This is an optimization exercise on Yosys and OpenROAD, whose aim is small area and a short achievable clock period, not a production implementation.
At most, simulation tests tie the RTL to the original design; equivalence was not proved.
The series may have gaps, and a smaller design here may also do less where the tests do not look.
Only the layout flow was run in runs 3 to 5; the RTL was not checked for function there.
Power figures rest on the tool's default switching activity, not on a simulated workload.

`config.mk`:
```
export PLATFORM = sky130hd
export DESIGN_NAME = wavlet
export DESIGN_NICKNAME = wavlet
export VERILOG_FILES = /design/flow/design.v
export SDC_FILE = /design/flow/constraint.sdc
export NUM_CORES = 4
export LEC_CHECK = 0
export CAP_MARGIN = 20
export CORE_MARGIN = 2
export CORE_UTILIZATION = 65
export CTS_CLUSTER_DIAMETER = 80
export CTS_CLUSTER_SIZE = 30
export SLEW_MARGIN = 20
```
`constraint.sdc`:
```
create_clock -name core_clock -period 12.0 [get_ports {clk}]
set_input_delay 2.4000 -clock core_clock [delete_from_list [all_inputs] [get_ports {clk}]]
set_output_delay 2.4000 -clock core_clock [all_outputs]
set_load 0.01 [all_outputs]
```
`design.v`:
```
module wavlet(
	input clk,
	input rst_n,
	input [15:0] data_in,
	output reg signed [20:0] data_out_hd,
	output reg signed [20:0] data_out_ld
);
reg [15:0] or1, or2, or3, er1, er2, er3;
reg ph;
reg hd_s2_0_0, hd_s2_0_1, hd_s2_1_0, hd_s2_1_1, hd_s2_2_0, hd_s2_2_1, hd_s2_3_0, hd_s2_3_1, hd_s2_4_0, hd_s2_4_1, hd_s2_5_0, hd_s2_5_1, hd_s2_6_0, hd_s2_6_1, hd_s2_7_0, hd_s2_7_1, hd_s2_8_0, hd_s2_8_1, hd_s2_9_0, hd_s2_9_1, hd_s2_10_0, hd_s2_10_1, hd_s2_11_0, hd_s2_11_1, hd_s2_12_0, hd_s2_12_1, hd_s2_13_0, hd_s2_13_1, hd_s2_14_0, hd_s2_14_1, hd_s2_15_0, hd_s2_15_1, hd_s1_0_0, hd_s1_0_1, hd_s1_1_0, hd_s1_2_0, hd_s1_2_1, hd_s1_3_0, hd_s1_3_1, hd_s1_4_0, hd_s1_4_1, hd_s1_5_0, hd_s1_5_1, hd_s1_6_0, hd_s1_6_1, hd_s1_7_0, hd_s1_7_1, hd_s1_8_0, hd_s1_8_1, hd_s1_9_0, hd_s1_9_1, hd_s1_10_0, hd_s1_10_1, hd_s1_11_0, hd_s1_11_1, hd_s1_12_0, hd_s1_12_1, hd_s1_13_0, hd_s1_13_1, hd_s1_14_0, hd_s1_14_1, hd_s1_15_0, hd_s1_15_1, hd_s1_16_0, ld_s2_0_0, ld_s2_0_1, ld_s2_1_0, ld_s2_1_1, ld_s2_2_0, ld_s2_2_1, ld_s2_3_0, ld_s2_3_1, ld_s2_4_0, ld_s2_4_1, ld_s2_5_0, ld_s2_5_1, ld_s2_6_0, ld_s2_6_1, ld_s2_7_0, ld_s2_7_1, ld_s2_8_0, ld_s2_8_1, ld_s2_9_0, ld_s2_9_1, ld_s2_10_0, ld_s2_10_1, ld_s2_11_0, ld_s2_11_1, ld_s2_12_0, ld_s2_12_1, ld_s2_13_0, ld_s1_0_0, ld_s1_1_0, ld_s1_1_1, ld_s1_2_0, ld_s1_2_1, ld_s1_3_0, ld_s1_3_1, ld_s1_4_0, ld_s1_4_1, ld_s1_5_0, ld_s1_5_1, ld_s1_6_0, ld_s1_6_1, ld_s1_7_0, ld_s1_7_1, ld_s1_8_0, ld_s1_8_1, ld_s1_9_0, ld_s1_9_1, ld_s1_10_0, ld_s1_10_1, ld_s1_11_0, ld_s1_11_1, ld_s1_12_0, ld_s1_12_1, ld_s1_13_0, ld_s1_13_1, ld_s1_14_0, ld_s1_14_1, ld_s1_15_0, ld_s1_15_1, ld_s1_16_0;
wire n1 = ~or2[4] ^ ~or2[0];
wire n2 = ~(~or2[4] | ~or2[0]);
wire n3 = or2[5] ^ or2[1];
wire n4 = ~(or2[5] | or2[1]);
wire n5 = ~or2[6] ^ ~or2[2];
wire n6 = ~(~or2[6] | ~or2[2]);
wire n7 = or2[0] ^ n5 ^ ~n4;
wire n8 = (or2[0] & n5) | (or2[0] & ~n4) | (n5 & ~n4);
wire c9 = (~n7 & ((~n2 & n3) | ((~n2 | n3) & (~n1 & (~or2[3] & (~or2[2] & (~or2[1] & ((~or2[0] & 1'b1) | ((~or2[0] | 1'b1) & 1'b0)))))))));
wire n10 = or3[6] ^ or3[4];
wire n11 = ~(or3[6] | or3[4]);
wire n12 = or3[7] ^ or3[5] ^ ~or3[1];
wire n13 = (or3[7] & or3[5]) | (or3[7] & ~or3[1]) | (or3[5] & ~or3[1]);
wire c14 = ((~n11 & n12) | ((~n11 | n12) & ((~or3[0] & ~n10) | ((~or3[0] | ~n10) & ((or3[5] & or3[3]) | ((or3[5] | or3[3]) & ((or3[4] & or3[2]) | ((or3[4] | or3[2]) & ((or3[3] & or3[1]) | ((or3[3] | or3[1]) & ((or3[2] & or3[0]) | ((or3[2] | or3[0]) & (or3[1] & (or3[0] & 1'b0))))))))))))));
wire n15 = ~er3[0] ^ ~er3[3];
wire n16 = ~(~er3[0] | ~er3[3]);
wire n17 = er3[1] ^ er3[4];
wire n18 = ~(er3[1] | er3[4]);
wire n19 = er3[2] ^ er3[5];
wire n20 = ~(er3[2] | er3[5]);
wire n21 = ~er3[0] ^ er3[3] ^ er3[6];
wire n22 = (~er3[0] & er3[3]) | (~er3[0] & er3[6]) | (er3[3] & er3[6]);
wire n23 = er3[0] ^ er3[1] ^ ~er3[4];
wire n24 = (er3[0] & er3[1]) | (er3[0] & ~er3[4]) | (er3[1] & ~er3[4]);
wire n25 = er3[7] ^ n22 ^ ~n23;
wire n26 = (er3[7] & n22) | (er3[7] & ~n23) | (n22 & ~n23);
wire c27 = (~n25 & ((n20 & ~n21) | ((n20 | ~n21) & ((n18 & n19) | ((n18 | n19) & ((~n16 & n17) | ((~n16 | n17) & (~n15 & (~er3[2] & (~er3[1] & ((~er3[0] & 1'b1) | ((~er3[0] | 1'b1) & 1'b0))))))))))));
wire n28 = or2[7] ^ or2[3] ^ or2[1];
wire n29 = (or2[7] & or2[3]) | (or2[7] & or2[1]) | (or2[3] & or2[1]);
wire n30 = or3[8] ^ or3[6] ^ er3[1];
wire n31 = (or3[8] & or3[6]) | (or3[8] & er3[1]) | (or3[6] & er3[1]);
wire n32 = or3[2] ^ er3[5] ^ er3[8];
wire n33 = (or3[2] & er3[5]) | (or3[2] & er3[8]) | (er3[5] & er3[8]);
wire n34 = er3[2] ^ n13 ^ n24;
wire n35 = (er3[2] & n13) | (er3[2] & n24) | (n13 & n24);
wire n36 = n6 ^ n28 ^ n32;
wire n37 = (n6 & n28) | (n6 & n32) | (n28 & n32);
wire n38 = n8 ^ n36 ^ n26;
wire n39 = (n8 & n36) | (n8 & n26) | (n36 & n26);
wire n40 = n30 ^ n34 ^ c14;
wire n41 = (n30 & n34) | (n30 & c14) | (n34 & c14);
wire n42 = c9 ^ n40 ^ c27;
wire n43 = (c9 & n40) | (c9 & c27) | (n40 & c27);
wire n44 = or2[8] ^ or2[4] ^ or2[2];
wire n45 = (or2[8] & or2[4]) | (or2[8] & or2[2]) | (or2[4] & or2[2]);
wire n46 = or3[9] ^ or3[7] ^ er3[2];
wire n47 = (or3[9] & or3[7]) | (or3[9] & er3[2]) | (or3[7] & er3[2]);
wire n48 = or3[3] ^ er3[6] ^ er3[9];
wire n49 = (or3[3] & er3[6]) | (or3[3] & er3[9]) | (er3[6] & er3[9]);
wire n50 = er3[3] ^ n31 ^ n46;
wire n51 = (er3[3] & n31) | (er3[3] & n46) | (n31 & n46);
wire n52 = n29 ^ n33 ^ n44;
wire n53 = (n29 & n33) | (n29 & n44) | (n33 & n44);
wire n54 = n48 ^ n37 ^ n52;
wire n55 = (n48 & n37) | (n48 & n52) | (n37 & n52);
wire n56 = n35 ^ n50 ^ ~n39;
wire n57 = (n35 & n50) | (n35 & ~n39) | (n50 & ~n39);
wire n58 = ~n54 ^ n41 ^ n56;
wire n59 = (~n54 & n41) | (~n54 & n56) | (n41 & n56);
wire n60 = or2[9] ^ or2[5] ^ or2[3];
wire n61 = (or2[9] & or2[5]) | (or2[9] & or2[3]) | (or2[5] & or2[3]);
wire n62 = or3[10] ^ or3[8] ^ er3[3];
wire n63 = (or3[10] & or3[8]) | (or3[10] & er3[3]) | (or3[8] & er3[3]);
wire n64 = or3[4] ^ er3[7] ^ er3[10];
wire n65 = (or3[4] & er3[7]) | (or3[4] & er3[10]) | (er3[7] & er3[10]);
wire n66 = er3[4] ^ n47 ^ n62;
wire n67 = (er3[4] & n47) | (er3[4] & n62) | (n47 & n62);
wire n68 = n45 ^ n49 ^ n60;
wire n69 = (n45 & n49) | (n45 & n60) | (n49 & n60);
wire n70 = n64 ^ n53 ^ n68;
wire n71 = (n64 & n53) | (n64 & n68) | (n53 & n68);
wire n72 = n51 ^ n66 ^ ~n55;
wire n73 = (n51 & n66) | (n51 & ~n55) | (n66 & ~n55);
wire n74 = ~n70 ^ n57 ^ n72;
wire n75 = (~n70 & n57) | (~n70 & n72) | (n57 & n72);
wire n76 = or2[10] ^ or2[6] ^ or2[4];
wire n77 = (or2[10] & or2[6]) | (or2[10] & or2[4]) | (or2[6] & or2[4]);
wire n78 = or3[11] ^ or3[9] ^ er3[4];
wire n79 = (or3[11] & or3[9]) | (or3[11] & er3[4]) | (or3[9] & er3[4]);
wire n80 = or3[5] ^ er3[8] ^ er3[11];
wire n81 = (or3[5] & er3[8]) | (or3[5] & er3[11]) | (er3[8] & er3[11]);
wire n82 = er3[5] ^ n63 ^ n78;
wire n83 = (er3[5] & n63) | (er3[5] & n78) | (n63 & n78);
wire n84 = n61 ^ n65 ^ n76;
wire n85 = (n61 & n65) | (n61 & n76) | (n65 & n76);
wire n86 = n80 ^ n69 ^ n84;
wire n87 = (n80 & n69) | (n80 & n84) | (n69 & n84);
wire n88 = n67 ^ n82 ^ ~n71;
wire n89 = (n67 & n82) | (n67 & ~n71) | (n82 & ~n71);
wire n90 = ~n86 ^ n73 ^ n88;
wire n91 = (~n86 & n73) | (~n86 & n88) | (n73 & n88);
wire n92 = or2[11] ^ or2[7] ^ or2[5];
wire n93 = (or2[11] & or2[7]) | (or2[11] & or2[5]) | (or2[7] & or2[5]);
wire n94 = or3[12] ^ or3[10] ^ er3[5];
wire n95 = (or3[12] & or3[10]) | (or3[12] & er3[5]) | (or3[10] & er3[5]);
wire n96 = or3[6] ^ er3[9] ^ er3[12];
wire n97 = (or3[6] & er3[9]) | (or3[6] & er3[12]) | (er3[9] & er3[12]);
wire n98 = er3[6] ^ n79 ^ n94;
wire n99 = (er3[6] & n79) | (er3[6] & n94) | (n79 & n94);
wire n100 = n77 ^ n81 ^ n92;
wire n101 = (n77 & n81) | (n77 & n92) | (n81 & n92);
wire n102 = n96 ^ n85 ^ n100;
wire n103 = (n96 & n85) | (n96 & n100) | (n85 & n100);
wire n104 = n83 ^ n98 ^ ~n87;
wire n105 = (n83 & n98) | (n83 & ~n87) | (n98 & ~n87);
wire n106 = ~n102 ^ n89 ^ n104;
wire n107 = (~n102 & n89) | (~n102 & n104) | (n89 & n104);
wire n108 = or2[12] ^ or2[8] ^ or2[6];
wire n109 = (or2[12] & or2[8]) | (or2[12] & or2[6]) | (or2[8] & or2[6]);
wire n110 = or3[13] ^ or3[11] ^ er3[6];
wire n111 = (or3[13] & or3[11]) | (or3[13] & er3[6]) | (or3[11] & er3[6]);
wire n112 = or3[7] ^ er3[10] ^ er3[13];
wire n113 = (or3[7] & er3[10]) | (or3[7] & er3[13]) | (er3[10] & er3[13]);
wire n114 = er3[7] ^ n95 ^ n110;
wire n115 = (er3[7] & n95) | (er3[7] & n110) | (n95 & n110);
wire n116 = n93 ^ n97 ^ n108;
wire n117 = (n93 & n97) | (n93 & n108) | (n97 & n108);
wire n118 = n112 ^ n101 ^ n116;
wire n119 = (n112 & n101) | (n112 & n116) | (n101 & n116);
wire n120 = n99 ^ n114 ^ ~n103;
wire n121 = (n99 & n114) | (n99 & ~n103) | (n114 & ~n103);
wire n122 = ~n118 ^ n105 ^ n120;
wire n123 = (~n118 & n105) | (~n118 & n120) | (n105 & n120);
wire n124 = or2[13] ^ or2[9] ^ or2[7];
wire n125 = (or2[13] & or2[9]) | (or2[13] & or2[7]) | (or2[9] & or2[7]);
wire n126 = or3[14] ^ or3[12] ^ er3[7];
wire n127 = (or3[14] & or3[12]) | (or3[14] & er3[7]) | (or3[12] & er3[7]);
wire n128 = or3[8] ^ er3[11] ^ er3[14];
wire n129 = (or3[8] & er3[11]) | (or3[8] & er3[14]) | (er3[11] & er3[14]);
wire n130 = er3[8] ^ n111 ^ n126;
wire n131 = (er3[8] & n111) | (er3[8] & n126) | (n111 & n126);
wire n132 = n109 ^ n113 ^ n124;
wire n133 = (n109 & n113) | (n109 & n124) | (n113 & n124);
wire n134 = n128 ^ n117 ^ n132;
wire n135 = (n128 & n117) | (n128 & n132) | (n117 & n132);
wire n136 = n115 ^ n130 ^ ~n119;
wire n137 = (n115 & n130) | (n115 & ~n119) | (n130 & ~n119);
wire n138 = ~n134 ^ n121 ^ n136;
wire n139 = (~n134 & n121) | (~n134 & n136) | (n121 & n136);
wire n140 = or2[14] ^ or2[10] ^ or2[8];
wire n141 = (or2[14] & or2[10]) | (or2[14] & or2[8]) | (or2[10] & or2[8]);
wire n142 = or3[15] ^ or3[9] ^ er3[12];
wire n143 = (or3[15] & or3[9]) | (or3[15] & er3[12]) | (or3[9] & er3[12]);
wire n144 = or3[13] ^ er3[8] ^ er3[9];
wire n145 = (or3[13] & er3[8]) | (or3[13] & er3[9]) | (er3[8] & er3[9]);
wire n146 = er3[15] ^ n127 ^ n144;
wire n147 = (er3[15] & n127) | (er3[15] & n144) | (n127 & n144);
wire n148 = n125 ^ n129 ^ n140;
wire n149 = (n125 & n129) | (n125 & n140) | (n129 & n140);
wire n150 = n142 ^ n133 ^ n148;
wire n151 = (n142 & n133) | (n142 & n148) | (n133 & n148);
wire n152 = n131 ^ n146 ^ ~n135;
wire n153 = (n131 & n146) | (n131 & ~n135) | (n146 & ~n135);
wire n154 = ~n150 ^ n137 ^ n152;
wire n155 = (~n150 & n137) | (~n150 & n152) | (n137 & n152);
wire n156 = or2[15] ^ or3[14] ^ er3[9];
wire n157 = (or2[15] & or3[14]) | (or2[15] & er3[9]) | (or3[14] & er3[9]);
wire n158 = or2[11] ^ or2[9] ^ or3[10];
wire n159 = (or2[11] & or2[9]) | (or2[11] & or3[10]) | (or2[9] & or3[10]);
wire n160 = er3[13] ^ n141 ^ n143;
wire n161 = (er3[13] & n141) | (er3[13] & n143) | (n141 & n143);
wire n162 = er3[10] ^ n145 ^ n156;
wire n163 = (er3[10] & n145) | (er3[10] & n156) | (n145 & n156);
wire n164 = n158 ^ n149 ^ n160;
wire n165 = (n158 & n149) | (n158 & n160) | (n149 & n160);
wire n166 = n147 ^ n162 ^ ~n151;
wire n167 = (n147 & n162) | (n147 & ~n151) | (n162 & ~n151);
wire n168 = ~n164 ^ n153 ^ n166;
wire n169 = (~n164 & n153) | (~n164 & n166) | (n153 & n166);
wire n170 = or2[12] ^ or2[10] ^ or3[15];
wire n171 = (or2[12] & or2[10]) | (or2[12] & or3[15]) | (or2[10] & or3[15]);
wire n172 = ~or3[11] ^ er3[10] ^ er3[11];
wire n173 = (~or3[11] & er3[10]) | (~or3[11] & er3[11]) | (er3[10] & er3[11]);
wire n174 = er3[14] ^ n159 ^ n170;
wire n175 = (er3[14] & n159) | (er3[14] & n170) | (n159 & n170);
wire n176 = n157 ^ n172 ^ n163;
wire n177 = (n157 & n172) | (n157 & n163) | (n172 & n163);
wire n178 = n161 ^ n174 ^ n165;
wire n179 = (n161 & n174) | (n161 & n165) | (n174 & n165);
wire n180 = n176 ^ ~n178 ^ n167;
wire n181 = (n176 & ~n178) | (n176 & n167) | (~n178 & n167);
wire n182 = or2[13] ^ or2[11] ^ or3[12];
wire n183 = (or2[13] & or2[11]) | (or2[13] & or3[12]) | (or2[11] & or3[12]);
wire n184 = er3[11] ^ er3[12] ^ er3[15];
wire n185 = (er3[11] & er3[12]) | (er3[11] & er3[15]) | (er3[12] & er3[15]);
wire n186 = n171 ^ ~n173 ^ n182;
wire n187 = (n171 & ~n173) | (n171 & n182) | (~n173 & n182);
wire n188 = ~n184 ^ n175 ^ n186;
wire n189 = (~n184 & n175) | (~n184 & n186) | (n175 & n186);
wire n190 = ~n177 ^ n188 ^ n179;
wire n191 = (~n177 & n188) | (~n177 & n179) | (n188 & n179);
wire n192 = or2[14] ^ or2[12] ^ or3[13];
wire n193 = (or2[14] & or2[12]) | (or2[14] & or3[13]) | (or2[12] & or3[13]);
wire n194 = er3[12] ^ er3[13] ^ n185;
wire n195 = (er3[12] & er3[13]) | (er3[12] & n185) | (er3[13] & n185);
wire n196 = n183 ^ n192 ^ n187;
wire n197 = (n183 & n192) | (n183 & n187) | (n192 & n187);
wire n198 = ~n194 ^ n189 ^ n196;
wire n199 = (~n194 & n189) | (~n194 & n196) | (n189 & n196);
wire n200 = or2[15] ^ er3[13] ^ er3[14];
wire n201 = (or2[15] & er3[13]) | (or2[15] & er3[14]) | (er3[13] & er3[14]);
wire n202 = or2[13] ^ or3[14] ^ n193;
wire n203 = (or2[13] & or3[14]) | (or2[13] & n193) | (or3[14] & n193);
wire n204 = n200 ^ n195 ^ ~n202;
wire n205 = (n200 & n195) | (n200 & ~n202) | (n195 & ~n202);
wire n206 = ~n197 ^ n204;
wire n207 = ~n197 & n204;
wire n208 = ~or2[14] ^ or3[15] ^ er3[14];
wire n209 = (~or2[14] & or3[15]) | (~or2[14] & er3[14]) | (or3[15] & er3[14]);
wire n210 = ~er3[15] ^ n201 ^ n208;
wire n211 = (~er3[15] & n201) | (~er3[15] & n208) | (n201 & n208);
wire n212 = ~n203 ^ n210 ^ n205;
wire n213 = (~n203 & n210) | (~n203 & n205) | (n210 & n205);
wire n214 = or2[15] ^ ~er3[15] ^ n209;
wire n215 = (or2[15] & ~er3[15]) | (or2[15] & n209) | (~er3[15] & n209);
wire n216 = n211 ^ n214;
wire n217 = n211 & n214;
wire c218 = (~or1[4] & (~or1[3] & (~or1[2] & (~or1[1] & ((~or1[0] & 1'b1) | ((~or1[0] | 1'b1) & 1'b0))))));
wire c219 = ((or2[2] & or2[3]) | ((or2[2] | or2[3]) & ((or2[1] & or2[2]) | ((or2[1] | or2[2]) & ((or2[0] & or2[1]) | ((or2[0] | or2[1]) & (or2[0] & 1'b0)))))));
wire n220 = ~er1[0] ^ ~er1[1];
wire n221 = ~(~er1[0] | ~er1[1]);
wire n222 = er1[1] ^ er1[2];
wire n223 = ~(er1[1] | er1[2]);
wire n224 = er1[2] ^ er1[3];
wire n225 = ~(er1[2] | er1[3]);
wire n226 = er1[3] ^ er1[4];
wire n227 = ~(er1[3] | er1[4]);
wire n228 = er1[4] ^ er1[5];
wire n229 = ~(er1[4] | er1[5]);
wire n230 = er1[5] ^ er1[6];
wire n231 = ~(er1[5] | er1[6]);
wire n232 = er1[6] ^ er1[7];
wire n233 = ~(er1[6] | er1[7]);
wire c234 = ((n231 & n232) | ((n231 | n232) & ((n229 & n230) | ((n229 | n230) & ((n227 & n228) | ((n227 | n228) & ((n225 & n226) | ((n225 | n226) & ((n223 & n224) | ((n223 | n224) & ((~n221 & n222) | ((~n221 | n222) & (~n220 & ((~er1[0] & 1'b1) | ((~er1[0] | 1'b1) & 1'b0)))))))))))))));
wire n235 = er3[3] ^ ~er3[0];
wire n236 = ~(er3[3] | ~er3[0]);
wire n237 = er3[4] ^ ~er3[1];
wire n238 = er3[4] & ~er3[1];
wire n239 = er3[5] ^ ~er3[2];
wire n240 = er3[5] & ~er3[2];
wire n241 = er3[6] ^ ~er3[3];
wire n242 = er3[6] & ~er3[3];
wire n243 = er3[7] ^ ~er3[4];
wire n244 = er3[7] & ~er3[4];
wire c245 = ((n242 & n243) | ((n242 | n243) & ((n240 & n241) | ((n240 | n241) & ((n238 & n239) | ((n238 | n239) & ((~n236 & n237) | ((~n236 | n237) & (~n235 & (er3[2] & (er3[1] & (er3[0] & 1'b0))))))))))));
wire n246 = hd_s2_0_0 ^ hd_s2_0_1 ^ or1[5];
wire n247 = (hd_s2_0_0 & hd_s2_0_1) | (hd_s2_0_0 & or1[5]) | (hd_s2_0_1 & or1[5]);
wire n248 = or2[3] ^ or2[4] ^ er2[5];
wire n249 = (or2[3] & or2[4]) | (or2[3] & er2[5]) | (or2[4] & er2[5]);
wire n250 = er1[7] ^ er1[8] ^ er3[5];
wire n251 = (er1[7] & er1[8]) | (er1[7] & er3[5]) | (er1[8] & er3[5]);
wire n252 = er3[8] ^ n233 ^ n244;
wire n253 = (er3[8] & n233) | (er3[8] & n244) | (n233 & n244);
wire n254 = n246 ^ ~n248 ^ n250;
wire n255 = (n246 & ~n248) | (n246 & n250) | (~n248 & n250);
wire n256 = n252 ^ c218 ^ c219;
wire n257 = (n252 & c218) | (n252 & c219) | (c218 & c219);
wire n258 = c234 ^ c245 ^ n256;
wire n259 = (c234 & c245) | (c234 & n256) | (c245 & n256);
wire n260 = hd_s2_1_0 ^ or1[6] ^ er1[8];
wire n261 = (hd_s2_1_0 & or1[6]) | (hd_s2_1_0 & er1[8]) | (or1[6] & er1[8]);
wire n262 = hd_s2_1_1 ^ or2[4] ^ or2[5];
wire n263 = (hd_s2_1_1 & or2[4]) | (hd_s2_1_1 & or2[5]) | (or2[4] & or2[5]);
wire n264 = ~er1[9] ^ er2[6] ^ er3[9];
wire n265 = (~er1[9] & er2[6]) | (~er1[9] & er3[9]) | (er2[6] & er3[9]);
wire n266 = er3[6] ^ n247 ^ n251;
wire n267 = (er3[6] & n247) | (er3[6] & n251) | (n247 & n251);
wire n268 = n249 ^ n262 ^ n264;
wire n269 = (n249 & n262) | (n249 & n264) | (n262 & n264);
wire n270 = n260 ^ n266 ^ n255;
wire n271 = (n260 & n266) | (n260 & n255) | (n266 & n255);
wire n272 = n253 ^ n268 ^ n257;
wire n273 = (n253 & n268) | (n253 & n257) | (n268 & n257);
wire n274 = ~n270 ^ n259 ^ n272;
wire n275 = (~n270 & n259) | (~n270 & n272) | (n259 & n272);
wire n276 = hd_s2_2_0 ^ or1[7] ^ er1[9];
wire n277 = (hd_s2_2_0 & or1[7]) | (hd_s2_2_0 & er1[9]) | (or1[7] & er1[9]);
wire n278 = hd_s2_2_1 ^ or2[5] ^ or2[6];
wire n279 = (hd_s2_2_1 & or2[5]) | (hd_s2_2_1 & or2[6]) | (or2[5] & or2[6]);
wire n280 = ~er1[10] ^ er2[7] ^ er3[10];
wire n281 = (~er1[10] & er2[7]) | (~er1[10] & er3[10]) | (er2[7] & er3[10]);
wire n282 = er3[7] ^ n261 ^ n276;
wire n283 = (er3[7] & n261) | (er3[7] & n276) | (n261 & n276);
wire n284 = n263 ^ n265 ^ n278;
wire n285 = (n263 & n265) | (n263 & n278) | (n265 & n278);
wire n286 = n280 ^ n269 ^ n284;
wire n287 = (n280 & n269) | (n280 & n284) | (n269 & n284);
wire n288 = n267 ^ n282 ^ n271;
wire n289 = (n267 & n282) | (n267 & n271) | (n282 & n271);
wire n290 = n286 ^ n273 ^ ~n288;
wire n291 = (n286 & n273) | (n286 & ~n288) | (n273 & ~n288);
wire n292 = hd_s2_3_0 ^ or1[8] ^ er1[10];
wire n293 = (hd_s2_3_0 & or1[8]) | (hd_s2_3_0 & er1[10]) | (or1[8] & er1[10]);
wire n294 = hd_s2_3_1 ^ or2[6] ^ or2[7];
wire n295 = (hd_s2_3_1 & or2[6]) | (hd_s2_3_1 & or2[7]) | (or2[6] & or2[7]);
wire n296 = ~er1[11] ^ er2[8] ^ er3[11];
wire n297 = (~er1[11] & er2[8]) | (~er1[11] & er3[11]) | (er2[8] & er3[11]);
wire n298 = er3[8] ^ n277 ^ n292;
wire n299 = (er3[8] & n277) | (er3[8] & n292) | (n277 & n292);
wire n300 = n279 ^ n281 ^ n294;
wire n301 = (n279 & n281) | (n279 & n294) | (n281 & n294);
wire n302 = n296 ^ n285 ^ n300;
wire n303 = (n296 & n285) | (n296 & n300) | (n285 & n300);
wire n304 = n283 ^ n298 ^ ~n287;
wire n305 = (n283 & n298) | (n283 & ~n287) | (n298 & ~n287);
wire n306 = ~n302 ^ n289 ^ n304;
wire n307 = (~n302 & n289) | (~n302 & n304) | (n289 & n304);
wire n308 = hd_s2_4_0 ^ or1[9] ^ er1[11];
wire n309 = (hd_s2_4_0 & or1[9]) | (hd_s2_4_0 & er1[11]) | (or1[9] & er1[11]);
wire n310 = hd_s2_4_1 ^ or2[7] ^ or2[8];
wire n311 = (hd_s2_4_1 & or2[7]) | (hd_s2_4_1 & or2[8]) | (or2[7] & or2[8]);
wire n312 = ~er1[12] ^ er2[9] ^ er3[12];
wire n313 = (~er1[12] & er2[9]) | (~er1[12] & er3[12]) | (er2[9] & er3[12]);
wire n314 = er3[9] ^ n293 ^ n308;
wire n315 = (er3[9] & n293) | (er3[9] & n308) | (n293 & n308);
wire n316 = n295 ^ n297 ^ n310;
wire n317 = (n295 & n297) | (n295 & n310) | (n297 & n310);
wire n318 = n312 ^ n301 ^ n316;
wire n319 = (n312 & n301) | (n312 & n316) | (n301 & n316);
wire n320 = n299 ^ n314 ^ ~n303;
wire n321 = (n299 & n314) | (n299 & ~n303) | (n314 & ~n303);
wire n322 = ~n318 ^ n305 ^ n320;
wire n323 = (~n318 & n305) | (~n318 & n320) | (n305 & n320);
wire n324 = hd_s2_5_0 ^ or1[10] ^ er1[12];
wire n325 = (hd_s2_5_0 & or1[10]) | (hd_s2_5_0 & er1[12]) | (or1[10] & er1[12]);
wire n326 = hd_s2_5_1 ^ or2[8] ^ or2[9];
wire n327 = (hd_s2_5_1 & or2[8]) | (hd_s2_5_1 & or2[9]) | (or2[8] & or2[9]);
wire n328 = ~er1[13] ^ er2[10] ^ er3[13];
wire n329 = (~er1[13] & er2[10]) | (~er1[13] & er3[13]) | (er2[10] & er3[13]);
wire n330 = er3[10] ^ n309 ^ n324;
wire n331 = (er3[10] & n309) | (er3[10] & n324) | (n309 & n324);
wire n332 = n311 ^ n313 ^ n326;
wire n333 = (n311 & n313) | (n311 & n326) | (n313 & n326);
wire n334 = n328 ^ n317 ^ n332;
wire n335 = (n328 & n317) | (n328 & n332) | (n317 & n332);
wire n336 = n315 ^ n330 ^ ~n319;
wire n337 = (n315 & n330) | (n315 & ~n319) | (n330 & ~n319);
wire n338 = ~n334 ^ n321 ^ n336;
wire n339 = (~n334 & n321) | (~n334 & n336) | (n321 & n336);
wire n340 = hd_s2_6_0 ^ or1[11] ^ er1[13];
wire n341 = (hd_s2_6_0 & or1[11]) | (hd_s2_6_0 & er1[13]) | (or1[11] & er1[13]);
wire n342 = hd_s2_6_1 ^ or2[9] ^ or2[10];
wire n343 = (hd_s2_6_1 & or2[9]) | (hd_s2_6_1 & or2[10]) | (or2[9] & or2[10]);
wire n344 = ~er1[14] ^ er2[11] ^ er3[14];
wire n345 = (~er1[14] & er2[11]) | (~er1[14] & er3[14]) | (er2[11] & er3[14]);
wire n346 = er3[11] ^ n325 ^ n340;
wire n347 = (er3[11] & n325) | (er3[11] & n340) | (n325 & n340);
wire n348 = n327 ^ n329 ^ n342;
wire n349 = (n327 & n329) | (n327 & n342) | (n329 & n342);
wire n350 = n344 ^ n333 ^ n348;
wire n351 = (n344 & n333) | (n344 & n348) | (n333 & n348);
wire n352 = n331 ^ n346 ^ ~n335;
wire n353 = (n331 & n346) | (n331 & ~n335) | (n346 & ~n335);
wire n354 = ~n350 ^ n337 ^ n352;
wire n355 = (~n350 & n337) | (~n350 & n352) | (n337 & n352);
wire n356 = hd_s2_7_0 ^ or1[12] ^ er1[14];
wire n357 = (hd_s2_7_0 & or1[12]) | (hd_s2_7_0 & er1[14]) | (or1[12] & er1[14]);
wire n358 = hd_s2_7_1 ^ or2[10] ^ or2[11];
wire n359 = (hd_s2_7_1 & or2[10]) | (hd_s2_7_1 & or2[11]) | (or2[10] & or2[11]);
wire n360 = er1[15] ^ er2[12] ^ ~er3[15];
wire n361 = (er1[15] & er2[12]) | (er1[15] & ~er3[15]) | (er2[12] & ~er3[15]);
wire n362 = er3[12] ^ n341 ^ n356;
wire n363 = (er3[12] & n341) | (er3[12] & n356) | (n341 & n356);
wire n364 = n343 ^ n345 ^ n358;
wire n365 = (n343 & n345) | (n343 & n358) | (n345 & n358);
wire n366 = n360 ^ n349 ^ n364;
wire n367 = (n360 & n349) | (n360 & n364) | (n349 & n364);
wire n368 = n347 ^ n362 ^ ~n351;
wire n369 = (n347 & n362) | (n347 & ~n351) | (n362 & ~n351);
wire n370 = ~n366 ^ n353 ^ n368;
wire n371 = (~n366 & n353) | (~n366 & n368) | (n353 & n368);
wire n372 = hd_s2_8_0 ^ or1[13] ^ er3[13];
wire n373 = (hd_s2_8_0 & or1[13]) | (hd_s2_8_0 & er3[13]) | (or1[13] & er3[13]);
wire n374 = hd_s2_8_1 ^ or2[11] ^ or2[12];
wire n375 = (hd_s2_8_1 & or2[11]) | (hd_s2_8_1 & or2[12]) | (or2[11] & or2[12]);
wire n376 = er1[15] ^ er2[13] ^ n359;
wire n377 = (er1[15] & er2[13]) | (er1[15] & n359) | (er2[13] & n359);
wire n378 = n357 ^ ~n361 ^ n372;
wire n379 = (n357 & ~n361) | (n357 & n372) | (~n361 & n372);
wire n380 = n374 ^ n365 ^ n376;
wire n381 = (n374 & n365) | (n374 & n376) | (n365 & n376);
wire n382 = n363 ^ n378 ^ ~n367;
wire n383 = (n363 & n378) | (n363 & ~n367) | (n378 & ~n367);
wire n384 = ~n380 ^ n369 ^ n382;
wire n385 = (~n380 & n369) | (~n380 & n382) | (n369 & n382);
wire n386 = hd_s2_9_0 ^ or1[14] ^ er3[14];
wire n387 = (hd_s2_9_0 & or1[14]) | (hd_s2_9_0 & er3[14]) | (or1[14] & er3[14]);
wire n388 = hd_s2_9_1 ^ or2[12] ^ or2[13];
wire n389 = (hd_s2_9_1 & or2[12]) | (hd_s2_9_1 & or2[13]) | (or2[12] & or2[13]);
wire n390 = er2[14] ^ n375 ^ n388;
wire n391 = (er2[14] & n375) | (er2[14] & n388) | (n375 & n388);
wire n392 = n373 ^ n386 ^ n379;
wire n393 = (n373 & n386) | (n373 & n379) | (n386 & n379);
wire n394 = n377 ^ n390 ^ n381;
wire n395 = (n377 & n390) | (n377 & n381) | (n390 & n381);
wire n396 = n392 ^ ~n394 ^ n383;
wire n397 = (n392 & ~n394) | (n392 & n383) | (~n394 & n383);
wire n398 = hd_s2_10_1 ^ or1[15] ^ or2[13];
wire n399 = (hd_s2_10_1 & or1[15]) | (hd_s2_10_1 & or2[13]) | (or1[15] & or2[13]);
wire n400 = hd_s2_10_0 ^ ~or2[14] ^ er2[15];
wire n401 = (hd_s2_10_0 & ~or2[14]) | (hd_s2_10_0 & er2[15]) | (~or2[14] & er2[15]);
wire n402 = er3[15] ^ n389 ^ n398;
wire n403 = (er3[15] & n389) | (er3[15] & n398) | (n389 & n398);
wire n404 = n387 ^ n400 ^ ~n391;
wire n405 = (n387 & n400) | (n387 & ~n391) | (n400 & ~n391);
wire n406 = ~n402 ^ n393 ^ n404;
wire n407 = (~n402 & n393) | (~n402 & n404) | (n393 & n404);
wire n408 = n395 ^ ~n406;
wire n409 = n395 & ~n406;
wire n410 = hd_s2_11_0 ^ hd_s2_11_1 ^ or2[15];
wire n411 = (hd_s2_11_0 & hd_s2_11_1) | (hd_s2_11_0 & or2[15]) | (hd_s2_11_1 & or2[15]);
wire n412 = or2[14] ^ n399 ^ ~n401;
wire n413 = (or2[14] & n399) | (or2[14] & ~n401) | (n399 & ~n401);
wire n414 = ~n410 ^ n403 ^ n412;
wire n415 = (~n410 & n403) | (~n410 & n412) | (n403 & n412);
wire n416 = n405 ^ ~n414 ^ n407;
wire n417 = (n405 & ~n414) | (n405 & n407) | (~n414 & n407);
wire n418 = hd_s2_12_0 ^ hd_s2_12_1 ^ ~or2[15];
wire n419 = (hd_s2_12_0 & hd_s2_12_1) | (hd_s2_12_0 & ~or2[15]) | (hd_s2_12_1 & ~or2[15]);
wire n420 = ~n411 ^ n418 ^ n413;
wire n421 = (~n411 & n418) | (~n411 & n413) | (n418 & n413);
wire n422 = n415 ^ n420;
wire n423 = n415 & n420;
wire n424 = hd_s2_13_0 ^ hd_s2_13_1 ^ ~n419;
wire n425 = (hd_s2_13_0 & hd_s2_13_1) | (hd_s2_13_0 & ~n419) | (hd_s2_13_1 & ~n419);
wire n426 = ~n424 ^ n421;
wire n427 = ~n424 & n421;
wire n428 = hd_s2_14_0 ^ hd_s2_14_1 ^ ~n425;
wire n429 = (hd_s2_14_0 & hd_s2_14_1) | (hd_s2_14_0 & ~n425) | (hd_s2_14_1 & ~n425);
wire n430 = hd_s2_15_0 ^ ~hd_s2_15_1;
wire n431 = hd_s2_15_0 & ~hd_s2_15_1;
wire [20:0] hd_sum = {1'b0, 1'b0, 1'b0, 1'b0, hd_s1_16_0, hd_s1_15_0, hd_s1_14_0, hd_s1_13_0, hd_s1_12_0, hd_s1_11_0, hd_s1_10_0, ~hd_s1_9_0, ~hd_s1_8_0, ~hd_s1_7_0, ~hd_s1_6_0, ~hd_s1_5_0, ~hd_s1_4_0, ~hd_s1_3_0, ~hd_s1_2_0, hd_s1_1_0, hd_s1_0_0} + {1'b0, 1'b0, 1'b0, 1'b0, 1'b0, ~hd_s1_15_1, ~hd_s1_14_1, ~hd_s1_13_1, ~hd_s1_12_1, ~hd_s1_11_1, hd_s1_10_1, ~hd_s1_9_1, hd_s1_8_1, hd_s1_7_1, hd_s1_6_1, hd_s1_5_1, hd_s1_4_1, hd_s1_3_1, ~hd_s1_2_1, 1'b0, hd_s1_0_1} + 21'd2032128;
wire n432 = or1[3] ^ ~or1[0];
wire n433 = ~(or1[3] | ~or1[0]);
wire n434 = or1[4] ^ ~or1[1];
wire n435 = or1[4] & ~or1[1];
wire n436 = or1[5] ^ ~or1[2];
wire n437 = or1[5] & ~or1[2];
wire n438 = or1[6] ^ ~or1[3];
wire n439 = or1[6] & ~or1[3];
wire n440 = or1[7] ^ ~or1[4];
wire n441 = or1[7] & ~or1[4];
wire c442 = ((n439 & n440) | ((n439 | n440) & ((n437 & n438) | ((n437 | n438) & ((n435 & n436) | ((n435 | n436) & ((~n433 & n434) | ((~n433 | n434) & (~n432 & (or1[2] & (or1[1] & (or1[0] & 1'b0))))))))))));
wire n443 = ~or3[0] ^ ~or3[1];
wire n444 = ~(~or3[0] | ~or3[1]);
wire n445 = or3[1] ^ or3[2];
wire n446 = ~(or3[1] | or3[2]);
wire n447 = or3[2] ^ or3[3];
wire n448 = ~(or3[2] | or3[3]);
wire n449 = or3[3] ^ or3[4];
wire n450 = ~(or3[3] | or3[4]);
wire n451 = or3[4] ^ or3[5];
wire n452 = ~(or3[4] | or3[5]);
wire n453 = or3[5] ^ or3[6];
wire n454 = ~(or3[5] | or3[6]);
wire n455 = or3[6] ^ or3[7];
wire n456 = ~(or3[6] | or3[7]);
wire c457 = ((n454 & n455) | ((n454 | n455) & ((n452 & n453) | ((n452 | n453) & ((n450 & n451) | ((n450 | n451) & ((n448 & n449) | ((n448 | n449) & ((n446 & n447) | ((n446 | n447) & ((~n444 & n445) | ((~n444 | n445) & (~n443 & ((~or3[0] & 1'b1) | ((~or3[0] | 1'b1) & 1'b0)))))))))))))));
wire n458 = ~er2[0] ^ ~er2[1];
wire n459 = ~(~er2[0] | ~er2[1]);
wire n460 = er2[1] ^ er2[2];
wire n461 = ~(er2[1] | er2[2]);
wire n462 = er2[2] ^ er2[3];
wire n463 = ~(er2[2] | er2[3]);
wire c464 = ((n461 & n462) | ((n461 | n462) & ((~n459 & n460) | ((~n459 | n460) & (~n458 & ((~er2[0] & 1'b1) | ((~er2[0] | 1'b1) & 1'b0)))))));
wire n465 = or1[8] ^ or2[5] ^ er3[5];
wire n466 = (or1[8] & or2[5]) | (or1[8] & er3[5]) | (or2[5] & er3[5]);
wire n467 = or1[5] ^ or3[7] ^ or3[8];
wire n468 = (or1[5] & or3[7]) | (or1[5] & or3[8]) | (or3[7] & or3[8]);
wire n469 = n441 ^ n456 ^ n463;
wire n470 = (n441 & n456) | (n441 & n463) | (n456 & n463);
wire n471 = er2[3] ^ er2[4] ^ n467;
wire n472 = (er2[3] & er2[4]) | (er2[3] & n467) | (er2[4] & n467);
wire n473 = n465 ^ n469 ^ c442;
wire n474 = (n465 & n469) | (n465 & c442) | (n469 & c442);
wire n475 = ~n471 ^ c457 ^ c464;
wire n476 = (~n471 & c457) | (~n471 & c464) | (c457 & c464);
wire n477 = or1[9] ^ or2[6] ^ er3[6];
wire n478 = (or1[9] & or2[6]) | (or1[9] & er3[6]) | (or2[6] & er3[6]);
wire n479 = or1[6] ^ or3[8] ^ or3[9];
wire n480 = (or1[6] & or3[8]) | (or1[6] & or3[9]) | (or3[8] & or3[9]);
wire n481 = er2[4] ^ er2[5] ^ n468;
wire n482 = (er2[4] & er2[5]) | (er2[4] & n468) | (er2[5] & n468);
wire n483 = n466 ^ n477 ^ n470;
wire n484 = (n466 & n477) | (n466 & n470) | (n477 & n470);
wire n485 = n479 ^ n472 ^ n481;
wire n486 = (n479 & n472) | (n479 & n481) | (n472 & n481);
wire n487 = n483 ^ n474 ^ n476;
wire n488 = (n483 & n474) | (n483 & n476) | (n474 & n476);
wire n489 = or1[10] ^ or2[7] ^ er3[7];
wire n490 = (or1[10] & or2[7]) | (or1[10] & er3[7]) | (or2[7] & er3[7]);
wire n491 = or1[7] ^ or3[9] ^ or3[10];
wire n492 = (or1[7] & or3[9]) | (or1[7] & or3[10]) | (or3[9] & or3[10]);
wire n493 = er2[5] ^ er2[6] ^ n480;
wire n494 = (er2[5] & er2[6]) | (er2[5] & n480) | (er2[6] & n480);
wire n495 = n478 ^ n489 ^ ~n491;
wire n496 = (n478 & n489) | (n478 & ~n491) | (n489 & ~n491);
wire n497 = n482 ^ n493 ^ ~n495;
wire n498 = (n482 & n493) | (n482 & ~n495) | (n493 & ~n495);
wire n499 = ~n484 ^ n486 ^ n497;
wire n500 = (~n484 & n486) | (~n484 & n497) | (n486 & n497);
wire n501 = or1[11] ^ or2[8] ^ er3[8];
wire n502 = (or1[11] & or2[8]) | (or1[11] & er3[8]) | (or2[8] & er3[8]);
wire n503 = or1[8] ^ or3[10] ^ or3[11];
wire n504 = (or1[8] & or3[10]) | (or1[8] & or3[11]) | (or3[10] & or3[11]);
wire n505 = er2[6] ^ er2[7] ^ n492;
wire n506 = (er2[6] & er2[7]) | (er2[6] & n492) | (er2[7] & n492);
wire n507 = n490 ^ n501 ^ ~n503;
wire n508 = (n490 & n501) | (n490 & ~n503) | (n501 & ~n503);
wire n509 = n494 ^ n505 ^ ~n496;
wire n510 = (n494 & n505) | (n494 & ~n496) | (n505 & ~n496);
wire n511 = ~n507 ^ n498 ^ n509;
wire n512 = (~n507 & n498) | (~n507 & n509) | (n498 & n509);
wire n513 = or1[12] ^ or2[9] ^ er3[9];
wire n514 = (or1[12] & or2[9]) | (or1[12] & er3[9]) | (or2[9] & er3[9]);
wire n515 = or1[9] ^ or3[11] ^ or3[12];
wire n516 = (or1[9] & or3[11]) | (or1[9] & or3[12]) | (or3[11] & or3[12]);
wire n517 = er2[7] ^ er2[8] ^ n504;
wire n518 = (er2[7] & er2[8]) | (er2[7] & n504) | (er2[8] & n504);
wire n519 = n502 ^ n513 ^ ~n515;
wire n520 = (n502 & n513) | (n502 & ~n515) | (n513 & ~n515);
wire n521 = n506 ^ n517 ^ ~n508;
wire n522 = (n506 & n517) | (n506 & ~n508) | (n517 & ~n508);
wire n523 = ~n519 ^ n510 ^ n521;
wire n524 = (~n519 & n510) | (~n519 & n521) | (n510 & n521);
wire n525 = or1[13] ^ or2[10] ^ er3[10];
wire n526 = (or1[13] & or2[10]) | (or1[13] & er3[10]) | (or2[10] & er3[10]);
wire n527 = or1[10] ^ or3[12] ^ or3[13];
wire n528 = (or1[10] & or3[12]) | (or1[10] & or3[13]) | (or3[12] & or3[13]);
wire n529 = er2[8] ^ er2[9] ^ n516;
wire n530 = (er2[8] & er2[9]) | (er2[8] & n516) | (er2[9] & n516);
wire n531 = n514 ^ n525 ^ ~n527;
wire n532 = (n514 & n525) | (n514 & ~n527) | (n525 & ~n527);
wire n533 = n518 ^ n529 ^ ~n520;
wire n534 = (n518 & n529) | (n518 & ~n520) | (n529 & ~n520);
wire n535 = ~n531 ^ n522 ^ n533;
wire n536 = (~n531 & n522) | (~n531 & n533) | (n522 & n533);
wire n537 = or1[14] ^ or2[11] ^ er3[11];
wire n538 = (or1[14] & or2[11]) | (or1[14] & er3[11]) | (or2[11] & er3[11]);
wire n539 = or1[11] ^ or3[13] ^ or3[14];
wire n540 = (or1[11] & or3[13]) | (or1[11] & or3[14]) | (or3[13] & or3[14]);
wire n541 = er2[9] ^ er2[10] ^ n528;
wire n542 = (er2[9] & er2[10]) | (er2[9] & n528) | (er2[10] & n528);
wire n543 = n526 ^ n537 ^ ~n539;
wire n544 = (n526 & n537) | (n526 & ~n539) | (n537 & ~n539);
wire n545 = n530 ^ n541 ^ ~n532;
wire n546 = (n530 & n541) | (n530 & ~n532) | (n541 & ~n532);
wire n547 = ~n543 ^ n534 ^ n545;
wire n548 = (~n543 & n534) | (~n543 & n545) | (n534 & n545);
wire n549 = or1[15] ^ or1[12] ^ or3[14];
wire n550 = (or1[15] & or1[12]) | (or1[15] & or3[14]) | (or1[12] & or3[14]);
wire n551 = or2[12] ^ or3[15] ^ er3[12];
wire n552 = (or2[12] & or3[15]) | (or2[12] & er3[12]) | (or3[15] & er3[12]);
wire n553 = er2[10] ^ er2[11] ^ n540;
wire n554 = (er2[10] & er2[11]) | (er2[10] & n540) | (er2[11] & n540);
wire n555 = n538 ^ ~n549 ^ n551;
wire n556 = (n538 & ~n549) | (n538 & n551) | (~n549 & n551);
wire n557 = n542 ^ n553 ^ ~n544;
wire n558 = (n542 & n553) | (n542 & ~n544) | (n553 & ~n544);
wire n559 = ~n555 ^ n546 ^ n557;
wire n560 = (~n555 & n546) | (~n555 & n557) | (n546 & n557);
wire n561 = or1[13] ^ er2[11] ^ er2[12];
wire n562 = (or1[13] & er2[11]) | (or1[13] & er2[12]) | (er2[11] & er2[12]);
wire n563 = or2[13] ^ or3[15] ^ er3[13];
wire n564 = (or2[13] & or3[15]) | (or2[13] & er3[13]) | (or3[15] & er3[13]);
wire n565 = n550 ^ ~n552 ^ n561;
wire n566 = (n550 & ~n552) | (n550 & n561) | (~n552 & n561);
wire n567 = n563 ^ ~n554 ^ n556;
wire n568 = (n563 & ~n554) | (n563 & n556) | (~n554 & n556);
wire n569 = n565 ^ n558 ^ ~n567;
wire n570 = (n565 & n558) | (n565 & ~n567) | (n558 & ~n567);
wire n571 = or1[14] ^ er2[12] ^ er2[13];
wire n572 = (or1[14] & er2[12]) | (or1[14] & er2[13]) | (er2[12] & er2[13]);
wire n573 = or2[14] ^ er3[14] ^ n564;
wire n574 = (or2[14] & er3[14]) | (or2[14] & n564) | (er3[14] & n564);
wire n575 = n562 ^ n571 ^ n566;
wire n576 = (n562 & n571) | (n562 & n566) | (n571 & n566);
wire n577 = n573 ^ n568 ^ ~n575;
wire n578 = (n573 & n568) | (n573 & ~n575) | (n568 & ~n575);
wire n579 = or2[15] ^ er2[13] ^ er2[14];
wire n580 = (or2[15] & er2[13]) | (or2[15] & er2[14]) | (er2[13] & er2[14]);
wire n581 = er3[15] ^ n572 ^ n579;
wire n582 = (er3[15] & n572) | (er3[15] & n579) | (n572 & n579);
wire n583 = or1[15] ^ n574 ^ ~n581;
wire n584 = (or1[15] & n574) | (or1[15] & ~n581) | (n574 & ~n581);
wire n585 = ~n576 ^ n583;
wire n586 = ~n576 & n583;
wire n587 = er2[14] ^ ~er2[15] ^ n580;
wire n588 = (er2[14] & ~er2[15]) | (er2[14] & n580) | (~er2[15] & n580);
wire n589 = n582 ^ n587 ^ ~n584;
wire n590 = (n582 & n587) | (n582 & ~n584) | (n587 & ~n584);
wire n591 = er2[15] ^ ~n588;
wire n592 = er2[15] & ~n588;
wire n593 = ~or1[0] ^ ~or1[3];
wire n594 = ~(~or1[0] | ~or1[3]);
wire n595 = or1[1] ^ or1[4];
wire n596 = ~(or1[1] | or1[4]);
wire n597 = or1[2] ^ or1[5];
wire n598 = ~(or1[2] | or1[5]);
wire n599 = ~or1[0] ^ or1[3] ^ or1[6];
wire n600 = (~or1[0] & or1[3]) | (~or1[0] & or1[6]) | (or1[3] & or1[6]);
wire n601 = or1[0] ^ or1[1] ^ ~or1[4];
wire n602 = (or1[0] & or1[1]) | (or1[0] & ~or1[4]) | (or1[1] & ~or1[4]);
wire n603 = or1[7] ^ n600 ^ ~n601;
wire n604 = (or1[7] & n600) | (or1[7] & ~n601) | (n600 & ~n601);
wire c605 = (~n603 & ((n598 & ~n599) | ((n598 | ~n599) & ((n596 & n597) | ((n596 | n597) & ((~n594 & n595) | ((~n594 | n595) & (~n593 & (~or1[2] & (~or1[1] & ((~or1[0] & 1'b1) | ((~or1[0] | 1'b1) & 1'b0))))))))))));
wire n606 = ~er1[2] ^ ~er1[0];
wire n607 = ~(~er1[2] | ~er1[0]);
wire n608 = er1[3] ^ er1[1];
wire n609 = ~(er1[3] | er1[1]);
wire n610 = er1[4] ^ er1[2];
wire n611 = ~(er1[4] | er1[2]);
wire n612 = er1[5] ^ er1[3];
wire n613 = ~(er1[5] | er1[3]);
wire n614 = er1[6] ^ er1[4] ^ ~er1[0];
wire n615 = (er1[6] & er1[4]) | (er1[6] & ~er1[0]) | (er1[4] & ~er1[0]);
wire n616 = er1[7] ^ er1[5] ^ ~er1[1];
wire n617 = (er1[7] & er1[5]) | (er1[7] & ~er1[1]) | (er1[5] & ~er1[1]);
wire c618 = ((~n615 & ~n616) | ((~n615 | ~n616) & ((n613 & ~n614) | ((n613 | ~n614) & ((n611 & n612) | ((n611 | n612) & ((n609 & n610) | ((n609 | n610) & ((~n607 & n608) | ((~n607 | n608) & (~n606 & (~er1[1] & ((~er1[0] & 1'b1) | ((~er1[0] | 1'b1) & 1'b0))))))))))))));
wire n619 = er2[6] ^ er2[2] ^ er2[0];
wire n620 = (er2[6] & er2[2]) | (er2[6] & er2[0]) | (er2[2] & er2[0]);
wire c621 = (n619 & ((er2[5] & er2[1]) | ((er2[5] | er2[1]) & ((er2[4] & er2[0]) | ((er2[4] | er2[0]) & (er2[3] & (er2[2] & (er2[1] & (er2[0] & 1'b0)))))))));
wire n622 = ld_s2_0_0 ^ ld_s2_0_1 ^ or1[5];
wire n623 = (ld_s2_0_0 & ld_s2_0_1) | (ld_s2_0_0 & or1[5]) | (ld_s2_0_1 & or1[5]);
wire n624 = or1[1] ^ or1[2] ^ er1[2];
wire n625 = (or1[1] & or1[2]) | (or1[1] & er1[2]) | (or1[2] & er1[2]);
wire n626 = or1[8] ^ er1[8] ^ er1[6];
wire n627 = (or1[8] & er1[8]) | (or1[8] & er1[6]) | (er1[8] & er1[6]);
wire n628 = er2[7] ^ er2[3] ^ er2[1];
wire n629 = (er2[7] & er2[3]) | (er2[7] & er2[1]) | (er2[3] & er2[1]);
wire n630 = n620 ^ n602 ^ n624;
wire n631 = (n620 & n602) | (n620 & n624) | (n602 & n624);
wire n632 = n617 ^ n622 ^ n626;
wire n633 = (n617 & n622) | (n617 & n626) | (n622 & n626);
wire n634 = n628 ^ n630 ^ ~n632;
wire n635 = (n628 & n630) | (n628 & ~n632) | (n630 & ~n632);
wire n636 = c621 ^ c618 ^ n634;
wire n637 = (c621 & c618) | (c621 & n634) | (c618 & n634);
wire n638 = ~n604 ^ c605 ^ n636;
wire n639 = (~n604 & c605) | (~n604 & n636) | (c605 & n636);
wire n640 = ld_s2_1_0 ^ or1[6] ^ or1[9];
wire n641 = (ld_s2_1_0 & or1[6]) | (ld_s2_1_0 & or1[9]) | (or1[6] & or1[9]);
wire n642 = ld_s2_1_1 ^ or1[2] ^ or1[3];
wire n643 = (ld_s2_1_1 & or1[2]) | (ld_s2_1_1 & or1[3]) | (or1[2] & or1[3]);
wire n644 = er1[3] ^ er2[8] ^ er2[4];
wire n645 = (er1[3] & er2[8]) | (er1[3] & er2[4]) | (er2[8] & er2[4]);
wire n646 = er1[9] ^ er1[7] ^ ~er2[2];
wire n647 = (er1[9] & er1[7]) | (er1[9] & ~er2[2]) | (er1[7] & ~er2[2]);
wire n648 = n623 ^ n627 ^ n640;
wire n649 = (n623 & n627) | (n623 & n640) | (n627 & n640);
wire n650 = n625 ^ n629 ^ n642;
wire n651 = (n625 & n629) | (n625 & n642) | (n629 & n642);
wire n652 = n644 ^ n631 ^ n650;
wire n653 = (n644 & n631) | (n644 & n650) | (n631 & n650);
wire n654 = n646 ^ n633 ^ n648;
wire n655 = (n646 & n633) | (n646 & n648) | (n633 & n648);
wire n656 = n635 ^ n652 ^ ~n654;
wire n657 = (n635 & n652) | (n635 & ~n654) | (n652 & ~n654);
wire n658 = n637 ^ n656;
wire n659 = n637 & n656;
wire n660 = ld_s2_2_0 ^ or1[7] ^ or1[10];
wire n661 = (ld_s2_2_0 & or1[7]) | (ld_s2_2_0 & or1[10]) | (or1[7] & or1[10]);
wire n662 = ld_s2_2_1 ^ or1[3] ^ or1[4];
wire n663 = (ld_s2_2_1 & or1[3]) | (ld_s2_2_1 & or1[4]) | (or1[3] & or1[4]);
wire n664 = er1[4] ^ er2[9] ^ er2[5];
wire n665 = (er1[4] & er2[9]) | (er1[4] & er2[5]) | (er2[9] & er2[5]);
wire n666 = er1[10] ^ er1[8] ^ ~er2[3];
wire n667 = (er1[10] & er1[8]) | (er1[10] & ~er2[3]) | (er1[8] & ~er2[3]);
wire n668 = n641 ^ n647 ^ n660;
wire n669 = (n641 & n647) | (n641 & n660) | (n647 & n660);
wire n670 = n643 ^ n645 ^ n662;
wire n671 = (n643 & n645) | (n643 & n662) | (n645 & n662);
wire n672 = n664 ^ n651 ^ n670;
wire n673 = (n664 & n651) | (n664 & n670) | (n651 & n670);
wire n674 = n666 ^ n649 ^ n668;
wire n675 = (n666 & n649) | (n666 & n668) | (n649 & n668);
wire n676 = n653 ^ ~n655 ^ n672;
wire n677 = (n653 & ~n655) | (n653 & n672) | (~n655 & n672);
wire n678 = ~n674 ^ n657 ^ n676;
wire n679 = (~n674 & n657) | (~n674 & n676) | (n657 & n676);
wire n680 = ld_s2_3_0 ^ or1[8] ^ or1[11];
wire n681 = (ld_s2_3_0 & or1[8]) | (ld_s2_3_0 & or1[11]) | (or1[8] & or1[11]);
wire n682 = ld_s2_3_1 ^ or1[4] ^ or1[5];
wire n683 = (ld_s2_3_1 & or1[4]) | (ld_s2_3_1 & or1[5]) | (or1[4] & or1[5]);
wire n684 = er1[5] ^ er2[10] ^ er2[6];
wire n685 = (er1[5] & er2[10]) | (er1[5] & er2[6]) | (er2[10] & er2[6]);
wire n686 = er1[11] ^ er1[9] ^ ~er2[4];
wire n687 = (er1[11] & er1[9]) | (er1[11] & ~er2[4]) | (er1[9] & ~er2[4]);
wire n688 = n661 ^ n667 ^ n680;
wire n689 = (n661 & n667) | (n661 & n680) | (n667 & n680);
wire n690 = n663 ^ n665 ^ n682;
wire n691 = (n663 & n665) | (n663 & n682) | (n665 & n682);
wire n692 = n684 ^ n671 ^ n690;
wire n693 = (n684 & n671) | (n684 & n690) | (n671 & n690);
wire n694 = n686 ^ n669 ^ n688;
wire n695 = (n686 & n669) | (n686 & n688) | (n669 & n688);
wire n696 = n673 ^ ~n675 ^ n692;
wire n697 = (n673 & ~n675) | (n673 & n692) | (~n675 & n692);
wire n698 = ~n694 ^ n677 ^ n696;
wire n699 = (~n694 & n677) | (~n694 & n696) | (n677 & n696);
wire n700 = ld_s2_4_0 ^ or1[9] ^ or1[12];
wire n701 = (ld_s2_4_0 & or1[9]) | (ld_s2_4_0 & or1[12]) | (or1[9] & or1[12]);
wire n702 = ld_s2_4_1 ^ or1[5] ^ or1[6];
wire n703 = (ld_s2_4_1 & or1[5]) | (ld_s2_4_1 & or1[6]) | (or1[5] & or1[6]);
wire n704 = er1[6] ^ er2[11] ^ er2[7];
wire n705 = (er1[6] & er2[11]) | (er1[6] & er2[7]) | (er2[11] & er2[7]);
wire n706 = er1[12] ^ er1[10] ^ ~er2[5];
wire n707 = (er1[12] & er1[10]) | (er1[12] & ~er2[5]) | (er1[10] & ~er2[5]);
wire n708 = n681 ^ n687 ^ n700;
wire n709 = (n681 & n687) | (n681 & n700) | (n687 & n700);
wire n710 = n683 ^ n685 ^ n702;
wire n711 = (n683 & n685) | (n683 & n702) | (n685 & n702);
wire n712 = n704 ^ n691 ^ n710;
wire n713 = (n704 & n691) | (n704 & n710) | (n691 & n710);
wire n714 = n706 ^ n689 ^ n708;
wire n715 = (n706 & n689) | (n706 & n708) | (n689 & n708);
wire n716 = n693 ^ ~n695 ^ n712;
wire n717 = (n693 & ~n695) | (n693 & n712) | (~n695 & n712);
wire n718 = ~n714 ^ n697 ^ n716;
wire n719 = (~n714 & n697) | (~n714 & n716) | (n697 & n716);
wire n720 = ld_s2_5_0 ^ or1[10] ^ or1[13];
wire n721 = (ld_s2_5_0 & or1[10]) | (ld_s2_5_0 & or1[13]) | (or1[10] & or1[13]);
wire n722 = ld_s2_5_1 ^ or1[6] ^ or1[7];
wire n723 = (ld_s2_5_1 & or1[6]) | (ld_s2_5_1 & or1[7]) | (or1[6] & or1[7]);
wire n724 = er1[7] ^ er2[12] ^ er2[8];
wire n725 = (er1[7] & er2[12]) | (er1[7] & er2[8]) | (er2[12] & er2[8]);
wire n726 = er1[13] ^ er1[11] ^ ~er2[6];
wire n727 = (er1[13] & er1[11]) | (er1[13] & ~er2[6]) | (er1[11] & ~er2[6]);
wire n728 = n701 ^ n707 ^ n720;
wire n729 = (n701 & n707) | (n701 & n720) | (n707 & n720);
wire n730 = n703 ^ n705 ^ n722;
wire n731 = (n703 & n705) | (n703 & n722) | (n705 & n722);
wire n732 = n724 ^ n711 ^ n730;
wire n733 = (n724 & n711) | (n724 & n730) | (n711 & n730);
wire n734 = n726 ^ n709 ^ n728;
wire n735 = (n726 & n709) | (n726 & n728) | (n709 & n728);
wire n736 = n713 ^ ~n715 ^ n732;
wire n737 = (n713 & ~n715) | (n713 & n732) | (~n715 & n732);
wire n738 = ~n734 ^ n717 ^ n736;
wire n739 = (~n734 & n717) | (~n734 & n736) | (n717 & n736);
wire n740 = ld_s2_6_0 ^ or1[11] ^ or1[14];
wire n741 = (ld_s2_6_0 & or1[11]) | (ld_s2_6_0 & or1[14]) | (or1[11] & or1[14]);
wire n742 = ld_s2_6_1 ^ or1[7] ^ or1[8];
wire n743 = (ld_s2_6_1 & or1[7]) | (ld_s2_6_1 & or1[8]) | (or1[7] & or1[8]);
wire n744 = er1[8] ^ er2[13] ^ er2[9];
wire n745 = (er1[8] & er2[13]) | (er1[8] & er2[9]) | (er2[13] & er2[9]);
wire n746 = er1[14] ^ er1[12] ^ ~er2[7];
wire n747 = (er1[14] & er1[12]) | (er1[14] & ~er2[7]) | (er1[12] & ~er2[7]);
wire n748 = n721 ^ n727 ^ n740;
wire n749 = (n721 & n727) | (n721 & n740) | (n727 & n740);
wire n750 = n723 ^ n725 ^ n742;
wire n751 = (n723 & n725) | (n723 & n742) | (n725 & n742);
wire n752 = n744 ^ n731 ^ n750;
wire n753 = (n744 & n731) | (n744 & n750) | (n731 & n750);
wire n754 = n746 ^ n729 ^ n748;
wire n755 = (n746 & n729) | (n746 & n748) | (n729 & n748);
wire n756 = n733 ^ ~n735 ^ n752;
wire n757 = (n733 & ~n735) | (n733 & n752) | (~n735 & n752);
wire n758 = ~n754 ^ n737 ^ n756;
wire n759 = (~n754 & n737) | (~n754 & n756) | (n737 & n756);
wire n760 = ld_s2_7_0 ^ or1[12] ^ er1[13];
wire n761 = (ld_s2_7_0 & or1[12]) | (ld_s2_7_0 & er1[13]) | (or1[12] & er1[13]);
wire n762 = ld_s2_7_1 ^ or1[8] ^ or1[9];
wire n763 = (ld_s2_7_1 & or1[8]) | (ld_s2_7_1 & or1[9]) | (or1[8] & or1[9]);
wire n764 = or1[15] ^ er1[15] ^ er1[9];
wire n765 = (or1[15] & er1[15]) | (or1[15] & er1[9]) | (er1[15] & er1[9]);
wire n766 = er2[14] ^ er2[10] ^ er2[8];
wire n767 = (er2[14] & er2[10]) | (er2[14] & er2[8]) | (er2[10] & er2[8]);
wire n768 = n741 ^ n747 ^ n760;
wire n769 = (n741 & n747) | (n741 & n760) | (n747 & n760);
wire n770 = n743 ^ n745 ^ n762;
wire n771 = (n743 & n745) | (n743 & n762) | (n745 & n762);
wire n772 = n764 ^ n766 ^ n751;
wire n773 = (n764 & n766) | (n764 & n751) | (n766 & n751);
wire n774 = n749 ^ n768 ^ ~n770;
wire n775 = (n749 & n768) | (n749 & ~n770) | (n768 & ~n770);
wire n776 = n753 ^ ~n755 ^ n772;
wire n777 = (n753 & ~n755) | (n753 & n772) | (~n755 & n772);
wire n778 = ~n774 ^ n757 ^ n776;
wire n779 = (~n774 & n757) | (~n774 & n776) | (n757 & n776);
wire n780 = ld_s2_8_0 ^ or1[13] ^ er1[14];
wire n781 = (ld_s2_8_0 & or1[13]) | (ld_s2_8_0 & er1[14]) | (or1[13] & er1[14]);
wire n782 = ld_s2_8_1 ^ or1[9] ^ or1[10];
wire n783 = (ld_s2_8_1 & or1[9]) | (ld_s2_8_1 & or1[10]) | (or1[9] & or1[10]);
wire n784 = er1[10] ^ er2[11] ^ er2[9];
wire n785 = (er1[10] & er2[11]) | (er1[10] & er2[9]) | (er2[11] & er2[9]);
wire n786 = n763 ^ n765 ^ n767;
wire n787 = (n763 & n765) | (n763 & n767) | (n765 & n767);
wire n788 = er2[15] ^ n761 ^ n780;
wire n789 = (er2[15] & n761) | (er2[15] & n780) | (n761 & n780);
wire n790 = n782 ^ n784 ^ n771;
wire n791 = (n782 & n784) | (n782 & n771) | (n784 & n771);
wire n792 = n769 ^ ~n786 ^ n788;
wire n793 = (n769 & ~n786) | (n769 & n788) | (~n786 & n788);
wire n794 = n773 ^ n790 ^ ~n775;
wire n795 = (n773 & n790) | (n773 & ~n775) | (n790 & ~n775);
wire n796 = ~n792 ^ n777 ^ n794;
wire n797 = (~n792 & n777) | (~n792 & n794) | (n777 & n794);
wire n798 = ld_s2_9_0 ^ ld_s2_9_1 ^ or1[14];
wire n799 = (ld_s2_9_0 & ld_s2_9_1) | (ld_s2_9_0 & or1[14]) | (ld_s2_9_1 & or1[14]);
wire n800 = or1[10] ^ or1[11] ^ er1[15];
wire n801 = (or1[10] & or1[11]) | (or1[10] & er1[15]) | (or1[11] & er1[15]);
wire n802 = er1[11] ^ er2[12] ^ er2[10];
wire n803 = (er1[11] & er2[12]) | (er1[11] & er2[10]) | (er2[12] & er2[10]);
wire n804 = n783 ^ n785 ^ n800;
wire n805 = (n783 & n785) | (n783 & n800) | (n785 & n800);
wire n806 = n781 ^ n798 ^ ~n802;
wire n807 = (n781 & n798) | (n781 & ~n802) | (n798 & ~n802);
wire n808 = n787 ^ ~n789 ^ n804;
wire n809 = (n787 & ~n789) | (n787 & n804) | (~n789 & n804);
wire n810 = n806 ^ ~n791 ^ n793;
wire n811 = (n806 & ~n791) | (n806 & n793) | (~n791 & n793);
wire n812 = n808 ^ ~n810 ^ n795;
wire n813 = (n808 & ~n810) | (n808 & n795) | (~n810 & n795);
wire n814 = ld_s2_10_0 ^ ld_s2_10_1 ^ or1[11];
wire n815 = (ld_s2_10_0 & ld_s2_10_1) | (ld_s2_10_0 & or1[11]) | (ld_s2_10_1 & or1[11]);
wire n816 = or1[12] ^ or1[15] ^ er1[12];
wire n817 = (or1[12] & or1[15]) | (or1[12] & er1[12]) | (or1[15] & er1[12]);
wire n818 = er2[13] ^ er2[11] ^ n801;
wire n819 = (er2[13] & er2[11]) | (er2[13] & n801) | (er2[11] & n801);
wire n820 = n803 ^ n814 ^ n816;
wire n821 = (n803 & n814) | (n803 & n816) | (n814 & n816);
wire n822 = n805 ^ n818 ^ n820;
wire n823 = (n805 & n818) | (n805 & n820) | (n818 & n820);
wire n824 = n799 ^ n807 ^ ~n809;
wire n825 = (n799 & n807) | (n799 & ~n809) | (n807 & ~n809);
wire n826 = ~n822 ^ n811 ^ n824;
wire n827 = (~n822 & n811) | (~n822 & n824) | (n811 & n824);
wire n828 = or1[12] ^ or1[13] ^ er1[13];
wire n829 = (or1[12] & or1[13]) | (or1[12] & er1[13]) | (or1[13] & er1[13]);
wire n830 = ld_s2_11_0 ^ ld_s2_11_1 ^ ~er2[14];
wire n831 = (ld_s2_11_0 & ld_s2_11_1) | (ld_s2_11_0 & ~er2[14]) | (ld_s2_11_1 & ~er2[14]);
wire n832 = er2[12] ^ n815 ^ n817;
wire n833 = (er2[12] & n815) | (er2[12] & n817) | (n815 & n817);
wire n834 = n828 ^ n819 ^ n821;
wire n835 = (n828 & n819) | (n828 & n821) | (n819 & n821);
wire n836 = n832 ^ n823 ^ n834;
wire n837 = (n832 & n823) | (n832 & n834) | (n823 & n834);
wire n838 = n830 ^ n825 ^ ~n836;
wire n839 = (n830 & n825) | (n830 & ~n836) | (n825 & ~n836);
wire n840 = ld_s2_12_0 ^ or1[13] ^ or1[14];
wire n841 = (ld_s2_12_0 & or1[13]) | (ld_s2_12_0 & or1[14]) | (or1[13] & or1[14]);
wire n842 = ld_s2_12_1 ^ ~er1[14] ^ er2[15];
wire n843 = (ld_s2_12_1 & ~er1[14]) | (ld_s2_12_1 & er2[15]) | (~er1[14] & er2[15]);
wire n844 = er2[13] ^ n829 ^ n840;
wire n845 = (er2[13] & n829) | (er2[13] & n840) | (n829 & n840);
wire n846 = n831 ^ n842 ^ ~n833;
wire n847 = (n831 & n842) | (n831 & ~n833) | (n842 & ~n833);
wire n848 = n844 ^ n835 ^ ~n846;
wire n849 = (n844 & n835) | (n844 & ~n846) | (n835 & ~n846);
wire n850 = n837 ^ n848;
wire n851 = n837 & n848;
wire n852 = ld_s2_13_0 ^ or1[14] ^ er2[14];
wire n853 = (ld_s2_13_0 & or1[14]) | (ld_s2_13_0 & er2[14]) | (or1[14] & er2[14]);
wire n854 = or1[15] ^ er1[15] ^ n843;
wire n855 = (or1[15] & er1[15]) | (or1[15] & n843) | (er1[15] & n843);
wire n856 = n841 ^ n852 ^ n845;
wire n857 = (n841 & n852) | (n841 & n845) | (n852 & n845);
wire n858 = n854 ^ n847 ^ ~n856;
wire n859 = (n854 & n847) | (n854 & ~n856) | (n847 & ~n856);
wire n860 = n849 ^ ~n858;
wire n861 = n849 & ~n858;
wire n862 = or1[15] ^ er2[15] ^ ~n853;
wire n863 = (or1[15] & er2[15]) | (or1[15] & ~n853) | (er2[15] & ~n853);
wire n864 = n855 ^ n862 ^ ~n857;
wire n865 = (n855 & n862) | (n855 & ~n857) | (n862 & ~n857);
wire n866 = n859 ^ n864;
wire n867 = ~(n859 | n864);
wire n868 = n863 ^ n865;
wire n869 = ~(n863 | n865);
wire [20:0] ld_sum = {1'b0, 1'b0, 1'b0, 1'b0, ld_s1_16_0, ld_s1_15_0, ld_s1_14_0, ld_s1_13_0, ld_s1_12_0, ld_s1_11_0, ~ld_s1_10_0, ld_s1_9_0, ld_s1_8_0, ld_s1_7_0, ld_s1_6_0, ld_s1_5_0, ld_s1_4_0, ld_s1_3_0, ld_s1_2_0, ~ld_s1_1_0, ld_s1_0_0} + {1'b0, 1'b0, 1'b0, 1'b0, 1'b0, ~ld_s1_15_1, ~ld_s1_14_1, ~ld_s1_13_1, ~ld_s1_12_1, ~ld_s1_11_1, ld_s1_10_1, ld_s1_9_1, ~ld_s1_8_1, ~ld_s1_7_1, ~ld_s1_6_1, ~ld_s1_5_1, ~ld_s1_4_1, ~ld_s1_3_1, ~ld_s1_2_1, ~ld_s1_1_1, 1'b0} + 21'd2032128;
always @(posedge clk or negedge rst_n) begin
	if (!rst_n) begin
		ph <= 1'b1;
		or1 <= 16'd0;
		or2 <= 16'd0;
		or3 <= 16'd0;
		er1 <= 16'd0;
		er2 <= 16'd0;
		er3 <= 16'd0;
		hd_s2_0_0 <= 1'b0;
		hd_s2_0_1 <= 1'b0;
		hd_s2_1_0 <= 1'b0;
		hd_s2_1_1 <= 1'b0;
		hd_s2_2_0 <= 1'b0;
		hd_s2_2_1 <= 1'b0;
		hd_s2_3_0 <= 1'b0;
		hd_s2_3_1 <= 1'b0;
		hd_s2_4_0 <= 1'b0;
		hd_s2_4_1 <= 1'b0;
		hd_s2_5_0 <= 1'b0;
		hd_s2_5_1 <= 1'b0;
		hd_s2_6_0 <= 1'b0;
		hd_s2_6_1 <= 1'b0;
		hd_s2_7_0 <= 1'b0;
		hd_s2_7_1 <= 1'b0;
		hd_s2_8_0 <= 1'b0;
		hd_s2_8_1 <= 1'b0;
		hd_s2_9_0 <= 1'b0;
		hd_s2_9_1 <= 1'b0;
		hd_s2_10_0 <= 1'b0;
		hd_s2_10_1 <= 1'b0;
		hd_s2_11_0 <= 1'b0;
		hd_s2_11_1 <= 1'b0;
		hd_s2_12_0 <= 1'b0;
		hd_s2_12_1 <= 1'b0;
		hd_s2_13_0 <= 1'b0;
		hd_s2_13_1 <= 1'b0;
		hd_s2_14_0 <= 1'b0;
		hd_s2_14_1 <= 1'b0;
		hd_s2_15_0 <= 1'b0;
		hd_s2_15_1 <= 1'b0;
		hd_s1_0_0 <= 1'b0;
		hd_s1_0_1 <= 1'b0;
		hd_s1_1_0 <= 1'b0;
		hd_s1_2_0 <= 1'b0;
		hd_s1_2_1 <= 1'b0;
		hd_s1_3_0 <= 1'b0;
		hd_s1_3_1 <= 1'b0;
		hd_s1_4_0 <= 1'b0;
		hd_s1_4_1 <= 1'b0;
		hd_s1_5_0 <= 1'b0;
		hd_s1_5_1 <= 1'b0;
		hd_s1_6_0 <= 1'b0;
		hd_s1_6_1 <= 1'b0;
		hd_s1_7_0 <= 1'b0;
		hd_s1_7_1 <= 1'b0;
		hd_s1_8_0 <= 1'b0;
		hd_s1_8_1 <= 1'b0;
		hd_s1_9_0 <= 1'b0;
		hd_s1_9_1 <= 1'b0;
		hd_s1_10_0 <= 1'b0;
		hd_s1_10_1 <= 1'b0;
		hd_s1_11_0 <= 1'b0;
		hd_s1_11_1 <= 1'b0;
		hd_s1_12_0 <= 1'b0;
		hd_s1_12_1 <= 1'b0;
		hd_s1_13_0 <= 1'b0;
		hd_s1_13_1 <= 1'b0;
		hd_s1_14_0 <= 1'b0;
		hd_s1_14_1 <= 1'b0;
		hd_s1_15_0 <= 1'b0;
		hd_s1_15_1 <= 1'b0;
		hd_s1_16_0 <= 1'b0;
		ld_s2_0_0 <= 1'b0;
		ld_s2_0_1 <= 1'b0;
		ld_s2_1_0 <= 1'b0;
		ld_s2_1_1 <= 1'b0;
		ld_s2_2_0 <= 1'b0;
		ld_s2_2_1 <= 1'b0;
		ld_s2_3_0 <= 1'b0;
		ld_s2_3_1 <= 1'b0;
		ld_s2_4_0 <= 1'b0;
		ld_s2_4_1 <= 1'b0;
		ld_s2_5_0 <= 1'b0;
		ld_s2_5_1 <= 1'b0;
		ld_s2_6_0 <= 1'b0;
		ld_s2_6_1 <= 1'b0;
		ld_s2_7_0 <= 1'b0;
		ld_s2_7_1 <= 1'b0;
		ld_s2_8_0 <= 1'b0;
		ld_s2_8_1 <= 1'b0;
		ld_s2_9_0 <= 1'b0;
		ld_s2_9_1 <= 1'b0;
		ld_s2_10_0 <= 1'b0;
		ld_s2_10_1 <= 1'b0;
		ld_s2_11_0 <= 1'b0;
		ld_s2_11_1 <= 1'b0;
		ld_s2_12_0 <= 1'b0;
		ld_s2_12_1 <= 1'b0;
		ld_s2_13_0 <= 1'b0;
		ld_s1_0_0 <= 1'b0;
		ld_s1_1_0 <= 1'b0;
		ld_s1_1_1 <= 1'b0;
		ld_s1_2_0 <= 1'b0;
		ld_s1_2_1 <= 1'b0;
		ld_s1_3_0 <= 1'b0;
		ld_s1_3_1 <= 1'b0;
		ld_s1_4_0 <= 1'b0;
		ld_s1_4_1 <= 1'b0;
		ld_s1_5_0 <= 1'b0;
		ld_s1_5_1 <= 1'b0;
		ld_s1_6_0 <= 1'b0;
		ld_s1_6_1 <= 1'b0;
		ld_s1_7_0 <= 1'b0;
		ld_s1_7_1 <= 1'b0;
		ld_s1_8_0 <= 1'b0;
		ld_s1_8_1 <= 1'b0;
		ld_s1_9_0 <= 1'b0;
		ld_s1_9_1 <= 1'b0;
		ld_s1_10_0 <= 1'b0;
		ld_s1_10_1 <= 1'b0;
		ld_s1_11_0 <= 1'b0;
		ld_s1_11_1 <= 1'b0;
		ld_s1_12_0 <= 1'b0;
		ld_s1_12_1 <= 1'b0;
		ld_s1_13_0 <= 1'b0;
		ld_s1_13_1 <= 1'b0;
		ld_s1_14_0 <= 1'b0;
		ld_s1_14_1 <= 1'b0;
		ld_s1_15_0 <= 1'b0;
		ld_s1_15_1 <= 1'b0;
		ld_s1_16_0 <= 1'b0;
		data_out_hd <= 21'd0;
		data_out_ld <= 21'd0;
	end else begin
		ph <= ~ph;
		if (ph) or1 <= data_in;
		if (!ph) er1 <= data_in;
		or2 <= or1;
		or3 <= or2;
		er2 <= er1;
		er3 <= er2;
		hd_s2_0_0 <= n38;
		hd_s2_0_1 <= ~n42;
		hd_s2_1_0 <= ~n43;
		hd_s2_1_1 <= n58;
		hd_s2_2_0 <= ~n59;
		hd_s2_2_1 <= n74;
		hd_s2_3_0 <= ~n75;
		hd_s2_3_1 <= n90;
		hd_s2_4_0 <= ~n91;
		hd_s2_4_1 <= n106;
		hd_s2_5_0 <= ~n107;
		hd_s2_5_1 <= n122;
		hd_s2_6_0 <= ~n123;
		hd_s2_6_1 <= n138;
		hd_s2_7_0 <= ~n139;
		hd_s2_7_1 <= n154;
		hd_s2_8_0 <= ~n155;
		hd_s2_8_1 <= n168;
		hd_s2_9_0 <= ~n169;
		hd_s2_9_1 <= n180;
		hd_s2_10_0 <= ~n181;
		hd_s2_10_1 <= ~n190;
		hd_s2_11_0 <= n191;
		hd_s2_11_1 <= n198;
		hd_s2_12_0 <= ~n199;
		hd_s2_12_1 <= n206;
		hd_s2_13_0 <= ~n207;
		hd_s2_13_1 <= ~n212;
		hd_s2_14_0 <= n213;
		hd_s2_14_1 <= n216;
		hd_s2_15_0 <= n215;
		hd_s2_15_1 <= ~n217;
		hd_s1_0_0 <= ~n254;
		hd_s1_0_1 <= n258;
		hd_s1_1_0 <= n274;
		hd_s1_2_0 <= ~n275;
		hd_s1_2_1 <= ~n290;
		hd_s1_3_0 <= ~n291;
		hd_s1_3_1 <= ~n306;
		hd_s1_4_0 <= n307;
		hd_s1_4_1 <= ~n322;
		hd_s1_5_0 <= n323;
		hd_s1_5_1 <= ~n338;
		hd_s1_6_0 <= n339;
		hd_s1_6_1 <= ~n354;
		hd_s1_7_0 <= n355;
		hd_s1_7_1 <= ~n370;
		hd_s1_8_0 <= n371;
		hd_s1_8_1 <= ~n384;
		hd_s1_9_0 <= n385;
		hd_s1_9_1 <= n396;
		hd_s1_10_0 <= ~n397;
		hd_s1_10_1 <= n408;
		hd_s1_11_0 <= n409;
		hd_s1_11_1 <= n416;
		hd_s1_12_0 <= ~n417;
		hd_s1_12_1 <= ~n422;
		hd_s1_13_0 <= n423;
		hd_s1_13_1 <= ~n426;
		hd_s1_14_0 <= n427;
		hd_s1_14_1 <= ~n428;
		hd_s1_15_0 <= n429;
		hd_s1_15_1 <= ~n430;
		hd_s1_16_0 <= n431;
		ld_s2_0_0 <= ~n473;
		ld_s2_0_1 <= ~n475;
		ld_s2_1_0 <= n485;
		ld_s2_1_1 <= n487;
		ld_s2_2_0 <= ~n488;
		ld_s2_2_1 <= ~n499;
		ld_s2_3_0 <= n500;
		ld_s2_3_1 <= ~n511;
		ld_s2_4_0 <= n512;
		ld_s2_4_1 <= ~n523;
		ld_s2_5_0 <= n524;
		ld_s2_5_1 <= ~n535;
		ld_s2_6_0 <= n536;
		ld_s2_6_1 <= ~n547;
		ld_s2_7_0 <= n548;
		ld_s2_7_1 <= ~n559;
		ld_s2_8_0 <= n560;
		ld_s2_8_1 <= ~n569;
		ld_s2_9_0 <= n570;
		ld_s2_9_1 <= ~n577;
		ld_s2_10_0 <= n578;
		ld_s2_10_1 <= n585;
		ld_s2_11_0 <= ~n586;
		ld_s2_11_1 <= n589;
		ld_s2_12_0 <= ~n590;
		ld_s2_12_1 <= ~n591;
		ld_s2_13_0 <= n592;
		ld_s1_0_0 <= n638;
		ld_s1_1_0 <= ~n639;
		ld_s1_1_1 <= ~n658;
		ld_s1_2_0 <= n659;
		ld_s1_2_1 <= ~n678;
		ld_s1_3_0 <= n679;
		ld_s1_3_1 <= ~n698;
		ld_s1_4_0 <= n699;
		ld_s1_4_1 <= ~n718;
		ld_s1_5_0 <= n719;
		ld_s1_5_1 <= ~n738;
		ld_s1_6_0 <= n739;
		ld_s1_6_1 <= ~n758;
		ld_s1_7_0 <= n759;
		ld_s1_7_1 <= ~n778;
		ld_s1_8_0 <= n779;
		ld_s1_8_1 <= ~n796;
		ld_s1_9_0 <= n797;
		ld_s1_9_1 <= n812;
		ld_s1_10_0 <= ~n813;
		ld_s1_10_1 <= ~n826;
		ld_s1_11_0 <= ~n827;
		ld_s1_11_1 <= n838;
		ld_s1_12_0 <= ~n839;
		ld_s1_12_1 <= ~n850;
		ld_s1_13_0 <= n851;
		ld_s1_13_1 <= ~n860;
		ld_s1_14_0 <= n861;
		ld_s1_14_1 <= ~n866;
		ld_s1_15_0 <= n867;
		ld_s1_15_1 <= ~n868;
		ld_s1_16_0 <= n869;
		data_out_hd <= hd_sum;
		data_out_ld <= ld_sum;
	end
end
endmodule
```
`flow/run.sh`:
```
#!/bin/bash
# Own layout flow: the standard synthesis (unchanged), then flipfa2.py, a
# netlist pass that removes inverters (a full adder is
# self-dual, and many gates have a complement cell), then the standard
# layout with plain buffers (buf_1 instead of clkdlybuf4s50_1) on the ports,
# and with ORFS's timing repair aiming at a setup slack of $MARGIN ns (the
# constraints are unchanged: the clock is still the design's period).
# If a layout attempt fails (e.g. a routing fault the extractor rejects), the
# layout steps are run again with a slightly different placement density.
set -uo pipefail
W=$PWD
R=$W/orfs/results/$FLOW_PLATFORM/wavlet/base
bash standard.sh "$R/1_2_yosys.v" > "$W/synth.log" 2>&1 || exit 1
cp "$R/1_2_yosys.v" "$W/yosys_standard.v"
python3 flow/flipfa2.py "$FLOW_HOME/platforms/$FLOW_PLATFORM/lib/sky130_fd_sc_hd__tt_025C_1v80.lib" "$W/yosys_standard.v" "$W/yosys_flipped.v" 1500 > "$W/flipfa.log" 2>&1 || exit 1
cp "$W/yosys_flipped.v" "$R/1_2_yosys.v"
export BUFFER_PORTS_ARGS="-buffer_cell sky130_fd_sc_hd__buf_1"
MARGIN=8.55
n=0
for dens in "" 0.58 0.62 0.55; do
  n=$((n + 1))
  if [[ -n "$dens" ]]; then
    rm -f "$R"/[2-6]_* "$W"/orfs/logs/"$FLOW_PLATFORM"/wavlet/base/[2-6]_*
    bash standard.sh SETUP_SLACK_MARGIN=$MARGIN PLACE_DENSITY=$dens finish > "$W/layout$n.log" 2>&1 && exit 0
  else
    bash standard.sh SETUP_SLACK_MARGIN=$MARGIN finish > "$W/layout$n.log" 2>&1 && exit 0
  fi
done
exit 1
```
`flow/flipfa2.py`:
```
#!/usr/bin/env python3
"""Remove inverters from a sky130hd gate netlist without changing its function.

Two kinds of node may change polarity:
  * full adders (fa): a full adder is self-dual, FA(~a,~b,~c) = (~sum, ~carry),
    so it can work on complemented inputs and give complemented outputs;
  * single-output gates with a complement cell (nand2 <-> and2, a21oi <-> a21o,
    xor2 <-> xnor2, ...): swapping the cell complements the output.
Inverters are then removed, and one inverter is added for each signal that
some input still needs complemented.  A local search picks the polarities
that minimise inverter area plus the area change of swapped cells.
Registers, ports and other cells are left as they are.

usage: flipfa2.py liberty in.v out.v
"""
import re, sys
from collections import defaultdict

OUTPINS = {'X', 'Y', 'Q', 'Q_N', 'SUM', 'COUT', 'HI', 'LO'}
PAIRS = [('nand2', 'and2'), ('nor2', 'or2'), ('nand3', 'and3'), ('nor3', 'or3'),
         ('nand4', 'and4'), ('nor4', 'or4'), ('a21oi', 'a21o'), ('o21ai', 'o21a'),
         ('a22oi', 'a22o'), ('o22ai', 'o22a'), ('a211oi', 'a211o'), ('o211ai', 'o211a'),
         ('a31oi', 'a31o'), ('o31ai', 'o31a'), ('a32oi', 'a32o'), ('o32ai', 'o32a'),
         ('a21boi', 'a21bo'), ('o21bai', 'o21ba'), ('xor2', 'xnor2'), ('xor3', 'xnor3'),
         ('nand2b', 'and2b'), ('nor2b', 'or2b'), ('mux2i', 'mux2'), ('a41oi', 'a41o'),
         ('o41ai', 'o41a'), ('a311oi', 'a311o'), ('o311ai', 'o311a'), ('a2111oi', 'a2111o'),
         ('o2111ai', 'o2111a'), ('a221oi', 'a221o'), ('o221ai', 'o221a'), ('a222oi', None),
         ('nand3b', 'and3b'), ('nor3b', 'or3b'), ('nand4b', 'and4b'), ('nor4b', 'or4b'),
         ('a2bb2oi', 'a2bb2o'), ('o2bb2ai', 'o2bb2a')]
COMP = {}
for a, b in PAIRS:
    if a and b:
        COMP[a] = b; COMP[b] = a

lib = open(sys.argv[1]).read()
area = {}; outpin = {}
cur = None
curpin = None
for line in lib.split('\n'):
    m = re.match(r'\s*cell \("(\w+)"\)', line)
    if m:
        cur = m.group(1); curpin = None; continue
    m = re.match(r'\s*area : ([\d.]+);', line)
    if m and cur and cur not in area:
        area[cur] = float(m.group(1))
    m = re.match(r'\s*pin \("(\w+)"\)', line)
    if m:
        curpin = m.group(1)
    if re.match(r'\s*direction : "?output"?;', line) and cur and curpin:
        outpin.setdefault(cur, curpin)
INV_AREA = area['sky130_fd_sc_hd__inv_1']

def comp_cell(t):
    m = re.match(r'sky130_fd_sc_hd__(\w+?)_(\d+)$', t)
    if not m:
        return None
    base, drv = m.group(1), m.group(2)
    if base not in COMP:
        return None
    for d in (drv, '1', '2', '0', '4'):
        c = f"sky130_fd_sc_hd__{COMP[base]}_{d}"
        if c in area:
            return c
    return None

src = open(sys.argv[2]).read()
m = re.search(r'^\s*sky130_fd_sc_hd__', src, re.M)
head = src[:m.start()]
body = src[m.start():]
cell_re = re.compile(r'\s*(sky130_fd_sc_hd__\w+)\s+(\S+)\s*\((.*?)\);', re.S)
pin_re = re.compile(r'\.(\w+)\(\s*(.*?)\s*\)\s*(?:,|$)', re.S)
cells = []
pos = 0
while True:
    mm = cell_re.match(body, pos)
    if not mm:
        break
    cells.append([mm.group(1), mm.group(2), [(p, n.strip()) for p, n in pin_re.findall(mm.group(3))]])
    pos = mm.end()
assert body[pos:].strip() == 'endmodule', body[pos:pos + 200]

ports = set()
for mm in re.finditer(r'^\s*output\s+(\[(\d+):(\d+)\]\s+)?(\S+)\s*;', head, re.M):
    nm = mm.group(4)
    if mm.group(1):
        for i in range(int(mm.group(3)), int(mm.group(2)) + 1):
            ports.add(f"{nm}[{i}]")
    else:
        ports.add(nm)

def is_inv(t):
    return re.match(r'sky130_fd_sc_hd__(clk)?inv_\d+$', t) is not None

driver = {}
for ci, (t, n, pins) in enumerate(cells):
    for p, net in pins:
        if p in OUTPINS:
            driver[net] = ci
invs = set()
for ci, (t, n, pins) in enumerate(cells):
    if is_inv(t):
        d = dict(pins)
        if d['Y'] in ports:
            continue
        invs.add(ci)

def root(net):
    p = 0
    while net in driver and driver[net] in invs:
        net = dict(cells[driver[net]][2])['A']; p ^= 1
    return net, p

# node kinds: 'fa' (inputs+outputs flip), 'g' (output flips, cell swaps)
kind = {}
for ci, (t, n, pins) in enumerate(cells):
    if ci in invs:
        continue
    if re.match(r'sky130_fd_sc_hd__fa_\d+$', t):
        kind[ci] = 'fa'
    elif comp_cell(t):
        outs = [net for p, net in pins if p in OUTPINS]
        if len(outs) == 1:
            kind[ci] = 'g'
# nodes driving ports directly stay fixed
for ci in list(kind):
    for p, net in cells[ci][2]:
        if p in OUTPINS and net in ports:
            del kind[ci]; break

cons = []
for ci, (t, n, pins) in enumerate(cells):
    if ci in invs:
        continue
    for p, net in pins:
        if p in OUTPINS or net == '' or net.startswith("1'"):
            continue
        r, par = root(net)
        cons.append((ci, p, r, par))
flip = defaultdict(int)
byroot = defaultdict(list)
for k, (ci, p, r, par) in enumerate(cons):
    byroot[r].append(k)

def in_flip(ci):
    return flip[ci] if kind.get(ci) == 'fa' else 0

def out_flip(ci):
    return flip[ci] if ci in kind else 0

def root_cost(r):
    d = driver.get(r)
    fd = out_flip(d) if d is not None else 0
    for k in byroot[r]:
        ci, p, _, par = cons[k]
        if par ^ in_flip(ci) ^ fd:
            return INV_AREA
    return 0.0

def node_cost(ci):
    if kind.get(ci) == 'g' and flip[ci]:
        t = cells[ci][0]
        return area[comp_cell(t)] - area[t]
    return 0.0

touch = defaultdict(set)
for k, (ci, p, r, par) in enumerate(cons):
    if kind.get(ci) == 'fa':
        touch[ci].add(r)
for ci in kind:
    for p, net in cells[ci][2]:
        if p in OUTPINS:
            touch[ci].add(net)

def total():
    return sum(root_cost(r) for r in byroot) + sum(node_cost(ci) for ci in kind)

import random
before = total()
order = sorted(kind)

def descend():
    for it in range(60):
        changed = False
        for ci in order:
            rs = touch[ci]
            c0 = sum(root_cost(r) for r in rs) + node_cost(ci)
            flip[ci] ^= 1
            c1 = sum(root_cost(r) for r in rs) + node_cost(ci)
            if c1 < c0 - 1e-9:
                changed = True
            elif c1 <= c0 + 1e-9 and random.random() < 0.3:
                changed = changed
            else:
                flip[ci] ^= 1
        if not changed:
            break

random.seed(12345)
descend()
best = total(); bestflip = dict(flip)
for rnd in range(int(sys.argv[4]) if len(sys.argv) > 4 else 40):
    # perturb: flip a random neighbourhood, then descend
    for ci in random.sample(order, max(1, len(order) // 20)):
        flip[ci] ^= 1
    descend()
    c = total()
    if c < best - 1e-9:
        best = c; bestflip = dict(flip)
    else:
        flip.clear(); flip.update(bestflip)
flip.clear(); flip.update(bestflip)
after = total()

invnet = {}
newcells = []
newwires = []
cnt = [0]
def inv_of(r):
    if r not in invnet:
        cnt[0] += 1
        nn = f"_flipinv{cnt[0]}_"
        invnet[r] = nn
        newwires.append(nn)
        newcells.append(['sky130_fd_sc_hd__inv_1', f"_flipinvc{cnt[0]}_", [('A', r), ('Y', nn)]])
    return invnet[r]
conmap = {}
for k, (ci, p, r, par) in enumerate(cons):
    d = driver.get(r)
    fd = out_flip(d) if d is not None else 0
    e = par ^ in_flip(ci) ^ fd
    conmap[(ci, p)] = inv_of(r) if e else r
out = []
nswap = 0
for ci, (t, n, pins) in enumerate(cells):
    if ci in invs:
        continue
    np = []
    if kind.get(ci) == 'g' and flip[ci]:
        nt = comp_cell(t)
        nswap += 1
        # output pin name of the new cell: X for non-inverting, Y for inverting
        newout = outpin[nt]
        t = nt
    for p, net in pins:
        if (ci, p) in conmap:
            net = conmap[(ci, p)]
        if kind.get(ci) == 'g' and flip[ci] and p in OUTPINS:
            p = newout
        np.append((p, net))
    out.append((t, n, np))
out.extend(newcells)
L = [head.rstrip('\n')]
for w in newwires:
    L.append(f"  wire {w};")
for t, n, pins in out:
    L.append(f"  {t} {n} (")
    L.append(",\n".join(f"    .{p}({net}{' ' if net.startswith(chr(92)) else ''})" for p, net in pins))
    L.append("  );")
L.append("endmodule")
open(sys.argv[3], 'w').write("\n".join(L) + "\n")
nfa = sum(1 for ci in kind if kind[ci] == 'fa' and flip[ci])
print(f"flipfa2: {len(invs)} inverters removed, {len(newcells)} added; "
      f"{nfa} full adders flipped, {nswap} gates swapped; cost {before:.1f} -> {after:.1f} um2",
      file=sys.stderr)
```
`standard.sh`:
```
#!/bin/bash
# synth_recipe.tcl (not shown) runs the flow's synth.tcl, then flattens the netlist and writes it again
# the make line also repeats each setting of config.mk as NAME=value (left out here)
make -C /OpenROAD-flow-scripts/flow DESIGN_CONFIG=/design/flow/config.mk WORK_HOME=/design/flow/orfs CLKGATE_MAP_FILE= SYNTH_SCRIPT=/design/flow/synth_recipe.tcl "${@:-finish}"
```
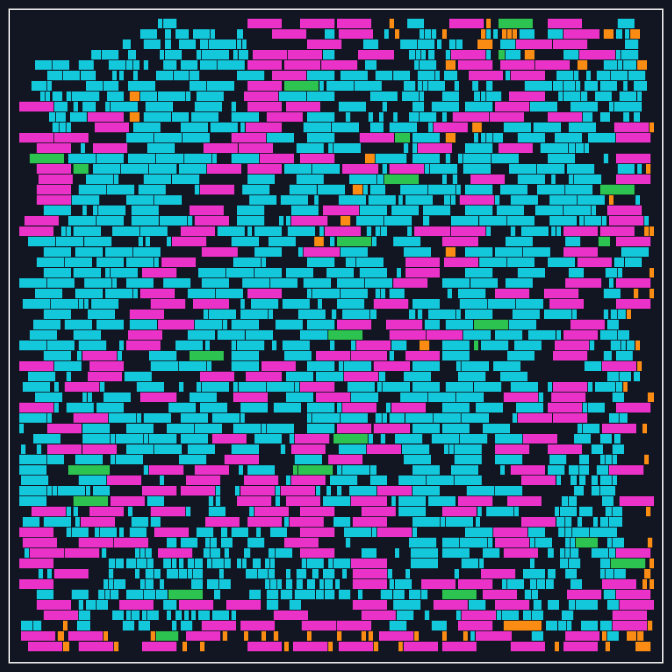
run_1/class_map.png
class	colour	cells	share of their area
clock drivers and dummy loads	green	24	2.5%
remaining logic cells	cyan	996	61%
remaining buffers and delay cells	orange	77	2.1%
registers	magenta	260	34%

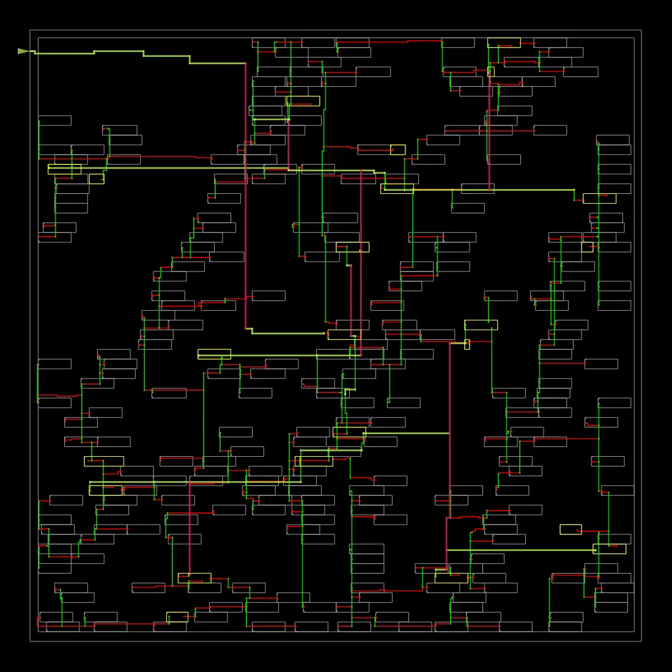
run_1/clock_nets.png
clock insertion delay at the later pin of the skew report: 510 ps
number of buffers inserted during clock tree synthesis: 15
number of clock buffers in the layout: 17

==> flow_results.xml, run 1 <==
<?xml version="1.0" encoding="UTF-8"?>
<metrics>
  <group name="critical_path">
    <metric name="timing.critical_path.from_type" unit="">flip-flop</metric>
    <metric name="critPathBufInv" unit="">1</metric>
    <metric name="critical_path.endpoint" unit="">data_out_ld[20]</metric>
    <metric name="crit_path_max_incr_delay" unit="ps">410</metric>
    <metric name="setup_slack_reg_to_reg" unit="ps">8620</metric>
    <metric name="critical_path.cell_chain" unit="">clkbuf_2</metric>
    <metric name="reg2reg_from" unit="">or1[10]$_DFFE_PN0P_</metric>
    <metric name="cp_data_required_time" unit="ps">9600</metric>
    <metric name="worstReg2RegEnd" unit="">ld_s1_3_1$_DFF_PN0_</metric>
    <metric name="total_stage_count_of_the_critical_path" unit="">1</metric>
    <metric name="cp.arrival" unit="ps">1040</metric>
    <metric name="rr_worst_depth" unit="">7</metric>
    <metric name="worstSetupEndpointType" unit="">primary output</metric>
  </group>
  <group name="timing">
    <metric name="setup_viol" unit="">0</metric>
    <metric name="tns" unit="ps">0</metric>
    <metric name="timing.hold.ws" unit="ps">364</metric>
    <metric name="tightestPinTransition" unit="ps">962</metric>
    <metric name="timing.final.crit_share" unit="%">28.7</metric>
    <metric name="slew_headroom" unit="%">35.9</metric>
    <metric name="report.final.hold_viol_count" unit="">0</metric>
    <metric name="final.min_clock_period" unit="ps">3440</metric>
    <metric name="finalClockSkew" unit="ps">22.2</metric>
    <metric name="grt_setup_unrepaired" unit="">true</metric>
    <metric name="maxClockFrequency" unit="MHz">291</metric>
  </group>
  <group name="drt">
    <metric name="detail_route_antenna_nets" unit="">0</metric>
    <metric name="drt-pass1-iter-count" unit="">5</metric>
    <metric name="drtIter0Drc" unit="">571</metric>
    <metric name="drt-total-wl" unit="mm">37.3</metric>
    <metric name="via_count" unit="">9547</metric>
    <metric name="route.detailed.drc" unit="">0</metric>
    <metric name="drt_via_density" unit="">5.50</metric>
  </group>
  <group name="global_route">
    <metric name="grt_pass1_vias" unit="">10600</metric>
    <metric name="maximum_number_of_pins_on_one_net_before_global_route_repair" unit="">156</metric>
    <metric name="antenna_violations_before_repair" unit="">0</metric>
    <metric name="overflow" unit="">0</metric>
    <metric name="groute.usage.overall" unit="%">28.3</metric>
    <metric name="wire_length_of_the_first_global_routing_pass" unit="mm">59.8</metric>
  </group>
  <group name="flow_run">
    <metric name="max_cap_viol_count" unit="">0</metric>
  </group>
  <group name="floorplanning">
    <metric name="dieHeight" unit="µm">171</metric>
    <metric name="fp.coreArea" unit="µm²">27600</metric>
    <metric name="floorplan.die_area" unit="µm²">29200</metric>
    <metric name="pin_count" unit="">60</metric>
    <metric name="std_cell_rows" unit="">61</metric>
    <metric name="floorplan.tapcells" unit="">378</metric>
    <metric name="start_util" unit="%">65.5</metric>
  </group>
  <group name="power_and_ir_drop">
    <metric name="leakage" unit="nW">8.84</metric>
    <metric name="cellPowerDensity" unit="nW/µm²">273</metric>
  </group>
  <group name="finish">
    <metric name="clock_area_share" unit="%">2.48</metric>
    <metric name="flops_and_latches" unit="">260</metric>
    <metric name="layout.core_utilization" unit="%">70.4</metric>
    <metric name="footprint_of_the_multi_input_gates" unit="µm²">10700</metric>
    <metric name="nFillCells" unit="">1954</metric>
    <metric name="area.growth.synth_to_final" unit="%">7.52</metric>
    <metric name="drive_above_1_share" unit="%">9.29</metric>
    <metric name="diodes" unit="">0</metric>
    <metric name="multi_input_cells" unit="">774</metric>
    <metric name="buf_share" unit="%">2.05</metric>
    <metric name="share_of_the_final_layout_cell_area_in_multi_input_gates" unit="%">55.1</metric>
  </group>
  <group name="clock_tree">
    <metric name="cts_sinks" unit="">260</metric>
    <metric name="clock_tree.root_cell" unit="">clkbuf_16</metric>
    <metric name="clk_pin_slew_worst_paths" unit="ps">100</metric>
    <metric name="clockBufferDepth" unit="">3</metric>
    <metric name="ctsHtreeMaxLevel" unit="">1</metric>
  </group>
  <group name="hold_path">
    <metric name="min_from" unit="">ld_s1_0_0$_DFF_PN0_</metric>
    <metric name="hold_end" unit="">data_out_ld[0]$_DFF_PN0_</metric>
    <metric name="worst_hold_path_type" unit="">reg -&gt; reg</metric>
  </group>
  <group name="placed_design">
    <metric name="placedInstanceArea" unit="µm²">18800</metric>
  </group>
  <group name="yosys">
    <metric name="avgSynthCellArea" unit="µm²">14.3</metric>
    <metric name="synth_cell_area" unit="µm²">18100</metric>
    <metric name="synth_fp_nets" unit="">1742</metric>
  </group>
  <group name="status">
    <metric name="run_status" unit="">no timing/DRC/antenna violations</metric>
  </group>
</metrics>
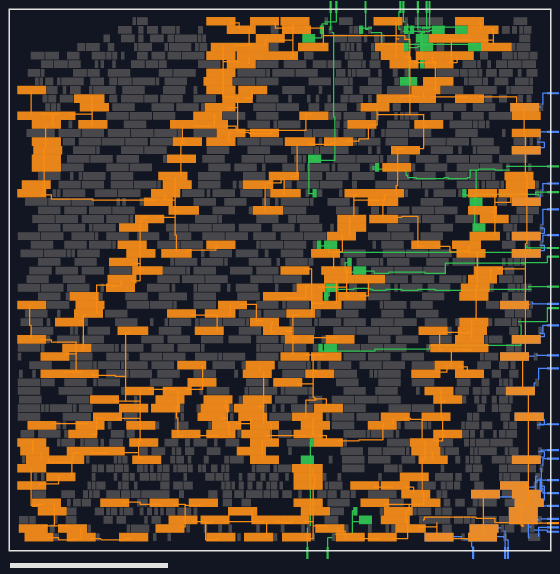
run_1/port_trees.png
Bar = 50 µm.
port	colour	direction	edge	end cells	buffers	wire
rst_n	orange	input	right	260	3	1820 µm
data_out_ld	blue	output	18 right, 3 bottom	20	21	203 µm
data_in	green	input	8 top, 6 right, 2 bottom	32	16	737 µm

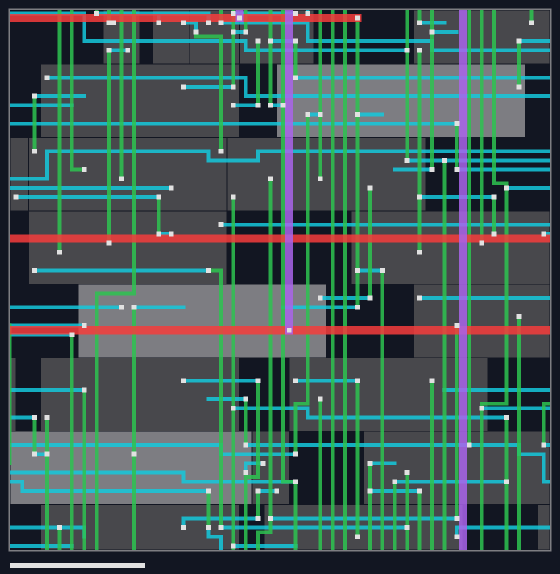
run_1/closeup.png
Bar = 5 µm. Region (118, 118) to (138, 138) µm. Cells in grey, sequential cells in the stronger grey; small squares are vias.
layer	colour
M1	cyan
M3	red
M2	green
M4	purple
cells with their middle in the window	20
most frequent	fa_1 (12), dfrtp_1 (3), inv_1 (2)
sequential cells in the window	3

## run 1: report_power, final
group          internal, mW  switching (mW)  leakage, nW
logic                  1.50            1.84         5.61
registers              1.25           0.141         2.99
clock network         0.264           0.310        0.236
total                  3.02            2.29         8.84
## run 1: through the flow
step | worst slack (ps) | power, mW | cells
6_report | 8560 | 5.31 | 1735
5_1_grt | 8490 | 5.90 | 1735
4_1_cts | 8550 | 5.41 | 1720
3_5_place_dp | 8200 | 4.82 | 1695
3_3_place_gp | 8220 | 4.66 | 1695
2_1_floorplan | 8710 | 3.85 | 1264
## run 1: repair_timing
item | 4_1_cts | 5_1_grt
endpoints found under the hold margin | 0 | 0
resized for setup | 19 | 28
buffers inserted | 1 | 15
gates cloned | 0 | 0
setup endpoints to repair | 23 | 55
pin swaps | 0 | 1
## run 1: registers in the layout (all words and copies together), names as in the netlist, 16 cells and up
name / flops
data_out_hd: 20
data_out_ld: 20
er1: 16
er2: 16
er3: 16
or1: 16
or2: 16
or3: 16
## run 1: layer usage
layer	up-vias	wire [µm]	track usage, %
met2	244	18500	45.8
met5	-	0	0
met3	60	2050	4.72
met1	5152	15500	40.5
li1	4091	-	-
met4	0	1240	8.62
run_1/route_heat.png
Bar = 50 µm. The die is cut into 34 by 34 equal tiles; black is low, pale yellow is high, scaled to the fullest tile. Values are wire area over tile area, all layers added.
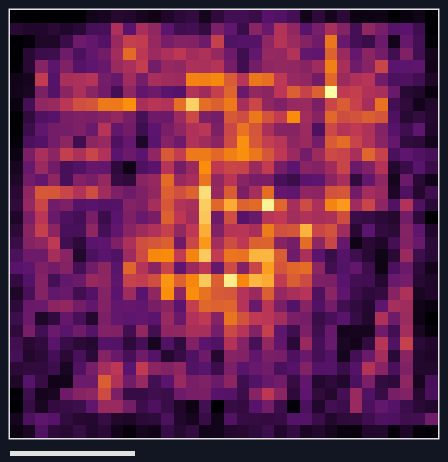

==> run 1 -> run 2 <==
--- a/config.mk
+++ b/config.mk
@@ -7,7 +7,7 @@
 export LEC_CHECK = 0
 export CAP_MARGIN = 20
 export CORE_MARGIN = 2
-export CORE_UTILIZATION = 65
+export CORE_UTILIZATION = 55
 export CTS_CLUSTER_DIAMETER = 80
 export CTS_CLUSTER_SIZE = 30
 export SLEW_MARGIN = 20
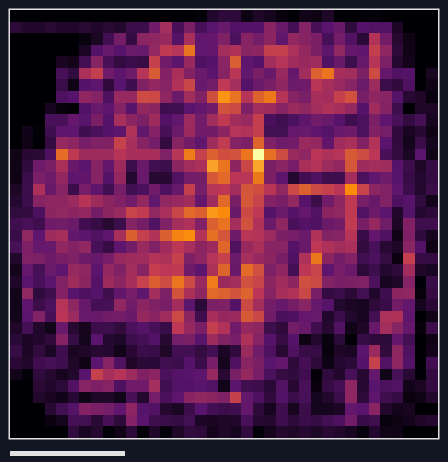
run_2/route_heat.png
Bar = 50 µm. The die is cut into 37 by 37 equal tiles; black is low, pale yellow is high, scaled to the fullest tile. Values are wire area over tile area, all layers added.
mean over tiles	0.17
fullest tile	0.65
densest ninth of the die	middle
tiles over half the peak	8.9%

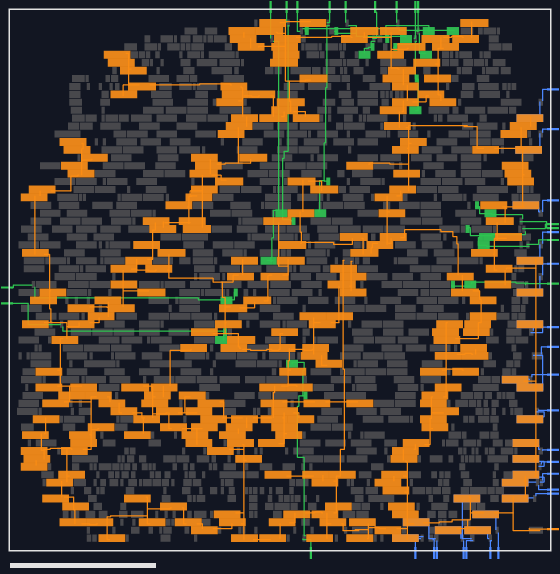
run_2/port_trees.png
Bar = 50 µm.
port	colour	direction	edge	end cells	buffers	wire
data_out_ld	blue	output	14 right, 7 bottom	20	21	211 µm
data_in	green	input	9 top, 4 right, 2 left, 1 bottom	32	16	827 µm
rst_n	orange	input	right	260	4	1910 µm

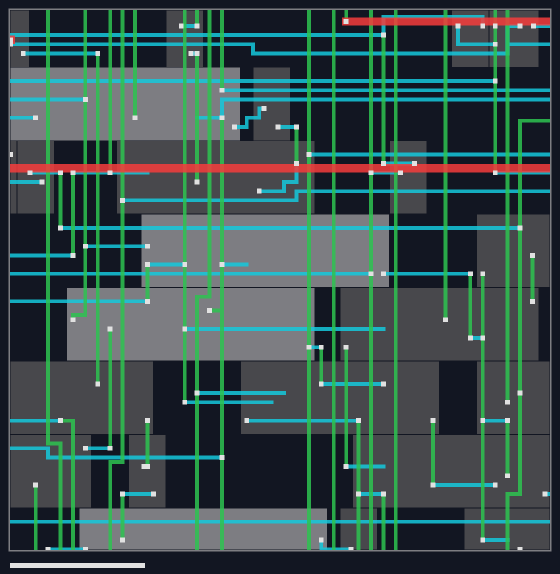
run_2/closeup.png
Bar = 5 µm. Region (129, 129) to (149, 149) µm. Cells in grey, sequential cells in the stronger grey; small squares are vias.

==> run 2 against run 1 <==
Effect of this change:
- still clean
- first-iteration DRC count shrank 17%
- register-to-register slack improved by 20 ps
- sequential cell count is the same
- critical path type unchanged
==> flow_results.xml, run 2 <==
<?xml version="1.0" encoding="UTF-8"?>
<metrics>
  <group name="clock_tree">
    <metric name="clk_pin_slew_worst_paths" unit="ps">100</metric>
    <metric name="worst_skew_pair.late_latency" unit="ps">510</metric>
    <metric name="cts_sinks" unit="">260</metric>
    <metric name="number_of_buffers_inserted_during_clock_tree_synthesis" unit="">16</metric>
    <metric name="ctsHtreeMaxLevel" unit="">1</metric>
    <metric name="clockBufferDepth" unit="">3</metric>
    <metric name="clock_tree.root_cell" unit="">clkbuf_16</metric>
  </group>
  <group name="critical_path">
    <metric name="reg2reg_from" unit="">or3[3]$_DFF_PN0_</metric>
    <metric name="rr_worst_depth" unit="">9</metric>
    <metric name="cp.arrival" unit="ps">1020</metric>
    <metric name="crit_path_max_incr_delay" unit="ps">390</metric>
    <metric name="worstReg2RegEnd" unit="">ld_s2_1_1$_DFF_PN0_</metric>
    <metric name="critical_path.cell_chain" unit="">clkbuf_2</metric>
    <metric name="timing.critical_path.from_type" unit="">flip-flop</metric>
    <metric name="worstSetupEndpointType" unit="">primary output</metric>
    <metric name="critPathBufInv" unit="">1</metric>
    <metric name="setup_slack_reg_to_reg" unit="ps">8640</metric>
    <metric name="cp_data_required_time" unit="ps">9600</metric>
  </group>
  <group name="timing">
    <metric name="timing.final.crit_share" unit="%">28.5</metric>
    <metric name="tightestPinTransition" unit="ps">961</metric>
    <metric name="report.final.hold_viol_count" unit="">0</metric>
    <metric name="setup_viol" unit="">0</metric>
    <metric name="final.min_clock_period" unit="ps">3420</metric>
    <metric name="slew_headroom" unit="%">36.0</metric>
    <metric name="timing.hold.ws" unit="ps">365</metric>
    <metric name="tns" unit="ps">0</metric>
    <metric name="finalClockSkew" unit="ps">17.5</metric>
    <metric name="grt_setup_unrepaired" unit="">true</metric>
    <metric name="maxClockFrequency" unit="MHz">292</metric>
    <metric name="finalWorstSetupSlack" unit="ps">8580</metric>
  </group>
  <group name="power_and_ir_drop">
    <metric name="sw_frac_of_total" unit="%">42.5</metric>
    <metric name="power.sequential.fraction" unit="%">25.9</metric>
    <metric name="top_power_group" unit="">combinational logic</metric>
    <metric name="power_combinational" unit="mW">3.32</metric>
    <metric name="clockNetworkPower" unit="mW">0.660</metric>
    <metric name="leakage" unit="nW">8.92</metric>
    <metric name="cell_internal_power" unit="mW">3.09</metric>
    <metric name="switching_power" unit="mW">2.28</metric>
    <metric name="cellPowerDensity" unit="nW/µm²">273</metric>
    <metric name="clock_power_share" unit="%">12.3</metric>
    <metric name="share_comb_of_total_power" unit="%">61.8</metric>
    <metric name="ir_worst_vdd" unit="mV">0.133</metric>
    <metric name="pg_seq" unit="mW">1.39</metric>
    <metric name="totalPowerFinal" unit="mW">5.37</metric>
  </group>
  <group name="placed_design">
    <metric name="dp_slack" unit="ps">7230</metric>
    <metric name="placedInstanceArea" unit="µm²">18900</metric>
    <metric name="portBuffers" unit="">59</metric>
    <metric name="place.detailed.instances" unit="">1760</metric>
    <metric name="dp_hpwl" unit="mm">29.9</metric>
  </group>
  <group name="finish">
    <metric name="reg.largest.list" unit="">data_out_hd: 20 flops, data_out_ld: 20 flops</metric>
    <metric name="drive_above_1_share" unit="%">10.4</metric>
    <metric name="layout.core_utilization" unit="%">60.6</metric>
    <metric name="layoutNonFillerInstCount" unit="">1803</metric>
    <metric name="area.growth.synth_to_final" unit="%">8.68</metric>
    <metric name="finish.instance_area" unit="µm²">19700</metric>
    <metric name="diodes" unit="">0</metric>
  </group>
  <group name="global_route">
    <metric name="wire_length_of_the_first_global_routing_pass" unit="mm">59.9</metric>
    <metric name="groute.usage.overall" unit="%">23.9</metric>
    <metric name="overflow" unit="">0</metric>
    <metric name="grt_pass1_vias" unit="">10600</metric>
    <metric name="maximum_number_of_pins_on_one_net_before_global_route_repair" unit="">78</metric>
    <metric name="antenna_violations_before_repair" unit="">0</metric>
  </group>
  <group name="status">
    <metric name="run_status" unit="">no timing/DRC/antenna violations</metric>
  </group>
  <group name="drt">
    <metric name="drtIter0Drc" unit="">473</metric>
    <metric name="detail_route_antenna_nets" unit="">0</metric>
    <metric name="drt_via_density" unit="">5.24</metric>
    <metric name="via_count" unit="">9452</metric>
    <metric name="route.detailed.drc" unit="">0</metric>
    <metric name="drt-total-wl" unit="mm">37.4</metric>
    <metric name="drt-pass1-iter-count" unit="">6</metric>
  </group>
  <group name="yosys">
    <metric name="avgSynthCellArea" unit="µm²">14.3</metric>
    <metric name="synth_cell_area" unit="µm²">18100</metric>
    <metric name="synth_fp_nets" unit="">1742</metric>
  </group>
  <group name="hold_path">
    <metric name="worst_hold_path_type" unit="">reg -&gt; reg</metric>
    <metric name="min_from" unit="">ld_s1_0_0$_DFF_PN0_</metric>
    <metric name="hold_end" unit="">data_out_ld[0]$_DFF_PN0_</metric>
  </group>
  <group name="flow_run">
    <metric name="max_cap_viol_count" unit="">0</metric>
  </group>
  <group name="floorplanning">
    <metric name="dieHeight" unit="µm">185</metric>
    <metric name="start_util" unit="%">55.7</metric>
    <metric name="floorplan.die_area" unit="µm²">34400</metric>
    <metric name="fp.coreArea" unit="µm²">32500</metric>
    <metric name="pin_count" unit="">60</metric>
    <metric name="std_cell_rows" unit="">66</metric>
  </group>
</metrics>
[run 2: layout make-up]
cell class	instances	area (µm²)
fillers	2584	12800
multi-input cells	774	10700
flip-flops and latches	260	6550
inverters	222	837
well taps	442	553
clock buffers	17	425
repair buffers	77	413
clock inverters	11	168
[run 2: how the worst max path moves through the flow]
stage,start,endpoint,slack (ps),cells after the start
CTS,data_out_hd[19]$_DFF_PN0_,data_out_hd[19],8550,1
detailed placement,rst_n,er2[12]$_DFF_PN0_,7230,3
finish,data_out_ld[16]$_DFF_PN0_,data_out_ld[16],8580,1
global route,er1[0]$_DFFE_PN0N_,ld_s1_0_0$_DFF_PN0_,8480,10
global placement,rst_n,hd_s1_6_0$_DFF_PN0_,7270,3
floorplan,or1[8]$_DFFE_PN0P_,ld_s1_0_0$_DFF_PN0_,8710,6
[run 2: per-layer routing]
metal	up-vias	track usage, %	share of wire, %
met5	-	0	0
li1	4088	-	-
met4	0	5.52	2.0
met2	160	39.0	50
met3	34	3.01	4.8
met1	5170	34.8	44
[run 2: repair_timing]
action,4_1_cts,5_1_grt
pin swaps,1,2
gates resized for setup,29,31
setup endpoints to repair,227,89
buffers inserted,2,13
hold buffers,0,0
==> run 2 -> run 3 <==
--- a/design.v
+++ b/design.v
@@ -439,7 +439,7 @@
 wire n429 = (hd_s2_14_0 & hd_s2_14_1) | (hd_s2_14_0 & ~n425) | (hd_s2_14_1 & ~n425);
 wire n430 = hd_s2_15_0 ^ ~hd_s2_15_1;
 wire n431 = hd_s2_15_0 & ~hd_s2_15_1;
-wire [20:0] hd_sum = {1'b0, 1'b0, 1'b0, 1'b0, hd_s1_16_0, hd_s1_15_0, hd_s1_14_0, hd_s1_13_0, hd_s1_12_0, hd_s1_11_0, hd_s1_10_0, ~hd_s1_9_0, ~hd_s1_8_0, ~hd_s1_7_0, ~hd_s1_6_0, ~hd_s1_5_0, ~hd_s1_4_0, ~hd_s1_3_0, ~hd_s1_2_0, hd_s1_1_0, hd_s1_0_0} + {1'b0, 1'b0, 1'b0, 1'b0, 1'b0, ~hd_s1_15_1, ~hd_s1_14_1, ~hd_s1_13_1, ~hd_s1_12_1, ~hd_s1_11_1, hd_s1_10_1, ~hd_s1_9_1, hd_s1_8_1, hd_s1_7_1, hd_s1_6_1, hd_s1_5_1, hd_s1_4_1, hd_s1_3_1, ~hd_s1_2_1, 1'b0, hd_s1_0_1} + 21'd2032128;
+wire [20:0] hd_sum = {1'b0, 1'b0, 1'b0, 1'b0, hd_s1_16_0, hd_s1_15_0, hd_s1_14_0, hd_s1_13_0, hd_s1_12_0, hd_s1_11_0, hd_s1_10_0, hd_s1_9_0, hd_s1_8_0, hd_s1_7_0, hd_s1_6_0, hd_s1_5_0, hd_s1_4_0, hd_s1_3_0, hd_s1_2_0, hd_s1_1_0, hd_s1_0_0} + {1'b0, 1'b0, 1'b0, 1'b0, 1'b0, hd_s1_15_1, hd_s1_14_1, hd_s1_13_1, hd_s1_12_1, hd_s1_11_1, hd_s1_10_1, hd_s1_9_1, hd_s1_8_1, hd_s1_7_1, hd_s1_6_1, hd_s1_5_1, hd_s1_4_1, hd_s1_3_1, hd_s1_2_1, 1'b0, hd_s1_0_1} + 21'd2032128;
 wire n432 = or1[3] ^ ~or1[0];
 wire n433 = ~(or1[3] | ~or1[0]);
 wire n434 = or1[4] ^ ~or1[1];
@@ -878,7 +878,7 @@
 wire n867 = ~(n859 | n864);
 wire n868 = n863 ^ n865;
 wire n869 = ~(n863 | n865);
-wire [20:0] ld_sum = {1'b0, 1'b0, 1'b0, 1'b0, ld_s1_16_0, ld_s1_15_0, ld_s1_14_0, ld_s1_13_0, ld_s1_12_0, ld_s1_11_0, ~ld_s1_10_0, ld_s1_9_0, ld_s1_8_0, ld_s1_7_0, ld_s1_6_0, ld_s1_5_0, ld_s1_4_0, ld_s1_3_0, ld_s1_2_0, ~ld_s1_1_0, ld_s1_0_0} + {1'b0, 1'b0, 1'b0, 1'b0, 1'b0, ~ld_s1_15_1, ~ld_s1_14_1, ~ld_s1_13_1, ~ld_s1_12_1, ~ld_s1_11_1, ld_s1_10_1, ld_s1_9_1, ~ld_s1_8_1, ~ld_s1_7_1, ~ld_s1_6_1, ~ld_s1_5_1, ~ld_s1_4_1, ~ld_s1_3_1, ~ld_s1_2_1, ~ld_s1_1_1, 1'b0} + 21'd2032128;
+wire [20:0] ld_sum = {1'b0, 1'b0, 1'b0, 1'b0, ld_s1_16_0, ld_s1_15_0, ld_s1_14_0, ld_s1_13_0, ld_s1_12_0, ld_s1_11_0, ld_s1_10_0, ld_s1_9_0, ld_s1_8_0, ld_s1_7_0, ld_s1_6_0, ld_s1_5_0, ld_s1_4_0, ld_s1_3_0, ld_s1_2_0, ld_s1_1_0, ld_s1_0_0} + {1'b0, 1'b0, 1'b0, 1'b0, 1'b0, ld_s1_15_1, ld_s1_14_1, ld_s1_13_1, ld_s1_12_1, ld_s1_11_1, ld_s1_10_1, ld_s1_9_1, ld_s1_8_1, ld_s1_7_1, ld_s1_6_1, ld_s1_5_1, ld_s1_4_1, ld_s1_3_1, ld_s1_2_1, ld_s1_1_1, 1'b0} + 21'd2032128;
 always @(posedge clk or negedge rst_n) begin
 	if (!rst_n) begin
 		ph <= 1'b1;
@@ -923,34 +923,34 @@
 		hd_s1_0_0 <= 1'b0;
 		hd_s1_0_1 <= 1'b0;
 		hd_s1_1_0 <= 1'b0;
-		hd_s1_2_0 <= 1'b0;
-		hd_s1_2_1 <= 1'b0;
-		hd_s1_3_0 <= 1'b0;
+		hd_s1_2_0 <= 1'b1;
+		hd_s1_2_1 <= 1'b1;
+		hd_s1_3_0 <= 1'b1;
 		hd_s1_3_1 <= 1'b0;
-		hd_s1_4_0 <= 1'b0;
+		hd_s1_4_0 <= 1'b1;
 		hd_s1_4_1 <= 1'b0;
-		hd_s1_5_0 <= 1'b0;
+		hd_s1_5_0 <= 1'b1;
 		hd_s1_5_1 <= 1'b0;
-		hd_s1_6_0 <= 1'b0;
+		hd_s1_6_0 <= 1'b1;
 		hd_s1_6_1 <= 1'b0;
-		hd_s1_7_0 <= 1'b0;
+		hd_s1_7_0 <= 1'b1;
 		hd_s1_7_1 <= 1'b0;
-		hd_s1_8_0 <= 1'b0;
+		hd_s1_8_0 <= 1'b1;
 		hd_s1_8_1 <= 1'b0;
-		hd_s1_9_0 <= 1'b0;
-		hd_s1_9_1 <= 1'b0;
+		hd_s1_9_0 <= 1'b1;
+		hd_s1_9_1 <= 1'b1;
 		hd_s1_10_0 <= 1'b0;
 		hd_s1_10_1 <= 1'b0;
 		hd_s1_11_0 <= 1'b0;
-		hd_s1_11_1 <= 1'b0;
+		hd_s1_11_1 <= 1'b1;
 		hd_s1_12_0 <= 1'b0;
-		hd_s1_12_1 <= 1'b0;
+		hd_s1_12_1 <= 1'b1;
 		hd_s1_13_0 <= 1'b0;
-		hd_s1_13_1 <= 1'b0;
+		hd_s1_13_1 <= 1'b1;
 		hd_s1_14_0 <= 1'b0;
-		hd_s1_14_1 <= 1'b0;
+		hd_s1_14_1 <= 1'b1;
 		hd_s1_15_0 <= 1'b0;
-		hd_s1_15_1 <= 1'b0;
+		hd_s1_15_1 <= 1'b1;
 		hd_s1_16_0 <= 1'b0;
 		ld_s2_0_0 <= 1'b0;
 		ld_s2_0_1 <= 1'b0;
@@ -980,36 +980,36 @@
 		ld_s2_12_1 <= 1'b0;
 		ld_s2_13_0 <= 1'b0;
 		ld_s1_0_0 <= 1'b0;
-		ld_s1_1_0 <= 1'b0;
-		ld_s1_1_1 <= 1'b0;
+		ld_s1_1_0 <= 1'b1;
+		ld_s1_1_1 <= 1'b1;
 		ld_s1_2_0 <= 1'b0;
-		ld_s1_2_1 <= 1'b0;
+		ld_s1_2_1 <= 1'b1;
 		ld_s1_3_0 <= 1'b0;
-		ld_s1_3_1 <= 1'b0;
+		ld_s1_3_1 <= 1'b1;
 		ld_s1_4_0 <= 1'b0;
-		ld_s1_4_1 <= 1'b0;
+		ld_s1_4_1 <= 1'b1;
 		ld_s1_5_0 <= 1'b0;
-		ld_s1_5_1 <= 1'b0;
+		ld_s1_5_1 <= 1'b1;
 		ld_s1_6_0 <= 1'b0;
-		ld_s1_6_1 <= 1'b0;
+		ld_s1_6_1 <= 1'b1;
 		ld_s1_7_0 <= 1'b0;
-		ld_s1_7_1 <= 1'b0;
+		ld_s1_7_1 <= 1'b1;
 		ld_s1_8_0 <= 1'b0;
-		ld_s1_8_1 <= 1'b0;
+		ld_s1_8_1 <= 1'b1;
 		ld_s1_9_0 <= 1'b0;
 		ld_s1_9_1 <= 1'b0;
-		ld_s1_10_0 <= 1'b0;
+		ld_s1_10_0 <= 1'b1;
 		ld_s1_10_1 <= 1'b0;
 		ld_s1_11_0 <= 1'b0;
-		ld_s1_11_1 <= 1'b0;
+		ld_s1_11_1 <= 1'b1;
 		ld_s1_12_0 <= 1'b0;
-		ld_s1_12_1 <= 1'b0;
+		ld_s1_12_1 <= 1'b1;
 		ld_s1_13_0 <= 1'b0;
-		ld_s1_13_1 <= 1'b0;
+		ld_s1_13_1 <= 1'b1;
 		ld_s1_14_0 <= 1'b0;
-		ld_s1_14_1 <= 1'b0;
+		ld_s1_14_1 <= 1'b1;
 		ld_s1_15_0 <= 1'b0;
-		ld_s1_15_1 <= 1'b0;
+		ld_s1_15_1 <= 1'b1;
 		ld_s1_16_0 <= 1'b0;
 		data_out_hd <= 21'd0;
 		data_out_ld <= 21'd0;
@@ -1056,34 +1056,34 @@
 		hd_s1_0_0 <= ~n254;
 		hd_s1_0_1 <= n258;
 		hd_s1_1_0 <= n274;
-		hd_s1_2_0 <= ~n275;
-		hd_s1_2_1 <= ~n290;
-		hd_s1_3_0 <= ~n291;
+		hd_s1_2_0 <= n275;
+		hd_s1_2_1 <= n290;
+		hd_s1_3_0 <= n291;
 		hd_s1_3_1 <= ~n306;
-		hd_s1_4_0 <= n307;
+		hd_s1_4_0 <= ~n307;
 		hd_s1_4_1 <= ~n322;
-		hd_s1_5_0 <= n323;
+		hd_s1_5_0 <= ~n323;
 		hd_s1_5_1 <= ~n338;
-		hd_s1_6_0 <= n339;
+		hd_s1_6_0 <= ~n339;
 		hd_s1_6_1 <= ~n354;
-		hd_s1_7_0 <= n355;
+		hd_s1_7_0 <= ~n355;
 		hd_s1_7_1 <= ~n370;
-		hd_s1_8_0 <= n371;
+		hd_s1_8_0 <= ~n371;
 		hd_s1_8_1 <= ~n384;
-		hd_s1_9_0 <= n385;
-		hd_s1_9_1 <= n396;
+		hd_s1_9_0 <= ~n385;
+		hd_s1_9_1 <= ~n396;
 		hd_s1_10_0 <= ~n397;
 		hd_s1_10_1 <= n408;
 		hd_s1_11_0 <= n409;
-		hd_s1_11_1 <= n416;
+		hd_s1_11_1 <= ~n416;
 		hd_s1_12_0 <= ~n417;
-		hd_s1_12_1 <= ~n422;
+		hd_s1_12_1 <= n422;
 		hd_s1_13_0 <= n423;
-		hd_s1_13_1 <= ~n426;
+		hd_s1_13_1 <= n426;
 		hd_s1_14_0 <= n427;
-		hd_s1_14_1 <= ~n428;
+		hd_s1_14_1 <= n428;
 		hd_s1_15_0 <= n429;
-		hd_s1_15_1 <= ~n430;
+		hd_s1_15_1 <= n430;
 		hd_s1_16_0 <= n431;
 		ld_s2_0_0 <= ~n473;
 		ld_s2_0_1 <= ~n475;
@@ -1113,36 +1113,36 @@
 		ld_s2_12_1 <= ~n591;
 		ld_s2_13_0 <= n592;
 		ld_s1_0_0 <= n638;
-		ld_s1_1_0 <= ~n639;
-		ld_s1_1_1 <= ~n658;
+		ld_s1_1_0 <= n639;
+		ld_s1_1_1 <= n658;
 		ld_s1_2_0 <= n659;
-		ld_s1_2_1 <= ~n678;
+		ld_s1_2_1 <= n678;
 		ld_s1_3_0 <= n679;
-		ld_s1_3_1 <= ~n698;
+		ld_s1_3_1 <= n698;
 		ld_s1_4_0 <= n699;
-		ld_s1_4_1 <= ~n718;
+		ld_s1_4_1 <= n718;
 		ld_s1_5_0 <= n719;
-		ld_s1_5_1 <= ~n738;
+		ld_s1_5_1 <= n738;
 		ld_s1_6_0 <= n739;
-		ld_s1_6_1 <= ~n758;
+		ld_s1_6_1 <= n758;
 		ld_s1_7_0 <= n759;
-		ld_s1_7_1 <= ~n778;
+		ld_s1_7_1 <= n778;
 		ld_s1_8_0 <= n779;
-		ld_s1_8_1 <= ~n796;
+		ld_s1_8_1 <= n796;
 		ld_s1_9_0 <= n797;
 		ld_s1_9_1 <= n812;
-		ld_s1_10_0 <= ~n813;
+		ld_s1_10_0 <= n813;
 		ld_s1_10_1 <= ~n826;
 		ld_s1_11_0 <= ~n827;
-		ld_s1_11_1 <= n838;
+		ld_s1_11_1 <= ~n838;
 		ld_s1_12_0 <= ~n839;
-		ld_s1_12_1 <= ~n850;
+		ld_s1_12_1 <= n850;
 		ld_s1_13_0 <= n851;
-		ld_s1_13_1 <= ~n860;
+		ld_s1_13_1 <= n860;
 		ld_s1_14_0 <= n861;
-		ld_s1_14_1 <= ~n866;
+		ld_s1_14_1 <= n866;
 		ld_s1_15_0 <= n867;
-		ld_s1_15_1 <= ~n868;
+		ld_s1_15_1 <= n868;
 		ld_s1_16_0 <= n869;
 		data_out_hd <= hd_sum;
 		data_out_ld <= ld_sum;
--- a/flow/run.sh
+++ b/flow/run.sh
@@ -15,7 +15,7 @@
 python3 flow/flipfa2.py "$FLOW_HOME/platforms/$FLOW_PLATFORM/lib/sky130_fd_sc_hd__tt_025C_1v80.lib" "$W/yosys_standard.v" "$W/yosys_flipped.v" 1500 > "$W/flipfa.log" 2>&1 || exit 1
 cp "$W/yosys_flipped.v" "$R/1_2_yosys.v"
 export BUFFER_PORTS_ARGS="-buffer_cell sky130_fd_sc_hd__buf_1"
-MARGIN=8.55
+MARGIN=8.62
 n=0
 for dens in "" 0.58 0.62 0.55; do
   n=$((n + 1))
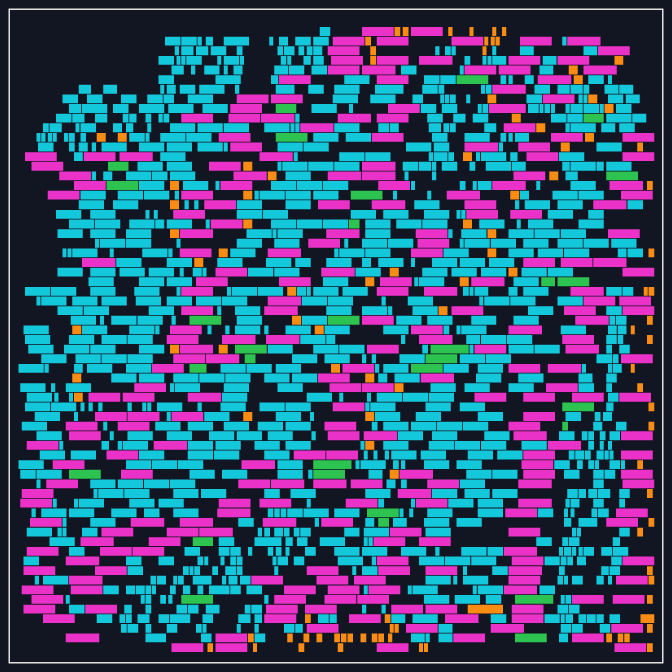
run_3/class_map.png
class	colour	cells	share of their area
remaining buffers and delay cells	orange	107	3.4%
registers	magenta	260	34%
clock drivers and dummy loads	green	30	3.3%
remaining logic cells	cyan	925	59%

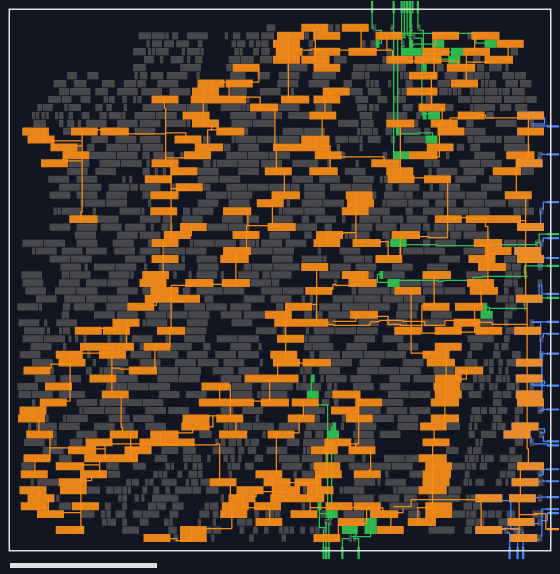
run_3/port_trees.png
Bar = 50 µm.
port	colour	direction	edge	end cells	buffers	wire
rst_n	orange	input	right	260	3	1990 µm
data_in	green	input	8 top, 5 bottom, 3 right	32	16	625 µm
data_out_ld	blue	output	18 right, 3 bottom	20	21	190 µm

==> run 3 against run 2 <==
Effect of this change:
- sequential share of layout area rose by 0.063 points
- sequential cell count unchanged
- first-iteration DRC count down 5.9%
- routed wire length shrank 0.26%
- clock power increased by 3.2%
- final cell count fell by 2.6%
- power down 2.5%
- critical path type unchanged
- highest routed layer unchanged
==> flow_results.xml, run 3 <==
<?xml version="1.0" encoding="UTF-8"?>
<metrics>
  <group name="status">
    <metric name="run_status" unit="">no timing/DRC/antenna violations</metric>
  </group>
  <group name="placed_design">
    <metric name="placedInstanceArea" unit="µm²">18600</metric>
    <metric name="dp_slack" unit="ps">8080</metric>
    <metric name="dp_hpwl" unit="mm">29.9</metric>
  </group>
  <group name="finish">
    <metric name="diodes" unit="">0</metric>
    <metric name="finish.instance_area" unit="µm²">19800</metric>
    <metric name="area.growth.synth_to_final" unit="%">10.6</metric>
    <metric name="drive_above_1_share" unit="%">18.9</metric>
    <metric name="register_area" unit="µm²">6600</metric>
    <metric name="footprint_of_the_multi_input_gates" unit="µm²">10700</metric>
  </group>
  <group name="yosys">
    <metric name="synth_fp_nets" unit="">1674</metric>
    <metric name="synth_cell_area" unit="µm²">17900</metric>
  </group>
  <group name="power_and_ir_drop">
    <metric name="cell_internal_power" unit="mW">3.07</metric>
    <metric name="top_power_group" unit="">combinational logic</metric>
    <metric name="leakage" unit="nW">8.74</metric>
    <metric name="clock_power_share" unit="%">13.0</metric>
    <metric name="power_combinational" unit="mW">3.12</metric>
    <metric name="sw_frac_of_total" unit="%">41.4</metric>
    <metric name="pg_seq" unit="mW">1.44</metric>
    <metric name="clockNetworkPower" unit="mW">0.681</metric>
    <metric name="share_comb_of_total_power" unit="%">59.6</metric>
  </group>
  <group name="timing">
    <metric name="slew_headroom" unit="%">38.8</metric>
    <metric name="tightestPinTransition" unit="ps">918</metric>
    <metric name="setup_viol" unit="">0</metric>
    <metric name="timing.final.crit_share" unit="%">28.7</metric>
    <metric name="final.min_clock_period" unit="ps">3440</metric>
    <metric name="maxClockFrequency" unit="MHz">291</metric>
    <metric name="report.final.hold_viol_count" unit="">0</metric>
    <metric name="grt_setup_unrepaired" unit="">true</metric>
    <metric name="finalWorstSetupSlack" unit="ps">8560</metric>
  </group>
  <group name="clock_tree">
    <metric name="ctsHtreeMaxLevel" unit="">1</metric>
    <metric name="worst_skew_pair.late_latency" unit="ps">530</metric>
    <metric name="cts_sinks" unit="">260</metric>
    <metric name="clock_tree.root_cell" unit="">clkbuf_16</metric>
    <metric name="holdBufCountCts" unit="">0</metric>
    <metric name="clk_pin_slew_worst_paths" unit="ps">90</metric>
    <metric name="clockBufferDepth" unit="">3</metric>
  </group>
  <group name="critical_path">
    <metric name="total_stage_count_of_the_critical_path" unit="">1</metric>
    <metric name="cp_data_required_time" unit="ps">9600</metric>
    <metric name="critical_path.endpoint" unit="">data_out_ld[19]</metric>
    <metric name="crit_path_max_incr_delay" unit="ps">390</metric>
    <metric name="reg2reg_from" unit="">or2[6]$_DFF_PN0_</metric>
    <metric name="rr_worst_depth" unit="">8</metric>
    <metric name="timing.critical_path.from_type" unit="">flip-flop</metric>
    <metric name="startpoint" unit="">data_out_ld[19]$_DFF_PN0_</metric>
  </group>
  <group name="floorplanning">
    <metric name="fp.coreArea" unit="µm²">31800</metric>
    <metric name="std_cell_rows" unit="">65</metric>
    <metric name="pin_count" unit="">60</metric>
  </group>
  <group name="hold_path">
    <metric name="hold_end" unit="">data_out_ld[0]$_DFF_PN0_</metric>
    <metric name="min_from" unit="">ld_s1_0_0$_DFF_PN0_</metric>
  </group>
  <group name="flow_run">
    <metric name="max_cap_viol_count" unit="">0</metric>
  </group>
  <group name="drt">
    <metric name="route.detailed.drc" unit="">0</metric>
    <metric name="detail_route_antenna_nets" unit="">0</metric>
    <metric name="via_count" unit="">9271</metric>
  </group>
  <group name="global_route">
    <metric name="maximum_number_of_pins_on_one_net_before_global_route_repair" unit="">156</metric>
    <metric name="overflow" unit="">0</metric>
    <metric name="antenna_violations_before_repair" unit="">0</metric>
    <metric name="grt_pass1_vias" unit="">10600</metric>
    <metric name="wire_length_of_the_first_global_routing_pass" unit="mm">61.2</metric>
  </group>
</metrics>
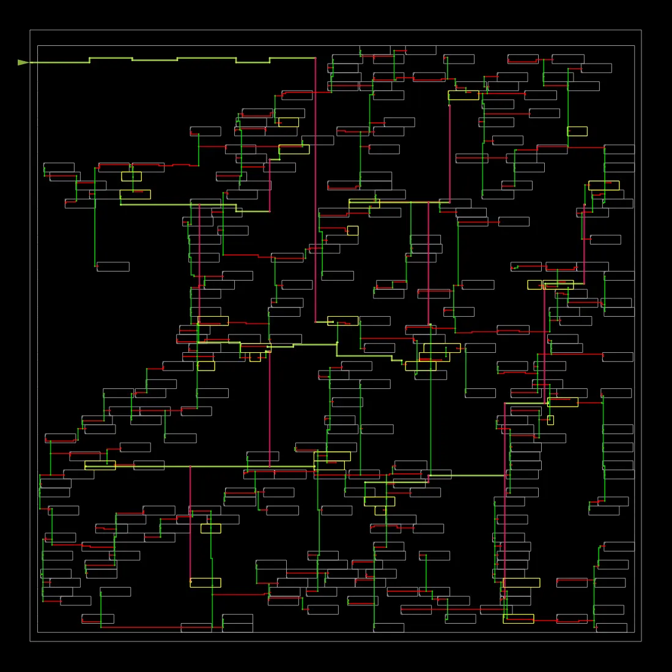
run_3/clock_nets.png
skew final: 26.3 ps
number of buffers inserted during clock tree synthesis: 17

run 3: per-stage QoR:
stage                     util (%)  instances  power [mW]  hold slack (ps)
after floorplan                  -       1196        3.78              331
after global placement        58.5       1681        4.49              347
after detailed placement      58.5       1681        4.61              342
after CTS                     60.9       1721        5.31              371
after global routing          62.2       1757        5.85              376
final                         62.2       1757        5.24              369
run 3: metal layers:
layer  up-vias  routed length, µm  track usage, %
li1       4003                  -               -
met5         -                  0               0
met1      5091              17200            37.3
met2       143              18500            39.7
met3        34               1110            2.88
met4         0                557            4.10
run 3: what timing repair did:
item,in CTS,in global routing
gates resized for setup,29,79
endpoints found under the setup margin,69,260
setup buffers,10,36
pin swaps,5,4
gates cloned,0,0
run 3: area by class of cell:
| cell class | count | area share [%] |
|---|---|---|
| multi-input cells | 759 | 53.9 |
| flip-flops and latches | 260 | 33.4 |
| inverters | 166 | 3.39 |
| repair buffers | 107 | 3.34 |
| well taps | 435 | 2.75 |
| clock buffers | 18 | 2.22 |
| clock inverters | 12 | 1.00 |
==> run 3 -> run 4 <==
--- a/flow/run.sh
+++ b/flow/run.sh
@@ -15,7 +15,7 @@
 python3 flow/flipfa2.py "$FLOW_HOME/platforms/$FLOW_PLATFORM/lib/sky130_fd_sc_hd__tt_025C_1v80.lib" "$W/yosys_standard.v" "$W/yosys_flipped.v" 1500 > "$W/flipfa.log" 2>&1 || exit 1
 cp "$W/yosys_flipped.v" "$R/1_2_yosys.v"
 export BUFFER_PORTS_ARGS="-buffer_cell sky130_fd_sc_hd__buf_1"
-MARGIN=8.62
+MARGIN=8.55
 n=0
 for dens in "" 0.58 0.62 0.55; do
   n=$((n + 1))
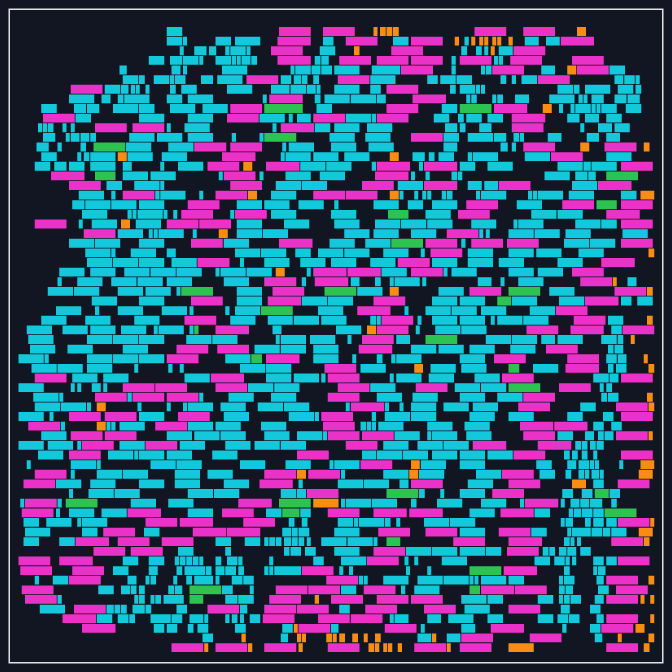
run_4/class_map.png
class	colour	cells	share of their area
remaining logic cells	cyan	925	60%
remaining buffers and delay cells	orange	82	2.5%
clock drivers and dummy loads	green	30	3.1%
registers	magenta	260	35%
area of all placed cells without fillers: 19500 µm²
final design utilization: 61.3%

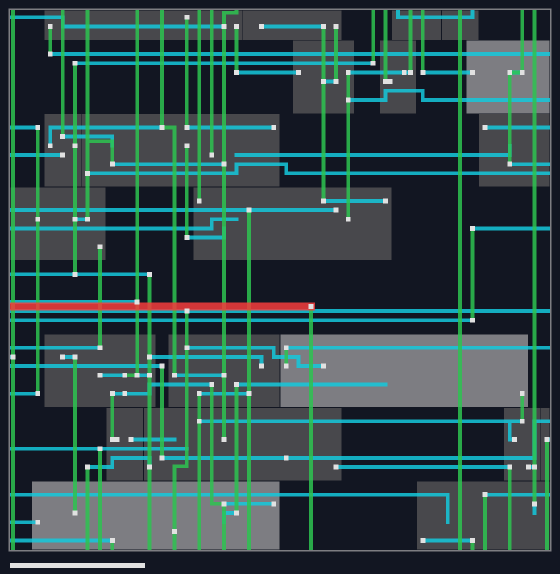
run_4/closeup.png
Bar = 5 µm. Region (128, 128) to (148, 148) µm. Cells in grey, sequential cells in the stronger grey; small squares are vias.
layer	colour
M2	green
M1	cyan
M3	red
sequential cells in the window	2
most frequent	fa_1 (4), inv_1 (3)
cells with their middle in the window	14
netlist names of flops here include	er1 (2)

==> run 4 against run 3 <==
Effect of this change:
- still clean
- fmax fell by 0.37%
- via count fell by 0.51%
- routed wire length rose by 0.31%
- first-iteration DRC count rose by 24%
- clock skew rose by 5.6 ps
- global-route usage fell by 0.21 points
- final area fell by 1.4%
- power fell by 0.25%
- sequential cell count did not move
- synthesized area did not move
- clock power fell by 3.7%
- critical endpoint is now ld_s1_0_0$_DFF_PN0_
- largest power group unchanged
==> flow_results.xml, run 4 <==
<?xml version="1.0" encoding="UTF-8"?>
<metrics>
  <group name="clock_tree">
    <metric name="worst_skew_pair.late_latency" unit="ps">530</metric>
    <metric name="clockBufferDepth" unit="">3</metric>
    <metric name="clock_tree.root_cell" unit="">clkbuf_16</metric>
    <metric name="cts_sinks" unit="">260</metric>
    <metric name="holdBufCountCts" unit="">0</metric>
    <metric name="number_of_buffers_inserted_during_clock_tree_synthesis" unit="">17</metric>
  </group>
  <group name="floorplanning">
    <metric name="floorplan.tapcells" unit="">435</metric>
    <metric name="dieHeight" unit="µm">184</metric>
    <metric name="fp.coreArea" unit="µm²">31800</metric>
    <metric name="pin_count" unit="">60</metric>
    <metric name="start_util" unit="%">56.2</metric>
    <metric name="std_cell_rows" unit="">65</metric>
  </group>
  <group name="global_route">
    <metric name="gr-usage-met2" unit="%">38.4</metric>
    <metric name="overflow" unit="">0</metric>
    <metric name="grt_pass1_vias" unit="">10400</metric>
    <metric name="grt-busiest-layer" unit="">met2</metric>
    <metric name="wire_length_of_the_first_global_routing_pass" unit="mm">60.6</metric>
  </group>
  <group name="finish">
    <metric name="flops_and_latches" unit="">260</metric>
    <metric name="final.signal_inverter_count" unit="">166</metric>
    <metric name="nClkBuffers" unit="">19</metric>
    <metric name="area.share.sequential" unit="%">33.7</metric>
    <metric name="drive_above_1_share" unit="%">13.9</metric>
    <metric name="reg.largest.list" unit="">data_out_hd: 20 flops, data_out_ld: 20 flops</metric>
    <metric name="area.growth.synth_to_final" unit="%">9.14</metric>
    <metric name="nonClockBufferCount" unit="">82</metric>
    <metric name="buf_share" unit="%">2.47</metric>
    <metric name="register_area" unit="µm²">6570</metric>
  </group>
  <group name="placed_design">
    <metric name="dp_hpwl" unit="mm">30.1</metric>
    <metric name="place.detailed.instances" unit="">1681</metric>
    <metric name="portBuffers" unit="">59</metric>
    <metric name="dp_slack" unit="ps">8230</metric>
  </group>
  <group name="yosys">
    <metric name="synth_cell_area" unit="µm²">17900</metric>
  </group>
  <group name="timing">
    <metric name="timing.final.crit_share" unit="%">28.8</metric>
    <metric name="finalWorstSetupSlack" unit="ps">8550</metric>
    <metric name="tightestPinTransition" unit="ps">981</metric>
    <metric name="slew_headroom" unit="%">34.6</metric>
    <metric name="grt_setup_unrepaired" unit="">true</metric>
    <metric name="maxClockFrequency" unit="MHz">289</metric>
  </group>
  <group name="drt">
    <metric name="detail_route_antenna_nets" unit="">0</metric>
    <metric name="wl_met1" unit="mm">16.7</metric>
    <metric name="route.top_layer_used" unit="">met4</metric>
    <metric name="drt-pass1-iter-count" unit="">4</metric>
    <metric name="met2RoutedLength" unit="mm">17.9</metric>
  </group>
  <group name="flow_run">
    <metric name="max_cap_viol_count" unit="">0</metric>
  </group>
  <group name="power_and_ir_drop">
    <metric name="clockNetworkPower" unit="mW">0.656</metric>
    <metric name="power_combinational" unit="mW">3.13</metric>
    <metric name="cell_internal_power" unit="mW">3.05</metric>
    <metric name="ir_worst_vdd" unit="mV">0.181</metric>
  </group>
  <group name="critical_path">
    <metric name="worstReg2RegEnd" unit="">ld_s1_0_0$_DFF_PN0_</metric>
    <metric name="setup_slack_reg_to_reg" unit="ps">8550</metric>
    <metric name="worstSetupEndpointType" unit="">flip-flop</metric>
    <metric name="cp.arrival" unit="ps">3860</metric>
    <metric name="timing.critical_path.from_type" unit="">flip-flop</metric>
    <metric name="crit_path_max_incr_delay" unit="ps">530</metric>
  </group>
  <group name="hold_path">
    <metric name="worst_hold_path_type" unit="">reg -&gt; reg</metric>
    <metric name="min_from" unit="">ld_s1_0_0$_DFF_PN0_</metric>
  </group>
  <group name="status">
    <metric name="run_status" unit="">no timing/DRC/antenna violations</metric>
  </group>
</metrics>
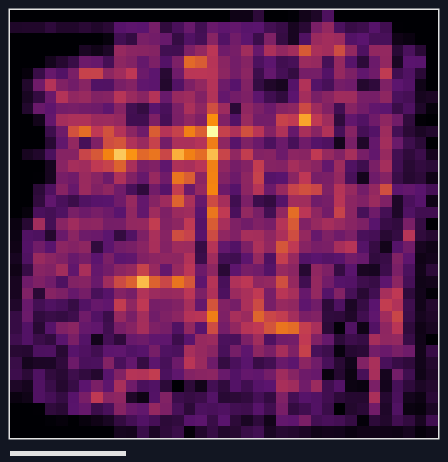
run_4/route_heat.png
Bar = 50 µm. The die is cut into 37 by 37 equal tiles; black is low, pale yellow is high, scaled to the fullest tile. Values are wire area over tile area, all layers added.
wirelength, routed: 37.4 mm
overall track demand over capacity in global routing: 24.4%
Avg WL per Cell: 21.6 µm

[run 4: what timing repair did]
item | in CTS | in global routing
resized for setup | 9 | 60
buffers inserted | 6 | 15
endpoints found under the hold margin | 0 | 0
pin swaps | 0 | 0
setup endpoints to repair | 13 | 59
[run 4: critical path: cells and delay by family (launching register included)]
kind	cells	cell delay, ps
fa+ha+maj	8	2870
simple gates	1	50
flops	1	420
[run 4: worst max path at each step]
stage | from | cells past startpoint | endpoint
2_1_floorplan | er1[0]$_DFFE_PN0N_ | 9 | ld_s1_0_0$_DFF_PN0_
5_1_grt | er1[2]$_DFFE_PN0N_ | 9 | ld_s1_0_0$_DFF_PN0_
3_5_place_dp | rst_n | 2 | data_out_hd[4]$_DFF_PN0_
6_report | er1[0]$_DFFE_PN0N_ | 9 | ld_s1_0_0$_DFF_PN0_
3_3_place_gp | rst_n | 2 | hd_s1_3_1$_DFF_PN0_
4_1_cts | or1[8]$_DFFE_PN0P_ | 6 | ld_s1_0_0$_DFF_PN0_
[run 4: per-stage QoR]
step           area [µm²]  total power [mW]
3_5_place_dp        18600              4.63
5_1_grt             19500              5.82
2_1_floorplan       17900              3.78
4_1_cts             19300              5.30
6_report            19500              5.23
3_3_place_gp        18600              4.51
==> run 4 -> run 5 <==
--- a/flow/run.sh
+++ b/flow/run.sh
@@ -1,5 +1,5 @@
 #!/bin/bash
-# Own layout flow: the standard synthesis (unchanged), then flipfa2.py, a
+# Own layout flow: the standard synthesis (unchanged), then flipfa3.py, a
 # netlist pass that removes inverters (a full adder is
 # self-dual, and many gates have a complement cell), then the standard
 # layout with plain buffers (buf_1 instead of clkdlybuf4s50_1) on the ports,
@@ -12,7 +12,7 @@
 R=$W/orfs/results/$FLOW_PLATFORM/wavlet/base
 bash standard.sh "$R/1_2_yosys.v" > "$W/synth.log" 2>&1 || exit 1
 cp "$R/1_2_yosys.v" "$W/yosys_standard.v"
-python3 flow/flipfa2.py "$FLOW_HOME/platforms/$FLOW_PLATFORM/lib/sky130_fd_sc_hd__tt_025C_1v80.lib" "$W/yosys_standard.v" "$W/yosys_flipped.v" 1500 > "$W/flipfa.log" 2>&1 || exit 1
+python3 flow/flipfa3.py "$FLOW_HOME/platforms/$FLOW_PLATFORM/lib/sky130_fd_sc_hd__tt_025C_1v80.lib" "$W/yosys_standard.v" "$W/yosys_flipped.v" 1500 > "$W/flipfa.log" 2>&1 || exit 1
 cp "$W/yosys_flipped.v" "$R/1_2_yosys.v"
 export BUFFER_PORTS_ARGS="-buffer_cell sky130_fd_sc_hd__buf_1"
 MARGIN=8.55
==> flow/flipfa3.py (new file) <==
#!/usr/bin/env python3
"""Remove inverters from a sky130hd gate netlist without changing its function.

Three kinds of node may change polarity:
  * full adders (fa): a full adder is self-dual, FA(~a,~b,~c) = (~sum, ~carry),
    so it can work on complemented inputs and give complemented outputs;
  * single-output gates with a complement cell (nand2 <-> and2, a21oi <-> a21o,
    xor2 <-> xnor2, ...): swapping the cell complements the output;
  * half adders (ha), split into an xor gate and an and-type gate, each of
    which takes any input polarity and gives either output polarity by its
    choice of cell (xor2/xnor2; and2, nand2, nor2, or2, and2b, nand2b); a
    half adder whose halves end up as xor2 + and2 on true inputs stays a
    half adder cell.
Inverters are then removed, and one inverter is added for each signal that
some input still needs complemented.  A local search picks the polarities
that minimise inverter area plus the area change of swapped cells.
Registers, ports and other cells are left as they are.

usage: flipfa3.py liberty in.v out.v
"""
import re, sys
from collections import defaultdict

OUTPINS = {'X', 'Y', 'Q', 'Q_N', 'SUM', 'COUT', 'HI', 'LO'}
PAIRS = [('nand2', 'and2'), ('nor2', 'or2'), ('nand3', 'and3'), ('nor3', 'or3'),
         ('nand4', 'and4'), ('nor4', 'or4'), ('a21oi', 'a21o'), ('o21ai', 'o21a'),
         ('a22oi', 'a22o'), ('o22ai', 'o22a'), ('a211oi', 'a211o'), ('o211ai', 'o211a'),
         ('a31oi', 'a31o'), ('o31ai', 'o31a'), ('a32oi', 'a32o'), ('o32ai', 'o32a'),
         ('a21boi', 'a21bo'), ('o21bai', 'o21ba'), ('xor2', 'xnor2'), ('xor3', 'xnor3'),
         ('nand2b', 'and2b'), ('nor2b', 'or2b'), ('mux2i', 'mux2'), ('a41oi', 'a41o'),
         ('o41ai', 'o41a'), ('a311oi', 'a311o'), ('o311ai', 'o311a'), ('a2111oi', 'a2111o'),
         ('o2111ai', 'o2111a'), ('a221oi', 'a221o'), ('o221ai', 'o221a'), ('a222oi', None),
         ('nand3b', 'and3b'), ('nor3b', 'or3b'), ('nand4b', 'and4b'), ('nor4b', 'or4b'),
         ('a2bb2oi', 'a2bb2o'), ('o2bb2ai', 'o2bb2a')]
COMP = {}
for a, b in PAIRS:
    if a and b:
        COMP[a] = b; COMP[b] = a

lib = open(sys.argv[1]).read()
area = {}; outpin = {}
cur = None
curpin = None
for line in lib.split('\n'):
    m = re.match(r'\s*cell \("(\w+)"\)', line)
    if m:
        cur = m.group(1); curpin = None; continue
    m = re.match(r'\s*area : ([\d.]+);', line)
    if m and cur and cur not in area:
        area[cur] = float(m.group(1))
    m = re.match(r'\s*pin \("(\w+)"\)', line)
    if m:
        curpin = m.group(1)
    if re.match(r'\s*direction : "?output"?;', line) and cur and curpin:
        outpin.setdefault(cur, curpin)
INV_AREA = area['sky130_fd_sc_hd__inv_1']

def comp_cell(t):
    m = re.match(r'sky130_fd_sc_hd__(\w+?)_(\d+)$', t)
    if not m:
        return None
    base, drv = m.group(1), m.group(2)
    if base not in COMP:
        return None
    for d in (drv, '1', '2', '0', '4'):
        c = f"sky130_fd_sc_hd__{COMP[base]}_{d}"
        if c in area:
            return c
    return None

src = open(sys.argv[2]).read()
m = re.search(r'^\s*sky130_fd_sc_hd__', src, re.M)
head = src[:m.start()]
body = src[m.start():]
cell_re = re.compile(r'\s*(sky130_fd_sc_hd__\w+)\s+(\S+)\s*\((.*?)\);', re.S)
pin_re = re.compile(r'\.(\w+)\(\s*(.*?)\s*\)\s*(?:,|$)', re.S)
cells = []
pos = 0
while True:
    mm = cell_re.match(body, pos)
    if not mm:
        break
    cells.append([mm.group(1), mm.group(2), [(p, n.strip()) for p, n in pin_re.findall(mm.group(3))]])
    pos = mm.end()
assert body[pos:].strip() == 'endmodule', body[pos:pos + 200]

# half adders become an xor gate and an and-type gate whose cells are chosen
# later, so that both can take either polarity on every pin
hapair = {}
newlist = []
for t, n, pins in cells:
    m_ = re.match(r'sky130_fd_sc_hd__ha_\d+$', t)
    if m_:
        d = dict(pins)
        newlist.append(['HX', n + '_hx', [('A', d['A']), ('B', d['B']), ('X', d['SUM'])]])
        newlist.append(['HN', n + '_hn', [('A', d['A']), ('B', d['B']), ('X', d['COUT'])]])
        hapair[len(newlist) - 1] = (len(newlist) - 2, n)
    else:
        newlist.append([t, n, pins])
cells = newlist

ports = set()
for mm in re.finditer(r'^\s*output\s+(\[(\d+):(\d+)\]\s+)?(\S+)\s*;', head, re.M):
    nm = mm.group(4)
    if mm.group(1):
        for i in range(int(mm.group(3)), int(mm.group(2)) + 1):
            ports.add(f"{nm}[{i}]")
    else:
        ports.add(nm)

def is_inv(t):
    return re.match(r'sky130_fd_sc_hd__(clk)?inv_\d+$', t) is not None

driver = {}
for ci, (t, n, pins) in enumerate(cells):
    for p, net in pins:
        if p in OUTPINS:
            driver[net] = ci
invs = set()
for ci, (t, n, pins) in enumerate(cells):
    if is_inv(t):
        d = dict(pins)
        if d['Y'] in ports:
            continue
        invs.add(ci)

def root(net):
    p = 0
    while net in driver and driver[net] in invs:
        net = dict(cells[driver[net]][2])['A']; p ^= 1
    return net, p

# node kinds: 'fa' (inputs+outputs flip), 'g' (output flips, cell swaps)
kind = {}
for ci, (t, n, pins) in enumerate(cells):
    if ci in invs:
        continue
    if t == 'HX':
        kind[ci] = 'hx'
    elif t == 'HN':
        kind[ci] = 'hn'
    elif re.match(r'sky130_fd_sc_hd__fa_\d+$', t):
        kind[ci] = 'fa'
    elif comp_cell(t):
        outs = [net for p, net in pins if p in OUTPINS]
        if len(outs) == 1:
            kind[ci] = 'g'
# nodes driving ports directly stay fixed
for ci in list(kind):
    for p, net in cells[ci][2]:
        if p in OUTPINS and net in ports:
            del kind[ci]; break

cons = []
flexin = defaultdict(list)
flexby = defaultdict(set)   # root -> flex nodes reading it
for ci, (t, n, pins) in enumerate(cells):
    if ci in invs:
        continue
    for p, net in pins:
        if p in OUTPINS or net == '' or net.startswith("1'"):
            continue
        r, par = root(net)
        if kind.get(ci) in ('hx', 'hn'):
            flexin[ci].append((p, r, par))
            flexby[r].add(ci)
        else:
            cons.append((ci, p, r, par))
flip = defaultdict(int)
byroot = defaultdict(list)
for k, (ci, p, r, par) in enumerate(cons):
    byroot[r].append(k)

def in_flip(ci):
    return flip[ci] if kind.get(ci) == 'fa' else 0

def out_flip(ci):
    return flip[ci] if ci in kind else 0

def root_cost(r):
    d = driver.get(r)
    fd = out_flip(d) if d is not None else 0
    for k in byroot[r]:
        ci, p, _, par = cons[k]
        if par ^ in_flip(ci) ^ fd:
            return INV_AREA
    return 0.0

HNCOST = {(0, 0, 0): 3.7536, (0, 0, 1): 3.7536, (1, 1, 0): 3.7536, (1, 1, 1): 6.256,
          (1, 0, 0): 7.5072, (1, 0, 1): 6.256, (0, 1, 0): 7.5072, (0, 1, 1): 6.256}
def flex_inpol(ci):
    res = []
    for p, r, par in flexin[ci]:
        d = driver.get(r)
        fd = out_flip(d) if d is not None else 0
        res.append(par ^ fd)
    return res
def node_cost(ci):
    k = kind.get(ci)
    if k == 'g' and flip[ci]:
        t = cells[ci][0]
        return area[comp_cell(t)] - area[t]
    if k == 'hn':
        ia, ib = flex_inpol(ci)
        return HNCOST[(ia, ib, flip[ci])]
    return 0.0

touch = defaultdict(set)
for k, (ci, p, r, par) in enumerate(cons):
    if kind.get(ci) == 'fa':
        touch[ci].add(r)
for ci in kind:
    for p, net in cells[ci][2]:
        if p in OUTPINS:
            touch[ci].add(net)
ntouch = defaultdict(set)
for ci in kind:
    ntouch[ci].add(ci)
    for p, net in cells[ci][2]:
        if p in OUTPINS:
            ntouch[ci] |= flexby.get(net, set())

def total():
    return sum(root_cost(r) for r in byroot) + sum(node_cost(ci) for ci in kind)

import random
before = total()
order = sorted(kind)

def descend():
    for it in range(60):
        changed = False
        for ci in order:
            rs = touch[ci]
            ns = ntouch[ci]
            c0 = sum(root_cost(r) for r in rs) + sum(node_cost(x) for x in ns)
            flip[ci] ^= 1
            c1 = sum(root_cost(r) for r in rs) + sum(node_cost(x) for x in ns)
            if c1 < c0 - 1e-9:
                changed = True
            elif c1 <= c0 + 1e-9 and random.random() < 0.3:
                changed = changed
            else:
                flip[ci] ^= 1
        if not changed:
            break

random.seed(12345)
descend()
best = total(); bestflip = dict(flip)
for rnd in range(int(sys.argv[4]) if len(sys.argv) > 4 else 40):
    # perturb: flip a random neighbourhood, then descend
    for ci in random.sample(order, max(1, len(order) // 20)):
        flip[ci] ^= 1
    descend()
    c = total()
    if c < best - 1e-9:
        best = c; bestflip = dict(flip)
    else:
        flip.clear(); flip.update(bestflip)
flip.clear(); flip.update(bestflip)
after = total()

invnet = {}
newcells = []
newwires = []
cnt = [0]
def inv_of(r):
    if r not in invnet:
        cnt[0] += 1
        nn = f"_flipinv{cnt[0]}_"
        invnet[r] = nn
        newwires.append(nn)
        newcells.append(['sky130_fd_sc_hd__inv_1', f"_flipinvc{cnt[0]}_", [('A', r), ('Y', nn)]])
    return invnet[r]
conmap = {}
for k, (ci, p, r, par) in enumerate(cons):
    d = driver.get(r)
    fd = out_flip(d) if d is not None else 0
    e = par ^ in_flip(ci) ^ fd
    conmap[(ci, p)] = inv_of(r) if e else r
out = []
nswap = 0
nmerge = 0
nsplit = 0
skip = set()
for hn, (hx, hname) in hapair.items():
    ia, ib = flex_inpol(hn)
    if (ia, ib, flip[hn]) == (0, 0, 0) and (ia ^ ib ^ flip[hx]) == 0:
        d = dict(cells[hn][2]); dx = dict(cells[hx][2])
        ra = [r for p, r, par in flexin[hn] if p == 'A'][0]
        rb = [r for p, r, par in flexin[hn] if p == 'B'][0]
        out.append(('sky130_fd_sc_hd__ha_1', hname, [('A', ra), ('B', rb), ('COUT', d['X']), ('SUM', dx['X'])]))
        skip.add(hn); skip.add(hx); nmerge += 1
for ci, (t, n, pins) in enumerate(cells):
    if ci in invs or ci in skip:
        continue
    if kind.get(ci) in ('hx', 'hn'):
        nsplit += 1
        ins = {p: r for p, r, par in flexin[ci]}
        ia, ib = flex_inpol(ci)
        o = flip[ci]
        onet = dict(pins)['X']
        if kind[ci] == 'hx':
            if ia ^ ib ^ o:
                out.append(('sky130_fd_sc_hd__xnor2_1', n, [('A', ins['A']), ('B', ins['B']), ('Y', onet)]))
            else:
                out.append(('sky130_fd_sc_hd__xor2_1', n, [('A', ins['A']), ('B', ins['B']), ('X', onet)]))
        else:
            A, B = ins['A'], ins['B']
            m = {(0, 0, 0): ('and2', [('A', A), ('B', B)], 'X'), (0, 0, 1): ('nand2', [('A', A), ('B', B)], 'Y'),
                 (1, 1, 0): ('nor2', [('A', A), ('B', B)], 'Y'), (1, 1, 1): ('or2', [('A', A), ('B', B)], 'X'),
                 (1, 0, 0): ('and2b', [('A_N', A), ('B', B)], 'X'), (1, 0, 1): ('nand2b', [('A_N', A), ('B', B)], 'Y'),
                 (0, 1, 0): ('and2b', [('A_N', B), ('B', A)], 'X'), (0, 1, 1): ('nand2b', [('A_N', B), ('B', A)], 'Y')}
            cell, ip, op = m[(ia, ib, o)]
            out.append((f'sky130_fd_sc_hd__{cell}_1', n, ip + [(op, onet)]))
        continue
    np = []
    if kind.get(ci) == 'g' and flip[ci]:
        nt = comp_cell(t)
        nswap += 1
        # output pin name of the new cell: X for non-inverting, Y for inverting
        newout = outpin[nt]
        t = nt
    for p, net in pins:
        if (ci, p) in conmap:
            net = conmap[(ci, p)]
        if kind.get(ci) == 'g' and flip[ci] and p in OUTPINS:
            p = newout
        np.append((p, net))
    out.append((t, n, np))
out.extend(newcells)
L = [head.rstrip('\n')]
for w in newwires:
    L.append(f"  wire {w};")
for t, n, pins in out:
    L.append(f"  {t} {n} (")
    L.append(",\n".join(f"    .{p}({net}{' ' if net.startswith(chr(92)) else ''})" for p, net in pins))
    L.append("  );")
L.append("endmodule")
open(sys.argv[3], 'w').write("\n".join(L) + "\n")
nfa = sum(1 for ci in kind if kind[ci] == 'fa' and flip[ci])
print(f"flipfa3: {len(invs)} inverters removed, {len(newcells)} added; "
      f"{nfa} full adders flipped, {nswap} gates swapped, {nsplit} half-adder halves as gates, {nmerge} half adders kept; cost {before:.1f} -> {after:.1f} um2",
      file=sys.stderr)
removed: flow/flipfa2.py
==> run 5 against run 4 <==
Effect of this change:
- worst setup slack better by 13 ps
- clock power grew 0.9%
- sequential share of layout area grew 0.12 points
- fmax grew 0.37%
==> flow_results.xml, run 5 <==
<?xml version="1.0" encoding="UTF-8"?>
<metrics>
  <group name="hold_path">
    <metric name="hold_end" unit="">data_out_ld[0]$_DFF_PN0_</metric>
    <metric name="worst_hold_path_type" unit="">reg -&gt; reg</metric>
    <metric name="min_from" unit="">ld_s1_0_0$_DFF_PN0_</metric>
  </group>
  <group name="clock_tree">
    <metric name="holdBufCountCts" unit="">0</metric>
    <metric name="ctsHtreeMaxLevel" unit="">1</metric>
    <metric name="worst_skew_pair.late_latency" unit="ps">520</metric>
    <metric name="cts_sinks" unit="">260</metric>
  </group>
  <group name="placed_design">
    <metric name="place.detailed.instances" unit="">1660</metric>
    <metric name="dp_hpwl" unit="mm">29.6</metric>
    <metric name="portBuffers" unit="">59</metric>
  </group>
  <group name="floorplanning">
    <metric name="start_util" unit="%">56.1</metric>
    <metric name="floorplan.die_area" unit="µm²">33700</metric>
    <metric name="pin_count" unit="">60</metric>
  </group>
  <group name="critical_path">
    <metric name="path_delay_family" unit="">flip-flops</metric>
    <metric name="critical_path.endpoint" unit="">data_out_hd[19]</metric>
    <metric name="worstSetupEndpointType" unit="">primary output</metric>
    <metric name="startpoint" unit="">data_out_hd[19]$_DFF_PN0_</metric>
    <metric name="worstReg2RegEnd" unit="">ld_s1_0_0$_DFF_PN0_</metric>
    <metric name="rr_worst_depth" unit="">6</metric>
    <metric name="total_stage_count_of_the_critical_path" unit="">1</metric>
  </group>
  <group name="power_and_ir_drop">
    <metric name="power_combinational" unit="mW">3.10</metric>
    <metric name="share_comb_of_total_power" unit="%">59.6</metric>
    <metric name="switching_power" unit="mW">2.17</metric>
    <metric name="clock_power_share" unit="%">12.7</metric>
    <metric name="cellPowerDensity" unit="nW/µm²">267</metric>
    <metric name="power.sequential.fraction" unit="%">27.7</metric>
    <metric name="leakage" unit="nW">8.46</metric>
    <metric name="ir_worst_vdd" unit="mV">0.132</metric>
    <metric name="clockNetworkPower" unit="mW">0.662</metric>
    <metric name="top_power_group" unit="">combinational logic</metric>
  </group>
  <group name="yosys">
    <metric name="synth_fp_nets" unit="">1640</metric>
    <metric name="avgSynthCellArea" unit="µm²">14.7</metric>
    <metric name="synth_cell_area" unit="µm²">17800</metric>
  </group>
  <group name="global_route">
    <metric name="antenna_violations_before_repair" unit="">0</metric>
    <metric name="grt-busiest-layer" unit="">met2</metric>
    <metric name="grt_pass1_vias" unit="">10500</metric>
    <metric name="grtUsageMet1" unit="%">36.2</metric>
    <metric name="gr-usage-met2" unit="%">39.9</metric>
    <metric name="wire_length_of_the_first_global_routing_pass" unit="mm">60.3</metric>
  </group>
  <group name="finish">
    <metric name="diodes" unit="">0</metric>
    <metric name="drive_above_1_share" unit="%">14.9</metric>
    <metric name="area.growth.synth_to_final" unit="%">9.65</metric>
    <metric name="layoutNonFillerInstCount" unit="">1727</metric>
    <metric name="nFillCells" unit="">2442</metric>
  </group>
  <group name="flow_run">
    <metric name="max_cap_viol_count" unit="">0</metric>
  </group>
  <group name="timing">
    <metric name="grt_setup_unrepaired" unit="">true</metric>
    <metric name="tns" unit="ps">0</metric>
    <metric name="report.final.hold_viol_count" unit="">0</metric>
    <metric name="finalClockSkew" unit="ps">33.1</metric>
    <metric name="tightestPinTransition" unit="ps">1020</metric>
  </group>
  <group name="drt">
    <metric name="detail_route_antenna_nets" unit="">0</metric>
    <metric name="drt-total-wl" unit="mm">37.5</metric>
    <metric name="wl_met3" unit="mm">1.42</metric>
    <metric name="met2RoutedLength" unit="mm">18.6</metric>
    <metric name="route.top_layer_used" unit="">met4</metric>
    <metric name="drt_via_density" unit="">5.38</metric>
    <metric name="drt-pass1-iter-count" unit="">4</metric>
    <metric name="wl_met1" unit="mm">16.8</metric>
    <metric name="drtIter0Drc" unit="">527</metric>
    <metric name="via_count" unit="">9284</metric>
  </group>
  <group name="status">
    <metric name="run_status" unit="">no timing/DRC/antenna violations</metric>
  </group>
</metrics>
[run 5: layout make-up]
| type | count | area, µm² | area share (%) |
|---|---|---|---|
| clock buffer | 17 | 425 | 2.18 |
| clock inverter | 12 | 178 | 0.913 |
| inverter | 143 | 567 | 2.91 |
| multi-input combinational | 793 | 10600 | 54.6 |
| sequential | 260 | 6590 | 33.8 |
| tap | 402 | 503 | 2.58 |
| timing repair buffer | 100 | 583 | 2.99 |
[run 5: stage by stage]
stage / hold slack (ps) / util [%] / setup WS [ps] / area [µm²] / total power, mW
after CTS: 366 / 60.6 / 8530 / 19200 / 5.28
after global routing: 369 / 61.5 / 8510 / 19500 / 5.78
after floorplan: 331 / - / 8590 / 17800 / 3.79
final: 363 / 61.5 / 8560 / 19500 / 5.20
after global placement: 346 / 58.3 / 6940 / 18500 / 4.51
after detailed placement: 345 / 58.3 / 6910 / 18500 / 4.60
[run 5: what timing repair did]
action | 4_1_cts | 5_1_grt
gates resized for setup | 28 | 38
setup buffers | 8 | 30
pin swaps | 0 | 0
endpoints found under the setup margin | 164 | 121
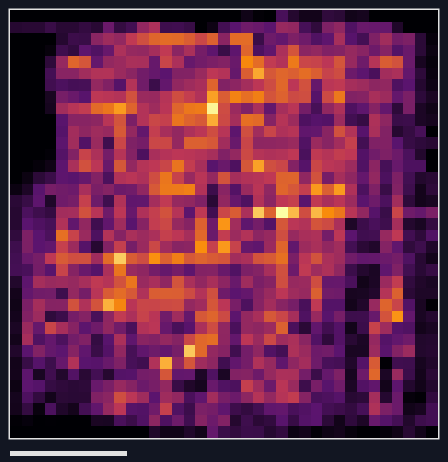
run_5/route_heat.png
Bar = 50 µm. The die is cut into 37 by 37 equal tiles; black is low, pale yellow is high, scaled to the fullest tile. Values are wire area over tile area, all layers added.
fullest tile	0.54
densest ninth of the die	middle
tiles over half the peak	18%
nearly empty tiles	8.0%
mean over tiles	0.17

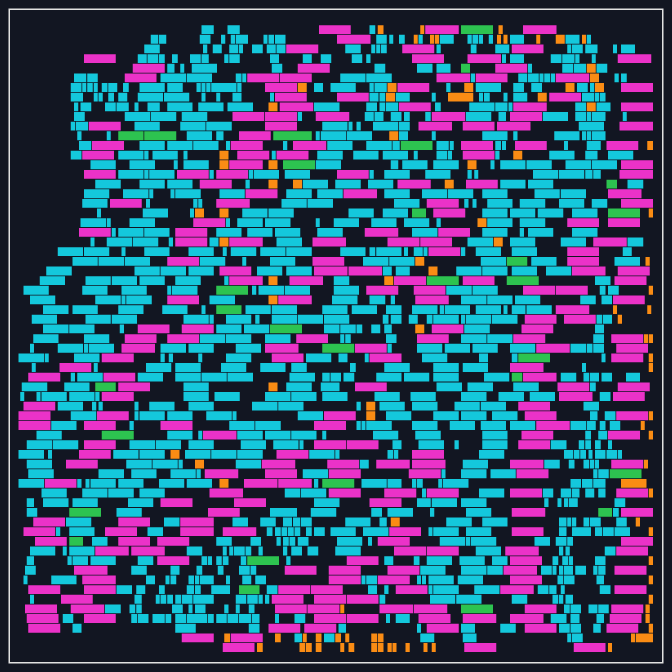
run_5/class_map.png
class	colour	cells	share of their area
registers	magenta	260	35%
clock drivers and dummy loads	green	29	3.2%
remaining buffers and delay cells	orange	100	3.1%
remaining logic cells	cyan	936	59%
final design utilization: 61.5%
floorplan core area: 31600 µm²
sequential portion of the cell area: 33.8%
area of all placed cells without fillers: 19500 µm²
Site Rows: 65

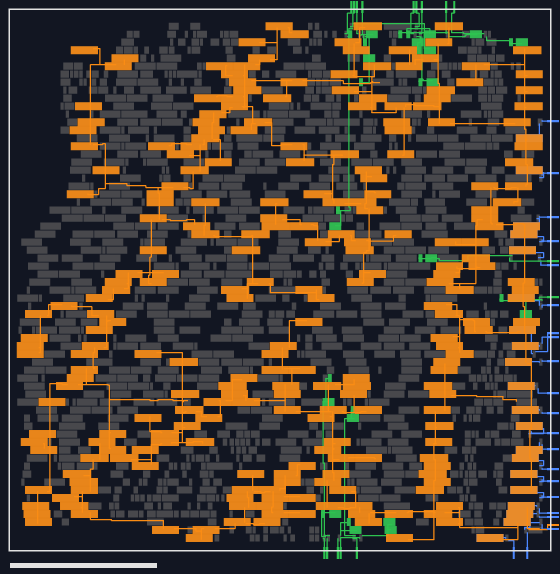
run_5/port_trees.png
Bar = 50 µm.
port	colour	direction	edge	end cells	buffers	wire
rst_n	orange	input	right	260	4	1810 µm
data_in	green	input	9 top, 5 bottom, 2 right	32	16	555 µm
data_out_ld	blue	output	19 right, 2 bottom	20	21	164 µm

==> run 5 -> run 6 <==
--- a/design.v
+++ b/design.v
@@ -439,7 +439,7 @@
 wire n429 = (hd_s2_14_0 & hd_s2_14_1) | (hd_s2_14_0 & ~n425) | (hd_s2_14_1 & ~n425);
 wire n430 = hd_s2_15_0 ^ ~hd_s2_15_1;
 wire n431 = hd_s2_15_0 & ~hd_s2_15_1;
-wire [20:0] hd_sum = {1'b0, 1'b0, 1'b0, 1'b0, hd_s1_16_0, hd_s1_15_0, hd_s1_14_0, hd_s1_13_0, hd_s1_12_0, hd_s1_11_0, hd_s1_10_0, hd_s1_9_0, hd_s1_8_0, hd_s1_7_0, hd_s1_6_0, hd_s1_5_0, hd_s1_4_0, hd_s1_3_0, hd_s1_2_0, hd_s1_1_0, hd_s1_0_0} + {1'b0, 1'b0, 1'b0, 1'b0, 1'b0, hd_s1_15_1, hd_s1_14_1, hd_s1_13_1, hd_s1_12_1, hd_s1_11_1, hd_s1_10_1, hd_s1_9_1, hd_s1_8_1, hd_s1_7_1, hd_s1_6_1, hd_s1_5_1, hd_s1_4_1, hd_s1_3_1, hd_s1_2_1, 1'b0, hd_s1_0_1} + 21'd2032128;
+wire [20:0] hd_sum = {1'b0, 1'b0, 1'b0, 1'b0, hd_s1_16_0, hd_s1_15_0, hd_s1_14_0, hd_s1_13_0, hd_s1_12_0, hd_s1_11_0, hd_s1_10_0, ~hd_s1_9_0, ~hd_s1_8_0, ~hd_s1_7_0, ~hd_s1_6_0, ~hd_s1_5_0, ~hd_s1_4_0, ~hd_s1_3_0, ~hd_s1_2_0, hd_s1_1_0, hd_s1_0_0} + {1'b0, 1'b0, 1'b0, 1'b0, 1'b0, ~hd_s1_15_1, ~hd_s1_14_1, ~hd_s1_13_1, ~hd_s1_12_1, ~hd_s1_11_1, hd_s1_10_1, ~hd_s1_9_1, hd_s1_8_1, hd_s1_7_1, hd_s1_6_1, hd_s1_5_1, hd_s1_4_1, hd_s1_3_1, ~hd_s1_2_1, 1'b0, hd_s1_0_1} + 21'd2032128;
 wire n432 = or1[3] ^ ~or1[0];
 wire n433 = ~(or1[3] | ~or1[0]);
 wire n434 = or1[4] ^ ~or1[1];
@@ -878,7 +878,7 @@
 wire n867 = ~(n859 | n864);
 wire n868 = n863 ^ n865;
 wire n869 = ~(n863 | n865);
-wire [20:0] ld_sum = {1'b0, 1'b0, 1'b0, 1'b0, ld_s1_16_0, ld_s1_15_0, ld_s1_14_0, ld_s1_13_0, ld_s1_12_0, ld_s1_11_0, ld_s1_10_0, ld_s1_9_0, ld_s1_8_0, ld_s1_7_0, ld_s1_6_0, ld_s1_5_0, ld_s1_4_0, ld_s1_3_0, ld_s1_2_0, ld_s1_1_0, ld_s1_0_0} + {1'b0, 1'b0, 1'b0, 1'b0, 1'b0, ld_s1_15_1, ld_s1_14_1, ld_s1_13_1, ld_s1_12_1, ld_s1_11_1, ld_s1_10_1, ld_s1_9_1, ld_s1_8_1, ld_s1_7_1, ld_s1_6_1, ld_s1_5_1, ld_s1_4_1, ld_s1_3_1, ld_s1_2_1, ld_s1_1_1, 1'b0} + 21'd2032128;
+wire [20:0] ld_sum = {1'b0, 1'b0, 1'b0, 1'b0, ld_s1_16_0, ld_s1_15_0, ld_s1_14_0, ld_s1_13_0, ld_s1_12_0, ld_s1_11_0, ~ld_s1_10_0, ld_s1_9_0, ld_s1_8_0, ld_s1_7_0, ld_s1_6_0, ld_s1_5_0, ld_s1_4_0, ld_s1_3_0, ld_s1_2_0, ~ld_s1_1_0, ld_s1_0_0} + {1'b0, 1'b0, 1'b0, 1'b0, 1'b0, ~ld_s1_15_1, ~ld_s1_14_1, ~ld_s1_13_1, ~ld_s1_12_1, ~ld_s1_11_1, ld_s1_10_1, ld_s1_9_1, ~ld_s1_8_1, ~ld_s1_7_1, ~ld_s1_6_1, ~ld_s1_5_1, ~ld_s1_4_1, ~ld_s1_3_1, ~ld_s1_2_1, ~ld_s1_1_1, 1'b0} + 21'd2032128;
 always @(posedge clk or negedge rst_n) begin
 	if (!rst_n) begin
 		ph <= 1'b1;
@@ -923,34 +923,34 @@
 		hd_s1_0_0 <= 1'b0;
 		hd_s1_0_1 <= 1'b0;
 		hd_s1_1_0 <= 1'b0;
-		hd_s1_2_0 <= 1'b1;
-		hd_s1_2_1 <= 1'b1;
-		hd_s1_3_0 <= 1'b1;
+		hd_s1_2_0 <= 1'b0;
+		hd_s1_2_1 <= 1'b0;
+		hd_s1_3_0 <= 1'b0;
 		hd_s1_3_1 <= 1'b0;
-		hd_s1_4_0 <= 1'b1;
+		hd_s1_4_0 <= 1'b0;
 		hd_s1_4_1 <= 1'b0;
-		hd_s1_5_0 <= 1'b1;
+		hd_s1_5_0 <= 1'b0;
 		hd_s1_5_1 <= 1'b0;
-		hd_s1_6_0 <= 1'b1;
+		hd_s1_6_0 <= 1'b0;
 		hd_s1_6_1 <= 1'b0;
-		hd_s1_7_0 <= 1'b1;
+		hd_s1_7_0 <= 1'b0;
 		hd_s1_7_1 <= 1'b0;
-		hd_s1_8_0 <= 1'b1;
+		hd_s1_8_0 <= 1'b0;
 		hd_s1_8_1 <= 1'b0;
-		hd_s1_9_0 <= 1'b1;
-		hd_s1_9_1 <= 1'b1;
+		hd_s1_9_0 <= 1'b0;
+		hd_s1_9_1 <= 1'b0;
 		hd_s1_10_0 <= 1'b0;
 		hd_s1_10_1 <= 1'b0;
 		hd_s1_11_0 <= 1'b0;
-		hd_s1_11_1 <= 1'b1;
+		hd_s1_11_1 <= 1'b0;
 		hd_s1_12_0 <= 1'b0;
-		hd_s1_12_1 <= 1'b1;
+		hd_s1_12_1 <= 1'b0;
 		hd_s1_13_0 <= 1'b0;
-		hd_s1_13_1 <= 1'b1;
+		hd_s1_13_1 <= 1'b0;
 		hd_s1_14_0 <= 1'b0;
-		hd_s1_14_1 <= 1'b1;
+		hd_s1_14_1 <= 1'b0;
 		hd_s1_15_0 <= 1'b0;
-		hd_s1_15_1 <= 1'b1;
+		hd_s1_15_1 <= 1'b0;
 		hd_s1_16_0 <= 1'b0;
 		ld_s2_0_0 <= 1'b0;
 		ld_s2_0_1 <= 1'b0;
@@ -980,36 +980,36 @@
 		ld_s2_12_1 <= 1'b0;
 		ld_s2_13_0 <= 1'b0;
 		ld_s1_0_0 <= 1'b0;
-		ld_s1_1_0 <= 1'b1;
-		ld_s1_1_1 <= 1'b1;
+		ld_s1_1_0 <= 1'b0;
+		ld_s1_1_1 <= 1'b0;
 		ld_s1_2_0 <= 1'b0;
-		ld_s1_2_1 <= 1'b1;
+		ld_s1_2_1 <= 1'b0;
 		ld_s1_3_0 <= 1'b0;
-		ld_s1_3_1 <= 1'b1;
+		ld_s1_3_1 <= 1'b0;
 		ld_s1_4_0 <= 1'b0;
-		ld_s1_4_1 <= 1'b1;
+		ld_s1_4_1 <= 1'b0;
 		ld_s1_5_0 <= 1'b0;
-		ld_s1_5_1 <= 1'b1;
+		ld_s1_5_1 <= 1'b0;
 		ld_s1_6_0 <= 1'b0;
-		ld_s1_6_1 <= 1'b1;
+		ld_s1_6_1 <= 1'b0;
 		ld_s1_7_0 <= 1'b0;
-		ld_s1_7_1 <= 1'b1;
+		ld_s1_7_1 <= 1'b0;
 		ld_s1_8_0 <= 1'b0;
-		ld_s1_8_1 <= 1'b1;
+		ld_s1_8_1 <= 1'b0;
 		ld_s1_9_0 <= 1'b0;
 		ld_s1_9_1 <= 1'b0;
-		ld_s1_10_0 <= 1'b1;
+		ld_s1_10_0 <= 1'b0;
 		ld_s1_10_1 <= 1'b0;
 		ld_s1_11_0 <= 1'b0;
-		ld_s1_11_1 <= 1'b1;
+		ld_s1_11_1 <= 1'b0;
 		ld_s1_12_0 <= 1'b0;
-		ld_s1_12_1 <= 1'b1;
+		ld_s1_12_1 <= 1'b0;
 		ld_s1_13_0 <= 1'b0;
-		ld_s1_13_1 <= 1'b1;
+		ld_s1_13_1 <= 1'b0;
 		ld_s1_14_0 <= 1'b0;
-		ld_s1_14_1 <= 1'b1;
+		ld_s1_14_1 <= 1'b0;
 		ld_s1_15_0 <= 1'b0;
-		ld_s1_15_1 <= 1'b1;
+		ld_s1_15_1 <= 1'b0;
 		ld_s1_16_0 <= 1'b0;
 		data_out_hd <= 21'd0;
 		data_out_ld <= 21'd0;
@@ -1056,34 +1056,34 @@
 		hd_s1_0_0 <= ~n254;
 		hd_s1_0_1 <= n258;
 		hd_s1_1_0 <= n274;
-		hd_s1_2_0 <= n275;
-		hd_s1_2_1 <= n290;
-		hd_s1_3_0 <= n291;
+		hd_s1_2_0 <= ~n275;
+		hd_s1_2_1 <= ~n290;
+		hd_s1_3_0 <= ~n291;
 		hd_s1_3_1 <= ~n306;
-		hd_s1_4_0 <= ~n307;
+		hd_s1_4_0 <= n307;
 		hd_s1_4_1 <= ~n322;
-		hd_s1_5_0 <= ~n323;
+		hd_s1_5_0 <= n323;
 		hd_s1_5_1 <= ~n338;
-		hd_s1_6_0 <= ~n339;
+		hd_s1_6_0 <= n339;
 		hd_s1_6_1 <= ~n354;
-		hd_s1_7_0 <= ~n355;
+		hd_s1_7_0 <= n355;
 		hd_s1_7_1 <= ~n370;
-		hd_s1_8_0 <= ~n371;
+		hd_s1_8_0 <= n371;
 		hd_s1_8_1 <= ~n384;
-		hd_s1_9_0 <= ~n385;
-		hd_s1_9_1 <= ~n396;
+		hd_s1_9_0 <= n385;
+		hd_s1_9_1 <= n396;
 		hd_s1_10_0 <= ~n397;
 		hd_s1_10_1 <= n408;
 		hd_s1_11_0 <= n409;
-		hd_s1_11_1 <= ~n416;
+		hd_s1_11_1 <= n416;
 		hd_s1_12_0 <= ~n417;
-		hd_s1_12_1 <= n422;
+		hd_s1_12_1 <= ~n422;
 		hd_s1_13_0 <= n423;
-		hd_s1_13_1 <= n426;
+		hd_s1_13_1 <= ~n426;
 		hd_s1_14_0 <= n427;
-		hd_s1_14_1 <= n428;
+		hd_s1_14_1 <= ~n428;
 		hd_s1_15_0 <= n429;
-		hd_s1_15_1 <= n430;
+		hd_s1_15_1 <= ~n430;
 		hd_s1_16_0 <= n431;
 		ld_s2_0_0 <= ~n473;
 		ld_s2_0_1 <= ~n475;
@@ -1113,36 +1113,36 @@
 		ld_s2_12_1 <= ~n591;
 		ld_s2_13_0 <= n592;
 		ld_s1_0_0 <= n638;
-		ld_s1_1_0 <= n639;
-		ld_s1_1_1 <= n658;
+		ld_s1_1_0 <= ~n639;
+		ld_s1_1_1 <= ~n658;
 		ld_s1_2_0 <= n659;
-		ld_s1_2_1 <= n678;
+		ld_s1_2_1 <= ~n678;
 		ld_s1_3_0 <= n679;
-		ld_s1_3_1 <= n698;
+		ld_s1_3_1 <= ~n698;
 		ld_s1_4_0 <= n699;
-		ld_s1_4_1 <= n718;
+		ld_s1_4_1 <= ~n718;
 		ld_s1_5_0 <= n719;
-		ld_s1_5_1 <= n738;
+		ld_s1_5_1 <= ~n738;
 		ld_s1_6_0 <= n739;
-		ld_s1_6_1 <= n758;
+		ld_s1_6_1 <= ~n758;
 		ld_s1_7_0 <= n759;
-		ld_s1_7_1 <= n778;
+		ld_s1_7_1 <= ~n778;
 		ld_s1_8_0 <= n779;
-		ld_s1_8_1 <= n796;
+		ld_s1_8_1 <= ~n796;
 		ld_s1_9_0 <= n797;
 		ld_s1_9_1 <= n812;
-		ld_s1_10_0 <= n813;
+		ld_s1_10_0 <= ~n813;
 		ld_s1_10_1 <= ~n826;
 		ld_s1_11_0 <= ~n827;
-		ld_s1_11_1 <= ~n838;
+		ld_s1_11_1 <= n838;
 		ld_s1_12_0 <= ~n839;
-		ld_s1_12_1 <= n850;
+		ld_s1_12_1 <= ~n850;
 		ld_s1_13_0 <= n851;
-		ld_s1_13_1 <= n860;
+		ld_s1_13_1 <= ~n860;
 		ld_s1_14_0 <= n861;
-		ld_s1_14_1 <= n866;
+		ld_s1_14_1 <= ~n866;
 		ld_s1_15_0 <= n867;
-		ld_s1_15_1 <= n868;
+		ld_s1_15_1 <= ~n868;
 		ld_s1_16_0 <= n869;
 		data_out_hd <= hd_sum;
 		data_out_ld <= ld_sum;
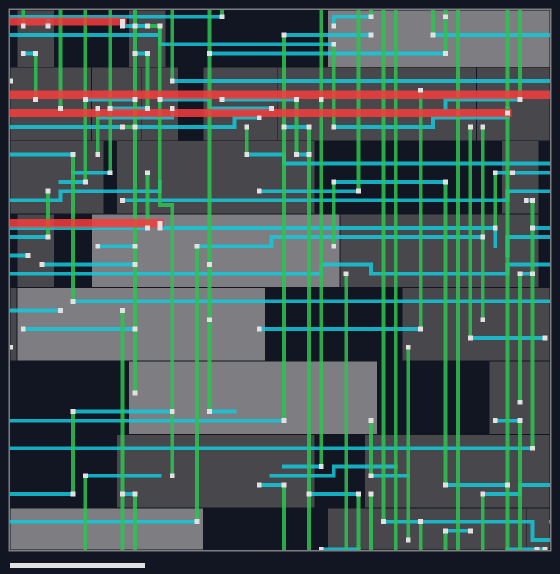
run_6/closeup.png
Bar = 5 µm. Region (129, 129) to (149, 149) µm. Cells in grey, sequential cells in the stronger grey; small squares are vias.

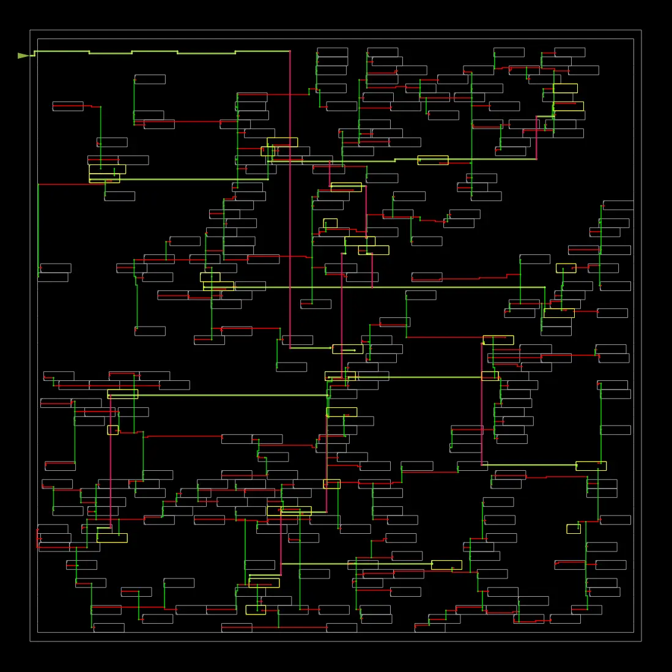
run_6/clock_nets.png
clock insertion delay at the later pin of the skew report: 540 ps
number of clock buffers in the layout: 21

==> run 6 against run 5 <==
Effect of this change:
- still clean on timing, DRC and antenna
- sequential cell count unchanged
- worst setup slack got worse by 16 ps
- via count increased by 3.7%
- sequential power about the same
- clock power increased by 5.1%
- first-iteration DRC count decreased by 3.4%
- combinational power increased by 5%
- clock-buffer cell count increased by 4
- register-to-register slack got worse by 60 ps
- final cell count increased by 6.3%
==> flow_results.xml, run 6 <==
<?xml version="1.0" encoding="UTF-8"?>
<metrics>
  <group name="yosys">
    <metric name="synth_cell_area" unit="µm²">18000</metric>
  </group>
  <group name="power_and_ir_drop">
    <metric name="pg_seq" unit="mW">1.44</metric>
    <metric name="cellPowerDensity" unit="nW/µm²">274</metric>
    <metric name="clock_power_share" unit="%">12.9</metric>
    <metric name="power.sequential.fraction" unit="%">26.7</metric>
    <metric name="leakage" unit="nW">8.65</metric>
    <metric name="cell_internal_power" unit="mW">3.08</metric>
  </group>
  <group name="timing">
    <metric name="finalClockSkew" unit="ps">24.7</metric>
    <metric name="grt_setup_unrepaired" unit="">true</metric>
    <metric name="slew_headroom" unit="%">34.5</metric>
    <metric name="timing.hold.ws" unit="ps">368</metric>
    <metric name="setup_viol" unit="">0</metric>
    <metric name="final.min_clock_period" unit="ps">3460</metric>
  </group>
  <group name="drt">
    <metric name="detail_route_antenna_nets" unit="">0</metric>
    <metric name="drtIter0Drc" unit="">509</metric>
    <metric name="via_count" unit="">9631</metric>
    <metric name="drt-pass1-iter-count" unit="">4</metric>
    <metric name="drt_via_density" unit="">5.25</metric>
  </group>
  <group name="placed_design">
    <metric name="place.detailed.instances" unit="">1787</metric>
  </group>
  <group name="finish">
    <metric name="layoutNonFillerInstCount" unit="">1835</metric>
    <metric name="nFillCells" unit="">2563</metric>
    <metric name="area.growth.synth_to_final" unit="%">9.16</metric>
    <metric name="diodes" unit="">0</metric>
    <metric name="share_of_the_final_layout_cell_area_in_multi_input_gates" unit="%">54.8</metric>
    <metric name="register_area" unit="µm²">6540</metric>
  </group>
  <group name="floorplanning">
    <metric name="std_cell_rows" unit="">66</metric>
    <metric name="floorplan.tapcells" unit="">442</metric>
  </group>
  <group name="clock_tree">
    <metric name="clk_pin_slew_worst_paths" unit="ps">110</metric>
    <metric name="clock_tree.root_cell" unit="">clkbuf_16</metric>
    <metric name="post_cts_buffers" unit="">1</metric>
  </group>
  <group name="global_route">
    <metric name="antenna_violations_before_repair" unit="">1</metric>
    <metric name="groute.usage.overall" unit="%">24.5</metric>
    <metric name="grt_pass1_vias" unit="">10700</metric>
  </group>
  <group name="status">
    <metric name="run_status" unit="">no timing/DRC/antenna violations</metric>
  </group>
  <group name="critical_path">
    <metric name="path_delay_family" unit="">flip-flops</metric>
    <metric name="total_stage_count_of_the_critical_path" unit="">1</metric>
    <metric name="reg2reg_from" unit="">or1[8]$_DFFE_PN0P_</metric>
    <metric name="cp_data_required_time" unit="ps">9600</metric>
    <metric name="timing.critical_path.from_type" unit="">flip-flop</metric>
  </group>
  <group name="flow_run">
    <metric name="max_cap_viol_count" unit="">0</metric>
  </group>
  <group name="hold_path">
    <metric name="min_from" unit="">ld_s1_0_0$_DFF_PN0_</metric>
  </group>
</metrics>
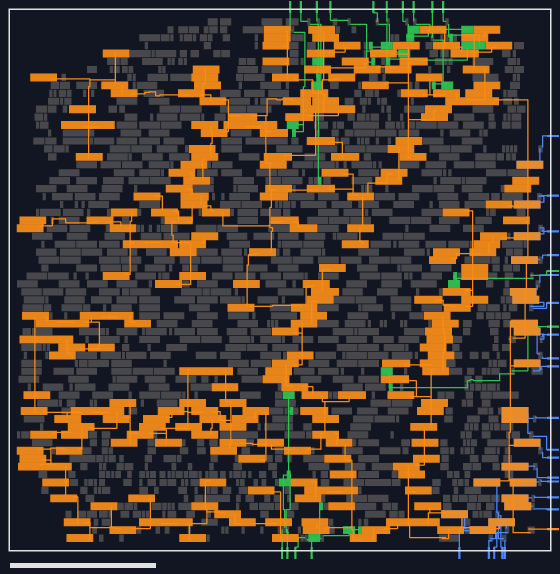
run_6/port_trees.png
Bar = 50 µm.
port	colour	direction	edge	end cells	buffers	wire
rst_n	orange	input	right	260	3	1900 µm
data_in	green	input	10 top, 4 bottom, 2 right	32	16	599 µm
data_out_ld	blue	output	16 right, 5 bottom	20	21	211 µm
number of I/O port buffers: 59
IO Count: 60

[run 6: cell count changes in the layout (fill, tap and decap cells not counted), sizes merged, moves of 6 or more]
cell and delta:
inv +44, buf -34, ha -32, dfrtp +30
dfstp -30, and2b +25, xnor2 +23, nor2 +18
clkbuf +16, nand2 +6
[run 6: final timing paths]
kind                                             end
min in group asynchronous  data_out_ld[18]$_DFF_PN0_
setup / recovery                      data_out_hd[2]
hold / removal              data_out_ld[0]$_DFF_PN0_
setup reg to reg                 ld_s1_0_0$_DFF_PN0_
hold reg to reg             data_out_ld[0]$_DFF_PN0_
max in group asynchronous           or2[5]$_DFF_PN0_
[run 6: stage by stage]
stage	util, %	setup slack [ps]	total power, mW
finish	60.7	8540	5.38
global route	60.7	8460	6.01
CTS	60.1	8530	5.47
detailed placement	58.0	8410	4.76
global placement	58.0	8440	4.67
floorplan	-	8690	3.91
[run 6: layer usage]
metal / vias up / routed length [µm] / global-route usage, % / share of wire, %
met3: 53 / 1930 / 4.17 / 5.0
met2: 181 / 19000 / 39.6 / 50
met4: 0 / 867 / 5.78 / 2.3
met1: 5233 / 16400 / 35.3 / 43
li1: 4164 / - / - / -
met5: - / 0 / 0 / 0

## port drivers added, routing unchanged
The flow's constraints put no driver on any port. The routed layouts listed below were extracted and timed again, unchanged, in two steps. Step 1: set_driving_cell puts a clkbuf_16 on clk and a buf_2 on each other input, an assumption about the parent block. Step 2 times the ports against the registers' clock, not the clock port: input delays grow and output delays shrink by t, the midpoint of the rising clock arrivals with the driver on. a / b / c = no drivers / after step 1 / after step 2; a / b = the first two.
run	shift t [ns]	setup slack, ns	worst slew at a driven data input, ns
run 1	0.548	8.561 / 8.511 / 8.278	0.03
run 2	0.555	8.581 / 8.531 / 8.353	0.04
run 3	0.567	8.558 / 8.505 / 8.396	0.04
run 4	0.564	8.546 / 8.517 / 8.298	0.03
run 5	0.560	8.558 / 8.506 / 8.337	0.04
run 6	0.574	8.542 / 8.490 / 8.406	0.04
After both steps setup and hold are still met in every run listed. For run 1, which loses most, drivers alone change the setup slack by -0.050 ns; drivers and shift together by -0.283 ns. Setup slack includes reset recovery checks.
